What follows belongs to an exercise in optimizing a design on an open flow for small area; a production flow would make more cautious choices. At most, simulation tests tie the RTL to the original design; equivalence was not proved. Not every run is shown, and edits may drop behaviour that the tests do not exercise. No functional check of the RTL was part of run 6.

## flow/config.mk

```make
export PLATFORM = sky130hd
export DESIGN_NAME = CannyEdge
export DESIGN_NICKNAME = CannyEdge
export VERILOG_FILES = /design/flow/design.v
export SDC_FILE = /design/flow/constraint.sdc
export NUM_CORES = 4
export LEC_CHECK = 0
export CAP_MARGIN = 20
export CORE_MARGIN = 2
export CORE_UTILIZATION = 80
export CTS_BUF_LIST = sky130_fd_sc_hd__clkbuf_16
export CTS_CLUSTER_DIAMETER = 100
export CTS_CLUSTER_SIZE = 20
export PLACE_DENSITY = 0.9
export SLEW_MARGIN = 20
```

## flow/constraint.sdc

```tcl
create_clock -name core_clock -period 12.0 [get_ports {clk}]
set_input_delay 2.4000 -clock core_clock [delete_from_list [all_inputs] [get_ports {clk}]]
set_output_delay 2.4000 -clock core_clock [all_outputs]
set_load 0.01 [all_outputs]
```

## flow/design.v

```verilog
`timescale 1ns/10ps
module CannyEdge(dAddrRegRow, dAddrRegCol, bWE, bCE, InData, OutData,
	OPMode, bOPEnable, dReadReg, dWriteReg,	clk, rst_b);
input 	[2:0]	dAddrRegRow, dAddrRegCol;
input		bWE, bCE;
input 	[7:0] 	InData;
output 	[7:0] 	OutData;
reg     [7:0] 	OutData;
input 	[2:0]	OPMode;
input 		bOPEnable;
input 	[3:0]	dReadReg, dWriteReg;
input		clk, rst_b;
wire cmd_wr = rst_b & ~bCE & ~bWE;
wire cmd_rd = rst_b & ~bCE &  bWE;
wire cmd_op = rst_b &  bCE & ~bOPEnable;
wire cmd_cl = bCE & bOPEnable;
wire op0 = cmd_op & (OPMode == 3'd0);
wire op1 = cmd_op & (OPMode == 3'd1);
wire op2 = cmd_op & (OPMode == 3'd2);
wire op3 = cmd_op & (OPMode == 3'd3);
reg [2:0] cnt;
always @(posedge clk or negedge rst_b)
	if (!rst_b)
		cnt <= 3'd0;
	else if (cmd_cl)
		cnt <= 3'd0;
	else if (cmd_op & ~cnt[2])
		cnt <= cnt + 3'd1;
wire [2:0] r = dAddrRegRow, c = dAddrRegCol;
wire [4:0] rs = { r[2], r[1] & r[0], r[1] & ~r[0], ~r[1] & r[0], ~(r[2] | r[1] | r[0]) };
wire [4:0] cs = { c[2], c[1] & c[0], c[1] & ~c[0], ~c[1] & c[0], ~(c[2] | c[1] | c[0]) };
wire [24:0] es;	 
genvar gi;
generate for (gi = 0; gi < 25; gi = gi + 1) begin : ge
	assign es[gi] = rs[gi/5] & cs[gi%5];
end endgenerate
wire wsx = (dWriteReg == 4'd0);
wire wsy = (dWriteReg == 4'd1);
wire wsz = ~wsx & ~wsy;
reg [7:0] X [0:24];
wire [7:0] Dz = InData & {8{~bCE}};	 
wire [24:0] clr;
generate for (gi = 0; gi < 25; gi = gi + 1) begin : gxr
	always @(posedge clk)
		if ((cmd_wr & wsx & es[gi]) | clr[gi])
			X[gi] <= Dz;
end endgenerate
reg [2:0] ycls;
always @(posedge clk)
	if (cmd_wr & wsy & es[6])
		ycls <= (InData == 8'd0)   ? 3'd0 :
		        (InData == 8'd45)  ? 3'd1 :
		        (InData == 8'd90)  ? 3'd2 :
		        (InData == 8'd135) ? 3'd3 : 3'd4;
wire y0 = (ycls == 3'd0), y45 = (ycls == 3'd1), y90 = (ycls == 3'd2),
     y135 = (ycls == 3'd3), yoth = ycls[2];
reg [12:0] zf;	 
generate for (gi = 0; gi < 13; gi = gi + 1) begin : gz
	if ((gi % 5) < 3) begin : u
		always @(posedge clk)
			if (cmd_wr & wsz & es[gi])
				zf[gi] <= (dWriteReg == 4'd2) & (InData == 8'd1);
	end else begin : n
		always @(*) zf[gi] = 1'b0;
	end
end endgenerate
wire [3:0] slot_rd = {es[24]|es[9]|es[23]|es[22]|es[18]|es[17],
                      es[20]|es[3]|es[21]|es[14]|es[16]|es[13],
                      es[4]|es[5]|es[19]|es[10]|es[8]|es[11],
                      es[0]|es[1]|es[15]|es[2]|es[6]|es[7]|es[12]};
wire [6:0] lane_rd = {es[12],
                   es[7]|es[11]|es[13]|es[17],
                   es[6]|es[8]|es[16]|es[18],
                   es[2]|es[10]|es[14]|es[22],
                   es[15]|es[19]|es[21]|es[23],
                   es[1]|es[3]|es[5]|es[9],
                   es[0]|es[4]|es[20]|es[24]};
wire [3:0] slot_op = {cnt == 3'd3, cnt == 3'd2, cnt == 3'd1, cnt == 3'd0};
wire [1:0] pq = {ycls[1] ^ OPMode[0], ycls[0]};
wire ph = cnt[0];
reg [3:0] slot_pr;
reg [6:0] lane_pr;	 
always @(*)
	case ({pq, ph})
	3'b000: begin slot_pr = 4'b0001; lane_pr = 7'b0100000; end	 
	3'b001: begin slot_pr = 4'b0010; lane_pr = 7'b0000010; end	 
	3'b010: begin slot_pr = 4'b0001; lane_pr = 7'b0001000; end	 
	3'b011: begin slot_pr = 4'b0010; lane_pr = 7'b0001000; end	 
	3'b100: begin slot_pr = 4'b0010; lane_pr = 7'b0100000; end	 
	3'b101: begin slot_pr = 4'b0001; lane_pr = 7'b0000010; end	 
	3'b110: begin slot_pr = 4'b0001; lane_pr = 7'b0000001; end	 
	default: begin slot_pr = 4'b0001; lane_pr = 7'b1000000; end	 
	endcase
wire [3:0] ss = ~bCE ? slot_rd : OPMode[1] ? slot_pr : slot_op;
wire [6:0] lsel = ~bCE ? lane_rd : (lane_pr & {7{~ycls[2]}});
function [7:0] m4; input [3:0] s; input [7:0] a, b, c, d;
	m4 = ({8{s[0]}} & a) | ({8{s[1]}} & b) | ({8{s[2]}} & c) | ({8{s[3]}} & d);
endfunction
wire [7:0] LA = m4(ss, X[0], X[4], X[20], X[24]);
wire [7:0] LB = m4(ss, X[1], X[5], X[3], X[9]);
wire [7:0] LC = m4(ss, X[15], X[19], X[21], X[23]);
wire [7:0] LD = m4(ss, X[2], X[10], X[14], X[22]);
wire [7:0] LE = m4(ss, X[6], X[8], X[16], X[18]);
wire [7:0] LF = m4(ss, X[7], X[11], X[13], X[17]);
wire [7:0] LG = {8{ss[0]}} & X[12];
wire [7:0] xr = ({8{lsel[0]}} & LA) | ({8{lsel[1]}} & LB) | ({8{lsel[2]}} & LC) |
                ({8{lsel[3]}} & LD) | ({8{lsel[4]}} & LE) | ({8{lsel[5]}} & LF) |
                ({8{lsel[6]}} & LG);
reg [14:0] gacc;
reg gcf;
wire gfirst = (cnt == 3'd0);
wire [14:0] gacc_in = gacc & {15{~gfirst}};
wire gcf_in = gcf & ~gfirst;
wire ga_1 = gacc_in[0] ^ LA[0] ^ LB[0];
wire ga_2 = (gacc_in[0] & LA[0]) | (gacc_in[0] & LB[0]) | (LA[0] & LB[0]);
wire ga_3 = LC[0] ^ LE[0] ^ ga_1;
wire ga_4 = (LC[0] & LE[0]) | (LC[0] & ga_1) | (LE[0] & ga_1);
wire ga_5 = gacc_in[1] ^ LA[1] ^ LB[1];
wire ga_6 = (gacc_in[1] & LA[1]) | (gacc_in[1] & LB[1]) | (LA[1] & LB[1]);
wire ga_7 = LB[0] ^ LC[1] ^ LC[0];
wire ga_8 = (LB[0] & LC[1]) | (LB[0] & LC[0]) | (LC[1] & LC[0]);
wire ga_9 = LE[1] ^ LE[0] ^ LF[0];
wire ga_10 = (LE[1] & LE[0]) | (LE[1] & LF[0]) | (LE[0] & LF[0]);
wire ga_11 = ga_2 ^ ga_5 ^ ga_7;
wire ga_12 = (ga_2 & ga_5) | (ga_2 & ga_7) | (ga_5 & ga_7);
wire ga_13 = ga_9 ^ ga_4 ^ ga_11;
wire ga_14 = (ga_9 & ga_4) | (ga_9 & ga_11) | (ga_4 & ga_11);
wire ga_15 = gacc_in[2] ^ LA[2] ^ LB[2];
wire ga_16 = (gacc_in[2] & LA[2]) | (gacc_in[2] & LB[2]) | (LA[2] & LB[2]);
wire ga_17 = LB[1] ^ LC[2] ^ LC[1];
wire ga_18 = (LB[1] & LC[2]) | (LB[1] & LC[1]) | (LC[2] & LC[1]);
wire ga_19 = LD[0] ^ LE[2] ^ LE[1];
wire ga_20 = (LD[0] & LE[2]) | (LD[0] & LE[1]) | (LE[2] & LE[1]);
wire ga_21 = LE[0] ^ LF[1] ^ ga_6;
wire ga_22 = (LE[0] & LF[1]) | (LE[0] & ga_6) | (LF[1] & ga_6);
wire ga_23 = ga_8 ^ ga_10 ^ ga_15;
wire ga_24 = (ga_8 & ga_10) | (ga_8 & ga_15) | (ga_10 & ga_15);
wire ga_25 = ga_17 ^ ga_19 ^ ga_12;
wire ga_26 = (ga_17 & ga_19) | (ga_17 & ga_12) | (ga_19 & ga_12);
wire ga_27 = ga_21 ^ ga_23 ^ ga_14;
wire ga_28 = (ga_21 & ga_23) | (ga_21 & ga_14) | (ga_23 & ga_14);
wire ga_29 = gacc_in[3] ^ LA[3] ^ LB[3];
wire ga_30 = (gacc_in[3] & LA[3]) | (gacc_in[3] & LB[3]) | (LA[3] & LB[3]);
wire ga_31 = LB[2] ^ LC[3] ^ LC[2];
wire ga_32 = (LB[2] & LC[3]) | (LB[2] & LC[2]) | (LC[3] & LC[2]);
wire ga_33 = LD[1] ^ LE[3] ^ LE[2];
wire ga_34 = (LD[1] & LE[3]) | (LD[1] & LE[2]) | (LE[3] & LE[2]);
wire ga_35 = LE[1] ^ LF[2] ^ LF[0];
wire ga_36 = (LE[1] & LF[2]) | (LE[1] & LF[0]) | (LF[2] & LF[0]);
wire ga_37 = ga_16 ^ ga_18 ^ ga_20;
wire ga_38 = (ga_16 & ga_18) | (ga_16 & ga_20) | (ga_18 & ga_20);
wire ga_39 = ga_29 ^ ga_31 ^ ga_33;
wire ga_40 = (ga_29 & ga_31) | (ga_29 & ga_33) | (ga_31 & ga_33);
wire ga_41 = ga_35 ^ ga_22 ^ ga_24;
wire ga_42 = (ga_35 & ga_22) | (ga_35 & ga_24) | (ga_22 & ga_24);
wire ga_43 = ga_37 ^ ga_39 ^ ga_26;
wire ga_44 = (ga_37 & ga_39) | (ga_37 & ga_26) | (ga_39 & ga_26);
wire ga_45 = ga_41 ^ ga_28 ^ ga_43;
wire ga_46 = (ga_41 & ga_28) | (ga_41 & ga_43) | (ga_28 & ga_43);
wire ga_47 = gacc_in[4] ^ LA[4] ^ LB[4];
wire ga_48 = (gacc_in[4] & LA[4]) | (gacc_in[4] & LB[4]) | (LA[4] & LB[4]);
wire ga_49 = LB[3] ^ LC[4] ^ LC[3];
wire ga_50 = (LB[3] & LC[4]) | (LB[3] & LC[3]) | (LC[4] & LC[3]);
wire ga_51 = LD[2] ^ LE[4] ^ LE[3];
wire ga_52 = (LD[2] & LE[4]) | (LD[2] & LE[3]) | (LE[4] & LE[3]);
wire ga_53 = LE[2] ^ LF[3] ^ LF[1];
wire ga_54 = (LE[2] & LF[3]) | (LE[2] & LF[1]) | (LF[3] & LF[1]);
wire ga_55 = LG[0] ^ ga_30 ^ ga_32;
wire ga_56 = (LG[0] & ga_30) | (LG[0] & ga_32) | (ga_30 & ga_32);
wire ga_57 = ga_34 ^ ga_36 ^ ga_47;
wire ga_58 = (ga_34 & ga_36) | (ga_34 & ga_47) | (ga_36 & ga_47);
wire ga_59 = ga_49 ^ ga_51 ^ ga_53;
wire ga_60 = (ga_49 & ga_51) | (ga_49 & ga_53) | (ga_51 & ga_53);
wire ga_61 = ga_38 ^ ga_40 ^ ga_55;
wire ga_62 = (ga_38 & ga_40) | (ga_38 & ga_55) | (ga_40 & ga_55);
wire ga_63 = ga_57 ^ ga_59 ^ ga_42;
wire ga_64 = (ga_57 & ga_59) | (ga_57 & ga_42) | (ga_59 & ga_42);
wire ga_65 = ga_61 ^ ga_44 ^ ga_63;
wire ga_66 = (ga_61 & ga_44) | (ga_61 & ga_63) | (ga_44 & ga_63);
wire ga_67 = gacc_in[5] ^ LA[5] ^ LB[5];
wire ga_68 = (gacc_in[5] & LA[5]) | (gacc_in[5] & LB[5]) | (LA[5] & LB[5]);
wire ga_69 = LB[4] ^ LC[5] ^ LC[4];
wire ga_70 = (LB[4] & LC[5]) | (LB[4] & LC[4]) | (LC[5] & LC[4]);
wire ga_71 = LD[3] ^ LE[5] ^ LE[4];
wire ga_72 = (LD[3] & LE[5]) | (LD[3] & LE[4]) | (LE[5] & LE[4]);
wire ga_73 = LE[3] ^ LF[4] ^ LF[2];
wire ga_74 = (LE[3] & LF[4]) | (LE[3] & LF[2]) | (LF[4] & LF[2]);
wire ga_75 = LG[1] ^ ga_48 ^ ga_50;
wire ga_76 = (LG[1] & ga_48) | (LG[1] & ga_50) | (ga_48 & ga_50);
wire ga_77 = ga_52 ^ ga_54 ^ ga_67;
wire ga_78 = (ga_52 & ga_54) | (ga_52 & ga_67) | (ga_54 & ga_67);
wire ga_79 = ga_69 ^ ga_71 ^ ga_73;
wire ga_80 = (ga_69 & ga_71) | (ga_69 & ga_73) | (ga_71 & ga_73);
wire ga_81 = ga_56 ^ ga_58 ^ ga_60;
wire ga_82 = (ga_56 & ga_58) | (ga_56 & ga_60) | (ga_58 & ga_60);
wire ga_83 = ga_75 ^ ga_77 ^ ga_79;
wire ga_84 = (ga_75 & ga_77) | (ga_75 & ga_79) | (ga_77 & ga_79);
wire ga_85 = ga_62 ^ ga_81 ^ ga_83;
wire ga_86 = (ga_62 & ga_81) | (ga_62 & ga_83) | (ga_81 & ga_83);
wire ga_87 = ga_64 ^ ga_85 ^ ga_66;
wire ga_88 = (ga_64 & ga_85) | (ga_64 & ga_66) | (ga_85 & ga_66);
wire ga_89 = gacc_in[6] ^ LA[6] ^ LB[6];
wire ga_90 = (gacc_in[6] & LA[6]) | (gacc_in[6] & LB[6]) | (LA[6] & LB[6]);
wire ga_91 = LB[5] ^ LC[6] ^ LC[5];
wire ga_92 = (LB[5] & LC[6]) | (LB[5] & LC[5]) | (LC[6] & LC[5]);
wire ga_93 = LD[4] ^ LE[6] ^ LE[5];
wire ga_94 = (LD[4] & LE[6]) | (LD[4] & LE[5]) | (LE[6] & LE[5]);
wire ga_95 = LE[4] ^ LF[5] ^ LF[3];
wire ga_96 = (LE[4] & LF[5]) | (LE[4] & LF[3]) | (LF[5] & LF[3]);
wire ga_97 = LG[2] ^ ga_68 ^ ga_70;
wire ga_98 = (LG[2] & ga_68) | (LG[2] & ga_70) | (ga_68 & ga_70);
wire ga_99 = ga_72 ^ ga_74 ^ ga_89;
wire ga_100 = (ga_72 & ga_74) | (ga_72 & ga_89) | (ga_74 & ga_89);
wire ga_101 = ga_91 ^ ga_93 ^ ga_95;
wire ga_102 = (ga_91 & ga_93) | (ga_91 & ga_95) | (ga_93 & ga_95);
wire ga_103 = ga_76 ^ ga_78 ^ ga_80;
wire ga_104 = (ga_76 & ga_78) | (ga_76 & ga_80) | (ga_78 & ga_80);
wire ga_105 = ga_97 ^ ga_99 ^ ga_101;
wire ga_106 = (ga_97 & ga_99) | (ga_97 & ga_101) | (ga_99 & ga_101);
wire ga_107 = ga_82 ^ ga_84 ^ ga_103;
wire ga_108 = (ga_82 & ga_84) | (ga_82 & ga_103) | (ga_84 & ga_103);
wire ga_109 = ga_105 ^ ga_86 ^ ga_107;
wire ga_110 = (ga_105 & ga_86) | (ga_105 & ga_107) | (ga_86 & ga_107);
wire ga_111 = gacc_in[7] ^ LA[7] ^ LB[7];
wire ga_112 = (gacc_in[7] & LA[7]) | (gacc_in[7] & LB[7]) | (LA[7] & LB[7]);
wire ga_113 = LB[6] ^ LC[7] ^ LC[6];
wire ga_114 = (LB[6] & LC[7]) | (LB[6] & LC[6]) | (LC[7] & LC[6]);
wire ga_115 = LD[5] ^ LE[7] ^ LE[6];
wire ga_116 = (LD[5] & LE[7]) | (LD[5] & LE[6]) | (LE[7] & LE[6]);
wire ga_117 = LE[5] ^ LF[6] ^ LF[4];
wire ga_118 = (LE[5] & LF[6]) | (LE[5] & LF[4]) | (LF[6] & LF[4]);
wire ga_119 = LG[3] ^ ga_90 ^ ga_92;
wire ga_120 = (LG[3] & ga_90) | (LG[3] & ga_92) | (ga_90 & ga_92);
wire ga_121 = ga_94 ^ ga_96 ^ ga_111;
wire ga_122 = (ga_94 & ga_96) | (ga_94 & ga_111) | (ga_96 & ga_111);
wire ga_123 = ga_113 ^ ga_115 ^ ga_117;
wire ga_124 = (ga_113 & ga_115) | (ga_113 & ga_117) | (ga_115 & ga_117);
wire ga_125 = ga_98 ^ ga_100 ^ ga_102;
wire ga_126 = (ga_98 & ga_100) | (ga_98 & ga_102) | (ga_100 & ga_102);
wire ga_127 = ga_119 ^ ga_121 ^ ga_123;
wire ga_128 = (ga_119 & ga_121) | (ga_119 & ga_123) | (ga_121 & ga_123);
wire ga_129 = ga_104 ^ ga_106 ^ ga_125;
wire ga_130 = (ga_104 & ga_106) | (ga_104 & ga_125) | (ga_106 & ga_125);
wire ga_131 = ga_127 ^ ga_108 ^ ga_129;
wire ga_132 = (ga_127 & ga_108) | (ga_127 & ga_129) | (ga_108 & ga_129);
wire ga_133 = gacc_in[8] ^ LB[7] ^ LC[7];
wire ga_134 = (gacc_in[8] & LB[7]) | (gacc_in[8] & LC[7]) | (LB[7] & LC[7]);
wire ga_135 = LD[6] ^ LE[7] ^ LE[6];
wire ga_136 = (LD[6] & LE[7]) | (LD[6] & LE[6]) | (LE[7] & LE[6]);
wire ga_137 = LF[7] ^ LF[5] ^ LG[4];
wire ga_138 = (LF[7] & LF[5]) | (LF[7] & LG[4]) | (LF[5] & LG[4]);
wire ga_139 = gcf_in ^ ga_112 ^ ga_114;
wire ga_140 = (gcf_in & ga_112) | (gcf_in & ga_114) | (ga_112 & ga_114);
wire ga_141 = ga_116 ^ ga_118 ^ ga_133;
wire ga_142 = (ga_116 & ga_118) | (ga_116 & ga_133) | (ga_118 & ga_133);
wire ga_143 = ga_135 ^ ga_137 ^ ga_120;
wire ga_144 = (ga_135 & ga_137) | (ga_135 & ga_120) | (ga_137 & ga_120);
wire ga_145 = ga_122 ^ ga_124 ^ ga_139;
wire ga_146 = (ga_122 & ga_124) | (ga_122 & ga_139) | (ga_124 & ga_139);
wire ga_147 = ga_141 ^ ga_126 ^ ga_143;
wire ga_148 = (ga_141 & ga_126) | (ga_141 & ga_143) | (ga_126 & ga_143);
wire ga_149 = ga_128 ^ ga_145 ^ ga_130;
wire ga_150 = (ga_128 & ga_145) | (ga_128 & ga_130) | (ga_145 & ga_130);
wire ga_151 = ga_147 ^ ga_132 ^ ga_149;
wire ga_152 = (ga_147 & ga_132) | (ga_147 & ga_149) | (ga_132 & ga_149);
wire ga_153 = gacc_in[9] ^ LD[7] ^ LE[7];
wire ga_154 = (gacc_in[9] & LD[7]) | (gacc_in[9] & LE[7]) | (LD[7] & LE[7]);
wire ga_155 = LF[6] ^ LG[5] ^ ga_134;
wire ga_156 = (LF[6] & LG[5]) | (LF[6] & ga_134) | (LG[5] & ga_134);
wire ga_157 = ga_136 ^ ga_138 ^ ga_153;
wire ga_158 = (ga_136 & ga_138) | (ga_136 & ga_153) | (ga_138 & ga_153);
wire ga_159 = ga_140 ^ ga_142 ^ ga_155;
wire ga_160 = (ga_140 & ga_142) | (ga_140 & ga_155) | (ga_142 & ga_155);
wire ga_161 = ga_157 ^ ga_144 ^ ga_146;
wire ga_162 = (ga_157 & ga_144) | (ga_157 & ga_146) | (ga_144 & ga_146);
wire ga_163 = ga_159 ^ ga_148 ^ ga_161;
wire ga_164 = (ga_159 & ga_148) | (ga_159 & ga_161) | (ga_148 & ga_161);
wire ga_165 = ga_150 ^ ga_163 ^ ga_152;
wire ga_166 = (ga_150 & ga_163) | (ga_150 & ga_152) | (ga_163 & ga_152);
wire ga_167 = gacc_in[10] ^ LF[7] ^ LG[6];
wire ga_168 = (gacc_in[10] & LF[7]) | (gacc_in[10] & LG[6]) | (LF[7] & LG[6]);
wire ga_169 = ga_154 ^ ga_167 ^ ga_156;
wire ga_170 = (ga_154 & ga_167) | (ga_154 & ga_156) | (ga_167 & ga_156);
wire ga_171 = ga_158 ^ ga_160 ^ ga_169;
wire ga_172 = (ga_158 & ga_160) | (ga_158 & ga_169) | (ga_160 & ga_169);
wire ga_173 = ga_162 ^ ga_171 ^ ga_164;
wire ga_174 = (ga_162 & ga_171) | (ga_162 & ga_164) | (ga_171 & ga_164);
wire ga_175 = gacc_in[11] ^ LG[7] ^ ga_168;
wire ga_176 = (gacc_in[11] & LG[7]) | (gacc_in[11] & ga_168) | (LG[7] & ga_168);
wire ga_177 = ga_175 ^ ga_170 ^ ga_172;
wire ga_178 = (ga_175 & ga_170) | (ga_175 & ga_172) | (ga_170 & ga_172);
wire ga_179 = gacc_in[12] ^ ga_176 ^ ga_178;
wire ga_180 = (gacc_in[12] & ga_176) | (gacc_in[12] & ga_178) | (ga_176 & ga_178);
wire ga_181 = ga_25 ^ ga_27;
wire ga_182 = ga_25 & ga_27;
wire ga_183 = ga_45 ^ ga_182;
wire ga_184 = ga_45 & ga_182;
wire ga_185 = ga_46 ^ ga_65 ^ ga_184;
wire ga_186 = (ga_46 & ga_65) | (ga_46 & ga_184) | (ga_65 & ga_184);
wire ga_187 = ga_87 ^ ga_186;
wire ga_188 = ga_87 & ga_186;
wire ga_189 = ga_109 ^ ga_88 ^ ga_188;
wire ga_190 = (ga_109 & ga_88) | (ga_109 & ga_188) | (ga_88 & ga_188);
wire ga_191 = ga_110 ^ ga_131 ^ ga_190;
wire ga_192 = (ga_110 & ga_131) | (ga_110 & ga_190) | (ga_131 & ga_190);
wire ga_193 = ga_173 ^ ga_166;
wire ga_194 = ga_173 & ga_166;
wire ga_195 = ga_177 ^ ga_174 ^ ga_194;
wire ga_196 = (ga_177 & ga_174) | (ga_177 & ga_194) | (ga_174 & ga_194);
wire ga_197 = ga_179 ^ ga_196;
wire ga_198 = ga_179 & ga_196;
wire ga_199 = gacc_in[13] ^ ga_180 ^ ga_198;
wire ga_200 = (gacc_in[13] & ga_180) | (gacc_in[13] & ga_198) | (ga_180 & ga_198);
wire ga_201 = gacc_in[14] ^ ga_200;
wire ga_202 = gacc_in[14] & ga_200;
wire [14:0] gnext = {ga_201, ga_199, ga_197, ga_195, ga_193, ga_165, ga_151, ga_191, ga_189, ga_187, ga_185, ga_183, ga_181, ga_13, ga_3};
wire gcf_next = ga_192;
always @(posedge clk) if (op0 & ~cnt[2]) begin
	gacc <= gnext;
	gcf <= gcf_next;
end
wire [7:0] gf = {gacc[14:8] + {6'd0, gcf}, gacc[7]};
wire [7:0] X0 = X[0], X1 = X[1], X2 = X[2], X5 = X[5], X7 = X[7], X10 = X[10], X11 = X[11], X12 = X[12];
wire sb_1 = X2[0] ^ ~X10[0] ^ 1'b1;
wire sb_2 = (X2[0] & ~X10[0]) | (X2[0] & 1'b1) | (~X10[0] & 1'b1);
wire sb_3 = X2[1] ^ ~X10[1] ^ sb_2;
wire sb_4 = (X2[1] & ~X10[1]) | (X2[1] & sb_2) | (~X10[1] & sb_2);
wire sb_5 = X2[2] ^ ~X10[2] ^ sb_4;
wire sb_6 = (X2[2] & ~X10[2]) | (X2[2] & sb_4) | (~X10[2] & sb_4);
wire sb_7 = X2[3] ^ ~X10[3] ^ sb_6;
wire sb_8 = (X2[3] & ~X10[3]) | (X2[3] & sb_6) | (~X10[3] & sb_6);
wire sb_9 = X2[4] ^ ~X10[4] ^ sb_8;
wire sb_10 = (X2[4] & ~X10[4]) | (X2[4] & sb_8) | (~X10[4] & sb_8);
wire sb_11 = X2[5] ^ ~X10[5] ^ sb_10;
wire sb_12 = (X2[5] & ~X10[5]) | (X2[5] & sb_10) | (~X10[5] & sb_10);
wire sb_13 = X2[6] ^ ~X10[6] ^ sb_12;
wire sb_14 = (X2[6] & ~X10[6]) | (X2[6] & sb_12) | (~X10[6] & sb_12);
wire sb_15 = X2[7] ^ ~X10[7] ^ sb_14;
wire sb_16 = (X2[7] & ~X10[7]) | (X2[7] & sb_14) | (~X10[7] & sb_14);
wire sb_17 = 1'b1 ^ sb_16;
wire [8:0] sS = {sb_17, sb_15, sb_13, sb_11, sb_9, sb_7, sb_5, sb_3, sb_1};
wire sb_19 = X12[0] ^ ~X0[0] ^ 1'b1;
wire sb_20 = (X12[0] & ~X0[0]) | (X12[0] & 1'b1) | (~X0[0] & 1'b1);
wire sb_21 = X12[1] ^ ~X0[1] ^ sb_20;
wire sb_22 = (X12[1] & ~X0[1]) | (X12[1] & sb_20) | (~X0[1] & sb_20);
wire sb_23 = X12[2] ^ ~X0[2] ^ sb_22;
wire sb_24 = (X12[2] & ~X0[2]) | (X12[2] & sb_22) | (~X0[2] & sb_22);
wire sb_25 = X12[3] ^ ~X0[3] ^ sb_24;
wire sb_26 = (X12[3] & ~X0[3]) | (X12[3] & sb_24) | (~X0[3] & sb_24);
wire sb_27 = X12[4] ^ ~X0[4] ^ sb_26;
wire sb_28 = (X12[4] & ~X0[4]) | (X12[4] & sb_26) | (~X0[4] & sb_26);
wire sb_29 = X12[5] ^ ~X0[5] ^ sb_28;
wire sb_30 = (X12[5] & ~X0[5]) | (X12[5] & sb_28) | (~X0[5] & sb_28);
wire sb_31 = X12[6] ^ ~X0[6] ^ sb_30;
wire sb_32 = (X12[6] & ~X0[6]) | (X12[6] & sb_30) | (~X0[6] & sb_30);
wire sb_33 = X12[7] ^ ~X0[7] ^ sb_32;
wire sb_34 = (X12[7] & ~X0[7]) | (X12[7] & sb_32) | (~X0[7] & sb_32);
wire sb_35 = 1'b1 ^ sb_34;
wire [8:0] sT = {sb_35, sb_33, sb_31, sb_29, sb_27, sb_25, sb_23, sb_21, sb_19};
wire sb_37 = X7[0] ^ ~X5[0] ^ 1'b1;
wire sb_38 = (X7[0] & ~X5[0]) | (X7[0] & 1'b1) | (~X5[0] & 1'b1);
wire sb_39 = X7[1] ^ ~X5[1] ^ sb_38;
wire sb_40 = (X7[1] & ~X5[1]) | (X7[1] & sb_38) | (~X5[1] & sb_38);
wire sb_41 = X7[2] ^ ~X5[2] ^ sb_40;
wire sb_42 = (X7[2] & ~X5[2]) | (X7[2] & sb_40) | (~X5[2] & sb_40);
wire sb_43 = X7[3] ^ ~X5[3] ^ sb_42;
wire sb_44 = (X7[3] & ~X5[3]) | (X7[3] & sb_42) | (~X5[3] & sb_42);
wire sb_45 = X7[4] ^ ~X5[4] ^ sb_44;
wire sb_46 = (X7[4] & ~X5[4]) | (X7[4] & sb_44) | (~X5[4] & sb_44);
wire sb_47 = X7[5] ^ ~X5[5] ^ sb_46;
wire sb_48 = (X7[5] & ~X5[5]) | (X7[5] & sb_46) | (~X5[5] & sb_46);
wire sb_49 = X7[6] ^ ~X5[6] ^ sb_48;
wire sb_50 = (X7[6] & ~X5[6]) | (X7[6] & sb_48) | (~X5[6] & sb_48);
wire sb_51 = X7[7] ^ ~X5[7] ^ sb_50;
wire sb_52 = (X7[7] & ~X5[7]) | (X7[7] & sb_50) | (~X5[7] & sb_50);
wire sb_53 = 1'b1 ^ sb_52;
wire [8:0] sU = {sb_53, sb_51, sb_49, sb_47, sb_45, sb_43, sb_41, sb_39, sb_37};
wire sb_55 = X1[0] ^ ~X11[0] ^ 1'b1;
wire sb_56 = (X1[0] & ~X11[0]) | (X1[0] & 1'b1) | (~X11[0] & 1'b1);
wire sb_57 = X1[1] ^ ~X11[1] ^ sb_56;
wire sb_58 = (X1[1] & ~X11[1]) | (X1[1] & sb_56) | (~X11[1] & sb_56);
wire sb_59 = X1[2] ^ ~X11[2] ^ sb_58;
wire sb_60 = (X1[2] & ~X11[2]) | (X1[2] & sb_58) | (~X11[2] & sb_58);
wire sb_61 = X1[3] ^ ~X11[3] ^ sb_60;
wire sb_62 = (X1[3] & ~X11[3]) | (X1[3] & sb_60) | (~X11[3] & sb_60);
wire sb_63 = X1[4] ^ ~X11[4] ^ sb_62;
wire sb_64 = (X1[4] & ~X11[4]) | (X1[4] & sb_62) | (~X11[4] & sb_62);
wire sb_65 = X1[5] ^ ~X11[5] ^ sb_64;
wire sb_66 = (X1[5] & ~X11[5]) | (X1[5] & sb_64) | (~X11[5] & sb_64);
wire sb_67 = X1[6] ^ ~X11[6] ^ sb_66;
wire sb_68 = (X1[6] & ~X11[6]) | (X1[6] & sb_66) | (~X11[6] & sb_66);
wire sb_69 = X1[7] ^ ~X11[7] ^ sb_68;
wire sb_70 = (X1[7] & ~X11[7]) | (X1[7] & sb_68) | (~X11[7] & sb_68);
wire sb_71 = 1'b1 ^ sb_70;
wire [8:0] sV = {sb_71, sb_69, sb_67, sb_65, sb_63, sb_61, sb_59, sb_57, sb_55};
wire sb_73 = sS[0] ^ sT[0];
wire sb_74 = sS[0] & sT[0];
wire sb_75 = sU[0] ^ sb_74 ^ sS[1];
wire sb_76 = (sU[0] & sb_74) | (sU[0] & sS[1]) | (sb_74 & sS[1]);
wire sb_77 = sT[1] ^ sb_75;
wire sb_78 = sT[1] & sb_75;
wire sb_79 = sU[1] ^ sS[2] ^ sT[2];
wire sb_80 = (sU[1] & sS[2]) | (sU[1] & sT[2]) | (sS[2] & sT[2]);
wire sb_81 = sb_76 ^ sb_78 ^ sb_79;
wire sb_82 = (sb_76 & sb_78) | (sb_76 & sb_79) | (sb_78 & sb_79);
wire sb_83 = sU[2] ^ sS[3] ^ sT[3];
wire sb_84 = (sU[2] & sS[3]) | (sU[2] & sT[3]) | (sS[3] & sT[3]);
wire sb_85 = sb_80 ^ sb_82 ^ sb_83;
wire sb_86 = (sb_80 & sb_82) | (sb_80 & sb_83) | (sb_82 & sb_83);
wire sb_87 = sU[3] ^ sS[4] ^ sT[4];
wire sb_88 = (sU[3] & sS[4]) | (sU[3] & sT[4]) | (sS[4] & sT[4]);
wire sb_89 = sb_84 ^ sb_86 ^ sb_87;
wire sb_90 = (sb_84 & sb_86) | (sb_84 & sb_87) | (sb_86 & sb_87);
wire sb_91 = sU[4] ^ sS[5] ^ sT[5];
wire sb_92 = (sU[4] & sS[5]) | (sU[4] & sT[5]) | (sS[5] & sT[5]);
wire sb_93 = sb_88 ^ sb_90 ^ sb_91;
wire sb_94 = (sb_88 & sb_90) | (sb_88 & sb_91) | (sb_90 & sb_91);
wire sb_95 = sU[5] ^ sS[6] ^ sT[6];
wire sb_96 = (sU[5] & sS[6]) | (sU[5] & sT[6]) | (sS[6] & sT[6]);
wire sb_97 = sb_92 ^ sb_94 ^ sb_95;
wire sb_98 = (sb_92 & sb_94) | (sb_92 & sb_95) | (sb_94 & sb_95);
wire sb_99 = sU[6] ^ sS[7] ^ sT[7];
wire sb_100 = (sU[6] & sS[7]) | (sU[6] & sT[7]) | (sS[7] & sT[7]);
wire sb_101 = sb_96 ^ sb_98 ^ sb_99;
wire sb_102 = (sb_96 & sb_98) | (sb_96 & sb_99) | (sb_98 & sb_99);
wire sb_103 = sU[7] ^ ~sS[8] ^ ~sT[8];
wire sb_104 = (sU[7] & ~sS[8]) | (sU[7] & ~sT[8]) | (~sS[8] & ~sT[8]);
wire sb_105 = sb_100 ^ sb_103 ^ sb_102;
wire sb_106 = (sb_100 & sb_103) | (sb_100 & sb_102) | (sb_103 & sb_102);
wire sb_107 = ~sU[8] ^ sb_104 ^ sb_106;
wire sb_108 = (~sU[8] & sb_104) | (~sU[8] & sb_106) | (sb_104 & sb_106);
wire sb_109 = 1'b1 ^ sb_108;
wire [10:0] gx = {sb_109, sb_107, sb_105, sb_101, sb_97, sb_93, sb_89, sb_85, sb_81, sb_77, sb_73};
wire sb_111 = 1'b1 ^ sS[0] ^ ~sT[0];
wire sb_112 = (1'b1 & sS[0]) | (1'b1 & ~sT[0]) | (sS[0] & ~sT[0]);
wire sb_113 = sV[0] ^ sS[1] ^ ~sT[1];
wire sb_114 = (sV[0] & sS[1]) | (sV[0] & ~sT[1]) | (sS[1] & ~sT[1]);
wire sb_115 = sb_112 ^ sb_113;
wire sb_116 = sb_112 & sb_113;
wire sb_117 = sV[1] ^ sS[2] ^ ~sT[2];
wire sb_118 = (sV[1] & sS[2]) | (sV[1] & ~sT[2]) | (sS[2] & ~sT[2]);
wire sb_119 = sb_114 ^ sb_116 ^ sb_117;
wire sb_120 = (sb_114 & sb_116) | (sb_114 & sb_117) | (sb_116 & sb_117);
wire sb_121 = sV[2] ^ sS[3] ^ ~sT[3];
wire sb_122 = (sV[2] & sS[3]) | (sV[2] & ~sT[3]) | (sS[3] & ~sT[3]);
wire sb_123 = sb_118 ^ sb_120 ^ sb_121;
wire sb_124 = (sb_118 & sb_120) | (sb_118 & sb_121) | (sb_120 & sb_121);
wire sb_125 = sV[3] ^ sS[4] ^ ~sT[4];
wire sb_126 = (sV[3] & sS[4]) | (sV[3] & ~sT[4]) | (sS[4] & ~sT[4]);
wire sb_127 = sb_122 ^ sb_124 ^ sb_125;
wire sb_128 = (sb_122 & sb_124) | (sb_122 & sb_125) | (sb_124 & sb_125);
wire sb_129 = sV[4] ^ sS[5] ^ ~sT[5];
wire sb_130 = (sV[4] & sS[5]) | (sV[4] & ~sT[5]) | (sS[5] & ~sT[5]);
wire sb_131 = sb_126 ^ sb_128 ^ sb_129;
wire sb_132 = (sb_126 & sb_128) | (sb_126 & sb_129) | (sb_128 & sb_129);
wire sb_133 = sV[5] ^ sS[6] ^ ~sT[6];
wire sb_134 = (sV[5] & sS[6]) | (sV[5] & ~sT[6]) | (sS[6] & ~sT[6]);
wire sb_135 = sb_130 ^ sb_132 ^ sb_133;
wire sb_136 = (sb_130 & sb_132) | (sb_130 & sb_133) | (sb_132 & sb_133);
wire sb_137 = sV[6] ^ sS[7] ^ ~sT[7];
wire sb_138 = (sV[6] & sS[7]) | (sV[6] & ~sT[7]) | (sS[7] & ~sT[7]);
wire sb_139 = sb_134 ^ sb_136 ^ sb_137;
wire sb_140 = (sb_134 & sb_136) | (sb_134 & sb_137) | (sb_136 & sb_137);
wire sb_141 = sV[7] ^ ~sS[8] ^ sT[8];
wire sb_142 = (sV[7] & ~sS[8]) | (sV[7] & sT[8]) | (~sS[8] & sT[8]);
wire sb_143 = sb_138 ^ sb_141 ^ sb_140;
wire sb_144 = (sb_138 & sb_141) | (sb_138 & sb_140) | (sb_141 & sb_140);
wire sb_145 = ~sV[8] ^ sb_142 ^ sb_144;
wire sb_146 = (~sV[8] & sb_142) | (~sV[8] & sb_144) | (sb_142 & sb_144);
wire sb_147 = 1'b1 ^ sb_146;
wire [10:0] gy = {sb_147, sb_145, sb_143, sb_139, sb_135, sb_131, sb_127, sb_123, sb_119, sb_115, sb_111};
reg sx, sy;
always @(posedge clk) begin sx <= gx[10]; sy <= gy[10]; end
wire [9:0] axp = gx[9:0] ^ {10{sx}};
wire [9:0] ayp = gy[9:0] ^ {10{sy}};
wire sb_149 = axp[0] ^ ayp[0] ^ sx;
wire sb_150 = (axp[0] & ayp[0]) | (axp[0] & sx) | (ayp[0] & sx);
wire sb_151 = sy ^ sb_149;
wire sb_152 = sy & sb_149;
wire sb_153 = axp[1] ^ ayp[1] ^ sb_150;
wire sb_154 = (axp[1] & ayp[1]) | (axp[1] & sb_150) | (ayp[1] & sb_150);
wire sb_155 = sb_152 ^ sb_153;
wire sb_156 = sb_152 & sb_153;
wire sb_157 = axp[2] ^ ayp[2] ^ sb_154;
wire sb_158 = (axp[2] & ayp[2]) | (axp[2] & sb_154) | (ayp[2] & sb_154);
wire sb_159 = sb_156 ^ sb_157;
wire sb_160 = sb_156 & sb_157;
wire sb_161 = axp[3] ^ ayp[3] ^ sb_158;
wire sb_162 = (axp[3] & ayp[3]) | (axp[3] & sb_158) | (ayp[3] & sb_158);
wire sb_163 = sb_160 ^ sb_161;
wire sb_164 = sb_160 & sb_161;
wire sb_165 = axp[4] ^ ayp[4] ^ sb_162;
wire sb_166 = (axp[4] & ayp[4]) | (axp[4] & sb_162) | (ayp[4] & sb_162);
wire sb_167 = sb_164 ^ sb_165;
wire sb_168 = sb_164 & sb_165;
wire sb_169 = axp[5] ^ ayp[5] ^ sb_166;
wire sb_170 = (axp[5] & ayp[5]) | (axp[5] & sb_166) | (ayp[5] & sb_166);
wire sb_171 = sb_168 ^ sb_169;
wire sb_172 = sb_168 & sb_169;
wire sb_173 = axp[6] ^ ayp[6] ^ sb_170;
wire sb_174 = (axp[6] & ayp[6]) | (axp[6] & sb_170) | (ayp[6] & sb_170);
wire sb_175 = sb_172 ^ sb_173;
wire sb_176 = sb_172 & sb_173;
wire sb_177 = axp[7] ^ ayp[7] ^ sb_174;
wire sb_178 = (axp[7] & ayp[7]) | (axp[7] & sb_174) | (ayp[7] & sb_174);
wire sb_179 = sb_176 ^ sb_177;
wire sb_180 = sb_176 & sb_177;
wire sb_181 = axp[8] ^ ayp[8] ^ sb_178;
wire sb_182 = (axp[8] & ayp[8]) | (axp[8] & sb_178) | (ayp[8] & sb_178);
wire sb_183 = sb_180 ^ sb_181;
wire sb_184 = sb_180 & sb_181;
wire sb_185 = axp[9] ^ ayp[9] ^ sb_182;
wire sb_186 = (axp[9] & ayp[9]) | (axp[9] & sb_182) | (ayp[9] & sb_182);
wire sb_187 = sb_184 ^ sb_185;
wire sb_188 = sb_184 & sb_185;
wire sb_189 = sb_186 ^ sb_188;
wire [10:0] gsum2 = {sb_189, sb_187, sb_183, sb_179, sb_175, sb_171, sb_167, sb_163, sb_159, sb_155, sb_151};
wire sb_191 = axp[0] ^ sx;
wire sb_192 = axp[0] & sx;
wire sb_193 = axp[1] ^ ~ayp[0] ^ ~sy;
wire sb_194 = (axp[1] & ~ayp[0]) | (axp[1] & ~sy) | (~ayp[0] & ~sy);
wire sb_195 = sb_192 ^ sb_193;
wire sb_196 = sb_192 & sb_193;
wire sb_197 = axp[2] ^ ~ayp[1] ^ sb_194;
wire sb_198 = (axp[2] & ~ayp[1]) | (axp[2] & sb_194) | (~ayp[1] & sb_194);
wire sb_199 = sb_196 ^ sb_197;
wire sb_200 = sb_196 & sb_197;
wire sb_201 = axp[3] ^ ~ayp[2] ^ sb_198;
wire sb_202 = (axp[3] & ~ayp[2]) | (axp[3] & sb_198) | (~ayp[2] & sb_198);
wire sb_203 = sb_200 ^ sb_201;
wire sb_204 = sb_200 & sb_201;
wire sb_205 = axp[4] ^ ~ayp[3] ^ sb_202;
wire sb_206 = (axp[4] & ~ayp[3]) | (axp[4] & sb_202) | (~ayp[3] & sb_202);
wire sb_207 = sb_204 ^ sb_205;
wire sb_208 = sb_204 & sb_205;
wire sb_209 = axp[5] ^ ~ayp[4] ^ sb_206;
wire sb_210 = (axp[5] & ~ayp[4]) | (axp[5] & sb_206) | (~ayp[4] & sb_206);
wire sb_211 = sb_208 ^ sb_209;
wire sb_212 = sb_208 & sb_209;
wire sb_213 = axp[6] ^ ~ayp[5] ^ sb_210;
wire sb_214 = (axp[6] & ~ayp[5]) | (axp[6] & sb_210) | (~ayp[5] & sb_210);
wire sb_215 = sb_212 ^ sb_213;
wire sb_216 = sb_212 & sb_213;
wire sb_217 = axp[7] ^ ~ayp[6] ^ sb_214;
wire sb_218 = (axp[7] & ~ayp[6]) | (axp[7] & sb_214) | (~ayp[6] & sb_214);
wire sb_219 = sb_216 ^ sb_217;
wire sb_220 = sb_216 & sb_217;
wire sb_221 = axp[8] ^ ~ayp[7] ^ sb_218;
wire sb_222 = (axp[8] & ~ayp[7]) | (axp[8] & sb_218) | (~ayp[7] & sb_218);
wire sb_223 = sb_220 ^ sb_221;
wire sb_224 = sb_220 & sb_221;
wire sb_225 = axp[9] ^ ~ayp[8] ^ sb_222;
wire sb_226 = (axp[9] & ~ayp[8]) | (axp[9] & sb_222) | (~ayp[8] & sb_222);
wire sb_227 = sb_224 ^ sb_225;
wire sb_228 = sb_224 & sb_225;
wire sb_229 = ~ayp[9] ^ sb_226 ^ sb_228;
wire sb_230 = (~ayp[9] & sb_226) | (~ayp[9] & sb_228) | (sb_226 & sb_228);
wire sb_231 = 1'b1 ^ sb_230;
wire [11:0] dd = {sb_231, sb_229, sb_227, sb_223, sb_219, sb_215, sb_211, sb_207, sb_203, sb_199, sb_195, sb_191};
wire sb_233 = axp[0] ^ sx ^ dd[2];
wire sb_234 = (axp[0] & sx) | (axp[0] & dd[2]) | (sx & dd[2]);
wire sb_235 = axp[1] ^ dd[3] ^ sb_234;
wire sb_236 = (axp[1] & dd[3]) | (axp[1] & sb_234) | (dd[3] & sb_234);
wire sb_237 = axp[2] ^ dd[4] ^ sb_236;
wire sb_238 = (axp[2] & dd[4]) | (axp[2] & sb_236) | (dd[4] & sb_236);
wire sb_239 = axp[3] ^ dd[5] ^ sb_238;
wire sb_240 = (axp[3] & dd[5]) | (axp[3] & sb_238) | (dd[5] & sb_238);
wire sb_241 = axp[4] ^ dd[6] ^ sb_240;
wire sb_242 = (axp[4] & dd[6]) | (axp[4] & sb_240) | (dd[6] & sb_240);
wire sb_243 = axp[5] ^ dd[7] ^ sb_242;
wire sb_244 = (axp[5] & dd[7]) | (axp[5] & sb_242) | (dd[7] & sb_242);
wire sb_245 = axp[6] ^ dd[8] ^ sb_244;
wire sb_246 = (axp[6] & dd[8]) | (axp[6] & sb_244) | (dd[8] & sb_244);
wire sb_247 = axp[7] ^ dd[9] ^ sb_246;
wire sb_248 = (axp[7] & dd[9]) | (axp[7] & sb_246) | (dd[9] & sb_246);
wire sb_249 = axp[8] ^ sb_248 ^ dd[10];
wire sb_250 = (axp[8] & sb_248) | (axp[8] & dd[10]) | (sb_248 & dd[10]);
wire sb_251 = axp[9] ^ 1'b1 ^ ~dd[11];
wire sb_252 = (axp[9] & 1'b1) | (axp[9] & ~dd[11]) | (1'b1 & ~dd[11]);
wire sb_253 = sb_250 ^ sb_251;
wire sb_254 = sb_250 & sb_251;
wire sb_255 = 1'b1 ^ sb_252 ^ sb_254;
wire sb_256 = (1'b1 & sb_252) | (1'b1 & sb_254) | (sb_252 & sb_254);
wire sb_257 = 1'b1 ^ sb_256;
wire [13:0] ee = {sb_257, sb_255, sb_253, sb_249, sb_247, sb_245, sb_243, sb_241, sb_239, sb_237, sb_235, sb_233, dd[1], dd[0]};
wire le1 = ~dd[11];	 
wire le5 = ~ee[13];	 
reg [7:0] r_grad;
reg [1:0] r_dir;	 
always @(posedge clk) if (op1) begin
	r_grad <= gsum2[10:3];
	r_dir  <= le1 ? 2'd0 : le5 ? ((sx == sy) ? 2'd1 : 2'd3) : 2'd2;
end
function hi; input [7:0] v; hi = (v >= 8'd15); endfunction
wire ge6 = (X[6] >= xr);	 
wire hin = hi(xr);		 
reg nf;			 
always @(posedge clk) nf <= OPMode[0] ? hin : ge6;
wire at1 = (cnt == 3'd1);
wire keep = ~ycls[2] & nf & ge6;
wire nms = op2 & at1;
assign clr[7]  = nms & keep & (ycls[1:0] == 2'd0);
assign clr[5]  = nms & keep & (ycls[1:0] == 2'd0);
assign clr[2]  = nms & keep & (ycls[1:0] == 2'd1);
assign clr[10] = nms & keep & (ycls[1:0] == 2'd1);
assign clr[11] = nms & keep & (ycls[1:0] == 2'd2);
assign clr[1]  = nms & keep & (ycls[1:0] == 2'd2);
assign clr[0]  = nms & keep & (ycls[1:0] == 2'd3);
assign clr[12] = nms & keep & (ycls[1:0] == 2'd3);
assign clr[6]  = nms & ~keep;
assign clr[3] = 1'b0; assign clr[4] = 1'b0; assign clr[8] = 1'b0; assign clr[9] = 1'b0;
generate for (gi = 13; gi < 25; gi = gi + 1) begin : gc
	assign clr[gi] = 1'b0;
end endgenerate
wire nb_z  = (y0 & (zf[1] | zf[11])) | (y45 & (zf[0] | zf[12])) |
             (y90 & (zf[5] | zf[7])) | (y135 & (zf[2] | zf[10])) | (yoth & zf[6]);
wire th = hi(X[6]) | (~(X[6] <= 8'd10) & (nf | hin | nb_z));
reg r_th;
always @(posedge clk) if (op3 & at1) r_th <= th;
wire [7:0] dirv = {r_dir == 2'd3, r_dir == 2'd2, r_dir == 2'd1, r_dir == 2'd2,
                   r_dir[0] ^ r_dir[1], r_dir[0], r_dir[1], r_dir[0]};
always @(posedge clk)
	if (cmd_rd)
		case (dReadReg)
		4'd0: OutData <= gf;
		4'd1: OutData <= r_grad;
		4'd2: OutData <= dirv;
		4'd3: OutData <= xr;
		4'd4: OutData <= {7'd0, r_th};
		default: OutData <= 8'd0;
		endcase
endmodule
```

## flow/flow/run.sh

```bash
#!/bin/bash
# Layout flow.
#  1. the standard synthesis (standard.sh synth).
#  2. The same synthesis script once more, with yosys synth's -noabc, so that
#     the full adders written in the RTL reach extract_fa unchanged (fewer
#     inverters). regmap.py checks that it has exactly the standard
#     synthesis's registers (paired by Q net, same cell types) and gives them
#     the standard instance names; if not, the standard netlist is used.
#  3. invopt.py removes inverters around full adders (same function, same
#     registers).
#  4. the standard layout from that netlist, with the port buffers made of
#     the smallest buffer and clock tree synthesis without dummy loads.
# Each tool's output goes to a log file of its own in this folder.
set -euo pipefail
R="$PWD/orfs/results/sky130hd/CannyEdge/base"
bash standard.sh synth > synth.log 2>&1
cp "$R/1_2_yosys.v" std_1_2_yosys.v
sed 's/yosys synth -nofsm -noshare /yosys synth -nofsm -noshare -noabc /' synth_recipe.tcl > synth_noabc.tcl
sed -e "s|SYNTH_SCRIPT=[^ ]*|SYNTH_SCRIPT=$PWD/synth_noabc.tcl|" \
    -e "s|WORK_HOME=[^ ]*|WORK_HOME=$PWD/orfs_alt|" standard.sh > standard_alt.sh
SRC=std_1_2_yosys.v
if bash standard_alt.sh synth > synth_alt.log 2>&1 &&
   python3 flow/regmap.py std_1_2_yosys.v orfs_alt/results/sky130hd/CannyEdge/base/1_2_yosys.v alt_1_2_yosys.v > regmap.log 2>&1; then
  SRC=alt_1_2_yosys.v
fi
echo "netlist: $SRC" >> regmap.log
python3 flow/invopt.py "$SRC" "$R/1_2_yosys.v" > invopt.log 2>&1
rm -f "$R/1_synth.odb" "$R/1_synth.sdc"
export BUFFER_PORTS_ARGS="-buffer_cell sky130_fd_sc_hd__buf_1"
export CTS_ARGS="-sink_clustering_enable -repair_clock_nets -sink_clustering_size 20 -sink_clustering_max_diameter 100 -buf_list sky130_fd_sc_hd__clkbuf_16 -dont_use_dummy_load"
bash standard.sh > layout.log 2>&1
```

## flow/flow/invopt.py

```python
#!/usr/bin/env python3
"""Removes inverters around full adders in a mapped sky130hd netlist.

A full adder is self-dual: FA(~a,~b,~c) = (~sum, ~cout). For each fa cell,
this script flips it (feeds it the complement of each input and complements
both outputs) when that lowers the number of inverters: an input driven by an
inverter is fed from the inverter's input instead, and an output that drives
inverters feeds their loads directly. Inverters left without loads are
deleted. The function of the netlist is unchanged; registers are untouched.

usage: invopt.py in.v out.v
"""
import re, sys
from collections import defaultdict

src = open(sys.argv[1]).read()
m_mod = re.search(r'^module .*?;\n', src, re.S | re.M)
body_start = m_mod.end()
end = src.rindex('endmodule')
body = src[body_start:end]
cell_re = re.compile(r'^\s*(sky130_fd_sc_hd__\w+)\s+(\\\S+\s|\S+)\s*\((.*?)\);\n', re.S | re.M)
pin_re = re.compile(r'\.(\w+)\(\s*(.*?)\s*\)(?:,|\s*$)', re.S)

decl_lines = []
cells = {}
order = []
pos = 0
first_cell = None
for m in cell_re.finditer(body):
    if first_cell is None:
        first_cell = m.start()
    typ, name, pins = m.group(1), m.group(2).strip(), m.group(3)
    pd = {}
    for pm in pin_re.finditer(pins):
        pd[pm.group(1)] = pm.group(2).strip()
    cells[name] = {'type': typ, 'pins': pd}
    order.append(name)
decls = body[:first_cell]
rest = cell_re.sub('', body[first_cell:])
if rest.strip():
    sys.exit("unexpected netlist content: " + rest.strip()[:200])

OUTPINS = {'X', 'Y', 'Q', 'Q_N', 'SUM', 'COUT', 'HI', 'LO'}
ports = set()
for m in re.finditer(r'^\s*(input|output)\s+(\[\d+:\d+\]\s+)?(\S+);', decls, re.M):
    ports.add(m.group(3))

def is_port(net):
    base = net.split('[')[0]
    return base in ports or net in ports

drv = {}
loads = defaultdict(set)
def rebuild():
    drv.clear(); loads.clear()
    for n, c in cells.items():
        for p, net in c['pins'].items():
            if p in OUTPINS:
                drv[net] = (n, p)
            else:
                loads[net].add((n, p))
rebuild()

def is_inv(n):
    return n in cells and cells[n]['type'].startswith('sky130_fd_sc_hd__inv_')

def inv_of(net):
    """an existing inverter whose input is net, or None"""
    for (c, p) in loads.get(net, ()):
        if is_inv(c):
            return c
    return None

cnt = [0]
newwires = []
def newnet():
    cnt[0] += 1
    n = f"_invopt_n{cnt[0]}_"
    newwires.append(n)
    return n

def newinv(a, y):
    cnt[0] += 1
    name = f"_invopt_i{cnt[0]}_"
    cells[name] = {'type': 'sky130_fd_sc_hd__inv_1', 'pins': {'A': a, 'Y': y}}
    order.append(name)
    drv[y] = (name, 'Y'); loads[a].add((name, 'A'))
    return name

def connect(c, p, net):
    old = cells[c]['pins'][p]
    loads[old].discard((c, p))
    cells[c]['pins'][p] = net
    loads[net].add((c, p))

def delete_if_dead(c):
    if c in cells and is_inv(c):
        y = cells[c]['pins']['Y']
        if not loads.get(y) and not is_port(y):
            a = cells[c]['pins']['A']
            loads[a].discard((c, 'A'))
            del drv[y]
            del cells[c]
            return True
    return False

def gain(f):
    c = cells[f]
    g = 0
    for p in ('A', 'B', 'CIN'):
        n = c['pins'][p]
        d = drv.get(n)
        if d and is_inv(d[0]):
            if len(loads[n]) == 1 and not is_port(n):
                g += 1
        elif n.startswith("1'") or n.startswith("1'b"):
            pass
        else:
            if inv_of(n) is None:
                g -= 1
    for p in ('SUM', 'COUT'):
        n = c['pins'][p]
        if is_port(n):
            return -99
        ls = loads.get(n, set())
        invs = [x for x in ls if is_inv(x[0])]
        others = [x for x in ls if not is_inv(x[0])]
        g += len(invs)
        if others:
            g -= 1
    return g

def flip(f):
    c = cells[f]
    for p in ('A', 'B', 'CIN'):
        n = c['pins'][p]
        d = drv.get(n)
        if n in ("1'h0", "1'b0"):
            connect(f, p, "1'h1")
        elif n in ("1'h1", "1'b1"):
            connect(f, p, "1'h0")
        elif d and is_inv(d[0]):
            src_net = cells[d[0]]['pins']['A']
            connect(f, p, src_net)
            delete_if_dead(d[0])
        else:
            i = inv_of(n)
            if i is None:
                y = newnet()
                newinv(n, y)
                connect(f, p, y)
            else:
                connect(f, p, cells[i]['pins']['Y'])
    for p in ('SUM', 'COUT'):
        n = c['pins'][p]
        pn = newnet()
        del drv[n]
        c['pins'][p] = pn
        drv[pn] = (f, p)
        ls = list(loads.get(n, set()))
        for (lc, lp) in ls:
            if is_inv(lc):
                y = cells[lc]['pins']['Y']
                for (c2, p2) in list(loads.get(y, set())):
                    connect(c2, p2, pn)
                if is_port(y):
                    # keep the inverter as a buffer-less path is not possible
                    continue
                loads[n].discard((lc, 'A'))
                del drv[y]
                del cells[lc]
        if loads.get(n):
            newinv(pn, n)

def ninv():
    return sum(1 for c in cells if is_inv(c))

before = ninv()
fas = [n for n in order if cells[n]['type'].startswith('sky130_fd_sc_hd__fa_')]
def descend():
    changed = True
    p = 0
    while changed and p < 50:
        changed = False
        p += 1
        for f in fas:
            if gain(f) > 0:
                flip(f)
                changed = True
    return p
passes = descend()
# plateau moves: flip adders whose flip keeps the count, then descend again;
# deterministic order, stop when a round brings no gain
for rnd in range(20):
    start = ninv()
    for f in fas:
        if gain(f) == 0:
            flip(f)
            descend()
    if ninv() >= start:
        break
after = ninv()
print(f"inverters: {before} -> {after} (greedy, then plateau moves)", file=sys.stderr)

def fmt(net):
    return net + ' ' if net.startswith('\\') else net

out = [src[:body_start], decls]
for w in newwires:
    out.append(f"  wire {w};\n")
for n in order:
    if n not in cells:
        continue
    c = cells[n]
    pins = ",\n".join(f"    .{p}({fmt(v)})" for p, v in c['pins'].items())
    out.append(f"  {c['type']} {fmt(n)} (\n{pins}\n  );\n")
out.append(src[end:])
open(sys.argv[2], 'w').write("".join(out))
```

## flow/flow/regmap.py

```python
#!/usr/bin/env python3
"""Gives the registers of an alternative synthesis netlist the instance names
of the standard synthesis.

usage: regmap.py std.v alt.v out.v

Registers are paired by the net on their Q pin. The script fails (exit 1),
writing nothing, unless both netlists have the same number of registers, each
Q net appears once in each, and paired registers have the same cell type.
"""
import re, sys

SEQ = re.compile(r'sky130_fd_sc_hd__(?:s?e?df\w*|dl\w*)_\d+$')
cell_re = re.compile(r'^(\s*)(sky130_fd_sc_hd__\w+)\s+(\\\S+\s|\S+)(\s*\()(.*?\);\n)', re.S | re.M)

def regs(txt):
    out = {}
    for m in cell_re.finditer(txt):
        typ, name = m.group(2), m.group(3).strip()
        if SEQ.match(typ):
            q = re.search(r'\.Q\(\s*(.*?)\s*\)', m.group(5))
            if not q:
                sys.exit(f"register {name} without Q pin")
            q = q.group(1)
            if q in out:
                sys.exit(f"Q net {q} driven twice")
            out[q] = (typ, name)
    return out

std = open(sys.argv[1]).read()
alt = open(sys.argv[2]).read()
rs, ra = regs(std), regs(alt)
if set(rs) != set(ra):
    sys.exit(f"register sets differ: {sorted(set(rs) ^ set(ra))[:10]}")
for q in rs:
    if rs[q][0] != ra[q][0]:
        sys.exit(f"register on {q}: {rs[q][0]} vs {ra[q][0]}")
newname = {ra[q][1]: rs[q][1] for q in rs}
stdnames = set(newname.values())
taken = set(m.group(3).strip() for m in cell_re.finditer(alt))
def fmt(n):
    return n + ' ' if n.startswith('\\') else n
k = [0]
def sub(m):
    name = m.group(3).strip()
    if name in newname:
        name = newname[name]
    elif name in stdnames:
        k[0] += 1
        name = f"_regmap_c{k[0]}_"
        assert name not in taken
    return f"{m.group(1)}{m.group(2)} {fmt(name)}{m.group(4)}{m.group(5)}"
out = cell_re.sub(sub, alt)
chk = regs(out)
assert all(chk[q] == rs[q] for q in rs)
open(sys.argv[3], 'w').write(out)
print(f"{len(rs)} registers renamed to the standard synthesis names, {k[0]} other cells renamed")
```

## flow/standard.sh

```bash
#!/bin/bash
# synth_recipe.tcl (not shown) runs the flow's synth.tcl, then flattens the netlist and writes it again
# the make line also repeats each setting of config.mk as NAME=value (left out here)
make -C /OpenROAD-flow-scripts/flow DESIGN_CONFIG=/design/flow/config.mk WORK_HOME=/design/flow/orfs CLKGATE_MAP_FILE= SYNTH_SCRIPT=/design/flow/synth_recipe.tcl "${@:-finish}"
```

**Run 1: met3 routing**

(4 px per µm)
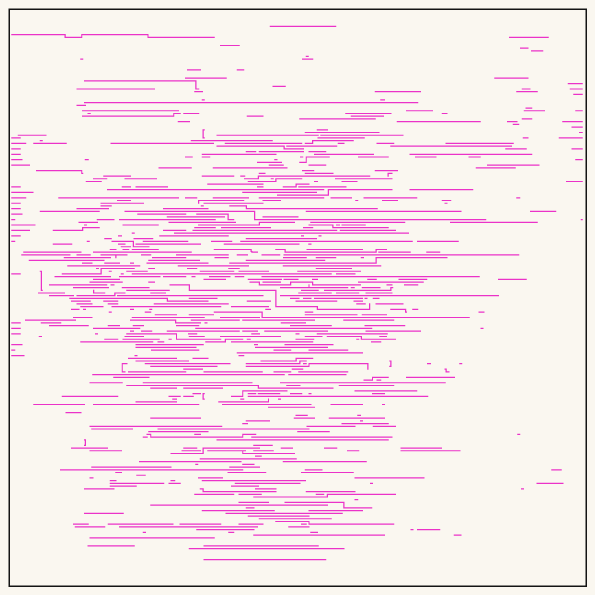
longest straight run: 83.3 µm
main direction: horizontal
share of all routed wire: 14%
grt met3 use: 11.2%
overall via count from detail_route: 10500
wirelength, routed: 42600 µm

**Run 1: sequential cells coloured by netlist name**

(3 px per µm) Other sequential cells in the stronger grey, the rest of the logic in the fainter grey.
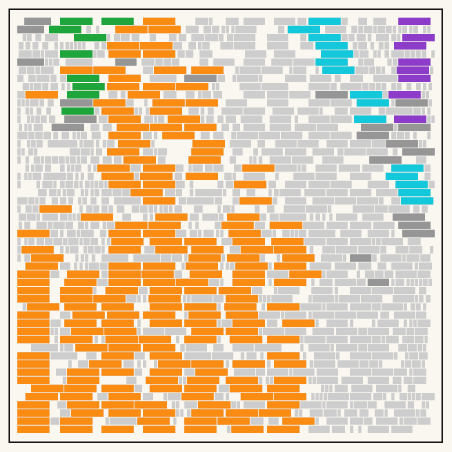
| netlist name | colour | sequential cells |
|---|---|---|
| X | orange | 200 |
| gacc | cyan | 15 |
| zf | green | 9 |
| OutData | purple | 8 |
not coloured: 21

==> results.toml, run 1 <==
[die]
die_x_um = 144
std_cell_rows = 51
tap_cells = 265
floorplan.die_area_um2 = 20700
die-height_um = 144

[setup_path]
critPathMostFrequentCell = "sky130_fd_sc_hd__fa_1"
worst_endpoint_required_time_ps = 12230
critical_path.top_delay_family = "adder cells"
path_max_fanout = 48
crit_path_end = "gacc[14]$_DFFE_PP_"
critical_path_cell_count = 18
crit_buf_inv = 1
critical_path.cell_chain = "buf_1 > nand2b_1 > o221ai_2 > o32a_2 > a222oi_1 > o21ai_0 > fa_1 > fa_1 > fa_1 > fa_1 > fa_1 > fa_1 > fa_1 > ha_1 > fa_1 > ha_1 > fa_1 > xnor2_1"
r2r-end = "r_dir[1]$_SDFFCE_PP0P_"
r2r_slack_ps = 3260
path_class = "input pin to flip-flop"
timing.critical_path.slowest_cell_delay_ps = 820

[global_routing]
grtUsageMet1_pct = 56.7
antenna_found_initial = 1
vias_in_the_first_global_route = 10400
grt-busiest-layer = "met2"

[cts]
cts.reportedPaths.clkPinSlew_ps = 80
cts_tree = "built"
cts_setup_buffers = 0
cts_buf_count = 16
post_cts_resize_count = 0
cts.hold.buffers_added = 0
worstSkewPairLatency_ps = 520

[drt]
dr_wl_met3_um = 5880
vias_per_inst = 7.22
top_layer = "met5"
wl_per_cell_um = 29.3
1st_iter_drt_viols = 1953
remaining_number_of_nets_flagged_by_the_antenna_check_after_routing = 0
met2_length_um = 20000
m1WireLength_um = 13900

[sta]
setup_repair_after_global_routing_missed_its_margin = "false"
setup-violations-final = 0
worst-slew-pin-transition_ps = 1180
timing.max_slew.rel_slack_pct = 21.5
post-route-period-util_pct = 81.0
hold_viol_final = 0

[layout]
num-fill-cells = 978
clockBufferCount = 16
area_growth_pct = 5.26
n_sequential_cell = 253
dominant_class_by_area = "flip-flops and latches"
final_layout_size_suffix_gt1_share_pct = 4.29
seq_area_share_pct = 45.9
area_taken_by_multi_input_logic_gates_um2 = 7510
multi_input_area_share_pct = 45.6

[placement]
buffer_ports.inserted = 37

[synth]
synthCells = 1164
post_synth_instance_area_um2 = 15600
yosysWarningCount = 2
syn_area_per_cell_um2 = 13.4

[run]
drv.max_cap_violation_count = 0

[outcome]
run_status = "no timing/DRC/antenna violations"
**Run 1: zoomed window**

Window x 62 to 82, y 62 to 82 µm. Cells in grey, sequential cells in the stronger grey; small squares are vias.
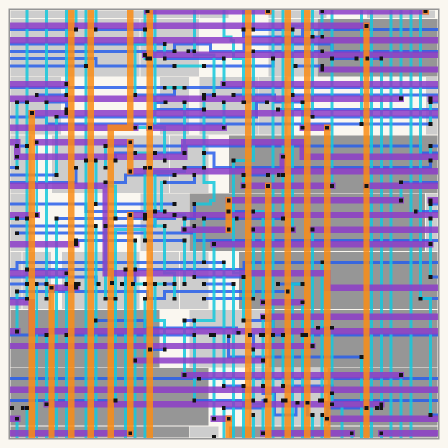
| layer | colour |
|---|---|
| metal 1 | blue |
| metal 4 | orange |
| metal 3 | purple |
| metal 2 | cyan |
cells with their middle in the window: 24
netlist names of flops here include: X (7)
most frequent: edfxtp_1 (7), nand2_1 (5), a222oi_1 (3)
sequential cells in the window: 7

## run 1: flip-flops by register name (all words and copies together), names as in the netlist
name / cells
OutData: 8
X: 200
cnt: 3
gacc: 15
gcf: 1
nf: 1
r_dir: 2
r_grad: 8
r_th: 1
sx: 1
sy: 1
ycls: 3
zf: 9
## run 1: worst min path at each step
stage                      startpoint             end  slack (ps)  cells past startpoint
floorplan           X[6][3]$_DFFE_PP_  r_th$_DFFE_PP_         570                      1
global placement    X[6][3]$_DFFE_PP_  r_th$_DFFE_PP_         650                      1
detailed placement  X[6][3]$_DFFE_PP_  r_th$_DFFE_PP_         660                      1
CTS                 X[6][3]$_DFFE_PP_  r_th$_DFFE_PP_         670                      1
global route        X[6][3]$_DFFE_PP_  r_th$_DFFE_PP_         680                      1
finish              X[6][3]$_DFFE_PP_  r_th$_DFFE_PP_         680                      1
## run 1: per-stage QoR
step	hold WS, ps	worst slack [ps]	std cells
finish	675	2280	1454
detailed placement	655	2030	1437
global route	683	1990	1454
CTS	674	2480	1453
floorplan	572	3040	1164
global placement	651	2230	1437
**Run 1: wires at chosen ports, followed through buffers**

(3 px per µm)
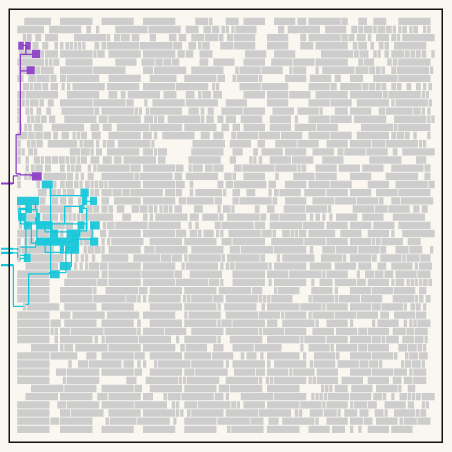

==> run 2, diff against run 1 <==
--- a/flow/flow/run.sh
+++ b/flow/flow/run.sh
@@ -11,3 +11,3 @@
 #  4. the standard layout from that netlist, with the port buffers made of
-#     the smallest buffer and clock tree synthesis without dummy loads.
+#     the smallest buffer.
 # Each tool's output goes to a log file of its own in this folder.
@@ -29,3 +29,2 @@
 export BUFFER_PORTS_ARGS="-buffer_cell sky130_fd_sc_hd__buf_1"
-export CTS_ARGS="-sink_clustering_enable -repair_clock_nets -sink_clustering_size 20 -sink_clustering_max_diameter 100 -buf_list sky130_fd_sc_hd__clkbuf_16 -dont_use_dummy_load"
 bash standard.sh > layout.log 2>&1
--- a/flow/config.mk
+++ b/flow/config.mk
@@ -9,3 +9,3 @@
 export CORE_MARGIN = 2
-export CORE_UTILIZATION = 80
+export CORE_UTILIZATION = 70
 export CTS_BUF_LIST = sky130_fd_sc_hd__clkbuf_16
@@ -13,3 +13,3 @@
 export CTS_CLUSTER_SIZE = 20
-export PLACE_DENSITY = 0.9
+export PLACE_DENSITY = 0.8
 export SLEW_MARGIN = 20
**Run 2: wires at chosen ports, followed through buffers**

(3 px per µm)
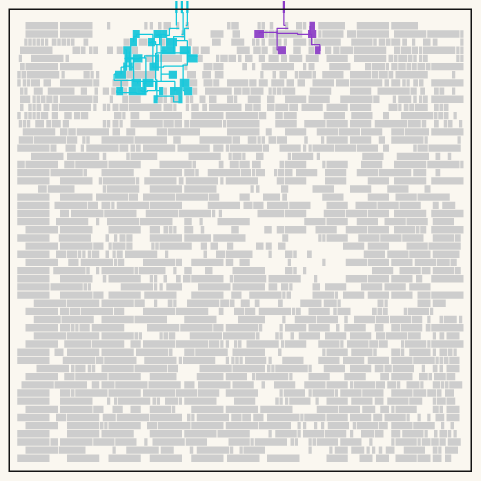
| port | colour | direction | end cells | buffers | wire |
|---|---|---|---|---|---|
| dAddrRegRow | cyan | input | 32 | 3 | 275 µm |
| bOPEnable | purple | input | 5 | 1 | 46.4 µm |

==> run 2 against run 1 <==
Net effect: synthesized cell count unchanged.
==> results.toml, run 2 <==
[setup_path]
worst_r2r_path_depth = 26
crit_path_end = "gacc[14]$_DFFE_PP_"
r2r-end = "r_dir[0]$_SDFFCE_PP0P_"
path_class = "input pin to flip-flop"
critical_path_cell_count = 19
critical_path.top_delay_family = "adder cells"
critPathMostFrequentCell = "sky130_fd_sc_hd__fa_1"
timing.critical_path.slowest_cell_delay_ps = 590
critical_path.cell_chain = "buf_1 > nor2_1 > a222oi_1 > a31oi_4 > buf_4 > a222oi_1 > nand2_1 > fa_1 > fa_1 > fa_1 > fa_1 > fa_1 > fa_1 > fa_1 > ha_1 > fa_1 > ha_1 > fa_1 > xnor2_1"
path_max_fanout = 24
crit_path_start_kind = "input pin"
r2r_slack_ps = 3320

[die]
die_x_um = 154
die-height_um = 154
floorplan.die_area_um2 = 23600
std_cell_rows = 54

[sta]
worst-slew-pin-transition_ps = 1110
post-route-period-util_pct = 79.6
timing.max_slew.rel_slack_pct = 25.7
setup_repair_after_global_routing_missed_its_margin = "false"
setup-violations-final = 0
hold_viol_final = 0

[global_routing]
vias_in_the_first_global_route = 10000
maximum_number_of_pins_on_one_net_before_global_route_repair = 49

[layout]
final_layout_size_suffix_gt1_share_pct = 4.52
num-fill-cells = 1365
largestRegisters = "X: 200 flops, gacc: 15 flops, zf: 9 flops"
max_flop_register = "X"
area_growth_pct = 5.68
layoutNonFillerInstCount = 1475
largest_reg_flops = 200
post-route-cell-area_um2 = 16500

[min_path]
min_path_cells = 1
whs_endpoint = "r_th$_DFFE_PP_"
worst_hold_startpoint = "X[6][3]$_DFFE_PP_"

[placement]
buffer_ports.inserted = 37
dp_cells = 1453

[synth]
post_synth_instance_area_um2 = 15600
synthCells = 1164
synth_fp_nets = 1422
syn_area_per_cell_um2 = 13.4
yosysWarningCount = 2

[drt]
wirelength_um = 41100
wl_per_cell_um = 27.9
overall_via_count_from_detail_route = 10100
1st_iter_drt_viols = 1490
vias_per_inst = 6.82
remaining_number_of_nets_flagged_by_the_antenna_check_after_routing = 0

[cts]
post_cts_resize_count = 0
cts_tree = "built"
cts.hold.buffers_added = 0
cts_buf_count = 16
cts.reportedPaths.clkPinSlew_ps = 90
worstSkewPairLatency_ps = 510
cts_setup_buffers = 0

[run]
drv.max_cap_violation_count = 0

[outcome]
run_status = "no timing/DRC/antenna violations"
**Run 2: sequential cells coloured by netlist name**

(3 px per µm) Other sequential cells in the stronger grey, the rest of the logic in the fainter grey.
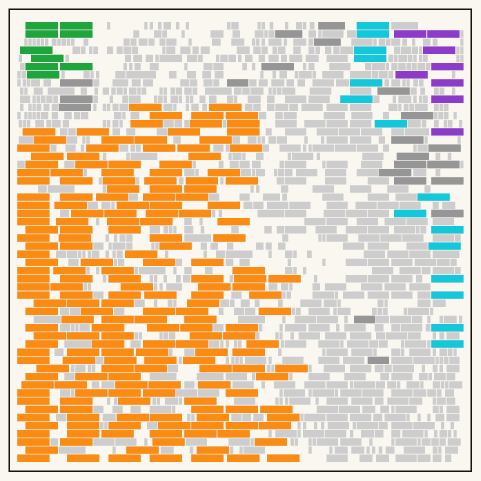
| netlist name | colour | sequential cells |
|---|---|---|
| OutData | purple | 8 |
| X | orange | 200 |
| zf | green | 9 |
| gacc | cyan | 15 |
not coloured: 21

==> run 2: area by class of cell <==
type / count / area, µm² / share of cell area, %
clock inverters: 6 / 38.8 / 0.235
well taps: 280 / 350 / 2.12
multi-input cells: 758 / 7510 / 45.4
flip-flops and latches: 253 / 7550 / 45.7
repair buffers: 56 / 282 / 1.70
inverters: 106 / 398 / 2.41
clock buffers: 16 / 400 / 2.42
==> run 2: metal layers <==
| metal | wire length [µm] | vias to the layer above | GRT usage (%) |
|---|---|---|---|
| met1 | 15400 | 5010 | 51.2 |
| met3 | 5040 | 94 | 7.55 |
| met5 | 0 | - | 0 |
| met4 | 1950 | 0 | 13.7 |
| li1 | - | 4248 | - |
| met2 | 18700 | 706 | 54.4 |
==> run 2: metrics by stage <==
step	setup slack [ps]	hold WS, ps
3_5_place_dp	2050	664
3_3_place_gp	2140	653
4_1_cts	2560	683
5_1_grt	2110	696
2_1_floorplan	3040	572
6_report	2450	684
**Run 2: met3 routing**

(4 px per µm)
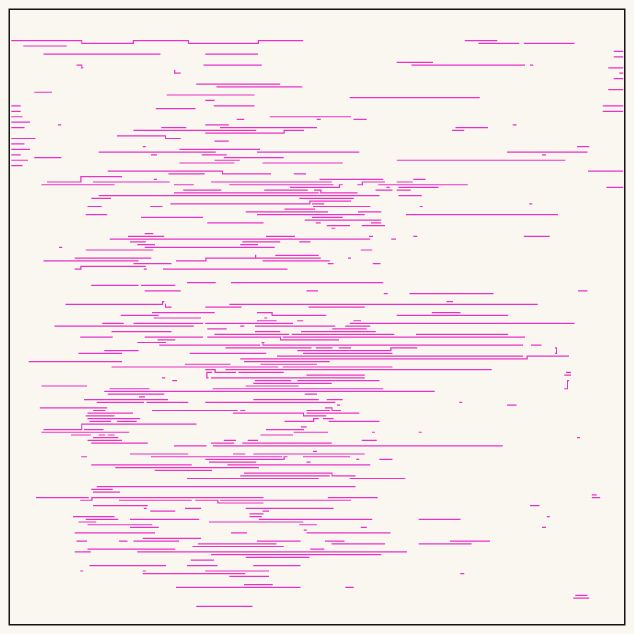

==> run 3, diff against run 2 <==
--- a/flow/design.v
+++ b/flow/design.v
@@ -104,3 +104,3 @@
 wire [7:0] LF = m4(ss, X[7], X[11], X[13], X[17]);
-wire [7:0] LG = {8{ss[0]}} & X[12];
+wire [7:0] LG = X[12];	 
 wire [7:0] xr = ({8{lsel[0]}} & LA) | ({8{lsel[1]}} & LB) | ({8{lsel[2]}} & LC) |
@@ -111,3 +111,3 @@
 wire gfirst = (cnt == 3'd0);
-wire [14:0] gacc_in = gacc & {15{~gfirst}};
+wire [14:0] gacc_in = gfirst ? {3'd0, X[12], 4'd0} : gacc;
 wire gcf_in = gcf & ~gfirst;
@@ -167,14 +167,14 @@
 wire ga_54 = (LE[2] & LF[3]) | (LE[2] & LF[1]) | (LF[3] & LF[1]);
-wire ga_55 = LG[0] ^ ga_30 ^ ga_32;
-wire ga_56 = (LG[0] & ga_30) | (LG[0] & ga_32) | (ga_30 & ga_32);
-wire ga_57 = ga_34 ^ ga_36 ^ ga_47;
-wire ga_58 = (ga_34 & ga_36) | (ga_34 & ga_47) | (ga_36 & ga_47);
-wire ga_59 = ga_49 ^ ga_51 ^ ga_53;
-wire ga_60 = (ga_49 & ga_51) | (ga_49 & ga_53) | (ga_51 & ga_53);
-wire ga_61 = ga_38 ^ ga_40 ^ ga_55;
-wire ga_62 = (ga_38 & ga_40) | (ga_38 & ga_55) | (ga_40 & ga_55);
-wire ga_63 = ga_57 ^ ga_59 ^ ga_42;
-wire ga_64 = (ga_57 & ga_59) | (ga_57 & ga_42) | (ga_59 & ga_42);
-wire ga_65 = ga_61 ^ ga_44 ^ ga_63;
-wire ga_66 = (ga_61 & ga_44) | (ga_61 & ga_63) | (ga_44 & ga_63);
+wire ga_55 = ga_30 ^ ga_32 ^ ga_34;
+wire ga_56 = (ga_30 & ga_32) | (ga_30 & ga_34) | (ga_32 & ga_34);
+wire ga_57 = ga_36 ^ ga_47 ^ ga_49;
+wire ga_58 = (ga_36 & ga_47) | (ga_36 & ga_49) | (ga_47 & ga_49);
+wire ga_59 = ga_51 ^ ga_53 ^ ga_38;
+wire ga_60 = (ga_51 & ga_53) | (ga_51 & ga_38) | (ga_53 & ga_38);
+wire ga_61 = ga_40 ^ ga_55 ^ ga_57;
+wire ga_62 = (ga_40 & ga_55) | (ga_40 & ga_57) | (ga_55 & ga_57);
+wire ga_63 = ga_42 ^ ga_59 ^ ga_61;
+wire ga_64 = (ga_42 & ga_59) | (ga_42 & ga_61) | (ga_59 & ga_61);
+wire ga_65 = ga_44 ^ ga_63 ^ ga_46;
+wire ga_66 = (ga_44 & ga_63) | (ga_44 & ga_46) | (ga_63 & ga_46);
 wire ga_67 = gacc_in[5] ^ LA[5] ^ LB[5];
@@ -187,132 +187,116 @@
 wire ga_74 = (LE[3] & LF[4]) | (LE[3] & LF[2]) | (LF[4] & LF[2]);
-wire ga_75 = LG[1] ^ ga_48 ^ ga_50;
-wire ga_76 = (LG[1] & ga_48) | (LG[1] & ga_50) | (ga_48 & ga_50);
-wire ga_77 = ga_52 ^ ga_54 ^ ga_67;
-wire ga_78 = (ga_52 & ga_54) | (ga_52 & ga_67) | (ga_54 & ga_67);
-wire ga_79 = ga_69 ^ ga_71 ^ ga_73;
-wire ga_80 = (ga_69 & ga_71) | (ga_69 & ga_73) | (ga_71 & ga_73);
-wire ga_81 = ga_56 ^ ga_58 ^ ga_60;
-wire ga_82 = (ga_56 & ga_58) | (ga_56 & ga_60) | (ga_58 & ga_60);
-wire ga_83 = ga_75 ^ ga_77 ^ ga_79;
-wire ga_84 = (ga_75 & ga_77) | (ga_75 & ga_79) | (ga_77 & ga_79);
-wire ga_85 = ga_62 ^ ga_81 ^ ga_83;
-wire ga_86 = (ga_62 & ga_81) | (ga_62 & ga_83) | (ga_81 & ga_83);
-wire ga_87 = ga_64 ^ ga_85 ^ ga_66;
-wire ga_88 = (ga_64 & ga_85) | (ga_64 & ga_66) | (ga_85 & ga_66);
-wire ga_89 = gacc_in[6] ^ LA[6] ^ LB[6];
-wire ga_90 = (gacc_in[6] & LA[6]) | (gacc_in[6] & LB[6]) | (LA[6] & LB[6]);
-wire ga_91 = LB[5] ^ LC[6] ^ LC[5];
-wire ga_92 = (LB[5] & LC[6]) | (LB[5] & LC[5]) | (LC[6] & LC[5]);
-wire ga_93 = LD[4] ^ LE[6] ^ LE[5];
-wire ga_94 = (LD[4] & LE[6]) | (LD[4] & LE[5]) | (LE[6] & LE[5]);
-wire ga_95 = LE[4] ^ LF[5] ^ LF[3];
-wire ga_96 = (LE[4] & LF[5]) | (LE[4] & LF[3]) | (LF[5] & LF[3]);
-wire ga_97 = LG[2] ^ ga_68 ^ ga_70;
-wire ga_98 = (LG[2] & ga_68) | (LG[2] & ga_70) | (ga_68 & ga_70);
-wire ga_99 = ga_72 ^ ga_74 ^ ga_89;
-wire ga_100 = (ga_72 & ga_74) | (ga_72 & ga_89) | (ga_74 & ga_89);
-wire ga_101 = ga_91 ^ ga_93 ^ ga_95;
-wire ga_102 = (ga_91 & ga_93) | (ga_91 & ga_95) | (ga_93 & ga_95);
-wire ga_103 = ga_76 ^ ga_78 ^ ga_80;
-wire ga_104 = (ga_76 & ga_78) | (ga_76 & ga_80) | (ga_78 & ga_80);
-wire ga_105 = ga_97 ^ ga_99 ^ ga_101;
-wire ga_106 = (ga_97 & ga_99) | (ga_97 & ga_101) | (ga_99 & ga_101);
-wire ga_107 = ga_82 ^ ga_84 ^ ga_103;
-wire ga_108 = (ga_82 & ga_84) | (ga_82 & ga_103) | (ga_84 & ga_103);
-wire ga_109 = ga_105 ^ ga_86 ^ ga_107;
-wire ga_110 = (ga_105 & ga_86) | (ga_105 & ga_107) | (ga_86 & ga_107);
-wire ga_111 = gacc_in[7] ^ LA[7] ^ LB[7];
-wire ga_112 = (gacc_in[7] & LA[7]) | (gacc_in[7] & LB[7]) | (LA[7] & LB[7]);
-wire ga_113 = LB[6] ^ LC[7] ^ LC[6];
-wire ga_114 = (LB[6] & LC[7]) | (LB[6] & LC[6]) | (LC[7] & LC[6]);
-wire ga_115 = LD[5] ^ LE[7] ^ LE[6];
-wire ga_116 = (LD[5] & LE[7]) | (LD[5] & LE[6]) | (LE[7] & LE[6]);
-wire ga_117 = LE[5] ^ LF[6] ^ LF[4];
-wire ga_118 = (LE[5] & LF[6]) | (LE[5] & LF[4]) | (LF[6] & LF[4]);
-wire ga_119 = LG[3] ^ ga_90 ^ ga_92;
-wire ga_120 = (LG[3] & ga_90) | (LG[3] & ga_92) | (ga_90 & ga_92);
-wire ga_121 = ga_94 ^ ga_96 ^ ga_111;
-wire ga_122 = (ga_94 & ga_96) | (ga_94 & ga_111) | (ga_96 & ga_111);
-wire ga_123 = ga_113 ^ ga_115 ^ ga_117;
-wire ga_124 = (ga_113 & ga_115) | (ga_113 & ga_117) | (ga_115 & ga_117);
-wire ga_125 = ga_98 ^ ga_100 ^ ga_102;
-wire ga_126 = (ga_98 & ga_100) | (ga_98 & ga_102) | (ga_100 & ga_102);
-wire ga_127 = ga_119 ^ ga_121 ^ ga_123;
-wire ga_128 = (ga_119 & ga_121) | (ga_119 & ga_123) | (ga_121 & ga_123);
-wire ga_129 = ga_104 ^ ga_106 ^ ga_125;
-wire ga_130 = (ga_104 & ga_106) | (ga_104 & ga_125) | (ga_106 & ga_125);
-wire ga_131 = ga_127 ^ ga_108 ^ ga_129;
-wire ga_132 = (ga_127 & ga_108) | (ga_127 & ga_129) | (ga_108 & ga_129);
-wire ga_133 = gacc_in[8] ^ LB[7] ^ LC[7];
-wire ga_134 = (gacc_in[8] & LB[7]) | (gacc_in[8] & LC[7]) | (LB[7] & LC[7]);
-wire ga_135 = LD[6] ^ LE[7] ^ LE[6];
-wire ga_136 = (LD[6] & LE[7]) | (LD[6] & LE[6]) | (LE[7] & LE[6]);
-wire ga_137 = LF[7] ^ LF[5] ^ LG[4];
-wire ga_138 = (LF[7] & LF[5]) | (LF[7] & LG[4]) | (LF[5] & LG[4]);
-wire ga_139 = gcf_in ^ ga_112 ^ ga_114;
-wire ga_140 = (gcf_in & ga_112) | (gcf_in & ga_114) | (ga_112 & ga_114);
-wire ga_141 = ga_116 ^ ga_118 ^ ga_133;
-wire ga_142 = (ga_116 & ga_118) | (ga_116 & ga_133) | (ga_118 & ga_133);
-wire ga_143 = ga_135 ^ ga_137 ^ ga_120;
-wire ga_144 = (ga_135 & ga_137) | (ga_135 & ga_120) | (ga_137 & ga_120);
-wire ga_145 = ga_122 ^ ga_124 ^ ga_139;
-wire ga_146 = (ga_122 & ga_124) | (ga_122 & ga_139) | (ga_124 & ga_139);
-wire ga_147 = ga_141 ^ ga_126 ^ ga_143;
-wire ga_148 = (ga_141 & ga_126) | (ga_141 & ga_143) | (ga_126 & ga_143);
-wire ga_149 = ga_128 ^ ga_145 ^ ga_130;
-wire ga_150 = (ga_128 & ga_145) | (ga_128 & ga_130) | (ga_145 & ga_130);
-wire ga_151 = ga_147 ^ ga_132 ^ ga_149;
-wire ga_152 = (ga_147 & ga_132) | (ga_147 & ga_149) | (ga_132 & ga_149);
-wire ga_153 = gacc_in[9] ^ LD[7] ^ LE[7];
-wire ga_154 = (gacc_in[9] & LD[7]) | (gacc_in[9] & LE[7]) | (LD[7] & LE[7]);
-wire ga_155 = LF[6] ^ LG[5] ^ ga_134;
-wire ga_156 = (LF[6] & LG[5]) | (LF[6] & ga_134) | (LG[5] & ga_134);
-wire ga_157 = ga_136 ^ ga_138 ^ ga_153;
-wire ga_158 = (ga_136 & ga_138) | (ga_136 & ga_153) | (ga_138 & ga_153);
-wire ga_159 = ga_140 ^ ga_142 ^ ga_155;
-wire ga_160 = (ga_140 & ga_142) | (ga_140 & ga_155) | (ga_142 & ga_155);
-wire ga_161 = ga_157 ^ ga_144 ^ ga_146;
-wire ga_162 = (ga_157 & ga_144) | (ga_157 & ga_146) | (ga_144 & ga_146);
-wire ga_163 = ga_159 ^ ga_148 ^ ga_161;
-wire ga_164 = (ga_159 & ga_148) | (ga_159 & ga_161) | (ga_148 & ga_161);
-wire ga_165 = ga_150 ^ ga_163 ^ ga_152;
-wire ga_166 = (ga_150 & ga_163) | (ga_150 & ga_152) | (ga_163 & ga_152);
-wire ga_167 = gacc_in[10] ^ LF[7] ^ LG[6];
-wire ga_168 = (gacc_in[10] & LF[7]) | (gacc_in[10] & LG[6]) | (LF[7] & LG[6]);
-wire ga_169 = ga_154 ^ ga_167 ^ ga_156;
-wire ga_170 = (ga_154 & ga_167) | (ga_154 & ga_156) | (ga_167 & ga_156);
-wire ga_171 = ga_158 ^ ga_160 ^ ga_169;
-wire ga_172 = (ga_158 & ga_160) | (ga_158 & ga_169) | (ga_160 & ga_169);
-wire ga_173 = ga_162 ^ ga_171 ^ ga_164;
-wire ga_174 = (ga_162 & ga_171) | (ga_162 & ga_164) | (ga_171 & ga_164);
-wire ga_175 = gacc_in[11] ^ LG[7] ^ ga_168;
-wire ga_176 = (gacc_in[11] & LG[7]) | (gacc_in[11] & ga_168) | (LG[7] & ga_168);
-wire ga_177 = ga_175 ^ ga_170 ^ ga_172;
-wire ga_178 = (ga_175 & ga_170) | (ga_175 & ga_172) | (ga_170 & ga_172);
-wire ga_179 = gacc_in[12] ^ ga_176 ^ ga_178;
-wire ga_180 = (gacc_in[12] & ga_176) | (gacc_in[12] & ga_178) | (ga_176 & ga_178);
-wire ga_181 = ga_25 ^ ga_27;
-wire ga_182 = ga_25 & ga_27;
-wire ga_183 = ga_45 ^ ga_182;
-wire ga_184 = ga_45 & ga_182;
-wire ga_185 = ga_46 ^ ga_65 ^ ga_184;
-wire ga_186 = (ga_46 & ga_65) | (ga_46 & ga_184) | (ga_65 & ga_184);
-wire ga_187 = ga_87 ^ ga_186;
-wire ga_188 = ga_87 & ga_186;
-wire ga_189 = ga_109 ^ ga_88 ^ ga_188;
-wire ga_190 = (ga_109 & ga_88) | (ga_109 & ga_188) | (ga_88 & ga_188);
-wire ga_191 = ga_110 ^ ga_131 ^ ga_190;
-wire ga_192 = (ga_110 & ga_131) | (ga_110 & ga_190) | (ga_131 & ga_190);
-wire ga_193 = ga_173 ^ ga_166;
-wire ga_194 = ga_173 & ga_166;
-wire ga_195 = ga_177 ^ ga_174 ^ ga_194;
-wire ga_196 = (ga_177 & ga_174) | (ga_177 & ga_194) | (ga_174 & ga_194);
-wire ga_197 = ga_179 ^ ga_196;
-wire ga_198 = ga_179 & ga_196;
-wire ga_199 = gacc_in[13] ^ ga_180 ^ ga_198;
-wire ga_200 = (gacc_in[13] & ga_180) | (gacc_in[13] & ga_198) | (ga_180 & ga_198);
-wire ga_201 = gacc_in[14] ^ ga_200;
-wire ga_202 = gacc_in[14] & ga_200;
-wire [14:0] gnext = {ga_201, ga_199, ga_197, ga_195, ga_193, ga_165, ga_151, ga_191, ga_189, ga_187, ga_185, ga_183, ga_181, ga_13, ga_3};
-wire gcf_next = ga_192;
+wire ga_75 = ga_48 ^ ga_50 ^ ga_52;
+wire ga_76 = (ga_48 & ga_50) | (ga_48 & ga_52) | (ga_50 & ga_52);
+wire ga_77 = ga_54 ^ ga_67 ^ ga_69;
+wire ga_78 = (ga_54 & ga_67) | (ga_54 & ga_69) | (ga_67 & ga_69);
+wire ga_79 = ga_71 ^ ga_73 ^ ga_56;
+wire ga_80 = (ga_71 & ga_73) | (ga_71 & ga_56) | (ga_73 & ga_56);
+wire ga_81 = ga_58 ^ ga_75 ^ ga_77;
+wire ga_82 = (ga_58 & ga_75) | (ga_58 & ga_77) | (ga_75 & ga_77);
+wire ga_83 = ga_60 ^ ga_79 ^ ga_62;
+wire ga_84 = (ga_60 & ga_79) | (ga_60 & ga_62) | (ga_79 & ga_62);
+wire ga_85 = ga_81 ^ ga_64 ^ ga_83;
+wire ga_86 = (ga_81 & ga_64) | (ga_81 & ga_83) | (ga_64 & ga_83);
+wire ga_87 = gacc_in[6] ^ LA[6] ^ LB[6];
+wire ga_88 = (gacc_in[6] & LA[6]) | (gacc_in[6] & LB[6]) | (LA[6] & LB[6]);
+wire ga_89 = LB[5] ^ LC[6] ^ LC[5];
+wire ga_90 = (LB[5] & LC[6]) | (LB[5] & LC[5]) | (LC[6] & LC[5]);
+wire ga_91 = LD[4] ^ LE[6] ^ LE[5];
+wire ga_92 = (LD[4] & LE[6]) | (LD[4] & LE[5]) | (LE[6] & LE[5]);
+wire ga_93 = LE[4] ^ LF[5] ^ LF[3];
+wire ga_94 = (LE[4] & LF[5]) | (LE[4] & LF[3]) | (LF[5] & LF[3]);
+wire ga_95 = ga_68 ^ ga_70 ^ ga_72;
+wire ga_96 = (ga_68 & ga_70) | (ga_68 & ga_72) | (ga_70 & ga_72);
+wire ga_97 = ga_74 ^ ga_87 ^ ga_89;
+wire ga_98 = (ga_74 & ga_87) | (ga_74 & ga_89) | (ga_87 & ga_89);
+wire ga_99 = ga_91 ^ ga_93 ^ ga_76;
+wire ga_100 = (ga_91 & ga_93) | (ga_91 & ga_76) | (ga_93 & ga_76);
+wire ga_101 = ga_78 ^ ga_95 ^ ga_97;
+wire ga_102 = (ga_78 & ga_95) | (ga_78 & ga_97) | (ga_95 & ga_97);
+wire ga_103 = ga_80 ^ ga_99 ^ ga_82;
+wire ga_104 = (ga_80 & ga_99) | (ga_80 & ga_82) | (ga_99 & ga_82);
+wire ga_105 = ga_101 ^ ga_84 ^ ga_103;
+wire ga_106 = (ga_101 & ga_84) | (ga_101 & ga_103) | (ga_84 & ga_103);
+wire ga_107 = gacc_in[7] ^ LA[7] ^ LB[7];
+wire ga_108 = (gacc_in[7] & LA[7]) | (gacc_in[7] & LB[7]) | (LA[7] & LB[7]);
+wire ga_109 = LB[6] ^ LC[7] ^ LC[6];
+wire ga_110 = (LB[6] & LC[7]) | (LB[6] & LC[6]) | (LC[7] & LC[6]);
+wire ga_111 = LD[5] ^ LE[7] ^ LE[6];
+wire ga_112 = (LD[5] & LE[7]) | (LD[5] & LE[6]) | (LE[7] & LE[6]);
+wire ga_113 = LE[5] ^ LF[6] ^ LF[4];
+wire ga_114 = (LE[5] & LF[6]) | (LE[5] & LF[4]) | (LF[6] & LF[4]);
+wire ga_115 = ga_88 ^ ga_90 ^ ga_92;
+wire ga_116 = (ga_88 & ga_90) | (ga_88 & ga_92) | (ga_90 & ga_92);
+wire ga_117 = ga_94 ^ ga_107 ^ ga_109;
+wire ga_118 = (ga_94 & ga_107) | (ga_94 & ga_109) | (ga_107 & ga_109);
+wire ga_119 = ga_111 ^ ga_113 ^ ga_96;
+wire ga_120 = (ga_111 & ga_113) | (ga_111 & ga_96) | (ga_113 & ga_96);
+wire ga_121 = ga_98 ^ ga_115 ^ ga_117;
+wire ga_122 = (ga_98 & ga_115) | (ga_98 & ga_117) | (ga_115 & ga_117);
+wire ga_123 = ga_100 ^ ga_119 ^ ga_102;
+wire ga_124 = (ga_100 & ga_119) | (ga_100 & ga_102) | (ga_119 & ga_102);
+wire ga_125 = ga_121 ^ ga_104 ^ ga_123;
+wire ga_126 = (ga_121 & ga_104) | (ga_121 & ga_123) | (ga_104 & ga_123);
+wire ga_127 = gacc_in[8] ^ LB[7] ^ LC[7];
+wire ga_128 = (gacc_in[8] & LB[7]) | (gacc_in[8] & LC[7]) | (LB[7] & LC[7]);
+wire ga_129 = LD[6] ^ LE[7] ^ LE[6];
+wire ga_130 = (LD[6] & LE[7]) | (LD[6] & LE[6]) | (LE[7] & LE[6]);
+wire ga_131 = LF[7] ^ LF[5] ^ gcf_in;
+wire ga_132 = (LF[7] & LF[5]) | (LF[7] & gcf_in) | (LF[5] & gcf_in);
+wire ga_133 = ga_108 ^ ga_110 ^ ga_112;
+wire ga_134 = (ga_108 & ga_110) | (ga_108 & ga_112) | (ga_110 & ga_112);
+wire ga_135 = ga_114 ^ ga_127 ^ ga_129;
+wire ga_136 = (ga_114 & ga_127) | (ga_114 & ga_129) | (ga_127 & ga_129);
+wire ga_137 = ga_131 ^ ga_116 ^ ga_118;
+wire ga_138 = (ga_131 & ga_116) | (ga_131 & ga_118) | (ga_116 & ga_118);
+wire ga_139 = ga_133 ^ ga_135 ^ ga_120;
+wire ga_140 = (ga_133 & ga_135) | (ga_133 & ga_120) | (ga_135 & ga_120);
+wire ga_141 = ga_122 ^ ga_137 ^ ga_139;
+wire ga_142 = (ga_122 & ga_137) | (ga_122 & ga_139) | (ga_137 & ga_139);
+wire ga_143 = ga_124 ^ ga_141 ^ ga_126;
+wire ga_144 = (ga_124 & ga_141) | (ga_124 & ga_126) | (ga_141 & ga_126);
+wire ga_145 = gacc_in[9] ^ LD[7] ^ LE[7];
+wire ga_146 = (gacc_in[9] & LD[7]) | (gacc_in[9] & LE[7]) | (LD[7] & LE[7]);
+wire ga_147 = LF[6] ^ ga_128 ^ ga_130;
+wire ga_148 = (LF[6] & ga_128) | (LF[6] & ga_130) | (ga_128 & ga_130);
+wire ga_149 = ga_132 ^ ga_145 ^ ga_134;
+wire ga_150 = (ga_132 & ga_145) | (ga_132 & ga_134) | (ga_145 & ga_134);
+wire ga_151 = ga_136 ^ ga_147 ^ ga_138;
+wire ga_152 = (ga_136 & ga_147) | (ga_136 & ga_138) | (ga_147 & ga_138);
+wire ga_153 = ga_149 ^ ga_140 ^ ga_151;
+wire ga_154 = (ga_149 & ga_140) | (ga_149 & ga_151) | (ga_140 & ga_151);
+wire ga_155 = ga_142 ^ ga_153 ^ ga_144;
+wire ga_156 = (ga_142 & ga_153) | (ga_142 & ga_144) | (ga_153 & ga_144);
+wire ga_157 = gacc_in[10] ^ LF[7] ^ ga_146;
+wire ga_158 = (gacc_in[10] & LF[7]) | (gacc_in[10] & ga_146) | (LF[7] & ga_146);
+wire ga_159 = ga_148 ^ ga_157 ^ ga_150;
+wire ga_160 = (ga_148 & ga_157) | (ga_148 & ga_150) | (ga_157 & ga_150);
+wire ga_161 = ga_152 ^ ga_159 ^ ga_154;
+wire ga_162 = (ga_152 & ga_159) | (ga_152 & ga_154) | (ga_159 & ga_154);
+wire ga_163 = gacc_in[11] ^ ga_158 ^ ga_160;
+wire ga_164 = (gacc_in[11] & ga_158) | (gacc_in[11] & ga_160) | (ga_158 & ga_160);
+wire ga_165 = ga_25 ^ ga_27;
+wire ga_166 = ga_25 & ga_27;
+wire ga_167 = ga_45 ^ ga_166;
+wire ga_168 = ga_45 & ga_166;
+wire ga_169 = ga_65 ^ ga_168;
+wire ga_170 = ga_65 & ga_168;
+wire ga_171 = ga_85 ^ ga_66 ^ ga_170;
+wire ga_172 = (ga_85 & ga_66) | (ga_85 & ga_170) | (ga_66 & ga_170);
+wire ga_173 = ga_86 ^ ga_105 ^ ga_172;
+wire ga_174 = (ga_86 & ga_105) | (ga_86 & ga_172) | (ga_105 & ga_172);
+wire ga_175 = ga_106 ^ ga_125 ^ ga_174;
+wire ga_176 = (ga_106 & ga_125) | (ga_106 & ga_174) | (ga_125 & ga_174);
+wire ga_177 = ga_161 ^ ga_156;
+wire ga_178 = ga_161 & ga_156;
+wire ga_179 = ga_163 ^ ga_162 ^ ga_178;
+wire ga_180 = (ga_163 & ga_162) | (ga_163 & ga_178) | (ga_162 & ga_178);
+wire ga_181 = gacc_in[12] ^ ga_164 ^ ga_180;
+wire ga_182 = (gacc_in[12] & ga_164) | (gacc_in[12] & ga_180) | (ga_164 & ga_180);
+wire ga_183 = gacc_in[13] ^ ga_182;
+wire ga_184 = gacc_in[13] & ga_182;
+wire ga_185 = gacc_in[14] ^ ga_184;
+wire ga_186 = gacc_in[14] & ga_184;
+wire [14:0] gnext = {ga_185, ga_183, ga_181, ga_179, ga_177, ga_155, ga_143, ga_175, ga_173, ga_171, ga_169, ga_167, ga_165, ga_13, ga_3};
+wire gcf_next = ga_176;
 always @(posedge clk) if (op0 & ~cnt[2]) begin
--- a/flow/flow/run.sh
+++ b/flow/flow/run.sh
@@ -5,3 +5,4 @@
 #     the full adders written in the RTL reach extract_fa unchanged (fewer
-#     inverters). regmap.py checks that it has exactly the standard
+#     inverters), and with an area-oriented script (abc_map_area.script) for
+#     the final ABC mapping. regmap.py checks that it has exactly the standard
 #     synthesis's registers (paired by Q net, same cell types) and gives them
@@ -11,3 +12,3 @@
 #  4. the standard layout from that netlist, with the port buffers made of
-#     the smallest buffer.
+#     the smallest buffer and clock tree synthesis without dummy loads.
 # Each tool's output goes to a log file of its own in this folder.
@@ -17,3 +18,11 @@
 cp "$R/1_2_yosys.v" std_1_2_yosys.v
-sed 's/yosys synth -nofsm -noshare /yosys synth -nofsm -noshare -noabc /' synth_recipe.tcl > synth_noabc.tcl
+{
+  sed -n '1p' synth_recipe.tcl | sed 's/yosys synth -nofsm -noshare /yosys synth -nofsm -noshare -noabc /'
+  echo 'proc abc {args} {'
+  echo '  set i [lsearch $args -script]'
+  echo "  if { \$i >= 0 } { lset args [expr {\$i + 1}] $PWD/flow/abc_map_area.script }"
+  echo '  yosys abc {*}$args'
+  echo '}'
+  sed -n '2,$p' synth_recipe.tcl
+} > synth_noabc.tcl
 sed -e "s|SYNTH_SCRIPT=[^ ]*|SYNTH_SCRIPT=$PWD/synth_noabc.tcl|" \
@@ -29,2 +38,3 @@
 export BUFFER_PORTS_ARGS="-buffer_cell sky130_fd_sc_hd__buf_1"
+export CTS_ARGS="-sink_clustering_enable -repair_clock_nets -sink_clustering_size 20 -sink_clustering_max_diameter 100 -buf_list sky130_fd_sc_hd__clkbuf_16 -dont_use_dummy_load"
 bash standard.sh > layout.log 2>&1
==> flow/flow/abc_map_area.script (new file) <==
strash
dch
map -a
topo
stime -c
dnsize -c
--- a/flow/flow/invopt.py
+++ b/flow/flow/invopt.py
@@ -64,3 +64,3 @@
 def is_inv(n):
-    return n in cells and cells[n]['type'].startswith('sky130_fd_sc_hd__inv_')
+    return n in cells and (cells[n]['type'].startswith('sky130_fd_sc_hd__inv_') or cells[n]['type'].startswith('sky130_fd_sc_hd__clkinv_'))
 
**Run 3: met3 routing**

(4 px per µm)
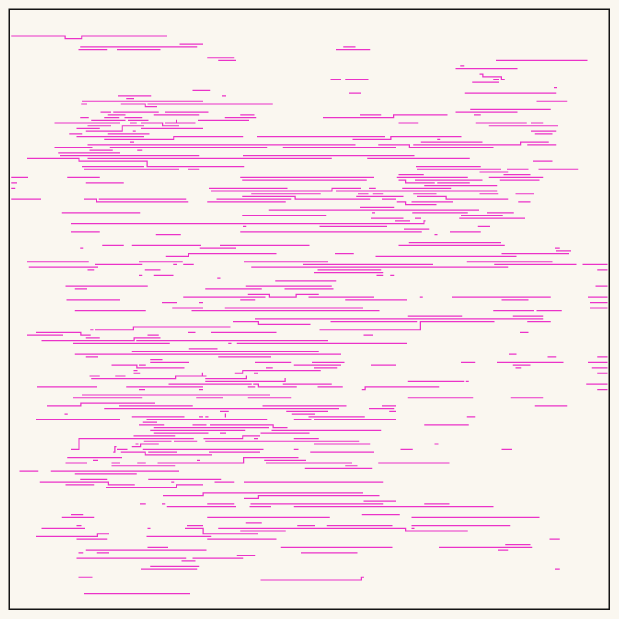
main direction: horizontal
nets with wire on the layer: 246
wire length on this layer: 5640 µm
longest straight run: 88.1 µm
share of all routed wire: 14%
grt met3 use: 9.82%
wirelength, routed: 41300 µm
overall via count from detail_route: 9933

==> run 3 against run 2 <==
Net effect: worst setup slack lost 11 ps; via count shrank 1.2%; maximum frequency shrank 0.12%; area after synthesis shrank 5.1%; first-iteration DRC count shrank 6.4%; critical endpoint unchanged.
==> results.toml, run 3 <==
[sta]
worst-slew-pin-transition_ps = 1140
timing.setup.tns_ps = 0
hold_viol_final = 0
post-route-period-util_pct = 79.7
worst_slack_ps = 2440
timing.hold.ws_ps = 595

[die]
die_x_um = 150
floorplan.die_area_um2 = 22400
design.core.area_um2 = 20900
die-height_um = 150

[run]
drv.max_cap_violation_count = 0

[cts]
worstSkewPairLatency_ps = 510
cts_tree = "built"
clockRootBuffer = "sky130_fd_sc_hd__clkbuf_16"
cts.hold.buffers_added = 0
cts_buf_count = 16
post_cts_resize_count = 0
cts.reportedPaths.clkPinSlew_ps = 80
cts_setup_buffers = 0

[layout]
final_layout_size_suffix_gt1_share_pct = 4.27
largestRegisters = "X: 200 flops, gacc: 15 flops, zf: 9 flops"
post-route-cell-area_um2 = 16000
num-fill-cells = 1279
largest_reg_flops = 200
layoutNonFillerInstCount = 1469
max_flop_register = "X"

[setup_path]
path_class = "input pin to flip-flop"
crit_buf_inv = 5
critPathMostFrequentCell = "sky130_fd_sc_hd__fa_1"
crit_path_start_kind = "input pin"
path_max_fanout = 47
timing.critical_path.slowest_cell_delay_ps = 730
worst_endpoint_required_time_ps = 12230
critical_path.top_delay_family = "adder cells"

[synth]
yosysWarningCount = 2
syn_area_per_cell_um2 = 13.3
synthCells = 1120
synth_fp_nets = 1369

[global_routing]
antenna_found_initial = 1
maximum_number_of_pins_on_one_net_before_global_route_repair = 48
vias_in_the_first_global_route = 10100

[drt]
vias_per_inst = 6.76
wl_per_cell_um = 28.1
remaining_number_of_nets_flagged_by_the_antenna_check_after_routing = 0
1st_iter_drt_viols = 1395

[outcome]
run_status = "no timing/DRC/antenna violations"

[placement]
buffer_ports.inserted = 37
pre_cts_ws_ps = 2060
dp_cells = 1452
**Run 3: routing congestion map**

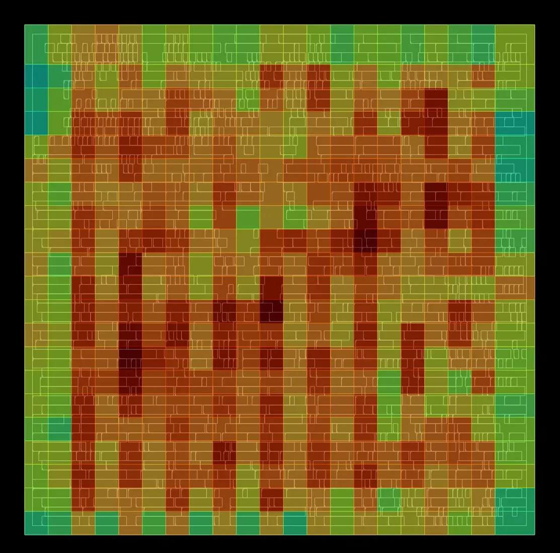
met1 GRT Util: 56.8%
global routing met2 resource utilization: 58.2%
final design utilization: 76.4%

[run 3: metal layers]
layer	global-route usage, %	up-vias	share of wire [%]
met3	9.82	121	14
met2	58.2	808	45
li1	-	4132	-
met4	13.6	0	4.1
met5	0	-	0
met1	56.8	4872	38
[run 3: final timing paths]
| path | startpoint | end | slack, ps | depth (start not counted) |
|---|---|---|---|---|
| max | dAddrRegRow[1] | gacc[14]$_DFFE_PP_ | 2440 | 25 |
| min in group asynchronous | rst_b | cnt[1]$_DFFE_PN0P_ | 1770 | 1 |
| max in group asynchronous | rst_b | cnt[2]$_DFFE_PN0P_ | 10010 | 1 |
| max reg2reg | X[12][0]$_DFFE_PP_ | r_dir[1]$_SDFFCE_PP0P_ | 3350 | 26 |
| min | cnt[2]$_DFFE_PN0P_ | cnt[2]$_DFFE_PN0P_ | 600 | 2 |
| min reg2reg | cnt[2]$_DFFE_PN0P_ | cnt[2]$_DFFE_PN0P_ | 600 | 2 |
[run 3: final cells by class]
type	instances	area, µm²	area share (%)
Multi-Input combinational cell	710	6780	42.5
Tap cell	275	344	2.16
Inverter	157	589	3.69
Clock buffer	16	400	2.51
Timing Repair Buffer	58	297	1.86
Sequential cell	253	7550	47.3
**Run 3: sequential cells coloured by netlist name**

(3 px per µm) Other sequential cells in the stronger grey, the rest of the logic in the fainter grey.
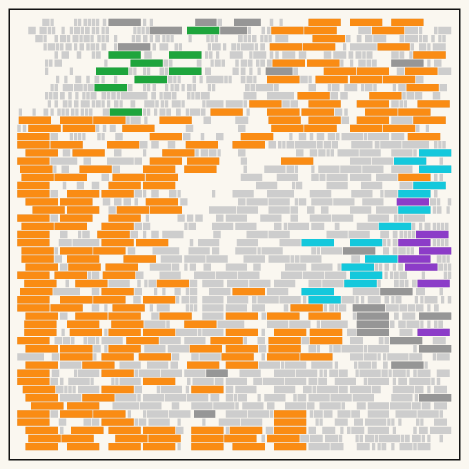

==> run 4, diff against run 3 <==
--- a/flow/flow/run.sh
+++ b/flow/flow/run.sh
@@ -38,3 +38,3 @@
 export BUFFER_PORTS_ARGS="-buffer_cell sky130_fd_sc_hd__buf_1"
-export CTS_ARGS="-sink_clustering_enable -repair_clock_nets -sink_clustering_size 20 -sink_clustering_max_diameter 100 -buf_list sky130_fd_sc_hd__clkbuf_16 -dont_use_dummy_load"
+export CTS_ARGS="-sink_clustering_enable -repair_clock_nets -sink_clustering_size 14 -sink_clustering_max_diameter 80 -buf_list sky130_fd_sc_hd__clkbuf_8 -dont_use_dummy_load"
 bash standard.sh > layout.log 2>&1
**Run 4: sequential cells coloured by netlist name**

(3 px per µm) Other sequential cells in the stronger grey, the rest of the logic in the fainter grey.
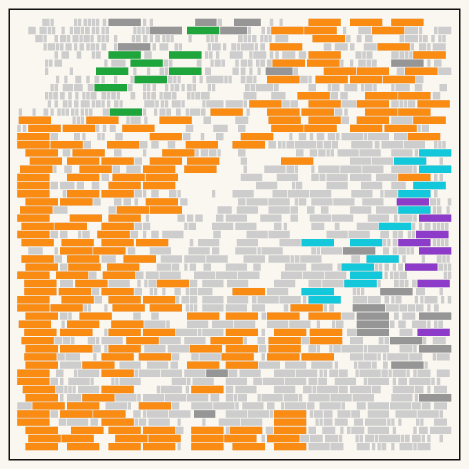
| netlist name | colour | sequential cells |
|---|---|---|
| OutData | purple | 8 |
| gacc | cyan | 15 |
| zf | green | 9 |
| X | orange | 200 |
not coloured: 21

**Run 4: zoomed window**

Window x 65 to 85, y 65 to 85 µm. Cells in grey, sequential cells in the stronger grey; small squares are vias.
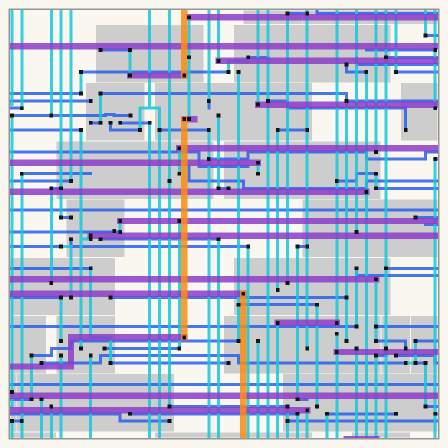
| layer | colour |
|---|---|
| metal 3 | purple |
| metal 4 | orange |
| metal 1 | blue |
| metal 2 | cyan |
most frequent: fa_1 (10), a22oi_1 (3)
sequential cells in the window: 0
cells with their middle in the window: 15

==> run 4 against run 3 <==
Net effect: synthesized cell count stayed put; routed wire length decreased by 1.1%; final cell count up 0.34%; sequential share of layout area increased by 0.31 points; critical path depth stayed put; clock skew about the same; still clean; via count decreased by 0.50%; highest routed layer is now met5.
==> results.toml, run 4 <==
[outcome]
run_status = "no timing/DRC/antenna violations"

[layout]
layoutNonFillerInstCount = 1474
final_core_utilization_pct = 75.9
post-route-cell-area_um2 = 15900
max_flop_register = "X"
largestRegisters = "X: 200 flops, gacc: 15 flops, zf: 9 flops"
final_layout_size_suffix_gt1_share_pct = 4.75
area_growth_pct = 6.84

[sta]
worst_slack_ps = 2470
hold_viol_final = 0
timing.max_slew.rel_slack_pct = 24.8
timing.setup.tns_ps = 0
post-route-period-util_pct = 79.4
worst-slew-pin-transition_ps = 1120
setup-violations-final = 0
setup_repair_after_global_routing_missed_its_margin = "false"

[cts]
cts_setup_buffers = 0
cts.reportedPaths.clkPinSlew_ps = 90
cts.hold.buffers_added = 0

[min_path]
worst_hold_startpoint = "r_grad[0]$_DFFE_PP_"
whs_endpoint = "OutData[0]$_DFFE_PP_"

[placement]
dp_cells = 1452
buffer_ports.inserted = 37
pre_cts_ws_ps = 2060

[global_routing]
groute.layer.met2.usage_pct = 56.9
vias_in_the_first_global_route = 9992
antenna_found_initial = 1
grt_use_met3_pct = 8.81

[die]
std_cell_rows = 53
floorplan.die_area_um2 = 22400
design.core.area_um2 = 20900
die_x_um = 150

[synth]
syn_area_per_cell_um2 = 13.3
post_synth_instance_area_um2 = 14800
yosysWarningCount = 2
synthCells = 1120

[setup_path]
r2r_slack_ps = 3300
critPathMostFrequentCell = "sky130_fd_sc_hd__fa_1"
worst_endpoint_required_time_ps = 12290
critical_path_cell_count = 25
crit_path_start_kind = "input pin"
path_max_fanout = 47
rr_startpoint = "X[12][0]$_DFFE_PP_"

[drt]
wl_per_cell_um = 27.7
wirelength_um = 40900
vias_per_inst = 6.70
remaining_number_of_nets_flagged_by_the_antenna_check_after_routing = 0
overall_via_count_from_detail_route = 9883
[run 4: worst max path at each step]
stage	endpoint	slack [ps]
2_1_floorplan	gacc[14]$_DFFE_PP_	1600
6_report	gacc[14]$_DFFE_PP_	2470
3_5_place_dp	gacc[14]$_DFFE_PP_	2060
5_1_grt	gacc[14]$_DFFE_PP_	2150
3_3_place_gp	gacc[14]$_DFFE_PP_	2000
4_1_cts	gacc[14]$_DFFE_PP_	2590
[run 4: layout make-up]
cell class | count | area (µm²)
sequential | 253 | 7550
inverter | 157 | 589
timing repair buffer | 57 | 289
fill | 1306 | 5030
tap | 275 | 344
clock buffer | 22 | 303
multi-input combinational | 710 | 6790
[run 4: layer usage]
metal  share of wire [%]  vias up
met2                  45      786
met4                 3.8        2
li1                    -     4130
met5               0.042        -
met1                  38     4858
met3                  13      107
**Run 4: wires at chosen ports, followed through buffers**

(3 px per µm)
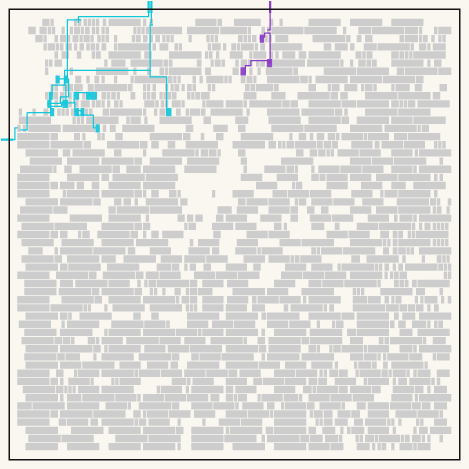

==> run 5, diff against run 4 <==
==> flow/flow/abc_map_area.script (replaced) <==
strash
dc2
dch
map -a
topo
stime -c
dnsize -c
--- a/flow/config.mk
+++ b/flow/config.mk
@@ -10,5 +10,2 @@
 export CORE_UTILIZATION = 70
-export CTS_BUF_LIST = sky130_fd_sc_hd__clkbuf_16
-export CTS_CLUSTER_DIAMETER = 100
-export CTS_CLUSTER_SIZE = 20
 export PLACE_DENSITY = 0.8
**Run 5: wires at chosen ports, followed through buffers**

(3 px per µm)
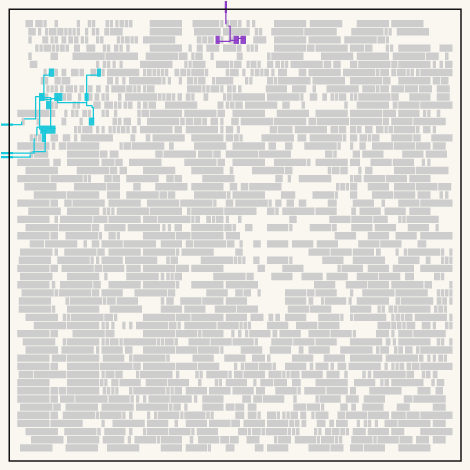
| port | colour | direction | end cells | buffers | wire |
|---|---|---|---|---|---|
| bOPEnable | purple | input | 3 | 1 | 20.7 µm |
| dAddrRegRow | cyan | input | 11 | 3 | 135 µm |
number of ports placed on the die boundary: 38
Port-buffer cells: 37

**Run 5: sequential cells coloured by netlist name**

(3 px per µm) Other sequential cells in the stronger grey, the rest of the logic in the fainter grey.
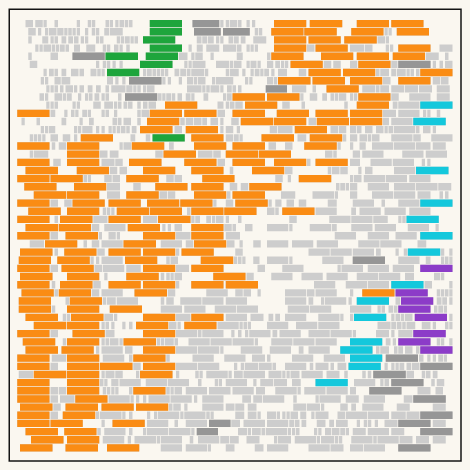
| netlist name | colour | sequential cells |
|---|---|---|
| OutData | purple | 8 |
| gacc | cyan | 15 |
| zf | green | 9 |
| X | orange | 200 |
not coloured: 21
final design utilization: 76.1%

==> run 5 against run 4 <==
Net effect: final area is 0.54% higher; hold slack better by 9.6 ps; area after synthesis is 0.57% higher; critical path depth is 1 lower; clock skew hardly changed; synthesized cell count is 1.9% higher; count of clock-buffer cells in the layout stayed put; maximum frequency is 1.0% lower; highest routed layer is now met4; sequential share of layout area is 0.26 points lower; non-clock buffer count is 7 higher.
==> results.toml, run 5 <==
[setup_path]
critical_path.top_delay_family = "adder cells"
worst_setup_path_startpoint = "dAddrRegRow[2]"
worst_endpoint_required_time_ps = 12270
crit_path_start_kind = "input pin"
crit_path_end = "gacc[14]$_DFFE_PP_"
r2r_slack_ps = 2590
crit_buf_inv = 4
rr_startpoint = "cnt[0]$_DFFE_PN0P_"
timing.critical_path.slowest_cell_delay_ps = 800
endpoint_kind = "flip-flop"
worst_r2r_path_depth = 21
critical_path.cell_chain = "buf_1 > nor3_1 > clkinv_1 > nor2_1 > clkinv_1 > nand4_1 > nor3_1 > nand3_1 > o21ai_2 > clkinv_1 > a22oi_1 > nand2_1 > fa_1 > fa_1 > fa_1 > fa_1 > fa_1 > fa_1 > fa_1 > ha_1 > fa_1 > fa_1 > ha_1 > xnor2_1"
critical_path_cell_count = 24
path_class = "input pin to flip-flop"
cp.arrival_ps = 9900
critPathMostFrequentCell = "sky130_fd_sc_hd__fa_1"
r2r-end = "gacc[14]$_DFFE_PP_"
slowest_stage = "sky130_fd_sc_hd__clkinv_1"
path_max_fanout = 21

[global_routing]
grt_first_pass_wirelength_um = 58800
maximum_number_of_pins_on_one_net_before_global_route_repair = 49
grt_remaining_overflow = 0
vias_in_the_first_global_route = 9864
grtUsageTotal_pct = 36.4
antenna_found_initial = 0

[synth]
post_synth_instance_area_um2 = 14900
syn_area_per_cell_um2 = 13.1
yosysWarningCount = 2
synthCells = 1141
synth_fp_nets = 1390

[cts]
post_cts_resize_count = 0
clock_sinks = 253
clockRootBuffer = "sky130_fd_sc_hd__clkbuf_8"
cts_tree = "built"
cts.hold.buffers_added = 0
worstSkewPairLatency_ps = 570
cts.reportedPaths.clkPinSlew_ps = 90
cts-htree-levels = 1
cts_buf_count = 22
max_buffers_root_to_sink = 3
cts_setup_buffers = 0

[die]
die-height_um = 150
floorplan.initialDensity_pct = 71.3
std_cell_rows = 53
floorplan.die_area_um2 = 22500
die_x_um = 150
design.core.area_um2 = 21000

[drt]
m1WireLength_um = 15200
detail_route.first_pass.iterations = 6
remaining_number_of_nets_flagged_by_the_antenna_check_after_routing = 0
top_layer = "met4"
met2_length_um = 18500
wirelength_um = 38700
vias_per_inst = 6.42
1st_iter_drt_viols = 1115
wl_per_cell_um = 25.8
drt_drc_violations_left = 0
dr_wl_met3_um = 4110
overall_via_count_from_detail_route = 9645

[min_path]
worst_hold_path_type = "flip-flop to flip-flop"
min_path_cells = 2
worst_hold_startpoint = "r_grad[5]$_DFFE_PP_"
whs_endpoint = "OutData[5]$_DFFE_PP_"

[layout]
layoutNonFillerInstCount = 1502
most_frequent_cells_in_the_layout = "sky130_fd_sc_hd__edfxtp_1 (247), sky130_fd_sc_hd__fa_1 (167), sky130_fd_sc_hd__clkinv_1 (152), sky130_fd_sc_hd__nand2_1 (127), sky130_fd_sc_hd__a22oi_1 (84)"
insertedDiodeCount = 0
largest_reg_flops = 200
final_layout_size_suffix_gt1_share_pct = 4.56
layout.cells.most_common = "sky130_fd_sc_hd__edfxtp_1"
max_flop_register = "X"
area_growth_pct = 6.81
largestRegisters = "X: 200 flops, gacc: 15 flops, zf: 9 flops"
nNetsFinal = 1478

[sta]
post-route-period-util_pct = 80.2
setup_repair_after_global_routing_missed_its_margin = "false"
post_layout_minimum_cycle_time_ps = 9630
timing.setup.tns_ps = 0
timing.max_slew.rel_slack_pct = 29.9
final-max-slew-violation-count = 0
maximum_clock_frequency_mhz = 104
setup-violations-final = 0
post_route_skew_ps = 52.6
worst-slew-pin-transition_ps = 1050
hold_viol_final = 0

[placement]
dp_cells = 1480
routabilityCongestion = 0.956
hpwl_um = 30300

[run]
drv.max_cap_violation_count = 0

[outcome]
run_status = "no timing/DRC/antenna violations"
-- run 5: tightest hold or removal path: cells and delay by family (launching register included) --
kind | cells | cell delay [ps]
AOI/OAI and AO/OA | 2 | 170
DFF | 1 | 340
-- run 5: metal layers --
metal / vias up / GRT usage, %
met2: 599 / 58.5
li1: 4181 / -
met1: 4798 / 52.7
met3: 67 / 7.71
met4: 0 / 7.69
met5: - / 0
-- run 5: stage by stage --
step | utilization (%) | hold WS [ps] | instance area, µm² | setup WS [ps]
CTS | 76.1 | 599 | 15900 | 2540
floorplan | - | 507 | 14900 | 1500
global route | 76.1 | 619 | 15900 | 2100
finish | 76.1 | 593 | 15900 | 2370
global placement | 74.6 | 566 | 15600 | 2090
detailed placement | 74.6 | 573 | 15600 | 2000
-- run 5: final cells by class --
cell class	count	area [µm²]
Tap cell	275	344
Multi-Input combinational cell	711	6740
Clock buffer	22	303
Inverter	177	664
Timing Repair Buffer	64	342
Sequential cell	253	7550
Fill cell	1299	5010
**Run 5: routing congestion map**

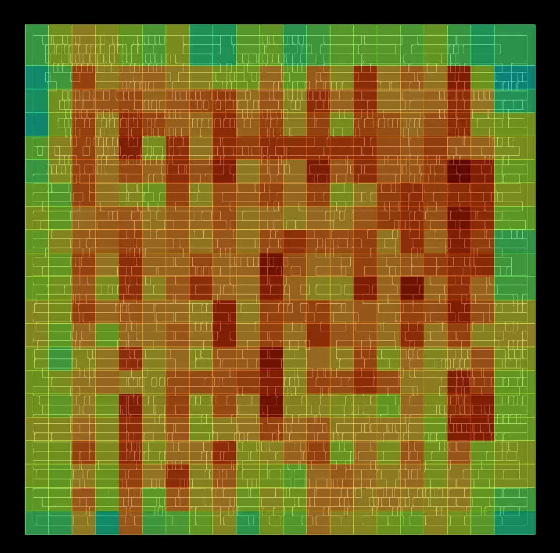

==> run 6, diff against run 5 <==
--- a/flow/design.v
+++ b/flow/design.v
@@ -113,190 +113,179 @@
 wire gcf_in = gcf & ~gfirst;
-wire ga_1 = gacc_in[0] ^ LA[0] ^ LB[0];
-wire ga_2 = (gacc_in[0] & LA[0]) | (gacc_in[0] & LB[0]) | (LA[0] & LB[0]);
-wire ga_3 = LC[0] ^ LE[0] ^ ga_1;
-wire ga_4 = (LC[0] & LE[0]) | (LC[0] & ga_1) | (LE[0] & ga_1);
-wire ga_5 = gacc_in[1] ^ LA[1] ^ LB[1];
-wire ga_6 = (gacc_in[1] & LA[1]) | (gacc_in[1] & LB[1]) | (LA[1] & LB[1]);
-wire ga_7 = LB[0] ^ LC[1] ^ LC[0];
-wire ga_8 = (LB[0] & LC[1]) | (LB[0] & LC[0]) | (LC[1] & LC[0]);
-wire ga_9 = LE[1] ^ LE[0] ^ LF[0];
-wire ga_10 = (LE[1] & LE[0]) | (LE[1] & LF[0]) | (LE[0] & LF[0]);
-wire ga_11 = ga_2 ^ ga_5 ^ ga_7;
-wire ga_12 = (ga_2 & ga_5) | (ga_2 & ga_7) | (ga_5 & ga_7);
-wire ga_13 = ga_9 ^ ga_4 ^ ga_11;
-wire ga_14 = (ga_9 & ga_4) | (ga_9 & ga_11) | (ga_4 & ga_11);
-wire ga_15 = gacc_in[2] ^ LA[2] ^ LB[2];
-wire ga_16 = (gacc_in[2] & LA[2]) | (gacc_in[2] & LB[2]) | (LA[2] & LB[2]);
-wire ga_17 = LB[1] ^ LC[2] ^ LC[1];
-wire ga_18 = (LB[1] & LC[2]) | (LB[1] & LC[1]) | (LC[2] & LC[1]);
-wire ga_19 = LD[0] ^ LE[2] ^ LE[1];
-wire ga_20 = (LD[0] & LE[2]) | (LD[0] & LE[1]) | (LE[2] & LE[1]);
-wire ga_21 = LE[0] ^ LF[1] ^ ga_6;
-wire ga_22 = (LE[0] & LF[1]) | (LE[0] & ga_6) | (LF[1] & ga_6);
-wire ga_23 = ga_8 ^ ga_10 ^ ga_15;
-wire ga_24 = (ga_8 & ga_10) | (ga_8 & ga_15) | (ga_10 & ga_15);
-wire ga_25 = ga_17 ^ ga_19 ^ ga_12;
-wire ga_26 = (ga_17 & ga_19) | (ga_17 & ga_12) | (ga_19 & ga_12);
-wire ga_27 = ga_21 ^ ga_23 ^ ga_14;
-wire ga_28 = (ga_21 & ga_23) | (ga_21 & ga_14) | (ga_23 & ga_14);
-wire ga_29 = gacc_in[3] ^ LA[3] ^ LB[3];
-wire ga_30 = (gacc_in[3] & LA[3]) | (gacc_in[3] & LB[3]) | (LA[3] & LB[3]);
-wire ga_31 = LB[2] ^ LC[3] ^ LC[2];
-wire ga_32 = (LB[2] & LC[3]) | (LB[2] & LC[2]) | (LC[3] & LC[2]);
-wire ga_33 = LD[1] ^ LE[3] ^ LE[2];
-wire ga_34 = (LD[1] & LE[3]) | (LD[1] & LE[2]) | (LE[3] & LE[2]);
-wire ga_35 = LE[1] ^ LF[2] ^ LF[0];
-wire ga_36 = (LE[1] & LF[2]) | (LE[1] & LF[0]) | (LF[2] & LF[0]);
-wire ga_37 = ga_16 ^ ga_18 ^ ga_20;
-wire ga_38 = (ga_16 & ga_18) | (ga_16 & ga_20) | (ga_18 & ga_20);
-wire ga_39 = ga_29 ^ ga_31 ^ ga_33;
-wire ga_40 = (ga_29 & ga_31) | (ga_29 & ga_33) | (ga_31 & ga_33);
-wire ga_41 = ga_35 ^ ga_22 ^ ga_24;
-wire ga_42 = (ga_35 & ga_22) | (ga_35 & ga_24) | (ga_22 & ga_24);
-wire ga_43 = ga_37 ^ ga_39 ^ ga_26;
-wire ga_44 = (ga_37 & ga_39) | (ga_37 & ga_26) | (ga_39 & ga_26);
-wire ga_45 = ga_41 ^ ga_28 ^ ga_43;
-wire ga_46 = (ga_41 & ga_28) | (ga_41 & ga_43) | (ga_28 & ga_43);
-wire ga_47 = gacc_in[4] ^ LA[4] ^ LB[4];
-wire ga_48 = (gacc_in[4] & LA[4]) | (gacc_in[4] & LB[4]) | (LA[4] & LB[4]);
-wire ga_49 = LB[3] ^ LC[4] ^ LC[3];
-wire ga_50 = (LB[3] & LC[4]) | (LB[3] & LC[3]) | (LC[4] & LC[3]);
-wire ga_51 = LD[2] ^ LE[4] ^ LE[3];
-wire ga_52 = (LD[2] & LE[4]) | (LD[2] & LE[3]) | (LE[4] & LE[3]);
-wire ga_53 = LE[2] ^ LF[3] ^ LF[1];
-wire ga_54 = (LE[2] & LF[3]) | (LE[2] & LF[1]) | (LF[3] & LF[1]);
-wire ga_55 = ga_30 ^ ga_32 ^ ga_34;
-wire ga_56 = (ga_30 & ga_32) | (ga_30 & ga_34) | (ga_32 & ga_34);
-wire ga_57 = ga_36 ^ ga_47 ^ ga_49;
-wire ga_58 = (ga_36 & ga_47) | (ga_36 & ga_49) | (ga_47 & ga_49);
-wire ga_59 = ga_51 ^ ga_53 ^ ga_38;
-wire ga_60 = (ga_51 & ga_53) | (ga_51 & ga_38) | (ga_53 & ga_38);
-wire ga_61 = ga_40 ^ ga_55 ^ ga_57;
-wire ga_62 = (ga_40 & ga_55) | (ga_40 & ga_57) | (ga_55 & ga_57);
-wire ga_63 = ga_42 ^ ga_59 ^ ga_61;
-wire ga_64 = (ga_42 & ga_59) | (ga_42 & ga_61) | (ga_59 & ga_61);
-wire ga_65 = ga_44 ^ ga_63 ^ ga_46;
-wire ga_66 = (ga_44 & ga_63) | (ga_44 & ga_46) | (ga_63 & ga_46);
-wire ga_67 = gacc_in[5] ^ LA[5] ^ LB[5];
-wire ga_68 = (gacc_in[5] & LA[5]) | (gacc_in[5] & LB[5]) | (LA[5] & LB[5]);
-wire ga_69 = LB[4] ^ LC[5] ^ LC[4];
-wire ga_70 = (LB[4] & LC[5]) | (LB[4] & LC[4]) | (LC[5] & LC[4]);
-wire ga_71 = LD[3] ^ LE[5] ^ LE[4];
-wire ga_72 = (LD[3] & LE[5]) | (LD[3] & LE[4]) | (LE[5] & LE[4]);
-wire ga_73 = LE[3] ^ LF[4] ^ LF[2];
-wire ga_74 = (LE[3] & LF[4]) | (LE[3] & LF[2]) | (LF[4] & LF[2]);
-wire ga_75 = ga_48 ^ ga_50 ^ ga_52;
-wire ga_76 = (ga_48 & ga_50) | (ga_48 & ga_52) | (ga_50 & ga_52);
-wire ga_77 = ga_54 ^ ga_67 ^ ga_69;
-wire ga_78 = (ga_54 & ga_67) | (ga_54 & ga_69) | (ga_67 & ga_69);
-wire ga_79 = ga_71 ^ ga_73 ^ ga_56;
-wire ga_80 = (ga_71 & ga_73) | (ga_71 & ga_56) | (ga_73 & ga_56);
-wire ga_81 = ga_58 ^ ga_75 ^ ga_77;
-wire ga_82 = (ga_58 & ga_75) | (ga_58 & ga_77) | (ga_75 & ga_77);
-wire ga_83 = ga_60 ^ ga_79 ^ ga_62;
-wire ga_84 = (ga_60 & ga_79) | (ga_60 & ga_62) | (ga_79 & ga_62);
-wire ga_85 = ga_81 ^ ga_64 ^ ga_83;
-wire ga_86 = (ga_81 & ga_64) | (ga_81 & ga_83) | (ga_64 & ga_83);
-wire ga_87 = gacc_in[6] ^ LA[6] ^ LB[6];
-wire ga_88 = (gacc_in[6] & LA[6]) | (gacc_in[6] & LB[6]) | (LA[6] & LB[6]);
-wire ga_89 = LB[5] ^ LC[6] ^ LC[5];
-wire ga_90 = (LB[5] & LC[6]) | (LB[5] & LC[5]) | (LC[6] & LC[5]);
-wire ga_91 = LD[4] ^ LE[6] ^ LE[5];
-wire ga_92 = (LD[4] & LE[6]) | (LD[4] & LE[5]) | (LE[6] & LE[5]);
-wire ga_93 = LE[4] ^ LF[5] ^ LF[3];
-wire ga_94 = (LE[4] & LF[5]) | (LE[4] & LF[3]) | (LF[5] & LF[3]);
-wire ga_95 = ga_68 ^ ga_70 ^ ga_72;
-wire ga_96 = (ga_68 & ga_70) | (ga_68 & ga_72) | (ga_70 & ga_72);
-wire ga_97 = ga_74 ^ ga_87 ^ ga_89;
-wire ga_98 = (ga_74 & ga_87) | (ga_74 & ga_89) | (ga_87 & ga_89);
-wire ga_99 = ga_91 ^ ga_93 ^ ga_76;
-wire ga_100 = (ga_91 & ga_93) | (ga_91 & ga_76) | (ga_93 & ga_76);
-wire ga_101 = ga_78 ^ ga_95 ^ ga_97;
-wire ga_102 = (ga_78 & ga_95) | (ga_78 & ga_97) | (ga_95 & ga_97);
-wire ga_103 = ga_80 ^ ga_99 ^ ga_82;
-wire ga_104 = (ga_80 & ga_99) | (ga_80 & ga_82) | (ga_99 & ga_82);
-wire ga_105 = ga_101 ^ ga_84 ^ ga_103;
-wire ga_106 = (ga_101 & ga_84) | (ga_101 & ga_103) | (ga_84 & ga_103);
-wire ga_107 = gacc_in[7] ^ LA[7] ^ LB[7];
-wire ga_108 = (gacc_in[7] & LA[7]) | (gacc_in[7] & LB[7]) | (LA[7] & LB[7]);
-wire ga_109 = LB[6] ^ LC[7] ^ LC[6];
-wire ga_110 = (LB[6] & LC[7]) | (LB[6] & LC[6]) | (LC[7] & LC[6]);
-wire ga_111 = LD[5] ^ LE[7] ^ LE[6];
-wire ga_112 = (LD[5] & LE[7]) | (LD[5] & LE[6]) | (LE[7] & LE[6]);
-wire ga_113 = LE[5] ^ LF[6] ^ LF[4];
-wire ga_114 = (LE[5] & LF[6]) | (LE[5] & LF[4]) | (LF[6] & LF[4]);
-wire ga_115 = ga_88 ^ ga_90 ^ ga_92;
-wire ga_116 = (ga_88 & ga_90) | (ga_88 & ga_92) | (ga_90 & ga_92);
-wire ga_117 = ga_94 ^ ga_107 ^ ga_109;
-wire ga_118 = (ga_94 & ga_107) | (ga_94 & ga_109) | (ga_107 & ga_109);
-wire ga_119 = ga_111 ^ ga_113 ^ ga_96;
-wire ga_120 = (ga_111 & ga_113) | (ga_111 & ga_96) | (ga_113 & ga_96);
-wire ga_121 = ga_98 ^ ga_115 ^ ga_117;
-wire ga_122 = (ga_98 & ga_115) | (ga_98 & ga_117) | (ga_115 & ga_117);
-wire ga_123 = ga_100 ^ ga_119 ^ ga_102;
-wire ga_124 = (ga_100 & ga_119) | (ga_100 & ga_102) | (ga_119 & ga_102);
-wire ga_125 = ga_121 ^ ga_104 ^ ga_123;
-wire ga_126 = (ga_121 & ga_104) | (ga_121 & ga_123) | (ga_104 & ga_123);
-wire ga_127 = gacc_in[8] ^ LB[7] ^ LC[7];
-wire ga_128 = (gacc_in[8] & LB[7]) | (gacc_in[8] & LC[7]) | (LB[7] & LC[7]);
-wire ga_129 = LD[6] ^ LE[7] ^ LE[6];
-wire ga_130 = (LD[6] & LE[7]) | (LD[6] & LE[6]) | (LE[7] & LE[6]);
-wire ga_131 = LF[7] ^ LF[5] ^ gcf_in;
-wire ga_132 = (LF[7] & LF[5]) | (LF[7] & gcf_in) | (LF[5] & gcf_in);
-wire ga_133 = ga_108 ^ ga_110 ^ ga_112;
-wire ga_134 = (ga_108 & ga_110) | (ga_108 & ga_112) | (ga_110 & ga_112);
-wire ga_135 = ga_114 ^ ga_127 ^ ga_129;
-wire ga_136 = (ga_114 & ga_127) | (ga_114 & ga_129) | (ga_127 & ga_129);
-wire ga_137 = ga_131 ^ ga_116 ^ ga_118;
-wire ga_138 = (ga_131 & ga_116) | (ga_131 & ga_118) | (ga_116 & ga_118);
-wire ga_139 = ga_133 ^ ga_135 ^ ga_120;
-wire ga_140 = (ga_133 & ga_135) | (ga_133 & ga_120) | (ga_135 & ga_120);
-wire ga_141 = ga_122 ^ ga_137 ^ ga_139;
-wire ga_142 = (ga_122 & ga_137) | (ga_122 & ga_139) | (ga_137 & ga_139);
-wire ga_143 = ga_124 ^ ga_141 ^ ga_126;
-wire ga_144 = (ga_124 & ga_141) | (ga_124 & ga_126) | (ga_141 & ga_126);
-wire ga_145 = gacc_in[9] ^ LD[7] ^ LE[7];
-wire ga_146 = (gacc_in[9] & LD[7]) | (gacc_in[9] & LE[7]) | (LD[7] & LE[7]);
-wire ga_147 = LF[6] ^ ga_128 ^ ga_130;
-wire ga_148 = (LF[6] & ga_128) | (LF[6] & ga_130) | (ga_128 & ga_130);
-wire ga_149 = ga_132 ^ ga_145 ^ ga_134;
-wire ga_150 = (ga_132 & ga_145) | (ga_132 & ga_134) | (ga_145 & ga_134);
-wire ga_151 = ga_136 ^ ga_147 ^ ga_138;
-wire ga_152 = (ga_136 & ga_147) | (ga_136 & ga_138) | (ga_147 & ga_138);
-wire ga_153 = ga_149 ^ ga_140 ^ ga_151;
-wire ga_154 = (ga_149 & ga_140) | (ga_149 & ga_151) | (ga_140 & ga_151);
-wire ga_155 = ga_142 ^ ga_153 ^ ga_144;
-wire ga_156 = (ga_142 & ga_153) | (ga_142 & ga_144) | (ga_153 & ga_144);
-wire ga_157 = gacc_in[10] ^ LF[7] ^ ga_146;
-wire ga_158 = (gacc_in[10] & LF[7]) | (gacc_in[10] & ga_146) | (LF[7] & ga_146);
-wire ga_159 = ga_148 ^ ga_157 ^ ga_150;
-wire ga_160 = (ga_148 & ga_157) | (ga_148 & ga_150) | (ga_157 & ga_150);
-wire ga_161 = ga_152 ^ ga_159 ^ ga_154;
-wire ga_162 = (ga_152 & ga_159) | (ga_152 & ga_154) | (ga_159 & ga_154);
-wire ga_163 = gacc_in[11] ^ ga_158 ^ ga_160;
-wire ga_164 = (gacc_in[11] & ga_158) | (gacc_in[11] & ga_160) | (ga_158 & ga_160);
-wire ga_165 = ga_25 ^ ga_27;
-wire ga_166 = ga_25 & ga_27;
-wire ga_167 = ga_45 ^ ga_166;
-wire ga_168 = ga_45 & ga_166;
-wire ga_169 = ga_65 ^ ga_168;
-wire ga_170 = ga_65 & ga_168;
-wire ga_171 = ga_85 ^ ga_66 ^ ga_170;
-wire ga_172 = (ga_85 & ga_66) | (ga_85 & ga_170) | (ga_66 & ga_170);
-wire ga_173 = ga_86 ^ ga_105 ^ ga_172;
-wire ga_174 = (ga_86 & ga_105) | (ga_86 & ga_172) | (ga_105 & ga_172);
-wire ga_175 = ga_106 ^ ga_125 ^ ga_174;
-wire ga_176 = (ga_106 & ga_125) | (ga_106 & ga_174) | (ga_125 & ga_174);
-wire ga_177 = ga_161 ^ ga_156;
-wire ga_178 = ga_161 & ga_156;
-wire ga_179 = ga_163 ^ ga_162 ^ ga_178;
-wire ga_180 = (ga_163 & ga_162) | (ga_163 & ga_178) | (ga_162 & ga_178);
-wire ga_181 = gacc_in[12] ^ ga_164 ^ ga_180;
-wire ga_182 = (gacc_in[12] & ga_164) | (gacc_in[12] & ga_180) | (ga_164 & ga_180);
-wire ga_183 = gacc_in[13] ^ ga_182;
-wire ga_184 = gacc_in[13] & ga_182;
-wire ga_185 = gacc_in[14] ^ ga_184;
-wire ga_186 = gacc_in[14] & ga_184;
-wire [14:0] gnext = {ga_185, ga_183, ga_181, ga_179, ga_177, ga_155, ga_143, ga_175, ga_173, ga_171, ga_169, ga_167, ga_165, ga_13, ga_3};
-wire gcf_next = ga_176;
+wire ga_1 = LB[0] ^ LC[0];
+wire ga_2 = LB[0] & LC[0];
+wire ga_3 = LB[1] ^ LC[1] ^ ga_2;
+wire ga_4 = (LB[1] & LC[1]) | (LB[1] & ga_2) | (LC[1] & ga_2);
+wire ga_5 = LB[2] ^ LC[2] ^ ga_4;
+wire ga_6 = (LB[2] & LC[2]) | (LB[2] & ga_4) | (LC[2] & ga_4);
+wire ga_7 = LB[3] ^ LC[3] ^ ga_6;
+wire ga_8 = (LB[3] & LC[3]) | (LB[3] & ga_6) | (LC[3] & ga_6);
+wire ga_9 = LB[4] ^ LC[4] ^ ga_8;
+wire ga_10 = (LB[4] & LC[4]) | (LB[4] & ga_8) | (LC[4] & ga_8);
+wire ga_11 = LB[5] ^ LC[5] ^ ga_10;
+wire ga_12 = (LB[5] & LC[5]) | (LB[5] & ga_10) | (LC[5] & ga_10);
+wire ga_13 = LB[6] ^ LC[6] ^ ga_12;
+wire ga_14 = (LB[6] & LC[6]) | (LB[6] & ga_12) | (LC[6] & ga_12);
+wire ga_15 = LB[7] ^ LC[7] ^ ga_14;
+wire ga_16 = (LB[7] & LC[7]) | (LB[7] & ga_14) | (LC[7] & ga_14);
+wire [8:0] t3 = {ga_16, ga_15, ga_13, ga_11, ga_9, ga_7, ga_5, ga_3, ga_1};
+wire ga_17 = gacc_in[0] ^ LA[0] ^ LE[0];
+wire ga_18 = (gacc_in[0] & LA[0]) | (gacc_in[0] & LE[0]) | (LA[0] & LE[0]);
+wire ga_19 = gacc_in[1] ^ LA[1] ^ LE[1];
+wire ga_20 = (gacc_in[1] & LA[1]) | (gacc_in[1] & LE[1]) | (LA[1] & LE[1]);
+wire ga_21 = LE[0] ^ LF[0] ^ t3[0];
+wire ga_22 = (LE[0] & LF[0]) | (LE[0] & t3[0]) | (LF[0] & t3[0]);
+wire ga_23 = ga_18 ^ ga_19 ^ t3[1];
+wire ga_24 = (ga_18 & ga_19) | (ga_18 & t3[1]) | (ga_19 & t3[1]);
+wire ga_25 = gacc_in[2] ^ LA[2] ^ LD[0];
+wire ga_26 = (gacc_in[2] & LA[2]) | (gacc_in[2] & LD[0]) | (LA[2] & LD[0]);
+wire ga_27 = LE[2] ^ LE[1] ^ LE[0];
+wire ga_28 = (LE[2] & LE[1]) | (LE[2] & LE[0]) | (LE[1] & LE[0]);
+wire ga_29 = LF[1] ^ ga_20 ^ ga_25;
+wire ga_30 = (LF[1] & ga_20) | (LF[1] & ga_25) | (ga_20 & ga_25);
+wire ga_31 = ga_27 ^ ga_22 ^ t3[1];
+wire ga_32 = (ga_27 & ga_22) | (ga_27 & t3[1]) | (ga_22 & t3[1]);
+wire ga_33 = ga_29 ^ t3[2] ^ ga_24;
+wire ga_34 = (ga_29 & t3[2]) | (ga_29 & ga_24) | (t3[2] & ga_24);
+wire ga_35 = gacc_in[3] ^ LA[3] ^ LD[1];
+wire ga_36 = (gacc_in[3] & LA[3]) | (gacc_in[3] & LD[1]) | (LA[3] & LD[1]);
+wire ga_37 = LE[3] ^ LE[2] ^ LE[1];
+wire ga_38 = (LE[3] & LE[2]) | (LE[3] & LE[1]) | (LE[2] & LE[1]);
+wire ga_39 = LF[2] ^ LF[0] ^ ga_26;
+wire ga_40 = (LF[2] & LF[0]) | (LF[2] & ga_26) | (LF[0] & ga_26);
+wire ga_41 = ga_28 ^ ga_35 ^ ga_37;
+wire ga_42 = (ga_28 & ga_35) | (ga_28 & ga_37) | (ga_35 & ga_37);
+wire ga_43 = ga_30 ^ ga_39 ^ ga_41;
+wire ga_44 = (ga_30 & ga_39) | (ga_30 & ga_41) | (ga_39 & ga_41);
+wire ga_45 = t3[2] ^ ga_32 ^ ga_43;
+wire ga_46 = (t3[2] & ga_32) | (t3[2] & ga_43) | (ga_32 & ga_43);
+wire ga_47 = t3[3] ^ ga_34 ^ ga_45;
+wire ga_48 = (t3[3] & ga_34) | (t3[3] & ga_45) | (ga_34 & ga_45);
+wire ga_49 = gacc_in[4] ^ LA[4] ^ LD[2];
+wire ga_50 = (gacc_in[4] & LA[4]) | (gacc_in[4] & LD[2]) | (LA[4] & LD[2]);
+wire ga_51 = LE[4] ^ LE[3] ^ LE[2];
+wire ga_52 = (LE[4] & LE[3]) | (LE[4] & LE[2]) | (LE[3] & LE[2]);
+wire ga_53 = LF[3] ^ LF[1] ^ ga_36;
+wire ga_54 = (LF[3] & LF[1]) | (LF[3] & ga_36) | (LF[1] & ga_36);
+wire ga_55 = ga_38 ^ ga_49 ^ ga_51;
+wire ga_56 = (ga_38 & ga_49) | (ga_38 & ga_51) | (ga_49 & ga_51);
+wire ga_57 = ga_40 ^ ga_42 ^ ga_53;
+wire ga_58 = (ga_40 & ga_42) | (ga_40 & ga_53) | (ga_42 & ga_53);
+wire ga_59 = ga_55 ^ ga_44 ^ ga_57;
+wire ga_60 = (ga_55 & ga_44) | (ga_55 & ga_57) | (ga_44 & ga_57);
+wire ga_61 = t3[3] ^ ga_46 ^ ga_59;
+wire ga_62 = (t3[3] & ga_46) | (t3[3] & ga_59) | (ga_46 & ga_59);
+wire ga_63 = t3[4] ^ ga_48 ^ ga_61;
+wire ga_64 = (t3[4] & ga_48) | (t3[4] & ga_61) | (ga_48 & ga_61);
+wire ga_65 = gacc_in[5] ^ LA[5] ^ LD[3];
+wire ga_66 = (gacc_in[5] & LA[5]) | (gacc_in[5] & LD[3]) | (LA[5] & LD[3]);
+wire ga_67 = LE[5] ^ LE[4] ^ LE[3];
+wire ga_68 = (LE[5] & LE[4]) | (LE[5] & LE[3]) | (LE[4] & LE[3]);
+wire ga_69 = LF[4] ^ LF[2] ^ ga_50;
+wire ga_70 = (LF[4] & LF[2]) | (LF[4] & ga_50) | (LF[2] & ga_50);
+wire ga_71 = ga_52 ^ ga_65 ^ ga_67;
+wire ga_72 = (ga_52 & ga_65) | (ga_52 & ga_67) | (ga_65 & ga_67);
+wire ga_73 = ga_54 ^ ga_56 ^ ga_69;
+wire ga_74 = (ga_54 & ga_56) | (ga_54 & ga_69) | (ga_56 & ga_69);
+wire ga_75 = ga_71 ^ ga_58 ^ ga_73;
+wire ga_76 = (ga_71 & ga_58) | (ga_71 & ga_73) | (ga_58 & ga_73);
+wire ga_77 = ga_60 ^ ga_75 ^ t3[4];
+wire ga_78 = (ga_60 & ga_75) | (ga_60 & t3[4]) | (ga_75 & t3[4]);
+wire ga_79 = ga_62 ^ t3[5] ^ ga_77;
+wire ga_80 = (ga_62 & t3[5]) | (ga_62 & ga_77) | (t3[5] & ga_77);
+wire ga_81 = gacc_in[6] ^ LA[6] ^ LD[4];
+wire ga_82 = (gacc_in[6] & LA[6]) | (gacc_in[6] & LD[4]) | (LA[6] & LD[4]);
+wire ga_83 = LE[6] ^ LE[5] ^ LE[4];
+wire ga_84 = (LE[6] & LE[5]) | (LE[6] & LE[4]) | (LE[5] & LE[4]);
+wire ga_85 = LF[5] ^ LF[3] ^ ga_66;
+wire ga_86 = (LF[5] & LF[3]) | (LF[5] & ga_66) | (LF[3] & ga_66);
+wire ga_87 = ga_68 ^ ga_81 ^ ga_83;
+wire ga_88 = (ga_68 & ga_81) | (ga_68 & ga_83) | (ga_81 & ga_83);
+wire ga_89 = ga_70 ^ ga_72 ^ ga_85;
+wire ga_90 = (ga_70 & ga_72) | (ga_70 & ga_85) | (ga_72 & ga_85);
+wire ga_91 = ga_87 ^ ga_74 ^ ga_89;
+wire ga_92 = (ga_87 & ga_74) | (ga_87 & ga_89) | (ga_74 & ga_89);
+wire ga_93 = ga_76 ^ ga_91 ^ t3[5];
+wire ga_94 = (ga_76 & ga_91) | (ga_76 & t3[5]) | (ga_91 & t3[5]);
+wire ga_95 = ga_78 ^ t3[6] ^ ga_80;
+wire ga_96 = (ga_78 & t3[6]) | (ga_78 & ga_80) | (t3[6] & ga_80);
+wire ga_97 = gacc_in[7] ^ LA[7] ^ LD[5];
+wire ga_98 = (gacc_in[7] & LA[7]) | (gacc_in[7] & LD[5]) | (LA[7] & LD[5]);
+wire ga_99 = LE[7] ^ LE[6] ^ LE[5];
+wire ga_100 = (LE[7] & LE[6]) | (LE[7] & LE[5]) | (LE[6] & LE[5]);
+wire ga_101 = LF[6] ^ LF[4] ^ ga_82;
+wire ga_102 = (LF[6] & LF[4]) | (LF[6] & ga_82) | (LF[4] & ga_82);
+wire ga_103 = ga_84 ^ ga_97 ^ ga_99;
+wire ga_104 = (ga_84 & ga_97) | (ga_84 & ga_99) | (ga_97 & ga_99);
+wire ga_105 = ga_86 ^ ga_88 ^ ga_101;
+wire ga_106 = (ga_86 & ga_88) | (ga_86 & ga_101) | (ga_88 & ga_101);
+wire ga_107 = ga_103 ^ ga_90 ^ ga_105;
+wire ga_108 = (ga_103 & ga_90) | (ga_103 & ga_105) | (ga_90 & ga_105);
+wire ga_109 = ga_92 ^ ga_107 ^ t3[6];
+wire ga_110 = (ga_92 & ga_107) | (ga_92 & t3[6]) | (ga_107 & t3[6]);
+wire ga_111 = ga_94 ^ t3[7] ^ ga_96;
+wire ga_112 = (ga_94 & t3[7]) | (ga_94 & ga_96) | (t3[7] & ga_96);
+wire ga_113 = gacc_in[8] ^ LD[6] ^ LE[7];
+wire ga_114 = (gacc_in[8] & LD[6]) | (gacc_in[8] & LE[7]) | (LD[6] & LE[7]);
+wire ga_115 = LE[6] ^ LF[7] ^ LF[5];
+wire ga_116 = (LE[6] & LF[7]) | (LE[6] & LF[5]) | (LF[7] & LF[5]);
+wire ga_117 = gcf_in ^ ga_98 ^ ga_100;
+wire ga_118 = (gcf_in & ga_98) | (gcf_in & ga_100) | (ga_98 & ga_100);
+wire ga_119 = ga_113 ^ ga_115 ^ ga_102;
+wire ga_120 = (ga_113 & ga_115) | (ga_113 & ga_102) | (ga_115 & ga_102);
+wire ga_121 = ga_104 ^ ga_117 ^ ga_106;
+wire ga_122 = (ga_104 & ga_117) | (ga_104 & ga_106) | (ga_117 & ga_106);
+wire ga_123 = ga_119 ^ ga_108 ^ ga_121;
+wire ga_124 = (ga_119 & ga_108) | (ga_119 & ga_121) | (ga_108 & ga_121);
+wire ga_125 = ga_123 ^ t3[8] ^ t3[7];
+wire ga_126 = (ga_123 & t3[8]) | (ga_123 & t3[7]) | (t3[8] & t3[7]);
+wire ga_127 = ga_110 ^ ga_112 ^ ga_125;
+wire ga_128 = (ga_110 & ga_112) | (ga_110 & ga_125) | (ga_112 & ga_125);
+wire ga_129 = gacc_in[9] ^ LD[7] ^ LE[7];
+wire ga_130 = (gacc_in[9] & LD[7]) | (gacc_in[9] & LE[7]) | (LD[7] & LE[7]);
+wire ga_131 = LF[6] ^ ga_114 ^ ga_116;
+wire ga_132 = (LF[6] & ga_114) | (LF[6] & ga_116) | (ga_114 & ga_116);
+wire ga_133 = ga_129 ^ ga_118 ^ ga_131;
+wire ga_134 = (ga_129 & ga_118) | (ga_129 & ga_131) | (ga_118 & ga_131);
+wire ga_135 = ga_120 ^ ga_133 ^ ga_122;
+wire ga_136 = (ga_120 & ga_133) | (ga_120 & ga_122) | (ga_133 & ga_122);
+wire ga_137 = ga_124 ^ ga_135 ^ t3[8];
+wire ga_138 = (ga_124 & ga_135) | (ga_124 & t3[8]) | (ga_135 & t3[8]);
+wire ga_139 = ga_126 ^ ga_137 ^ ga_128;
+wire ga_140 = (ga_126 & ga_137) | (ga_126 & ga_128) | (ga_137 & ga_128);
+wire ga_141 = gacc_in[10] ^ LF[7] ^ ga_130;
+wire ga_142 = (gacc_in[10] & LF[7]) | (gacc_in[10] & ga_130) | (LF[7] & ga_130);
+wire ga_143 = ga_132 ^ ga_141 ^ ga_134;
+wire ga_144 = (ga_132 & ga_141) | (ga_132 & ga_134) | (ga_141 & ga_134);
+wire ga_145 = ga_143 ^ ga_136 ^ ga_138;
+wire ga_146 = (ga_143 & ga_136) | (ga_143 & ga_138) | (ga_136 & ga_138);
+wire ga_147 = gacc_in[11] ^ ga_142 ^ ga_144;
+wire ga_148 = (gacc_in[11] & ga_142) | (gacc_in[11] & ga_144) | (ga_142 & ga_144);
+wire ga_149 = t3[0] ^ ga_17;
+wire ga_150 = t3[0] & ga_17;
+wire ga_151 = ga_21 ^ ga_23 ^ ga_150;
+wire ga_152 = (ga_21 & ga_23) | (ga_21 & ga_150) | (ga_23 & ga_150);
+wire ga_153 = ga_31 ^ ga_33 ^ ga_152;
+wire ga_154 = (ga_31 & ga_33) | (ga_31 & ga_152) | (ga_33 & ga_152);
+wire ga_155 = ga_47 ^ ga_154;
+wire ga_156 = ga_47 & ga_154;
+wire ga_157 = ga_63 ^ ga_156;
+wire ga_158 = ga_63 & ga_156;
+wire ga_159 = ga_64 ^ ga_79 ^ ga_158;
+wire ga_160 = (ga_64 & ga_79) | (ga_64 & ga_158) | (ga_79 & ga_158);
+wire ga_161 = ga_93 ^ ga_95 ^ ga_160;
+wire ga_162 = (ga_93 & ga_95) | (ga_93 & ga_160) | (ga_95 & ga_160);
+wire ga_163 = ga_109 ^ ga_111 ^ ga_162;
+wire ga_164 = (ga_109 & ga_111) | (ga_109 & ga_162) | (ga_111 & ga_162);
+wire ga_165 = ga_145 ^ ga_140;
+wire ga_166 = ga_145 & ga_140;
+wire ga_167 = ga_147 ^ ga_146 ^ ga_166;
+wire ga_168 = (ga_147 & ga_146) | (ga_147 & ga_166) | (ga_146 & ga_166);
+wire ga_169 = gacc_in[12] ^ ga_148 ^ ga_168;
+wire ga_170 = (gacc_in[12] & ga_148) | (gacc_in[12] & ga_168) | (ga_148 & ga_168);
+wire ga_171 = gacc_in[13] ^ ga_170;
+wire ga_172 = gacc_in[13] & ga_170;
+wire ga_173 = gacc_in[14] ^ ga_172;
+wire ga_174 = gacc_in[14] & ga_172;
+wire [14:0] gnext = {ga_173, ga_171, ga_169, ga_167, ga_165, ga_139, ga_127, ga_163, ga_161, ga_159, ga_157, ga_155, ga_153, ga_151, ga_149};
+wire gcf_next = ga_164;
 always @(posedge clk) if (op0 & ~cnt[2]) begin
--- a/flow/flow/run.sh
+++ b/flow/flow/run.sh
@@ -38,3 +38,3 @@
 export BUFFER_PORTS_ARGS="-buffer_cell sky130_fd_sc_hd__buf_1"
-export CTS_ARGS="-sink_clustering_enable -repair_clock_nets -sink_clustering_size 14 -sink_clustering_max_diameter 80 -buf_list sky130_fd_sc_hd__clkbuf_8 -dont_use_dummy_load"
+export CTS_ARGS="-sink_clustering_enable -repair_clock_nets -sink_clustering_size 20 -sink_clustering_max_diameter 100 -buf_list sky130_fd_sc_hd__clkbuf_16 -dont_use_dummy_load"
 bash standard.sh > layout.log 2>&1
==> flow/flow/abc_map_area.script (replaced) <==
strash
dch
map -a
topo
stime -c
dnsize -c
--- a/flow/config.mk
+++ b/flow/config.mk
@@ -10,2 +10,5 @@
 export CORE_UTILIZATION = 70
+export CTS_BUF_LIST = sky130_fd_sc_hd__clkbuf_16
+export CTS_CLUSTER_DIAMETER = 100
+export CTS_CLUSTER_SIZE = 20
 export PLACE_DENSITY = 0.8
**Run 6: routing congestion map**

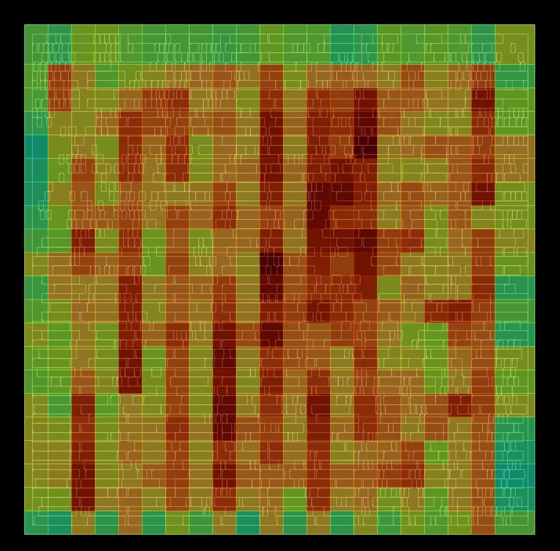
grt met3 use: 7.47%
average detailed-routed wire length per instance: 25.4 µm
final design utilization: 76.4%
layer carrying the most global-route usage: met2
met1 GRT Util: 49.1%

**Run 6: zoomed window**

Window x 65 to 85, y 65 to 85 µm. Cells in grey, sequential cells in the stronger grey; small squares are vias.
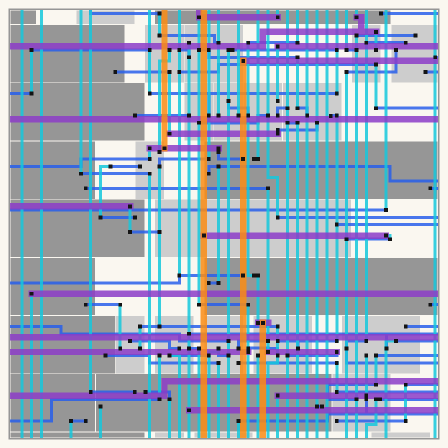
| layer | colour |
|---|---|
| metal 3 | purple |
| metal 4 | orange |
| metal 1 | blue |
| metal 2 | cyan |
most frequent: edfxtp_1 (5), nand2_1 (5)
netlist names of flops here include: X (5)
cells with their middle in the window: 21
sequential cells in the window: 5

==> run 6 against run 5 <==
Net effect: still clean; via count is 0.24% higher; hold slack better by 4.7 ps; critical path type unchanged; highest routed layer unchanged.
==> results.toml, run 6 <==
[outcome]
run_status = "no timing/DRC/antenna violations"

[placement]
dpl-instance-area_um2 = 15600
hpwl_um = 29800
dp_cells = 1500
buffer_ports.inserted = 37
routabilityCongestion = 1.01

[setup_path]
worst_endpoint_required_time_ps = 12240
r2r_slack_ps = 2500
worst_r2r_path_depth = 25
critPathMostFrequentCell = "sky130_fd_sc_hd__fa_1"
rr_startpoint = "cnt[0]$_DFFE_PN0P_"
endpoint_kind = "flip-flop"
critical_path.cell_chain = "buf_1 > nor3_1 > clkinv_1 > nor2_1 > a2111oi_0 > o221ai_4 > nand2_1 > o211ai_1 > fa_1 > fa_1 > fa_1 > fa_1 > fa_1 > fa_1 > fa_1 > fa_1 > fa_1 > fa_1 > ha_1 > fa_1 > fa_1 > ha_1 > xnor2_1"
critical_path.top_delay_family = "adder cells"
crit_path_start_kind = "input pin"
slowest_stage = "sky130_fd_sc_hd__a2111oi_0"
crit_buf_inv = 2
r2r-end = "gacc[14]$_DFFE_PP_"
path_max_fanout = 30
path_class = "input pin to flip-flop"
cp.arrival_ps = 10710
worst_setup_path_startpoint = "dAddrRegCol[2]"

[drt]
vias_per_inst = 6.38
detail_route.first_pass.iterations = 7
overall_via_count_from_detail_route = 9668
1st_iter_drt_viols = 1151
drt_drc_violations_left = 0
remaining_number_of_nets_flagged_by_the_antenna_check_after_routing = 0

[global_routing]
grt_remaining_overflow = 0
antenna_found_initial = 0
grtUsageTotal_pct = 36.1
maximum_number_of_pins_on_one_net_before_global_route_repair = 36
grt_first_pass_wirelength_um = 58300
vias_in_the_first_global_route = 9985

[layout]
layoutNonFillerInstCount = 1516
max_flop_register = "X"
post-route-cell-area_um2 = 16000
most_frequent_cells_in_the_layout = "sky130_fd_sc_hd__edfxtp_1 (247), sky130_fd_sc_hd__fa_1 (160), sky130_fd_sc_hd__clkinv_1 (155), sky130_fd_sc_hd__nand2_1 (150)"
largestRegisters = "X: 200 flops, gacc: 15 flops, zf: 9 flops"
nNetsFinal = 1486
insertedDiodeCount = 0
final_layout_size_suffix_gt1_share_pct = 4.67
largest_reg_flops = 200
area_growth_pct = 7.82
layout.cells.most_common = "sky130_fd_sc_hd__edfxtp_1"

[die]
die-height_um = 150
die_x_um = 150
floorplan.die_area_um2 = 22400
std_cell_rows = 53
design.core.area_um2 = 21000
io-pin-count = 38
floorplan.initialDensity_pct = 70.9

[cts]
cts_tree = "built"
clockRootBuffer = "sky130_fd_sc_hd__clkbuf_16"
clock_sinks = 253
cts_buf_count = 16
cts.reportedPaths.clkPinSlew_ps = 80
cts_setup_buffers = 0
post_cts_resize_count = 0
cts.hold.buffers_added = 0
max_buffers_root_to_sink = 3

[sta]
post-route-period-util_pct = 87.3
timing.hold.ws_ps = 597
final-max-slew-violation-count = 0
post_layout_minimum_cycle_time_ps = 10480
setup-violations-final = 0
worst-slew-pin-transition_ps = 1120
maximum_clock_frequency_mhz = 95.4
hold_viol_final = 0
timing.max_slew.rel_slack_pct = 25.1
setup_repair_after_global_routing_missed_its_margin = "false"

[min_path]
whs_endpoint = "cnt[2]$_DFFE_PN0P_"
min_path_cells = 2
worst_hold_path_type = "flip-flop to flip-flop"
worst_hold_startpoint = "cnt[2]$_DFFE_PN0P_"

[run]
drv.max_cap_violation_count = 0

[synth]
synth_fp_nets = 1401
post_synth_instance_area_um2 = 14900
yosysWarningCount = 2
syn_area_per_cell_um2 = 12.8
==> run 6: how the worst max path moves through the flow <==
stage,depth (start not counted),end,slack (ps)
finish,23,gacc[14]$_DFFE_PP_,1520
detailed placement,23,gacc[14]$_DFFE_PP_,1070
CTS,23,gacc[14]$_DFFE_PP_,1560
global route,23,gacc[14]$_DFFE_PP_,1120
floorplan,19,gacc[14]$_DFFE_PP_,490
global placement,25,gacc[14]$_DFFE_PP_,1140
==> run 6: routing by layer <==
layer | GRT usage (%) | vias up | share of wire (%)
met2 | 59.2 | 568 | 49
met1 | 49.1 | 4783 | 37
met3 | 7.47 | 95 | 11
met5 | 0 | - | 0
li1 | - | 4222 | -
met4 | 12.5 | 0 | 3.8
==> run 6: area by class of cell <==
class,count,area [µm²]
clock buffer,16,400
inverter,180,676
multi-input combinational,725,6680
sequential,253,7550
tap,275,344
timing repair buffer,67,364
fill,1283,4940
**Run 6: wires at chosen ports, followed through buffers**

(3 px per µm)
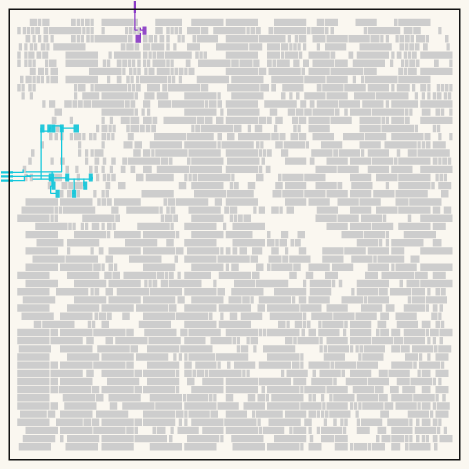

--- run 7 (changed files replaced; the others as in run 6) ---
==> flow/design.v <==
`timescale 1ns/10ps
module CannyEdge(dAddrRegRow, dAddrRegCol, bWE, bCE, InData, OutData,
	OPMode, bOPEnable, dReadReg, dWriteReg,	clk, rst_b);
input 	[2:0]	dAddrRegRow, dAddrRegCol;
input		bWE, bCE;
input 	[7:0] 	InData;
output 	[7:0] 	OutData;
reg     [7:0] 	OutData;
input 	[2:0]	OPMode;
input 		bOPEnable;
input 	[3:0]	dReadReg, dWriteReg;
input		clk, rst_b;
wire cmd_wr = rst_b & ~bCE & ~bWE;
wire cmd_rd = rst_b & ~bCE &  bWE;
wire cmd_op = rst_b &  bCE & ~bOPEnable;
wire cmd_cl = bCE & bOPEnable;
wire op0 = cmd_op & (OPMode == 3'd0);
wire op1 = cmd_op & (OPMode == 3'd1);
wire op2 = cmd_op & (OPMode == 3'd2);
wire op3 = cmd_op & (OPMode == 3'd3);
reg [2:0] cnt;
always @(posedge clk or negedge rst_b)
	if (!rst_b)
		cnt <= 3'd0;
	else if (cmd_cl)
		cnt <= 3'd0;
	else if (cmd_op & ~cnt[2])
		cnt <= cnt + 3'd1;
wire [2:0] r = dAddrRegRow, c = dAddrRegCol;
wire [4:0] rs = { r[2], r[1] & r[0], r[1] & ~r[0], ~r[1] & r[0], ~(r[2] | r[1] | r[0]) };
wire [4:0] cs = { c[2], c[1] & c[0], c[1] & ~c[0], ~c[1] & c[0], ~(c[2] | c[1] | c[0]) };
wire [24:0] es;	 
genvar gi;
generate for (gi = 0; gi < 25; gi = gi + 1) begin : ge
	assign es[gi] = rs[gi/5] & cs[gi%5];
end endgenerate
wire wsx = (dWriteReg == 4'd0);
wire wsy = (dWriteReg == 4'd1);
wire wsz = ~wsx & ~wsy;
reg [7:0] X [0:24];
wire [7:0] Dz = InData & {8{~bCE}};	 
wire [24:0] clr;
generate for (gi = 0; gi < 25; gi = gi + 1) begin : gxr
	always @(posedge clk)
		if ((cmd_wr & wsx & es[gi]) | clr[gi])
			X[gi] <= Dz;
end endgenerate
reg [2:0] ycls;
always @(posedge clk)
	if (cmd_wr & wsy & es[6])
		ycls <= (InData == 8'd0)   ? 3'd0 :
		        (InData == 8'd45)  ? 3'd1 :
		        (InData == 8'd90)  ? 3'd2 :
		        (InData == 8'd135) ? 3'd3 : 3'd4;
wire y0 = (ycls == 3'd0), y45 = (ycls == 3'd1), y90 = (ycls == 3'd2),
     y135 = (ycls == 3'd3), yoth = ycls[2];
reg [12:0] zf;	 
generate for (gi = 0; gi < 13; gi = gi + 1) begin : gz
	if ((gi % 5) < 3) begin : u
		always @(posedge clk)
			if (cmd_wr & wsz & es[gi])
				zf[gi] <= (dWriteReg == 4'd2) & (InData == 8'd1);
	end else begin : n
		always @(*) zf[gi] = 1'b0;
	end
end endgenerate
wire [3:0] slot_rd = {es[24]|es[9]|es[23]|es[22]|es[18]|es[17],
                      es[20]|es[3]|es[21]|es[14]|es[16]|es[13],
                      es[4]|es[5]|es[19]|es[10]|es[8]|es[11],
                      es[0]|es[1]|es[15]|es[2]|es[6]|es[7]|es[12]};
wire [6:0] lane_rd = {es[12],
                   es[7]|es[11]|es[13]|es[17],
                   es[6]|es[8]|es[16]|es[18],
                   es[2]|es[10]|es[14]|es[22],
                   es[15]|es[19]|es[21]|es[23],
                   es[1]|es[3]|es[5]|es[9],
                   es[0]|es[4]|es[20]|es[24]};
wire [3:0] slot_op = {cnt == 3'd3, cnt == 3'd2, cnt == 3'd1, cnt == 3'd0};
wire [1:0] pq = {ycls[1] ^ OPMode[0], ycls[0]};
wire ph = cnt[0];
reg [3:0] slot_pr;
reg [6:0] lane_pr;	 
always @(*)
	case ({pq, ph})
	3'b000: begin slot_pr = 4'b0001; lane_pr = 7'b0100000; end	 
	3'b001: begin slot_pr = 4'b0010; lane_pr = 7'b0000010; end	 
	3'b010: begin slot_pr = 4'b0001; lane_pr = 7'b0001000; end	 
	3'b011: begin slot_pr = 4'b0010; lane_pr = 7'b0001000; end	 
	3'b100: begin slot_pr = 4'b0010; lane_pr = 7'b0100000; end	 
	3'b101: begin slot_pr = 4'b0001; lane_pr = 7'b0000010; end	 
	3'b110: begin slot_pr = 4'b0001; lane_pr = 7'b0000001; end	 
	default: begin slot_pr = 4'b0001; lane_pr = 7'b1000000; end	 
	endcase
wire [3:0] ss = ~bCE ? slot_rd : OPMode[1] ? slot_pr : slot_op;
wire [6:0] lsel = ~bCE ? lane_rd : (lane_pr & {7{~ycls[2]}});
function [7:0] m4; input [3:0] s; input [7:0] a, b, c, d;
	m4 = ({8{s[0]}} & a) | ({8{s[1]}} & b) | ({8{s[2]}} & c) | ({8{s[3]}} & d);
endfunction
wire [7:0] LA = m4(ss, X[0], X[4], X[20], X[24]);
wire [7:0] LB = m4(ss, X[1], X[5], X[3], X[9]);
wire [7:0] LC = m4(ss, X[15], X[19], X[21], X[23]);
wire [7:0] LD = m4(ss, X[2], X[10], X[14], X[22]);
wire [7:0] LE = m4(ss, X[6], X[8], X[16], X[18]);
wire [7:0] LF = m4(ss, X[7], X[11], X[13], X[17]);
wire [7:0] LG = X[12];	 
wire [7:0] xr = ({8{lsel[0]}} & LA) | ({8{lsel[1]}} & LB) | ({8{lsel[2]}} & LC) |
                ({8{lsel[3]}} & LD) | ({8{lsel[4]}} & LE) | ({8{lsel[5]}} & LF) |
                ({8{lsel[6]}} & LG);
reg [14:0] gacc;
reg gcf;
wire gfirst = (cnt == 3'd0);
wire [14:0] gacc_in = gfirst ? {3'd0, X[12], 4'd0} : gacc;
wire gcf_in = gcf & ~gfirst;
wire ga_1 = LB[0] ^ LC[0];
wire ga_2 = LB[0] & LC[0];
wire ga_3 = LB[1] ^ LC[1] ^ ga_2;
wire ga_4 = (LB[1] & LC[1]) | (LB[1] & ga_2) | (LC[1] & ga_2);
wire ga_5 = LB[2] ^ LC[2] ^ ga_4;
wire ga_6 = (LB[2] & LC[2]) | (LB[2] & ga_4) | (LC[2] & ga_4);
wire ga_7 = LB[3] ^ LC[3] ^ ga_6;
wire ga_8 = (LB[3] & LC[3]) | (LB[3] & ga_6) | (LC[3] & ga_6);
wire ga_9 = LB[4] ^ LC[4] ^ ga_8;
wire ga_10 = (LB[4] & LC[4]) | (LB[4] & ga_8) | (LC[4] & ga_8);
wire ga_11 = LB[5] ^ LC[5] ^ ga_10;
wire ga_12 = (LB[5] & LC[5]) | (LB[5] & ga_10) | (LC[5] & ga_10);
wire ga_13 = LB[6] ^ LC[6] ^ ga_12;
wire ga_14 = (LB[6] & LC[6]) | (LB[6] & ga_12) | (LC[6] & ga_12);
wire ga_15 = LB[7] ^ LC[7] ^ ga_14;
wire ga_16 = (LB[7] & LC[7]) | (LB[7] & ga_14) | (LC[7] & ga_14);
wire [8:0] t3 = {ga_16, ga_15, ga_13, ga_11, ga_9, ga_7, ga_5, ga_3, ga_1};
wire ga_17 = gacc_in[0] ^ LA[0] ^ LE[0];
wire ga_18 = (gacc_in[0] & LA[0]) | (gacc_in[0] & LE[0]) | (LA[0] & LE[0]);
wire ga_19 = gacc_in[1] ^ LA[1] ^ LE[1];
wire ga_20 = (gacc_in[1] & LA[1]) | (gacc_in[1] & LE[1]) | (LA[1] & LE[1]);
wire ga_21 = LE[0] ^ LF[0] ^ t3[0];
wire ga_22 = (LE[0] & LF[0]) | (LE[0] & t3[0]) | (LF[0] & t3[0]);
wire ga_23 = ga_18 ^ ga_19 ^ t3[1];
wire ga_24 = (ga_18 & ga_19) | (ga_18 & t3[1]) | (ga_19 & t3[1]);
wire ga_25 = gacc_in[2] ^ LA[2] ^ LD[0];
wire ga_26 = (gacc_in[2] & LA[2]) | (gacc_in[2] & LD[0]) | (LA[2] & LD[0]);
wire ga_27 = LE[2] ^ LE[1] ^ LE[0];
wire ga_28 = (LE[2] & LE[1]) | (LE[2] & LE[0]) | (LE[1] & LE[0]);
wire ga_29 = LF[1] ^ ga_20 ^ ga_25;
wire ga_30 = (LF[1] & ga_20) | (LF[1] & ga_25) | (ga_20 & ga_25);
wire ga_31 = ga_27 ^ ga_22 ^ t3[1];
wire ga_32 = (ga_27 & ga_22) | (ga_27 & t3[1]) | (ga_22 & t3[1]);
wire ga_33 = ga_29 ^ t3[2] ^ ga_24;
wire ga_34 = (ga_29 & t3[2]) | (ga_29 & ga_24) | (t3[2] & ga_24);
wire ga_35 = gacc_in[3] ^ LA[3] ^ LD[1];
wire ga_36 = (gacc_in[3] & LA[3]) | (gacc_in[3] & LD[1]) | (LA[3] & LD[1]);
wire ga_37 = LE[3] ^ LE[2] ^ LE[1];
wire ga_38 = (LE[3] & LE[2]) | (LE[3] & LE[1]) | (LE[2] & LE[1]);
wire ga_39 = LF[2] ^ LF[0] ^ ga_26;
wire ga_40 = (LF[2] & LF[0]) | (LF[2] & ga_26) | (LF[0] & ga_26);
wire ga_41 = ga_28 ^ ga_35 ^ ga_37;
wire ga_42 = (ga_28 & ga_35) | (ga_28 & ga_37) | (ga_35 & ga_37);
wire ga_43 = ga_30 ^ ga_39 ^ ga_41;
wire ga_44 = (ga_30 & ga_39) | (ga_30 & ga_41) | (ga_39 & ga_41);
wire ga_45 = t3[2] ^ ga_32 ^ ga_43;
wire ga_46 = (t3[2] & ga_32) | (t3[2] & ga_43) | (ga_32 & ga_43);
wire ga_47 = t3[3] ^ ga_34 ^ ga_45;
wire ga_48 = (t3[3] & ga_34) | (t3[3] & ga_45) | (ga_34 & ga_45);
wire ga_49 = gacc_in[4] ^ LA[4] ^ LD[2];
wire ga_50 = (gacc_in[4] & LA[4]) | (gacc_in[4] & LD[2]) | (LA[4] & LD[2]);
wire ga_51 = LE[4] ^ LE[3] ^ LE[2];
wire ga_52 = (LE[4] & LE[3]) | (LE[4] & LE[2]) | (LE[3] & LE[2]);
wire ga_53 = LF[3] ^ LF[1] ^ ga_36;
wire ga_54 = (LF[3] & LF[1]) | (LF[3] & ga_36) | (LF[1] & ga_36);
wire ga_55 = ga_38 ^ ga_49 ^ ga_51;
wire ga_56 = (ga_38 & ga_49) | (ga_38 & ga_51) | (ga_49 & ga_51);
wire ga_57 = ga_40 ^ ga_42 ^ ga_53;
wire ga_58 = (ga_40 & ga_42) | (ga_40 & ga_53) | (ga_42 & ga_53);
wire ga_59 = ga_55 ^ ga_44 ^ ga_57;
wire ga_60 = (ga_55 & ga_44) | (ga_55 & ga_57) | (ga_44 & ga_57);
wire ga_61 = t3[3] ^ ga_46 ^ ga_59;
wire ga_62 = (t3[3] & ga_46) | (t3[3] & ga_59) | (ga_46 & ga_59);
wire ga_63 = t3[4] ^ ga_48 ^ ga_61;
wire ga_64 = (t3[4] & ga_48) | (t3[4] & ga_61) | (ga_48 & ga_61);
wire ga_65 = gacc_in[5] ^ LA[5] ^ LD[3];
wire ga_66 = (gacc_in[5] & LA[5]) | (gacc_in[5] & LD[3]) | (LA[5] & LD[3]);
wire ga_67 = LE[5] ^ LE[4] ^ LE[3];
wire ga_68 = (LE[5] & LE[4]) | (LE[5] & LE[3]) | (LE[4] & LE[3]);
wire ga_69 = LF[4] ^ LF[2] ^ ga_50;
wire ga_70 = (LF[4] & LF[2]) | (LF[4] & ga_50) | (LF[2] & ga_50);
wire ga_71 = ga_52 ^ ga_65 ^ ga_67;
wire ga_72 = (ga_52 & ga_65) | (ga_52 & ga_67) | (ga_65 & ga_67);
wire ga_73 = ga_54 ^ ga_56 ^ ga_69;
wire ga_74 = (ga_54 & ga_56) | (ga_54 & ga_69) | (ga_56 & ga_69);
wire ga_75 = ga_71 ^ ga_58 ^ ga_73;
wire ga_76 = (ga_71 & ga_58) | (ga_71 & ga_73) | (ga_58 & ga_73);
wire ga_77 = ga_60 ^ ga_75 ^ t3[4];
wire ga_78 = (ga_60 & ga_75) | (ga_60 & t3[4]) | (ga_75 & t3[4]);
wire ga_79 = ga_62 ^ t3[5] ^ ga_77;
wire ga_80 = (ga_62 & t3[5]) | (ga_62 & ga_77) | (t3[5] & ga_77);
wire ga_81 = gacc_in[6] ^ LA[6] ^ LD[4];
wire ga_82 = (gacc_in[6] & LA[6]) | (gacc_in[6] & LD[4]) | (LA[6] & LD[4]);
wire ga_83 = LE[6] ^ LE[5] ^ LE[4];
wire ga_84 = (LE[6] & LE[5]) | (LE[6] & LE[4]) | (LE[5] & LE[4]);
wire ga_85 = LF[5] ^ LF[3] ^ ga_66;
wire ga_86 = (LF[5] & LF[3]) | (LF[5] & ga_66) | (LF[3] & ga_66);
wire ga_87 = ga_68 ^ ga_81 ^ ga_83;
wire ga_88 = (ga_68 & ga_81) | (ga_68 & ga_83) | (ga_81 & ga_83);
wire ga_89 = ga_70 ^ ga_72 ^ ga_85;
wire ga_90 = (ga_70 & ga_72) | (ga_70 & ga_85) | (ga_72 & ga_85);
wire ga_91 = ga_87 ^ ga_74 ^ ga_89;
wire ga_92 = (ga_87 & ga_74) | (ga_87 & ga_89) | (ga_74 & ga_89);
wire ga_93 = ga_76 ^ ga_91 ^ t3[5];
wire ga_94 = (ga_76 & ga_91) | (ga_76 & t3[5]) | (ga_91 & t3[5]);
wire ga_95 = ga_78 ^ t3[6] ^ ga_80;
wire ga_96 = (ga_78 & t3[6]) | (ga_78 & ga_80) | (t3[6] & ga_80);
wire ga_97 = gacc_in[7] ^ LA[7] ^ LD[5];
wire ga_98 = (gacc_in[7] & LA[7]) | (gacc_in[7] & LD[5]) | (LA[7] & LD[5]);
wire ga_99 = LE[7] ^ LE[6] ^ LE[5];
wire ga_100 = (LE[7] & LE[6]) | (LE[7] & LE[5]) | (LE[6] & LE[5]);
wire ga_101 = LF[6] ^ LF[4] ^ ga_82;
wire ga_102 = (LF[6] & LF[4]) | (LF[6] & ga_82) | (LF[4] & ga_82);
wire ga_103 = ga_84 ^ ga_97 ^ ga_99;
wire ga_104 = (ga_84 & ga_97) | (ga_84 & ga_99) | (ga_97 & ga_99);
wire ga_105 = ga_86 ^ ga_88 ^ ga_101;
wire ga_106 = (ga_86 & ga_88) | (ga_86 & ga_101) | (ga_88 & ga_101);
wire ga_107 = ga_103 ^ ga_90 ^ ga_105;
wire ga_108 = (ga_103 & ga_90) | (ga_103 & ga_105) | (ga_90 & ga_105);
wire ga_109 = ga_92 ^ ga_107 ^ t3[6];
wire ga_110 = (ga_92 & ga_107) | (ga_92 & t3[6]) | (ga_107 & t3[6]);
wire ga_111 = ga_94 ^ t3[7] ^ ga_96;
wire ga_112 = (ga_94 & t3[7]) | (ga_94 & ga_96) | (t3[7] & ga_96);
wire ga_113 = gacc_in[8] ^ LD[6] ^ LE[7];
wire ga_114 = (gacc_in[8] & LD[6]) | (gacc_in[8] & LE[7]) | (LD[6] & LE[7]);
wire ga_115 = LE[6] ^ LF[7] ^ LF[5];
wire ga_116 = (LE[6] & LF[7]) | (LE[6] & LF[5]) | (LF[7] & LF[5]);
wire ga_117 = gcf_in ^ ga_98 ^ ga_100;
wire ga_118 = (gcf_in & ga_98) | (gcf_in & ga_100) | (ga_98 & ga_100);
wire ga_119 = ga_113 ^ ga_115 ^ ga_102;
wire ga_120 = (ga_113 & ga_115) | (ga_113 & ga_102) | (ga_115 & ga_102);
wire ga_121 = ga_104 ^ ga_117 ^ ga_106;
wire ga_122 = (ga_104 & ga_117) | (ga_104 & ga_106) | (ga_117 & ga_106);
wire ga_123 = ga_119 ^ ga_108 ^ ga_121;
wire ga_124 = (ga_119 & ga_108) | (ga_119 & ga_121) | (ga_108 & ga_121);
wire ga_125 = ga_123 ^ t3[8] ^ t3[7];
wire ga_126 = (ga_123 & t3[8]) | (ga_123 & t3[7]) | (t3[8] & t3[7]);
wire ga_127 = ga_110 ^ ga_112 ^ ga_125;
wire ga_128 = (ga_110 & ga_112) | (ga_110 & ga_125) | (ga_112 & ga_125);
wire ga_129 = gacc_in[9] ^ LD[7] ^ LE[7];
wire ga_130 = (gacc_in[9] & LD[7]) | (gacc_in[9] & LE[7]) | (LD[7] & LE[7]);
wire ga_131 = LF[6] ^ ga_114 ^ ga_116;
wire ga_132 = (LF[6] & ga_114) | (LF[6] & ga_116) | (ga_114 & ga_116);
wire ga_133 = ga_129 ^ ga_118 ^ ga_131;
wire ga_134 = (ga_129 & ga_118) | (ga_129 & ga_131) | (ga_118 & ga_131);
wire ga_135 = ga_120 ^ ga_133 ^ ga_122;
wire ga_136 = (ga_120 & ga_133) | (ga_120 & ga_122) | (ga_133 & ga_122);
wire ga_137 = ga_124 ^ ga_135 ^ t3[8];
wire ga_138 = (ga_124 & ga_135) | (ga_124 & t3[8]) | (ga_135 & t3[8]);
wire ga_139 = ga_126 ^ ga_137 ^ ga_128;
wire ga_140 = (ga_126 & ga_137) | (ga_126 & ga_128) | (ga_137 & ga_128);
wire ga_141 = gacc_in[10] ^ LF[7] ^ ga_130;
wire ga_142 = (gacc_in[10] & LF[7]) | (gacc_in[10] & ga_130) | (LF[7] & ga_130);
wire ga_143 = ga_132 ^ ga_141 ^ ga_134;
wire ga_144 = (ga_132 & ga_141) | (ga_132 & ga_134) | (ga_141 & ga_134);
wire ga_145 = ga_143 ^ ga_136 ^ ga_138;
wire ga_146 = (ga_143 & ga_136) | (ga_143 & ga_138) | (ga_136 & ga_138);
wire ga_147 = gacc_in[11] ^ ga_142 ^ ga_144;
wire ga_148 = (gacc_in[11] & ga_142) | (gacc_in[11] & ga_144) | (ga_142 & ga_144);
wire ga_149 = t3[0] ^ ga_17;
wire ga_150 = t3[0] & ga_17;
wire ga_151 = ga_21 ^ ga_23 ^ ga_150;
wire ga_152 = (ga_21 & ga_23) | (ga_21 & ga_150) | (ga_23 & ga_150);
wire ga_153 = ga_31 ^ ga_33 ^ ga_152;
wire ga_154 = (ga_31 & ga_33) | (ga_31 & ga_152) | (ga_33 & ga_152);
wire ga_155 = ga_47 ^ ga_154;
wire ga_156 = ga_47 & ga_154;
wire ga_157 = ga_63 ^ ga_156;
wire ga_158 = ga_63 & ga_156;
wire ga_159 = ga_64 ^ ga_79 ^ ga_158;
wire ga_160 = (ga_64 & ga_79) | (ga_64 & ga_158) | (ga_79 & ga_158);
wire ga_161 = ga_93 ^ ga_95 ^ ga_160;
wire ga_162 = (ga_93 & ga_95) | (ga_93 & ga_160) | (ga_95 & ga_160);
wire ga_163 = ga_109 ^ ga_111 ^ ga_162;
wire ga_164 = (ga_109 & ga_111) | (ga_109 & ga_162) | (ga_111 & ga_162);
wire ga_165 = ga_145 ^ ga_140;
wire ga_166 = ga_145 & ga_140;
wire ga_167 = ga_147 ^ ga_146 ^ ga_166;
wire ga_168 = (ga_147 & ga_146) | (ga_147 & ga_166) | (ga_146 & ga_166);
wire ga_169 = gacc_in[12] ^ ga_148 ^ ga_168;
wire ga_170 = (gacc_in[12] & ga_148) | (gacc_in[12] & ga_168) | (ga_148 & ga_168);
wire ga_171 = gacc_in[13] ^ ga_170;
wire ga_172 = gacc_in[13] & ga_170;
wire ga_173 = gacc_in[14] ^ ga_172;
wire ga_174 = gacc_in[14] & ga_172;
wire [14:0] gnext = {ga_173, ga_171, ga_169, ga_167, ga_165, ga_139, ga_127, ga_163, ga_161, ga_159, ga_157, ga_155, ga_153, ga_151, ga_149};
wire gcf_next = ga_164;
always @(posedge clk) if (op0 & ~cnt[2]) begin
	gacc <= gnext;
	gcf <= gcf_next;
end
wire [7:0] gf = {gacc[14:8] + {6'd0, gcf}, gacc[7]};
wire [7:0] X0 = X[0], X1 = X[1], X2 = X[2], X5 = X[5], X7 = X[7], X10 = X[10], X11 = X[11], X12 = X[12];
wire gsel = ~cnt[1] & ~cnt[2];	 
wire ngsel = ~gsel;
wire [7:0] wa = gsel ? X7 : X1, wb = gsel ? X5 : X11;
wire sb_1 = X2[0] ^ ~X10[0] ^ 1'b1;
wire sb_2 = (X2[0] & ~X10[0]) | (X2[0] & 1'b1) | (~X10[0] & 1'b1);
wire sb_3 = X2[1] ^ ~X10[1] ^ sb_2;
wire sb_4 = (X2[1] & ~X10[1]) | (X2[1] & sb_2) | (~X10[1] & sb_2);
wire sb_5 = X2[2] ^ ~X10[2] ^ sb_4;
wire sb_6 = (X2[2] & ~X10[2]) | (X2[2] & sb_4) | (~X10[2] & sb_4);
wire sb_7 = X2[3] ^ ~X10[3] ^ sb_6;
wire sb_8 = (X2[3] & ~X10[3]) | (X2[3] & sb_6) | (~X10[3] & sb_6);
wire sb_9 = X2[4] ^ ~X10[4] ^ sb_8;
wire sb_10 = (X2[4] & ~X10[4]) | (X2[4] & sb_8) | (~X10[4] & sb_8);
wire sb_11 = X2[5] ^ ~X10[5] ^ sb_10;
wire sb_12 = (X2[5] & ~X10[5]) | (X2[5] & sb_10) | (~X10[5] & sb_10);
wire sb_13 = X2[6] ^ ~X10[6] ^ sb_12;
wire sb_14 = (X2[6] & ~X10[6]) | (X2[6] & sb_12) | (~X10[6] & sb_12);
wire sb_15 = X2[7] ^ ~X10[7] ^ sb_14;
wire sb_16 = (X2[7] & ~X10[7]) | (X2[7] & sb_14) | (~X10[7] & sb_14);
wire sb_17 = 1'b1 ^ sb_16;
wire [8:0] sS = {sb_17, sb_15, sb_13, sb_11, sb_9, sb_7, sb_5, sb_3, sb_1};
wire sb_19 = X12[0] ^ ~X0[0] ^ 1'b1;
wire sb_20 = (X12[0] & ~X0[0]) | (X12[0] & 1'b1) | (~X0[0] & 1'b1);
wire sb_21 = X12[1] ^ ~X0[1] ^ sb_20;
wire sb_22 = (X12[1] & ~X0[1]) | (X12[1] & sb_20) | (~X0[1] & sb_20);
wire sb_23 = X12[2] ^ ~X0[2] ^ sb_22;
wire sb_24 = (X12[2] & ~X0[2]) | (X12[2] & sb_22) | (~X0[2] & sb_22);
wire sb_25 = X12[3] ^ ~X0[3] ^ sb_24;
wire sb_26 = (X12[3] & ~X0[3]) | (X12[3] & sb_24) | (~X0[3] & sb_24);
wire sb_27 = X12[4] ^ ~X0[4] ^ sb_26;
wire sb_28 = (X12[4] & ~X0[4]) | (X12[4] & sb_26) | (~X0[4] & sb_26);
wire sb_29 = X12[5] ^ ~X0[5] ^ sb_28;
wire sb_30 = (X12[5] & ~X0[5]) | (X12[5] & sb_28) | (~X0[5] & sb_28);
wire sb_31 = X12[6] ^ ~X0[6] ^ sb_30;
wire sb_32 = (X12[6] & ~X0[6]) | (X12[6] & sb_30) | (~X0[6] & sb_30);
wire sb_33 = X12[7] ^ ~X0[7] ^ sb_32;
wire sb_34 = (X12[7] & ~X0[7]) | (X12[7] & sb_32) | (~X0[7] & sb_32);
wire sb_35 = 1'b1 ^ sb_34;
wire [8:0] sT = {sb_35, sb_33, sb_31, sb_29, sb_27, sb_25, sb_23, sb_21, sb_19};
wire sb_37 = wa[0] ^ ~wb[0] ^ 1'b1;
wire sb_38 = (wa[0] & ~wb[0]) | (wa[0] & 1'b1) | (~wb[0] & 1'b1);
wire sb_39 = wa[1] ^ ~wb[1] ^ sb_38;
wire sb_40 = (wa[1] & ~wb[1]) | (wa[1] & sb_38) | (~wb[1] & sb_38);
wire sb_41 = wa[2] ^ ~wb[2] ^ sb_40;
wire sb_42 = (wa[2] & ~wb[2]) | (wa[2] & sb_40) | (~wb[2] & sb_40);
wire sb_43 = wa[3] ^ ~wb[3] ^ sb_42;
wire sb_44 = (wa[3] & ~wb[3]) | (wa[3] & sb_42) | (~wb[3] & sb_42);
wire sb_45 = wa[4] ^ ~wb[4] ^ sb_44;
wire sb_46 = (wa[4] & ~wb[4]) | (wa[4] & sb_44) | (~wb[4] & sb_44);
wire sb_47 = wa[5] ^ ~wb[5] ^ sb_46;
wire sb_48 = (wa[5] & ~wb[5]) | (wa[5] & sb_46) | (~wb[5] & sb_46);
wire sb_49 = wa[6] ^ ~wb[6] ^ sb_48;
wire sb_50 = (wa[6] & ~wb[6]) | (wa[6] & sb_48) | (~wb[6] & sb_48);
wire sb_51 = wa[7] ^ ~wb[7] ^ sb_50;
wire sb_52 = (wa[7] & ~wb[7]) | (wa[7] & sb_50) | (~wb[7] & sb_50);
wire sb_53 = 1'b1 ^ sb_52;
wire [8:0] sW = {sb_53, sb_51, sb_49, sb_47, sb_45, sb_43, sb_41, sb_39, sb_37};
wire [8:0] sTn = sT ^ {9{ngsel}};	 
wire sb_55 = sTn[0] ^ ngsel ^ sS[0];
wire sb_56 = (sTn[0] & ngsel) | (sTn[0] & sS[0]) | (ngsel & sS[0]);
wire sb_57 = sTn[1] ^ sW[0] ^ sS[1];
wire sb_58 = (sTn[1] & sW[0]) | (sTn[1] & sS[1]) | (sW[0] & sS[1]);
wire sb_59 = sb_56 ^ sb_57;
wire sb_60 = sb_56 & sb_57;
wire sb_61 = sTn[2] ^ sW[1] ^ sS[2];
wire sb_62 = (sTn[2] & sW[1]) | (sTn[2] & sS[2]) | (sW[1] & sS[2]);
wire sb_63 = sb_58 ^ sb_60 ^ sb_61;
wire sb_64 = (sb_58 & sb_60) | (sb_58 & sb_61) | (sb_60 & sb_61);
wire sb_65 = sTn[3] ^ sW[2] ^ sS[3];
wire sb_66 = (sTn[3] & sW[2]) | (sTn[3] & sS[3]) | (sW[2] & sS[3]);
wire sb_67 = sb_62 ^ sb_64 ^ sb_65;
wire sb_68 = (sb_62 & sb_64) | (sb_62 & sb_65) | (sb_64 & sb_65);
wire sb_69 = sTn[4] ^ sW[3] ^ sS[4];
wire sb_70 = (sTn[4] & sW[3]) | (sTn[4] & sS[4]) | (sW[3] & sS[4]);
wire sb_71 = sb_66 ^ sb_68 ^ sb_69;
wire sb_72 = (sb_66 & sb_68) | (sb_66 & sb_69) | (sb_68 & sb_69);
wire sb_73 = sTn[5] ^ sW[4] ^ sS[5];
wire sb_74 = (sTn[5] & sW[4]) | (sTn[5] & sS[5]) | (sW[4] & sS[5]);
wire sb_75 = sb_70 ^ sb_72 ^ sb_73;
wire sb_76 = (sb_70 & sb_72) | (sb_70 & sb_73) | (sb_72 & sb_73);
wire sb_77 = sTn[6] ^ sW[5] ^ sS[6];
wire sb_78 = (sTn[6] & sW[5]) | (sTn[6] & sS[6]) | (sW[5] & sS[6]);
wire sb_79 = sb_74 ^ sb_76 ^ sb_77;
wire sb_80 = (sb_74 & sb_76) | (sb_74 & sb_77) | (sb_76 & sb_77);
wire sb_81 = sTn[7] ^ sW[6] ^ sS[7];
wire sb_82 = (sTn[7] & sW[6]) | (sTn[7] & sS[7]) | (sW[6] & sS[7]);
wire sb_83 = sb_78 ^ sb_80 ^ sb_81;
wire sb_84 = (sb_78 & sb_80) | (sb_78 & sb_81) | (sb_80 & sb_81);
wire sb_85 = ~sTn[8] ^ sW[7] ^ ~sS[8];
wire sb_86 = (~sTn[8] & sW[7]) | (~sTn[8] & ~sS[8]) | (sW[7] & ~sS[8]);
wire sb_87 = sb_82 ^ sb_85 ^ sb_84;
wire sb_88 = (sb_82 & sb_85) | (sb_82 & sb_84) | (sb_85 & sb_84);
wire sb_89 = ~sW[8] ^ sb_86 ^ sb_88;
wire sb_90 = (~sW[8] & sb_86) | (~sW[8] & sb_88) | (sb_86 & sb_88);
wire sb_91 = 1'b1 ^ sb_90;
wire [10:0] g = {sb_91, sb_89, sb_87, sb_83, sb_79, sb_75, sb_71, sb_67, sb_63, sb_59, sb_55};
reg sg;
always @(posedge clk) sg <= g[10];
wire [9:0] ap = g[9:0] ^ {10{sg}};	 
reg [7:0] r_grad;
reg [1:0] r_dir;	 
reg sxr;
wire [9:0] axp = {r_dir, r_grad};
wire [9:0] ayp = ap;
wire sx = sxr, sy = sg;
wire sb_93 = axp[0] ^ ayp[0] ^ sx;
wire sb_94 = (axp[0] & ayp[0]) | (axp[0] & sx) | (ayp[0] & sx);
wire sb_95 = sy ^ sb_93;
wire sb_96 = sy & sb_93;
wire sb_97 = axp[1] ^ ayp[1] ^ sb_94;
wire sb_98 = (axp[1] & ayp[1]) | (axp[1] & sb_94) | (ayp[1] & sb_94);
wire sb_99 = sb_96 ^ sb_97;
wire sb_100 = sb_96 & sb_97;
wire sb_101 = axp[2] ^ ayp[2] ^ sb_98;
wire sb_102 = (axp[2] & ayp[2]) | (axp[2] & sb_98) | (ayp[2] & sb_98);
wire sb_103 = sb_100 ^ sb_101;
wire sb_104 = sb_100 & sb_101;
wire sb_105 = axp[3] ^ ayp[3] ^ sb_102;
wire sb_106 = (axp[3] & ayp[3]) | (axp[3] & sb_102) | (ayp[3] & sb_102);
wire sb_107 = sb_104 ^ sb_105;
wire sb_108 = sb_104 & sb_105;
wire sb_109 = axp[4] ^ ayp[4] ^ sb_106;
wire sb_110 = (axp[4] & ayp[4]) | (axp[4] & sb_106) | (ayp[4] & sb_106);
wire sb_111 = sb_108 ^ sb_109;
wire sb_112 = sb_108 & sb_109;
wire sb_113 = axp[5] ^ ayp[5] ^ sb_110;
wire sb_114 = (axp[5] & ayp[5]) | (axp[5] & sb_110) | (ayp[5] & sb_110);
wire sb_115 = sb_112 ^ sb_113;
wire sb_116 = sb_112 & sb_113;
wire sb_117 = axp[6] ^ ayp[6] ^ sb_114;
wire sb_118 = (axp[6] & ayp[6]) | (axp[6] & sb_114) | (ayp[6] & sb_114);
wire sb_119 = sb_116 ^ sb_117;
wire sb_120 = sb_116 & sb_117;
wire sb_121 = axp[7] ^ ayp[7] ^ sb_118;
wire sb_122 = (axp[7] & ayp[7]) | (axp[7] & sb_118) | (ayp[7] & sb_118);
wire sb_123 = sb_120 ^ sb_121;
wire sb_124 = sb_120 & sb_121;
wire sb_125 = axp[8] ^ ayp[8] ^ sb_122;
wire sb_126 = (axp[8] & ayp[8]) | (axp[8] & sb_122) | (ayp[8] & sb_122);
wire sb_127 = sb_124 ^ sb_125;
wire sb_128 = sb_124 & sb_125;
wire sb_129 = axp[9] ^ ayp[9] ^ sb_126;
wire sb_130 = (axp[9] & ayp[9]) | (axp[9] & sb_126) | (ayp[9] & sb_126);
wire sb_131 = sb_128 ^ sb_129;
wire sb_132 = sb_128 & sb_129;
wire sb_133 = sb_130 ^ sb_132;
wire [10:0] gsum2 = {sb_133, sb_131, sb_127, sb_123, sb_119, sb_115, sb_111, sb_107, sb_103, sb_99, sb_95};
wire sb_135 = axp[0] ^ sx;
wire sb_136 = axp[0] & sx;
wire sb_137 = axp[1] ^ ~ayp[0] ^ ~sy;
wire sb_138 = (axp[1] & ~ayp[0]) | (axp[1] & ~sy) | (~ayp[0] & ~sy);
wire sb_139 = sb_136 ^ sb_137;
wire sb_140 = sb_136 & sb_137;
wire sb_141 = axp[2] ^ ~ayp[1] ^ sb_138;
wire sb_142 = (axp[2] & ~ayp[1]) | (axp[2] & sb_138) | (~ayp[1] & sb_138);
wire sb_143 = sb_140 ^ sb_141;
wire sb_144 = sb_140 & sb_141;
wire sb_145 = axp[3] ^ ~ayp[2] ^ sb_142;
wire sb_146 = (axp[3] & ~ayp[2]) | (axp[3] & sb_142) | (~ayp[2] & sb_142);
wire sb_147 = sb_144 ^ sb_145;
wire sb_148 = sb_144 & sb_145;
wire sb_149 = axp[4] ^ ~ayp[3] ^ sb_146;
wire sb_150 = (axp[4] & ~ayp[3]) | (axp[4] & sb_146) | (~ayp[3] & sb_146);
wire sb_151 = sb_148 ^ sb_149;
wire sb_152 = sb_148 & sb_149;
wire sb_153 = axp[5] ^ ~ayp[4] ^ sb_150;
wire sb_154 = (axp[5] & ~ayp[4]) | (axp[5] & sb_150) | (~ayp[4] & sb_150);
wire sb_155 = sb_152 ^ sb_153;
wire sb_156 = sb_152 & sb_153;
wire sb_157 = axp[6] ^ ~ayp[5] ^ sb_154;
wire sb_158 = (axp[6] & ~ayp[5]) | (axp[6] & sb_154) | (~ayp[5] & sb_154);
wire sb_159 = sb_156 ^ sb_157;
wire sb_160 = sb_156 & sb_157;
wire sb_161 = axp[7] ^ ~ayp[6] ^ sb_158;
wire sb_162 = (axp[7] & ~ayp[6]) | (axp[7] & sb_158) | (~ayp[6] & sb_158);
wire sb_163 = sb_160 ^ sb_161;
wire sb_164 = sb_160 & sb_161;
wire sb_165 = axp[8] ^ ~ayp[7] ^ sb_162;
wire sb_166 = (axp[8] & ~ayp[7]) | (axp[8] & sb_162) | (~ayp[7] & sb_162);
wire sb_167 = sb_164 ^ sb_165;
wire sb_168 = sb_164 & sb_165;
wire sb_169 = axp[9] ^ ~ayp[8] ^ sb_166;
wire sb_170 = (axp[9] & ~ayp[8]) | (axp[9] & sb_166) | (~ayp[8] & sb_166);
wire sb_171 = sb_168 ^ sb_169;
wire sb_172 = sb_168 & sb_169;
wire sb_173 = ~ayp[9] ^ sb_170 ^ sb_172;
wire sb_174 = (~ayp[9] & sb_170) | (~ayp[9] & sb_172) | (sb_170 & sb_172);
wire sb_175 = 1'b1 ^ sb_174;
wire [11:0] dd = {sb_175, sb_173, sb_171, sb_167, sb_163, sb_159, sb_155, sb_151, sb_147, sb_143, sb_139, sb_135};
wire sb_177 = axp[0] ^ sx ^ dd[2];
wire sb_178 = (axp[0] & sx) | (axp[0] & dd[2]) | (sx & dd[2]);
wire sb_179 = axp[1] ^ dd[3] ^ sb_178;
wire sb_180 = (axp[1] & dd[3]) | (axp[1] & sb_178) | (dd[3] & sb_178);
wire sb_181 = axp[2] ^ dd[4] ^ sb_180;
wire sb_182 = (axp[2] & dd[4]) | (axp[2] & sb_180) | (dd[4] & sb_180);
wire sb_183 = axp[3] ^ dd[5] ^ sb_182;
wire sb_184 = (axp[3] & dd[5]) | (axp[3] & sb_182) | (dd[5] & sb_182);
wire sb_185 = axp[4] ^ dd[6] ^ sb_184;
wire sb_186 = (axp[4] & dd[6]) | (axp[4] & sb_184) | (dd[6] & sb_184);
wire sb_187 = axp[5] ^ dd[7] ^ sb_186;
wire sb_188 = (axp[5] & dd[7]) | (axp[5] & sb_186) | (dd[7] & sb_186);
wire sb_189 = axp[6] ^ dd[8] ^ sb_188;
wire sb_190 = (axp[6] & dd[8]) | (axp[6] & sb_188) | (dd[8] & sb_188);
wire sb_191 = axp[7] ^ dd[9] ^ sb_190;
wire sb_192 = (axp[7] & dd[9]) | (axp[7] & sb_190) | (dd[9] & sb_190);
wire sb_193 = axp[8] ^ sb_192 ^ dd[10];
wire sb_194 = (axp[8] & sb_192) | (axp[8] & dd[10]) | (sb_192 & dd[10]);
wire sb_195 = axp[9] ^ 1'b1 ^ ~dd[11];
wire sb_196 = (axp[9] & 1'b1) | (axp[9] & ~dd[11]) | (1'b1 & ~dd[11]);
wire sb_197 = sb_194 ^ sb_195;
wire sb_198 = sb_194 & sb_195;
wire sb_199 = 1'b1 ^ sb_196 ^ sb_198;
wire sb_200 = (1'b1 & sb_196) | (1'b1 & sb_198) | (sb_196 & sb_198);
wire sb_201 = 1'b1 ^ sb_200;
wire [13:0] ee = {sb_201, sb_199, sb_197, sb_193, sb_191, sb_189, sb_187, sb_185, sb_183, sb_181, sb_179, sb_177, dd[1], dd[0]};
wire le1 = ~dd[11];	 
wire le5 = ~ee[13];	 
wire [1:0] dirn = le1 ? 2'd0 : le5 ? ((sx == sy) ? 2'd1 : 2'd3) : 2'd2;
always @(posedge clk)
	if (op1 & (cnt == 3'd1)) begin
		{r_dir, r_grad} <= ap;
		sxr <= sg;
	end else if (op1 & (cnt == 3'd3)) begin
		r_grad <= gsum2[10:3];
		r_dir  <= dirn;
	end
function hi; input [7:0] v; hi = (v >= 8'd15); endfunction
wire ge6 = (X[6] >= xr);	 
wire hin = hi(xr);		 
reg nf;			 
always @(posedge clk) nf <= OPMode[0] ? hin : ge6;
wire at1 = (cnt == 3'd1);
wire keep = ~ycls[2] & nf & ge6;
wire nms = op2 & at1;
assign clr[7]  = nms & keep & (ycls[1:0] == 2'd0);
assign clr[5]  = nms & keep & (ycls[1:0] == 2'd0);
assign clr[2]  = nms & keep & (ycls[1:0] == 2'd1);
assign clr[10] = nms & keep & (ycls[1:0] == 2'd1);
assign clr[11] = nms & keep & (ycls[1:0] == 2'd2);
assign clr[1]  = nms & keep & (ycls[1:0] == 2'd2);
assign clr[0]  = nms & keep & (ycls[1:0] == 2'd3);
assign clr[12] = nms & keep & (ycls[1:0] == 2'd3);
assign clr[6]  = nms & ~keep;
assign clr[3] = 1'b0; assign clr[4] = 1'b0; assign clr[8] = 1'b0; assign clr[9] = 1'b0;
generate for (gi = 13; gi < 25; gi = gi + 1) begin : gc
	assign clr[gi] = 1'b0;
end endgenerate
wire nb_z  = (y0 & (zf[1] | zf[11])) | (y45 & (zf[0] | zf[12])) |
             (y90 & (zf[5] | zf[7])) | (y135 & (zf[2] | zf[10])) | (yoth & zf[6]);
wire th = hi(X[6]) | (~(X[6] <= 8'd10) & (nf | hin | nb_z));
reg r_th;
always @(posedge clk) if (op3 & at1) r_th <= th;
wire [7:0] dirv = {r_dir == 2'd3, r_dir == 2'd2, r_dir == 2'd1, r_dir == 2'd2,
                   r_dir[0] ^ r_dir[1], r_dir[0], r_dir[1], r_dir[0]};
always @(posedge clk)
	if (cmd_rd)
		case (dReadReg)
		4'd0: OutData <= gf;
		4'd1: OutData <= r_grad;
		4'd2: OutData <= dirv;
		4'd3: OutData <= xr;
		4'd4: OutData <= {7'd0, r_th};
		default: OutData <= 8'd0;
		endcase
endmodule
==> flow/flow/run.sh <==
#!/bin/bash
# Layout flow.
#  1. the standard synthesis (standard.sh synth).
#  2. The same synthesis script once more, with yosys synth's -noabc, so that
#     the full adders written in the RTL reach extract_fa unchanged (fewer
#     inverters), and with an area-oriented script (abc_map_area.script) for
#     the final ABC mapping. regmap.py checks that it has exactly the standard
#     synthesis's registers (paired by Q net, same cell types) and gives them
#     the standard instance names; if not, the standard netlist is used.
#  3. invopt.py removes inverters around full adders (same function, same
#     registers).
#  4. the standard layout from that netlist, with the port buffers made of
#     the smallest buffer and clock tree synthesis without dummy loads.
# Each tool's output goes to a log file of its own in this folder.
set -euo pipefail
R="$PWD/orfs/results/sky130hd/CannyEdge/base"
bash standard.sh synth > synth.log 2>&1
cp "$R/1_2_yosys.v" std_1_2_yosys.v
{
  sed -n '1p' synth_recipe.tcl | sed 's/yosys synth -nofsm -noshare /yosys synth -nofsm -noshare -noabc /'
  echo 'proc abc {args} {'
  echo '  set i [lsearch $args -script]'
  echo "  if { \$i >= 0 } { lset args [expr {\$i + 1}] $PWD/flow/abc_map_area.script }"
  echo '  yosys abc {*}$args'
  echo '}'
  sed -n '2,$p' synth_recipe.tcl
} > synth_noabc.tcl
sed -e "s|SYNTH_SCRIPT=[^ ]*|SYNTH_SCRIPT=$PWD/synth_noabc.tcl|" \
    -e "s|WORK_HOME=[^ ]*|WORK_HOME=$PWD/orfs_alt|" standard.sh > standard_alt.sh
SRC=std_1_2_yosys.v
if bash standard_alt.sh synth > synth_alt.log 2>&1 &&
   python3 flow/regmap.py std_1_2_yosys.v orfs_alt/results/sky130hd/CannyEdge/base/1_2_yosys.v alt_1_2_yosys.v > regmap.log 2>&1; then
  SRC=alt_1_2_yosys.v
fi
echo "netlist: $SRC" >> regmap.log
python3 flow/invopt.py "$SRC" "$R/1_2_yosys.v" > invopt.log 2>&1
rm -f "$R/1_synth.odb" "$R/1_synth.sdc"
export BUFFER_PORTS_ARGS="-buffer_cell sky130_fd_sc_hd__buf_1"
export CTS_ARGS="-sink_clustering_enable -repair_clock_nets -sink_clustering_size 14 -sink_clustering_max_diameter 80 -buf_list sky130_fd_sc_hd__clkbuf_8 -dont_use_dummy_load"
bash standard.sh > layout.log 2>&1
==> flow/flow/abc_map_area.script <==
strash
dc2
dch
map -a
topo
stime -c
dnsize -c
==> flow/config.mk <==
export PLATFORM = sky130hd
export DESIGN_NAME = CannyEdge
export DESIGN_NICKNAME = CannyEdge
export VERILOG_FILES = /design/flow/design.v
export SDC_FILE = /design/flow/constraint.sdc
export NUM_CORES = 4
export LEC_CHECK = 0
export CAP_MARGIN = 20
export CORE_MARGIN = 2
export CORE_UTILIZATION = 70
export GPL_TIMING_DRIVEN = 0
export PLACE_DENSITY = 0.8
export SLEW_MARGIN = 20
**Run 7: wires at chosen ports, followed through buffers**

(3 px per µm)
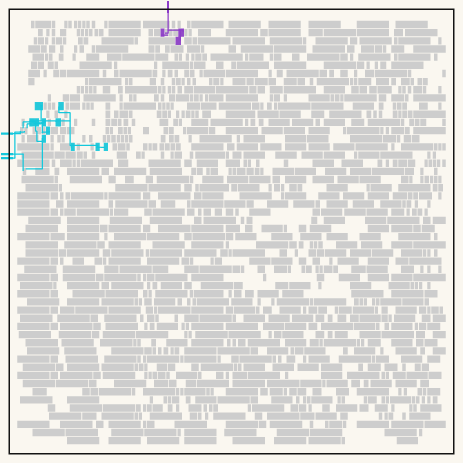
| port | colour | direction | end cells | buffers | wire |
|---|---|---|---|---|---|
| dAddrRegRow | cyan | input | 11 | 3 | 122 µm |
| bOPEnable | purple | input | 3 | 1 | 19.7 µm |

**Run 7: sequential cells coloured by netlist name**

(3 px per µm) Other sequential cells in the stronger grey, the rest of the logic in the fainter grey.
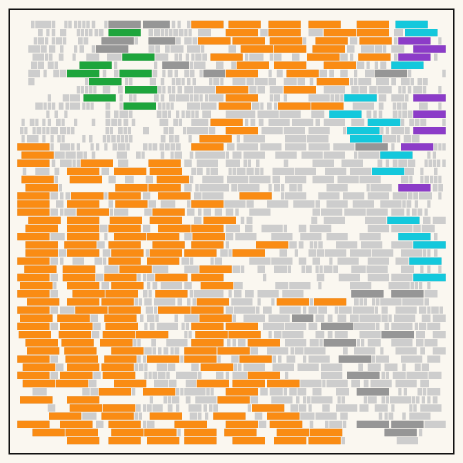
| netlist name | colour | sequential cells |
|---|---|---|
| gacc | cyan | 15 |
| X | orange | 200 |
| zf | green | 9 |
| OutData | purple | 8 |

==> run 7 against run 6 <==
Net effect: core utilization increased by 0.68 points; highest routed layer unchanged; still clean on timing, DRC and antenna; hold slack improved by 56 ps; sequential share of layout area up 1.3 points; final cell count is 2.4% lower; via count is 1.4% lower.
==> results.toml, run 7 <==
[placement]
hpwl_um = 27800
buffer_ports.inserted = 37
pre_cts_ws_ps = -216

[sta]
maximum_clock_frequency_mhz = 86.3
hold_viol_final = 0
final-max-slew-violation-count = 0
worst_slack_ps = 409
post_layout_minimum_cycle_time_ps = 11590
timing.max_slew.rel_slack_pct = 18.8
worst-slew-pin-transition_ps = 1210

[drt]
remaining_number_of_nets_flagged_by_the_antenna_check_after_routing = 0
top_layer = "met4"
dr_wl_met3_um = 3820
drt_drc_violations_left = 0
m1WireLength_um = 13900
met2_length_um = 17000
wirelength_um = 36100
1st_iter_drt_viols = 1145
overall_via_count_from_detail_route = 9536
wl_per_cell_um = 24.4

[setup_path]
rr_startpoint = "cnt[0]$_DFFE_PN0P_"
critical_path.top_delay_family = "adder cells"
critical_path_cell_count = 24
critical_path.cell_chain = "buf_2 > clkinv_1 > nor2_1 > nand2_1 > nand3_1 > clkinvlp_4 > buf_8 > a22oi_1 > nand2_1 > fa_1 > fa_1 > fa_1 > fa_1 > fa_1 > fa_1 > fa_1 > fa_1 > fa_1 > fa_1 > ha_1 > fa_1 > fa_1 > ha_1 > xnor2_1"
critPathMostFrequentCell = "sky130_fd_sc_hd__fa_1"
r2r-end = "gacc[14]$_DFFE_PP_"
r2r_slack_ps = 1910
timing.critical_path.slowest_cell_delay_ps = 800
path_class = "input pin to flip-flop"
worst_r2r_path_depth = 24
path_max_fanout = 20
worst_endpoint_required_time_ps = 12300
cp.arrival_ps = 11890
endpoint_kind = "flip-flop"
crit_path_end = "gacc[14]$_DFFE_PP_"
slowest_stage = "sky130_fd_sc_hd__nand3_1"

[cts]
max_buffers_root_to_sink = 3
cts_setup_buffers = 0
clock_sinks = 253
cts_buf_count = 22
cts_tree = "built"
clockRootBuffer = "sky130_fd_sc_hd__clkbuf_8"
worstSkewPairLatency_ps = 580
cts-htree-levels = 1
post_cts_resize_count = 0

[layout]
num-fill-cells = 1307
largestRegisters = "X: 200 flops, gacc: 15 flops, zf: 9 flops"
final_layout_size_suffix_gt1_share_pct = 5.45
most_frequent_cells_in_the_layout = "sky130_fd_sc_hd__edfxtp_1 (248), sky130_fd_sc_hd__nand2_1 (143), sky130_fd_sc_hd__fa_1 (138), sky130_fd_sc_hd__clkinv_1 (137), sky130_fd_sc_hd__a22oi_1 (93)"
insertedDiodeCount = 0
max_flop_register = "X"
final_core_utilization_pct = 77.1
largest_reg_flops = 200

[synth]
synth_fp_nets = 1349
post_synth_instance_area_um2 = 14400
yosysWarningCount = 2
synthCells = 1134

[global_routing]
groute.layer.met2.usage_pct = 53.9
grtUsageMet1_pct = 48.0
vias_in_the_first_global_route = 9581
grt-busiest-layer = "met2"
maximum_number_of_pins_on_one_net_before_global_route_repair = 41
grtUsageTotal_pct = 34.4
grt_remaining_overflow = 0
antenna_found_initial = 0

[die]
floorplan.initialDensity_pct = 71.4
io-pin-count = 38
die-height_um = 148
design.core.area_um2 = 20200
die_x_um = 148

[outcome]
run_status = "no timing/DRC/antenna violations"

[run]
drv.max_cap_violation_count = 0
-- run 7: cell count changes in the layout (fill, tap and decap cells not counted), sizes merged, moves of 7 or more --
cell | previous run | this run
xor2 | 19 | 6
a21oi | 20 | 30
xnor2 | 3 | 13
inv | 25 | 5
nand2 | 150 | 143
nor3 | 18 | 25
buf | 67 | 54
o21ai | 31 | 45
a22oi | 73 | 93
clkinv | 155 | 138
nand3 | 41 | 24
fa | 160 | 138
nor2 | 73 | 85
-- run 7: worst min-delay path, delay by kind of cell (launching register included) --
| family | cells | cell delay [ps] |
|---|---|---|
| flops | 1 | 430 |
| compound gates | 2 | 180 |
-- run 7: stage by stage --
step	cell area, µm²	TNS [ps]	instances
2_1_floorplan	14400	0	1134
3_3_place_gp	14900	-111350	1441
3_5_place_dp	15300	-398	1458
4_1_cts	15600	0	1480
5_1_grt	15600	0	1480
6_report	15600	0	1480
-- run 7: layout make-up --
cell class                      instances  area (µm²)  area share [%]
Clock buffer                           22         303            1.94
Sequential cell                       253        7560            48.5
Tap cell                              270         338            2.17
Inverter                              144         546            3.50
Multi-Input combinational cell        737        6460            41.4
Timing Repair Buffer                   54         393            2.52
**Run 7: zoomed window**

Window x 64 to 84, y 64 to 84 µm. Cells in grey, sequential cells in the stronger grey; small squares are vias.
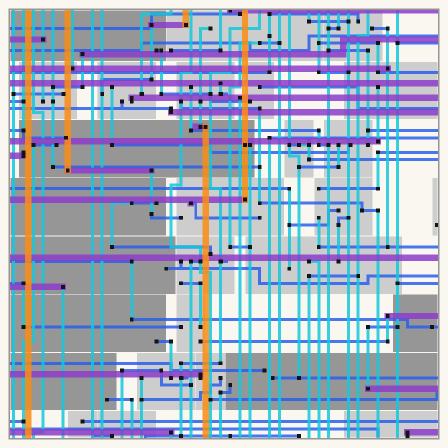

==> run 8, diff against run 7 <==
--- a/flow/config.mk
+++ b/flow/config.mk
@@ -10,3 +10,2 @@
 export CORE_UTILIZATION = 70
-export GPL_TIMING_DRIVEN = 0
 export PLACE_DENSITY = 0.8
**Run 8: zoomed window**

Window x 64 to 84, y 64 to 84 µm. Cells in grey, sequential cells in the stronger grey; small squares are vias.
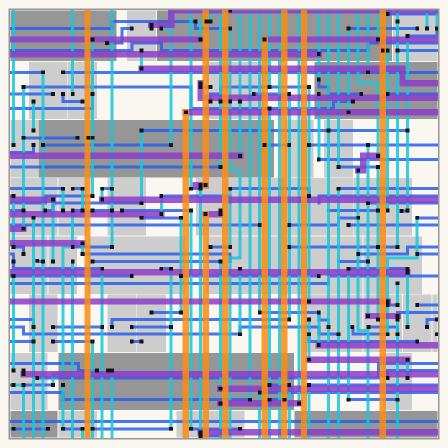
| layer | colour |
|---|---|
| metal 4 | orange |
| metal 2 | cyan |
| metal 3 | purple |
| metal 1 | blue |
netlist names of flops here include: X (4)
sequential cells in the window: 4
most frequent: nand2_1 (9), a22oi_1 (7), edfxtp_1 (4)
cells with their middle in the window: 30

==> run 8 against run 7 <==
Net effect: critical path depth is 1 lower; worst setup slack better by 890 ps; hold slack worse by 8.3 ps; non-clock buffer count grew 15; count of clock-buffer cells in the layout stayed put; die area unchanged; register-to-register slack better by 1100 ps; critical endpoint unchanged.
==> results.toml, run 8 <==
[outcome]
run_status = "no timing/DRC/antenna violations"

[global_routing]
antenna_found_initial = 0
grt_first_pass_wirelength_um = 57500
maximum_number_of_pins_on_one_net_before_global_route_repair = 41

[sta]
setup_repair_after_global_routing_missed_its_margin = "false"
timing.setup.tns_ps = 0
maximum_clock_frequency_mhz = 93.5
timing.max_slew.rel_slack_pct = 19.5
post_layout_minimum_cycle_time_ps = 10700
setup-violations-final = 0
post_route_skew_ps = 56.2

[setup_path]
critical_path.top_delay_family = "adder cells"
critPathMostFrequentCell = "sky130_fd_sc_hd__fa_1"
endpoint_kind = "flip-flop"
path_max_fanout = 20
worst_r2r_path_depth = 24
cp.arrival_ps = 10980

[die]
die-height_um = 148
floorplan.initialDensity_pct = 71.4

[placement]
dpl-instance-area_um2 = 15200
routabilityCongestion = 1.06
hpwl_um = 29600
buffer_ports.inserted = 37

[drt]
detail_route.first_pass.iterations = 6
vias_per_inst = 6.49
remaining_number_of_nets_flagged_by_the_antenna_check_after_routing = 0

[synth]
synthCells = 1134
synth_fp_nets = 1349
yosysWarningCount = 2

[layout]
largestRegisters = "X: 200 flops, gacc: 15 flops, zf: 9 flops"
final_layout_size_suffix_gt1_share_pct = 5.63
layoutNonFillerInstCount = 1495
post-route-cell-area_um2 = 15500
insertedDiodeCount = 0
area_growth_pct = 7.59

[cts]
post_cts_resize_count = 0
cts.hold.buffers_added = 0
max_buffers_root_to_sink = 3
cts.reportedPaths.clkPinSlew_ps = 90
cts-htree-levels = 1
cts_tree = "built"

[min_path]
min_path_cells = 2

[power_and_ir_drop]
**Run 8: routing congestion map**

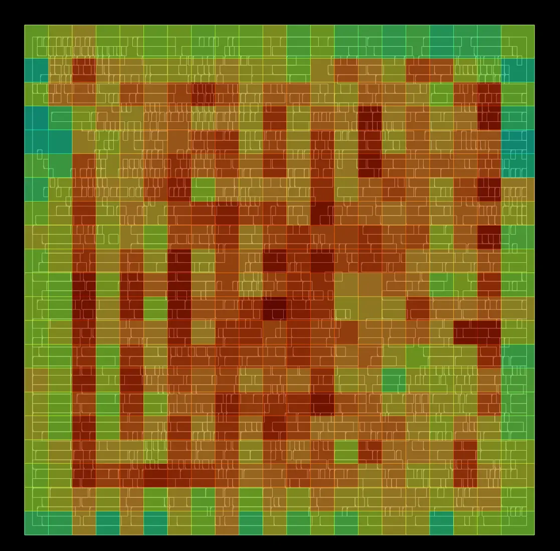
average detailed-routed wire length per instance: 25.7 µm
grt met3 use: 9.44%
total routing resource utilization after global routing: 36.3%
final design utilization: 76.8%
met1 GRT Util: 49.0%

==> run 8: layout make-up <==
type	count	area [µm²]
sequential	253	7560
multi-input combinational	737	6400
fill	1250	4700
inverter	144	541
timing repair buffer	69	392
tap	270	338
clock buffer	22	303
==> run 8: worst paths after layout <==
path,startpoint,end
max,bCE,gacc[14]$_DFFE_PP_
min,r_th$_DFFE_PP_,OutData[0]$_DFFE_PP_
max reg2reg,cnt[0]$_DFFE_PN0P_,gacc[14]$_DFFE_PP_
min reg2reg,r_th$_DFFE_PP_,OutData[0]$_DFFE_PP_
max in group asynchronous,rst_b,cnt[0]$_DFFE_PN0P_
min in group asynchronous,rst_b,cnt[2]$_DFFE_PN0P_
==> run 8: through the flow <==
stage	setup WS, ps	hold WS, ps
floorplan	120	512
global placement	921	602
detailed placement	872	613
CTS	1400	643
global route	994	670
finish	1300	645
==> run 8: routing by layer <==
| layer | vias to the layer above | GRT usage [%] | routed length (µm) |
|---|---|---|---|
| li1 | 4251 | - | - |
| met1 | 4758 | 49.0 | 14300 |
| met2 | 589 | 58.4 | 18200 |
| met3 | 100 | 9.44 | 4280 |
| met4 | 0 | 13.1 | 1620 |
| met5 | - | 0 | 0 |
**Run 8: met3 routing**

(4 px per µm)
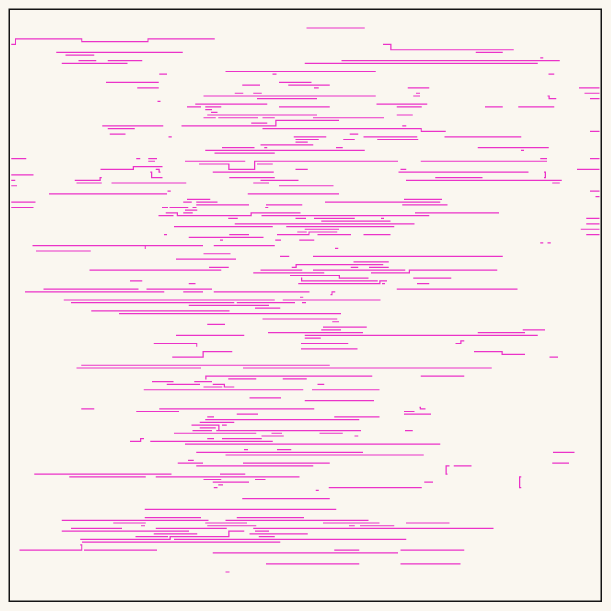

==> run 9, diff against run 8 <==
--- a/flow/flow/run.sh
+++ b/flow/flow/run.sh
@@ -38,3 +38,3 @@
 export BUFFER_PORTS_ARGS="-buffer_cell sky130_fd_sc_hd__buf_1"
-export CTS_ARGS="-sink_clustering_enable -repair_clock_nets -sink_clustering_size 14 -sink_clustering_max_diameter 80 -buf_list sky130_fd_sc_hd__clkbuf_8 -dont_use_dummy_load"
+export CTS_ARGS="-sink_clustering_enable -repair_clock_nets -sink_clustering_size 8 -sink_clustering_max_diameter 50 -buf_list sky130_fd_sc_hd__clkbuf_4 -dont_use_dummy_load"
 bash standard.sh > layout.log 2>&1
**Run 9: met3 routing**

(4 px per µm)
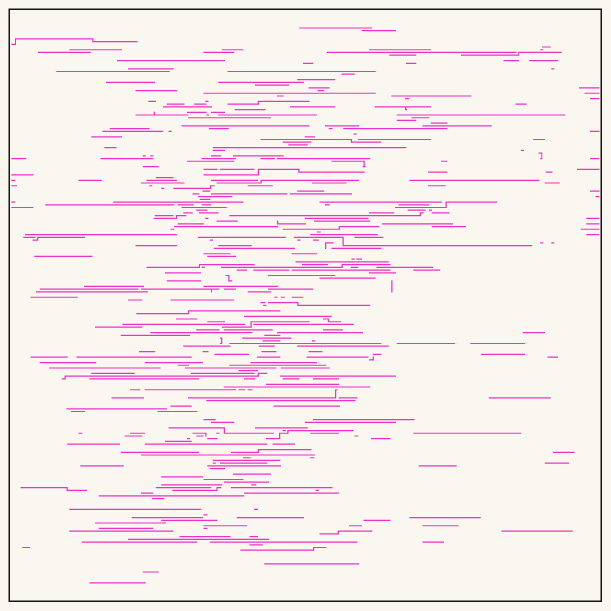
longest straight run: 48.3 µm
share of all routed wire: 11%

**Run 9: routing congestion map**

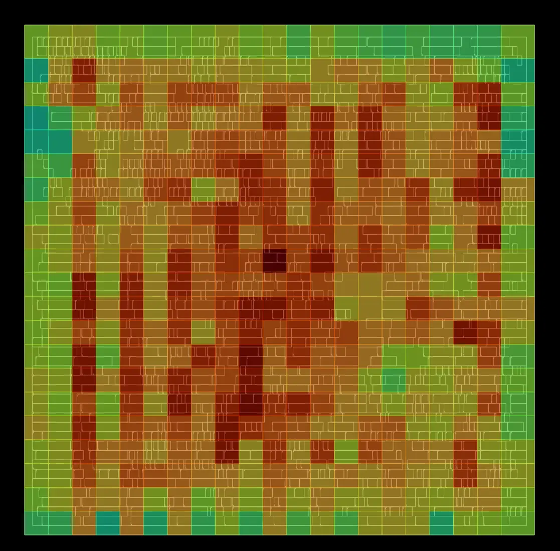
grt met3 use: 5.86%
global routing met2 resource utilization: 58.8%
average detailed-routed wire length per instance: 25.6 µm
met1 GRT Util: 51.7%
total routing resource utilization after global routing: 36.7%

==> run 9 against run 8 <==
Net effect: hold slack improved by 7.3 ps; still clean on timing, DRC and antenna; clock skew increased by 4.1 ps; area after synthesis unchanged; critical path depth unchanged; register-to-register slack improved by 30 ps; die area unchanged; via count increased by 2.5%.
==> results.toml, run 9 <==
[layout]
post-route-cell-area_um2 = 15500
max_flop_register = "X"
final_layout_size_suffix_gt1_share_pct = 6.77
layout.cells.most_common = "sky130_fd_sc_hd__edfxtp_1"
nNetsFinal = 1458
largest_reg_flops = 200
largestRegisters = "X: 200 flops, gacc: 15 flops, zf: 9 flops"
area_growth_pct = 7.44
num-fill-cells = 1267
layoutNonFillerInstCount = 1512
most_frequent_cells_in_the_layout = "sky130_fd_sc_hd__edfxtp_1 (248), sky130_fd_sc_hd__nand2_1 (143), sky130_fd_sc_hd__clkinv_1 (139), sky130_fd_sc_hd__fa_1 (138), sky130_fd_sc_hd__a22oi_1 (93)"

[placement]
hpwl_um = 29600
pre_cts_ws_ps = 872
routabilityCongestion = 1.06
dp_cells = 1473
buffer_ports.inserted = 37
dpl-instance-area_um2 = 15200

[die]
die-height_um = 148
die_x_um = 148
design.core.area_um2 = 20200
floorplan.initialDensity_pct = 71.4
std_cell_rows = 52
floorplan.die_area_um2 = 21800
io-pin-count = 38

[drt]
detail_route.first_pass.iterations = 6
wirelength_um = 38700
met2_length_um = 18400
overall_via_count_from_detail_route = 9943
remaining_number_of_nets_flagged_by_the_antenna_check_after_routing = 0
vias_per_inst = 6.58
m1WireLength_um = 14400
dr_wl_met3_um = 4280
top_layer = "met4"
drt_drc_violations_left = 0
1st_iter_drt_viols = 1275

[setup_path]
critPathMostFrequentCell = "sky130_fd_sc_hd__fa_1"
crit_buf_inv = 6
crit_path_start_kind = "input pin"
worst_setup_path_startpoint = "bCE"
crit_path_end = "gacc[14]$_DFFE_PP_"
rr_startpoint = "cnt[0]$_DFFE_PN0P_"
r2r_slack_ps = 3050
slowest_stage = "sky130_fd_sc_hd__o22ai_2"
timing.critical_path.slowest_cell_delay_ps = 730
cp.arrival_ps = 11090
worst_r2r_path_depth = 24
path_max_fanout = 20
path_class = "input pin to flip-flop"
endpoint_kind = "flip-flop"
r2r-end = "gacc[14]$_DFFE_PP_"
critical_path.top_delay_family = "adder cells"
critical_path.cell_chain = "buf_1 > buf_4 > clkinv_1 > nor2_1 > clkinv_1 > o22ai_2 > buf_4 > clkinv_1 > o211ai_1 > fa_1 > fa_1 > fa_1 > fa_1 > fa_1 > fa_1 > fa_1 > fa_1 > fa_1 > ha_1 > fa_1 > fa_1 > ha_1 > xnor2_1"
worst_endpoint_required_time_ps = 12400

[run]
drv.max_cap_violation_count = 0

[sta]
final-max-slew-violation-count = 0
post-route-period-util_pct = 89.1
timing.max_slew.rel_slack_pct = 8.59
maximum_clock_frequency_mhz = 93.5
worst_slack_ps = 1310
post_route_skew_ps = 60.4
post_layout_minimum_cycle_time_ps = 10690
setup-violations-final = 0
setup_repair_after_global_routing_missed_its_margin = "false"
timing.setup.tns_ps = 0
worst-slew-pin-transition_ps = 1360
hold_viol_final = 0

[global_routing]
grt_remaining_overflow = 0
maximum_number_of_pins_on_one_net_before_global_route_repair = 41
vias_in_the_first_global_route = 10100
grt_first_pass_wirelength_um = 58100
antenna_found_initial = 1

[cts]
cts_setup_buffers = 0
cts.reportedPaths.clkPinSlew_ps = 80
worstSkewPairLatency_ps = 660
cts_tree = "built"
cts-htree-levels = 2
clock_sinks = 253
max_buffers_root_to_sink = 3
post_cts_resize_count = 0
cts.hold.buffers_added = 0
cts_buf_count = 38
clockRootBuffer = "sky130_fd_sc_hd__clkbuf_4"

[synth]
synth_fp_nets = 1349
syn_area_per_cell_um2 = 12.7
synthCells = 1134
yosysWarningCount = 2
post_synth_instance_area_um2 = 14400

[min_path]
whs_endpoint = "OutData[0]$_DFFE_PP_"
worst_hold_path_type = "flip-flop to flip-flop"
worst_hold_startpoint = "r_th$_DFFE_PP_"
min_path_cells = 2

[outcome]
run_status = "no timing/DRC/antenna violations"
==> run 9: cell types whose count changed in the layout (fill, tap and decap cells not counted), sizes merged <==
cell | previous run | this run
clkbuf | 22 | 38
diode | 0 | 1
==> run 9: final cells by class <==
type / instances / area, µm² / share of cell area [%]
Inverter: 144 / 541 / 3.48
Antenna cell: 1 / 2.50 / 0.0161
Timing Repair Buffer: 69 / 392 / 2.52
Sequential cell: 253 / 7560 / 48.7
Clock buffer: 38 / 285 / 1.84
Multi-Input combinational cell: 737 / 6400 / 41.2
Tap cell: 270 / 338 / 2.18
==> run 9: stage by stage <==
stage / hold slack [ps] / util, %
floorplan: 512 / -
global route: 667 / 76.7
detailed placement: 613 / 75.2
global placement: 602 / 75.2
CTS: 643 / 76.6
finish: 652 / 76.7
==> run 9: metal layers <==
layer / global-route usage (%) / vias up
li1: - / 4304
met1: 51.7 / 4832
met2: 58.8 / 691
met3: 5.86 / 116
met4: 14.7 / 0
met5: 0 / -
**Run 9: sequential cells coloured by netlist name**

(3 px per µm) Other sequential cells in the stronger grey, the rest of the logic in the fainter grey.
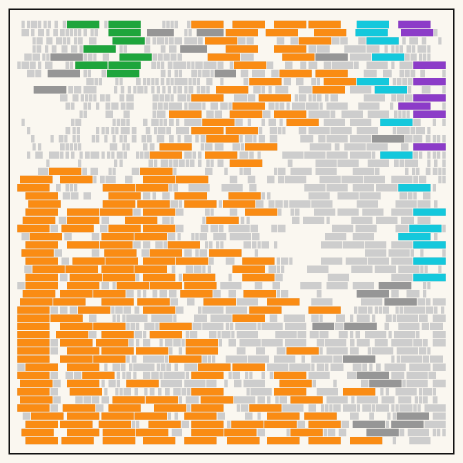

--- run 10: outline of the changes from run 9 ---
flow/design.v: 561 -> 572 lines; modules unchanged: 0
  CannyEdge: edited, 560 -> 571 lines
--- a/flow/flow/run.sh
+++ b/flow/flow/run.sh
@@ -37,4 +37,4 @@
 rm -f "$R/1_synth.odb" "$R/1_synth.sdc"
 export BUFFER_PORTS_ARGS="-buffer_cell sky130_fd_sc_hd__buf_1"
-export CTS_ARGS="-sink_clustering_enable -repair_clock_nets -sink_clustering_size 8 -sink_clustering_max_diameter 50 -buf_list sky130_fd_sc_hd__clkbuf_4 -dont_use_dummy_load"
+export CTS_ARGS="-sink_clustering_enable -repair_clock_nets -sink_clustering_size 14 -sink_clustering_max_diameter 80 -buf_list sky130_fd_sc_hd__clkbuf_8 -dont_use_dummy_load"
 bash standard.sh > layout.log 2>&1
**Run 10: sequential cells coloured by netlist name**

(3 px per µm) Other sequential cells in the stronger grey, the rest of the logic in the fainter grey.
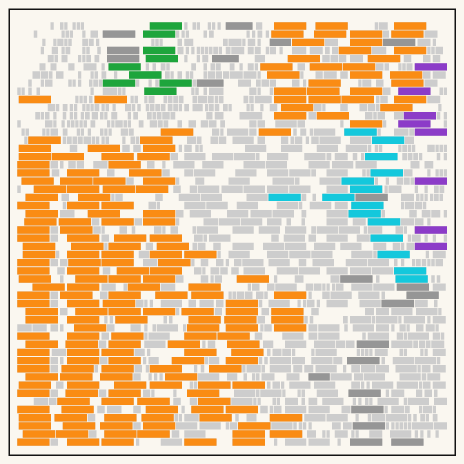
| netlist name | colour | sequential cells |
|---|---|---|
| OutData | purple | 8 |
| zf | green | 9 |
| gacc | cyan | 15 |
| X | orange | 200 |
not coloured: 21

**Run 10: zoomed window**

Window x 64 to 84, y 64 to 84 µm. Cells in grey, sequential cells in the stronger grey; small squares are vias.
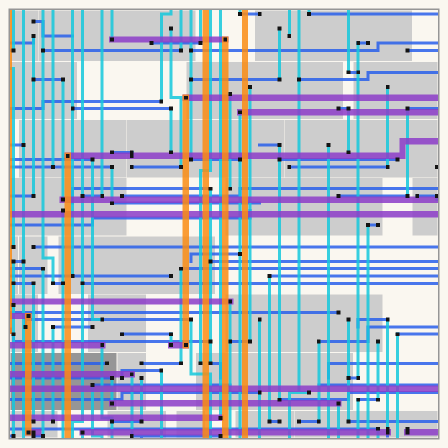
| layer | colour |
|---|---|
| metal 2 | cyan |
| metal 1 | blue |
| metal 4 | orange |
| metal 3 | purple |
sequential cells in the window: 0
cells with their middle in the window: 15
most frequent: fa_1 (11)

==> run 10 against run 9 <==
Net effect: count of clock-buffer cells in the layout down 16; die area increased by 0.69%; worst setup slack better by 940 ps; critical endpoint unchanged; still clean on timing, DRC and antenna; sequential share of layout area is 0.27 points lower; non-clock buffer count fell by 1; register-to-register slack improved by 220 ps; final cell count shrank 2.1%; hold slack better by 4.0 ps; via count is 1.4% lower.
==> results.toml, run 10 <==
[layout]
n_sequential_cell = 253
area_taken_by_multi_input_logic_gates_um2 = 6540
largest_reg_flops = 200
clockBufferCount = 22
max_flop_register = "X"
post-route-cell-area_um2 = 15600
buffers = 68
clock_network_share_of_area_pct = 1.94
dominant_class_by_area = "flip-flops and latches"
layoutNonFillerInstCount = 1480
largestRegisters = "X: 200 flops, gacc: 15 flops, zf: 9 flops"
final_core_utilization_pct = 76.9
seq_area_um2 = 7560
multi_input_area_share_pct = 41.9
multi_input_gates = 737
layout.nonclk_buf_share_pct = 2.38
nNetsFinal = 1433
seq_area_share_pct = 48.5
insertedDiodeCount = 0
layout.cells.most_common = "sky130_fd_sc_hd__edfxtp_1"

[cts]
cts.hold.buffers_added = 0
clockRootBuffer = "sky130_fd_sc_hd__clkbuf_8"
cts_buf_count = 22

[die]
std_cell_rows = 52
design.core.area_um2 = 20300
floorplan.initialDensity_pct = 71.6
tap_cells = 270
io-pin-count = 38
die_x_um = 148
die-height_um = 148

[setup_path]
r2r-end = "r_dir[1]$_DFFE_PP_"
crit_path_start_kind = "input pin"
critical_path.top_delay_family = "adder cells"
cp.arrival_ps = 10030
r2r_slack_ps = 3270
slowest_stage = "sky130_fd_sc_hd__buf_1"
crit_buf_inv = 3
rr_startpoint = "cnt[2]$_DFFE_PN0P_"
endpoint_kind = "flip-flop"
worst_setup_path_startpoint = "bCE"
worst_endpoint_required_time_ps = 12270

[drt]
wirelength_um = 38800
dr_wl_met3_um = 4840
met2_length_um = 17600
top_layer = "met5"
wl_per_cell_um = 26.2
1st_iter_drt_viols = 1487
overall_via_count_from_detail_route = 9800

[placement]
hpwl_um = 29500
routabilityCongestion = 1.05
dp_cells = 1458
pre_cts_ws_ps = 1920
dpl-instance-area_um2 = 15300
buffer_ports.inserted = 37

[global_routing]
grt-busiest-layer = "met2"
grt_use_met3_pct = 8.68
maximum_number_of_pins_on_one_net_before_global_route_repair = 41
grtUsageMet1_pct = 52.9
vias_in_the_first_global_route = 9905
antenna_found_initial = 1
grt_remaining_overflow = 0

[sta]
setup-violations-final = 0
timing.hold.ws_ps = 656
final-max-slew-violation-count = 0
post-route-period-util_pct = 81.3
maximum_clock_frequency_mhz = 103
hold_viol_final = 0
post_route_skew_ps = 49.1
post_layout_minimum_cycle_time_ps = 9750
worst_slack_ps = 2250

[outcome]
run_status = "no timing/DRC/antenna violations"

[synth]
syn_area_per_cell_um2 = 13.0
synth_fp_nets = 1341

[min_path]
worst_hold_path_type = "flip-flop to flip-flop"
worst_hold_startpoint = "cnt[1]$_DFFE_PN0P_"
whs_endpoint = "cnt[1]$_DFFE_PN0P_"
[run 10: cell types whose count changed in the layout (fill, tap and decap cells not counted), moves of 8 or more]
cell | previous run | this run
sky130_fd_sc_hd__o211ai_1 | 26 | 1
sky130_fd_sc_hd__o21ai_0 | 42 | 26
sky130_fd_sc_hd__a21oi_1 | 30 | 15
sky130_fd_sc_hd__nor2_1 | 80 | 71
sky130_fd_sc_hd__clkbuf_4 | 38 | 0
sky130_fd_sc_hd__nand2_1 | 143 | 165
sky130_fd_sc_hd__xor2_1 | 6 | 14
sky130_fd_sc_hd__clkbuf_8 | 0 | 22
sky130_fd_sc_hd__clkinv_1 | 139 | 128
sky130_fd_sc_hd__a22oi_1 | 93 | 117
[run 10: tightest hold or removal path: cells and delay by family (launching register included)]
family | cells | cell delay, ps
compound gates | 1 | 70
buf+inv | 1 | 100
flops | 1 | 450
**Run 10: met3 routing**

(4 px per µm)
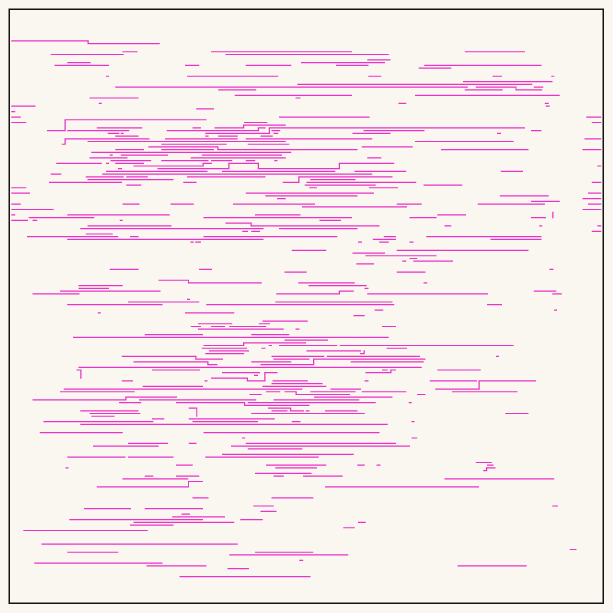

--- run 11: outline of the changes from run 10 ---
flow/design.v: 572 -> 549 lines; modules unchanged: 0
  CannyEdge: edited, 571 -> 548 lines
--- a/flow/config.mk
+++ b/flow/config.mk
@@ -6,7 +6,7 @@
 export NUM_CORES = 4
 export LEC_CHECK = 0
-export CAP_MARGIN = 20
+export CAP_MARGIN = 5
 export CORE_MARGIN = 2
 export CORE_UTILIZATION = 70
 export PLACE_DENSITY = 0.8
-export SLEW_MARGIN = 20
+export SLEW_MARGIN = 5
**Run 11: met3 routing**

(4 px per µm)
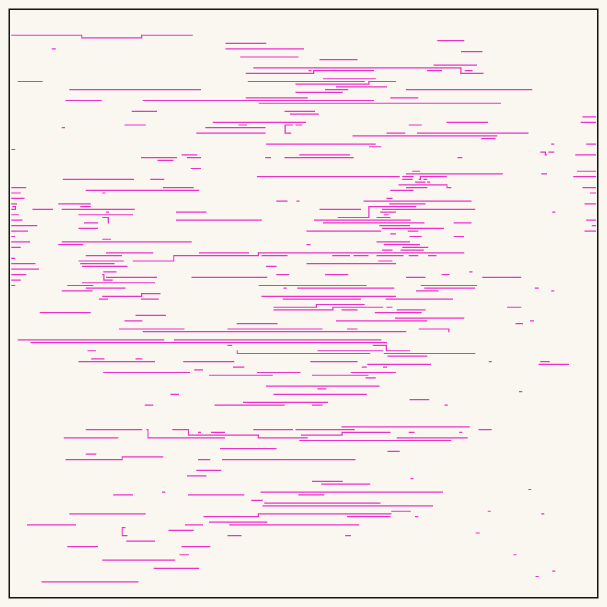
wire length on this layer: 3390 µm
main direction: horizontal
nets with wire on the layer: 190
overall via count from detail_route: 9426
grt met3 use: 5.22%
wirelength, routed: 37200 µm

**Run 11: sequential cells coloured by netlist name**

(3 px per µm) Other sequential cells in the stronger grey, the rest of the logic in the fainter grey.
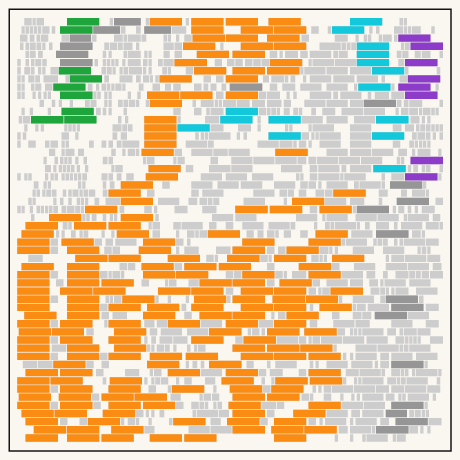
| netlist name | colour | sequential cells |
|---|---|---|
| gacc | cyan | 15 |
| OutData | purple | 8 |
| zf | green | 9 |
| X | orange | 200 |

==> run 11 against run 10 <==
Net effect: still clean on timing, DRC and antenna; final cell count fell by 1.3%; critical path depth rose by 5; highest routed layer unchanged.
==> results.toml, run 11 <==
[outcome]
run_status = "no timing/DRC/antenna violations"

[setup_path]
critical_path.top_delay_family = "adder cells"
timing.critical_path.slowest_cell_delay_ps = 570
endpoint_kind = "flip-flop"
r2r_slack_ps = 2140
crit_path_end = "gacc[14]$_DFFE_PP_"
critPathMostFrequentCell = "sky130_fd_sc_hd__fa_1"
slowest_stage = "sky130_fd_sc_hd__fa_1"
r2r-end = "gacc[14]$_DFFE_PP_"
worst_r2r_path_depth = 25
path_class = "input pin to flip-flop"
cp.arrival_ps = 11090
crit_buf_inv = 4
crit_path_start_kind = "input pin"

[cts]
cts_buf_count = 22
cts.reportedPaths.clkPinSlew_ps = 90
cts.hold.buffers_added = 0
cts_tree = "built"
clockRootBuffer = "sky130_fd_sc_hd__clkbuf_8"
cts_setup_buffers = 0
post_cts_resize_count = 0
clock_sinks = 253

[die]
die_x_um = 147
std_cell_rows = 52
design.core.area_um2 = 20100
io-pin-count = 38
die-height_um = 147

[min_path]
min_path_cells = 2
whs_endpoint = "cnt[2]$_DFFE_PN0P_"

[global_routing]
vias_in_the_first_global_route = 9842
antenna_found_initial = 1
grt_first_pass_wirelength_um = 56300
grt_remaining_overflow = 0

[sta]
timing.max_slew.rel_slack_pct = 22.0
post_layout_minimum_cycle_time_ps = 10810
worst-slew-pin-transition_ps = 1160
setup-violations-final = 0
final-max-slew-violation-count = 0
post-route-period-util_pct = 90.0

[synth]
synthCells = 1101
synth_fp_nets = 1310
post_synth_instance_area_um2 = 14300

[layout]
post-route-cell-area_um2 = 15300
num-fill-cells = 1285
largestRegisters = "X: 200 flops, gacc: 15 flops, zf: 9 flops"
nNetsFinal = 1402
area_taken_by_multi_input_logic_gates_um2 = 6230
final_layout_size_suffix_gt1_share_pct = 4.95
layout.cells.most_common = "sky130_fd_sc_hd__edfxtp_1"
max_flop_register = "X"

[drt]
1st_iter_drt_viols = 1034
drt_drc_violations_left = 0
remaining_number_of_nets_flagged_by_the_antenna_check_after_routing = 0
wl_per_cell_um = 25.5
vias_per_inst = 6.45

[placement]
dpl-instance-area_um2 = 15000
hpwl_um = 28500
[run 11: through the flow]
| step | worst slack, ps | hold slack (ps) | std cells | util, % |
|---|---|---|---|---|
| 3_3_place_gp | 801 | 594 | 1439 | 74.6 |
| 5_1_grt | 779 | 652 | 1461 | 76.1 |
| 3_5_place_dp | 741 | 605 | 1439 | 74.6 |
| 4_1_cts | 1280 | 630 | 1461 | 76.1 |
| 6_report | 1190 | 635 | 1461 | 76.1 |
| 2_1_floorplan | 667 | 528 | 1101 | - |
[run 11: layer usage]
metal | GRT usage (%) | vias to the layer above | routed length, µm
li1 | - | 4144 | -
met1 | 49.0 | 4621 | 13900
met2 | 58.4 | 549 | 18100
met3 | 5.22 | 110 | 3390
met4 | 15.9 | 2 | 1870
met5 | 0 | - | 13
[run 11: layout make-up]
type,instances,share of cell area (%)
Sequential cell,253,49.4
Multi-Input combinational cell,716,40.7
Inverter,132,3.24
Timing Repair Buffer,68,2.51
Tap cell,270,2.21
Clock buffer,22,1.98
**Run 11: routing congestion map**

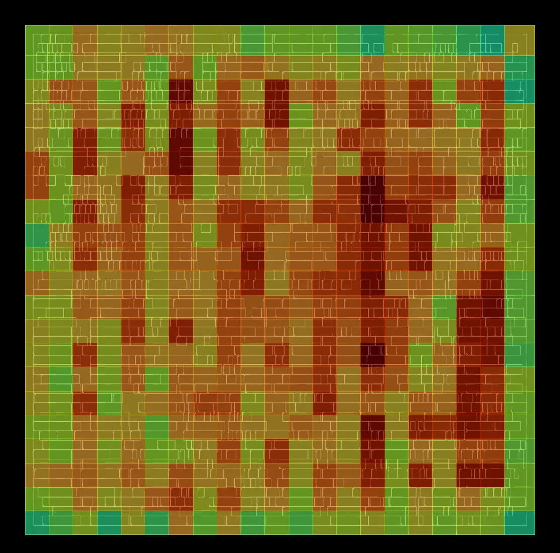

==> run 12, diff against run 11 <==
--- a/flow/config.mk
+++ b/flow/config.mk
@@ -7,3 +7,3 @@
 export LEC_CHECK = 0
-export CAP_MARGIN = 5
+export CAP_MARGIN = 20
 export CORE_MARGIN = 2
@@ -11,2 +11,2 @@
 export PLACE_DENSITY = 0.8
-export SLEW_MARGIN = 5
+export SLEW_MARGIN = 20
**Run 12: routing congestion map**

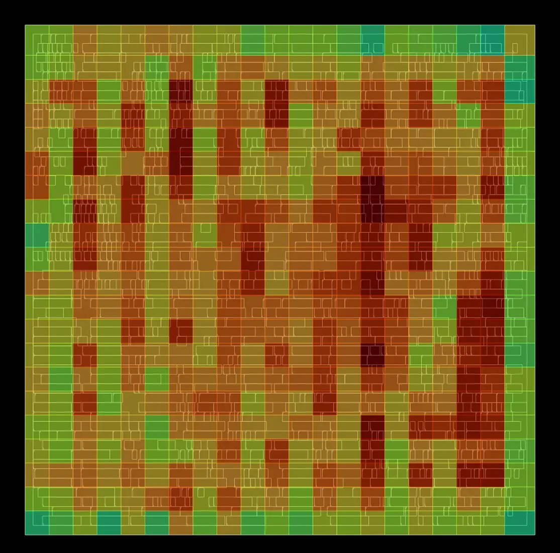
met1 GRT Util: 49.0%
global routing met2 resource utilization: 58.4%
average detailed-routed wire length per instance: 25.6 µm

**Run 12: zoomed window**

Window x 63 to 83, y 63 to 83 µm. Cells in grey, sequential cells in the stronger grey; small squares are vias.
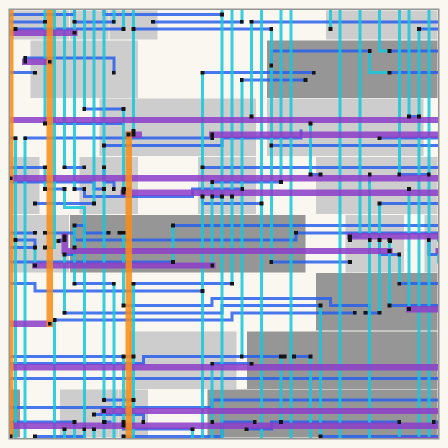
| layer | colour |
|---|---|
| metal 2 | cyan |
| metal 3 | purple |
| metal 1 | blue |
| metal 4 | orange |
cells with their middle in the window: 20
most frequent: a22oi_1 (6), edfxtp_1 (5), fa_1 (4)
netlist names of flops here include: X (5)
sequential cells in the window: 5

==> run 12 against run 11 <==
Net effect: critical endpoint unchanged; routed wire length is 0.25% higher; final area hardly changed; worst setup slack improved by 2.6 ps; flip-flop and latch count is the same.
==> results.toml, run 12 <==
[outcome]
run_status = "no timing/DRC/antenna violations"

[sta]
worst-slew-pin-transition_ps = 1170
setup-violations-final = 0
post_layout_minimum_cycle_time_ps = 10800
hold_viol_final = 0
post-route-period-util_pct = 90.0
worst_slack_ps = 1200
timing.hold.ws_ps = 633
maximum_clock_frequency_mhz = 92.6
timing.max_slew.rel_slack_pct = 21.3
setup_repair_after_global_routing_missed_its_margin = "false"
post_route_skew_ps = 53.1
timing.setup.tns_ps = 0
final-max-slew-violation-count = 0

[setup_path]
worst_endpoint_required_time_ps = 12280
rr_startpoint = "cnt[0]$_DFFE_PN0P_"
endpoint_kind = "flip-flop"
r2r_slack_ps = 2110
worst_setup_path_startpoint = "dAddrRegRow[2]"
timing.critical_path.slowest_cell_delay_ps = 610
critical_path.top_delay_family = "adder cells"
path_max_fanout = 14
worst_r2r_path_depth = 25
crit_buf_inv = 2
slowest_stage = "sky130_fd_sc_hd__nor3_1"
crit_path_end = "gacc[14]$_DFFE_PP_"
cp.arrival_ps = 11090
r2r-end = "gacc[14]$_DFFE_PP_"
critical_path_cell_count = 25
path_class = "input pin to flip-flop"
crit_path_start_kind = "input pin"
critPathMostFrequentCell = "sky130_fd_sc_hd__fa_1"

[min_path]
min_path_cells = 2
worst_hold_path_type = "flip-flop to flip-flop"
worst_hold_startpoint = "X[6][5]$_DFFE_PP_"
whs_endpoint = "r_th$_DFFE_PP_"

[layout]
max_flop_register = "X"
layout.cells.most_common = "sky130_fd_sc_hd__edfxtp_1"
largest_reg_flops = 200
largestRegisters = "X: 200 flops, gacc: 15 flops, zf: 9 flops"
post-route-cell-area_um2 = 15300
most_frequent_cells_in_the_layout = "sky130_fd_sc_hd__edfxtp_1 (248), sky130_fd_sc_hd__nand2_1 (131), sky130_fd_sc_hd__fa_1 (131), sky130_fd_sc_hd__clkinv_1 (127), sky130_fd_sc_hd__a22oi_1 (110)"
nNetsFinal = 1402
insertedDiodeCount = 0
area_growth_pct = 7.43
num-fill-cells = 1286
final_core_utilization_pct = 76.2
final_layout_size_suffix_gt1_share_pct = 5.12

[drt]
met2_length_um = 18200
overall_via_count_from_detail_route = 9505
top_layer = "met5"
drt_drc_violations_left = 0
1st_iter_drt_viols = 1099
m1WireLength_um = 14000
dr_wl_met3_um = 3320
remaining_number_of_nets_flagged_by_the_antenna_check_after_routing = 0
detail_route.first_pass.iterations = 6
vias_per_inst = 6.51
wirelength_um = 37300

[placement]
dpl-instance-area_um2 = 15000
hpwl_um = 28500
pre_cts_ws_ps = 741
routabilityCongestion = 0.962
buffer_ports.inserted = 37

[global_routing]
grtUsageTotal_pct = 35.8
antenna_found_initial = 1
grt_remaining_overflow = 0
grt_first_pass_wirelength_um = 56300
vias_in_the_first_global_route = 9842
maximum_number_of_pins_on_one_net_before_global_route_repair = 39

[cts]
post_cts_resize_count = 0
cts_setup_buffers = 0
cts_buf_count = 22
cts.reportedPaths.clkPinSlew_ps = 90
max_buffers_root_to_sink = 3
cts-htree-levels = 1
cts.hold.buffers_added = 0
worstSkewPairLatency_ps = 570
clock_sinks = 253
cts_tree = "built"
clockRootBuffer = "sky130_fd_sc_hd__clkbuf_8"

[die]
io-pin-count = 38
floorplan.initialDensity_pct = 70.9
floorplan.die_area_um2 = 21500
design.core.area_um2 = 20100
die_x_um = 147
std_cell_rows = 52
die-height_um = 147

[synth]
yosysWarningCount = 2
synth_fp_nets = 1310
synthCells = 1101
syn_area_per_cell_um2 = 13.0
post_synth_instance_area_um2 = 14300

[run]
drv.max_cap_violation_count = 0
## run 12: cell types whose count changed in the layout (fill, tap and decap cells not counted)
cell	delta
sky130_fd_sc_hd__nor4_1	-1
sky130_fd_sc_hd__nor3_2	+1
sky130_fd_sc_hd__nor4_2	+1
sky130_fd_sc_hd__nor3_1	-1
## run 12: stage by stage
step,std cells
2_1_floorplan,1101
3_3_place_gp,1439
3_5_place_dp,1439
4_1_cts,1461
5_1_grt,1461
6_report,1461
## run 12: area by class of cell
| type | instances | area, µm² | share of cell area, % |
|---|---|---|---|
| timing repair buffer | 68 | 384 | 2.51 |
| inverter | 132 | 495 | 3.23 |
| sequential | 253 | 7560 | 49.4 |
| clock buffer | 22 | 303 | 1.98 |
| tap | 270 | 338 | 2.21 |
| multi-input combinational | 716 | 6240 | 40.7 |
## run 12: per-layer routing
layer / up-vias / track usage (%)
met5: - / 0
met4: 2 / 15.9
met3: 107 / 5.22
met2: 536 / 58.4
met1: 4714 / 49.0
li1: 4146 / -

what the ideal ports hide:
No port has a modelled driver above. Below, the same layouts with a new extraction and two added sets of constraints.
Step 1 (the two cells are an assumption about what drives the block):
set clk [get_ports {clk}]
set_driving_cell -lib_cell sky130_fd_sc_hd__clkbuf_16 $clk
set_driving_cell -lib_cell sky130_fd_sc_hd__buf_2 [delete_from_list [all_inputs] $clk]
Step 2 moves the port delays by t, midway between the first and last clock arrival at a register: inputs arrive t later, outputs are due t later. That takes back most of the time a late clock gives input paths.
a / b / c = ideal ports / drivers / drivers and shift; a / b = the first two.
| run | shift t [ns] | setup WS [ns] | hold WS [ns] | cell pins on the clock port's net |
|---|---|---|---|---|
| run 1 | 0.538 | 2.283 / 2.303 / 1.765 | 0.675 / 0.675 / 0.675 | 1 |
| run 2 | 0.548 | 2.448 / 2.472 / 1.924 | 0.684 / 0.684 / 0.684 | 1 |
| run 3 | 0.532 | 2.436 / 2.429 / 1.897 | 0.595 / 0.595 / 0.595 | 1 |
| run 4 | 0.573 | 2.471 / 2.469 / 1.896 | 0.583 / 0.583 / 0.583 | 1 |
| run 5 | 0.589 | 2.371 / 2.397 / 1.808 | 0.593 / 0.593 / 0.593 | 1 |
| run 6 | 0.536 | 1.522 / 1.547 / 1.011 | 0.597 / 0.597 / 0.597 | 1 |
| run 7 | 0.585 | 0.409 / 0.421 / -0.164 | 0.654 / 0.654 / 0.654 | 1 |
| run 8 | 0.575 | 1.300 / 1.317 / 0.742 | 0.645 / 0.645 / 0.645 | 1 |
| run 9 | 0.677 | 1.310 / 1.329 / 0.652 | 0.652 / 0.652 / 0.652 | 1 |
| run 10 | 0.572 | 2.248 / 2.258 / 1.687 | 0.656 / 0.656 / 0.656 | 1 |
| run 11 | 0.588 | 1.194 / 1.211 / 0.624 | 0.635 / 0.635 / 0.635 | 1 |
| run 12 | 0.586 | 1.197 / 1.218 / 0.632 | 0.633 / 0.633 / 0.633 | 1 |
With both steps, setup timing fails in run 7, where it was met with ideal ports. The setup slack of run 9, which loses most, moves by +0.019 ns with the drivers and by -0.658 ns with both steps.
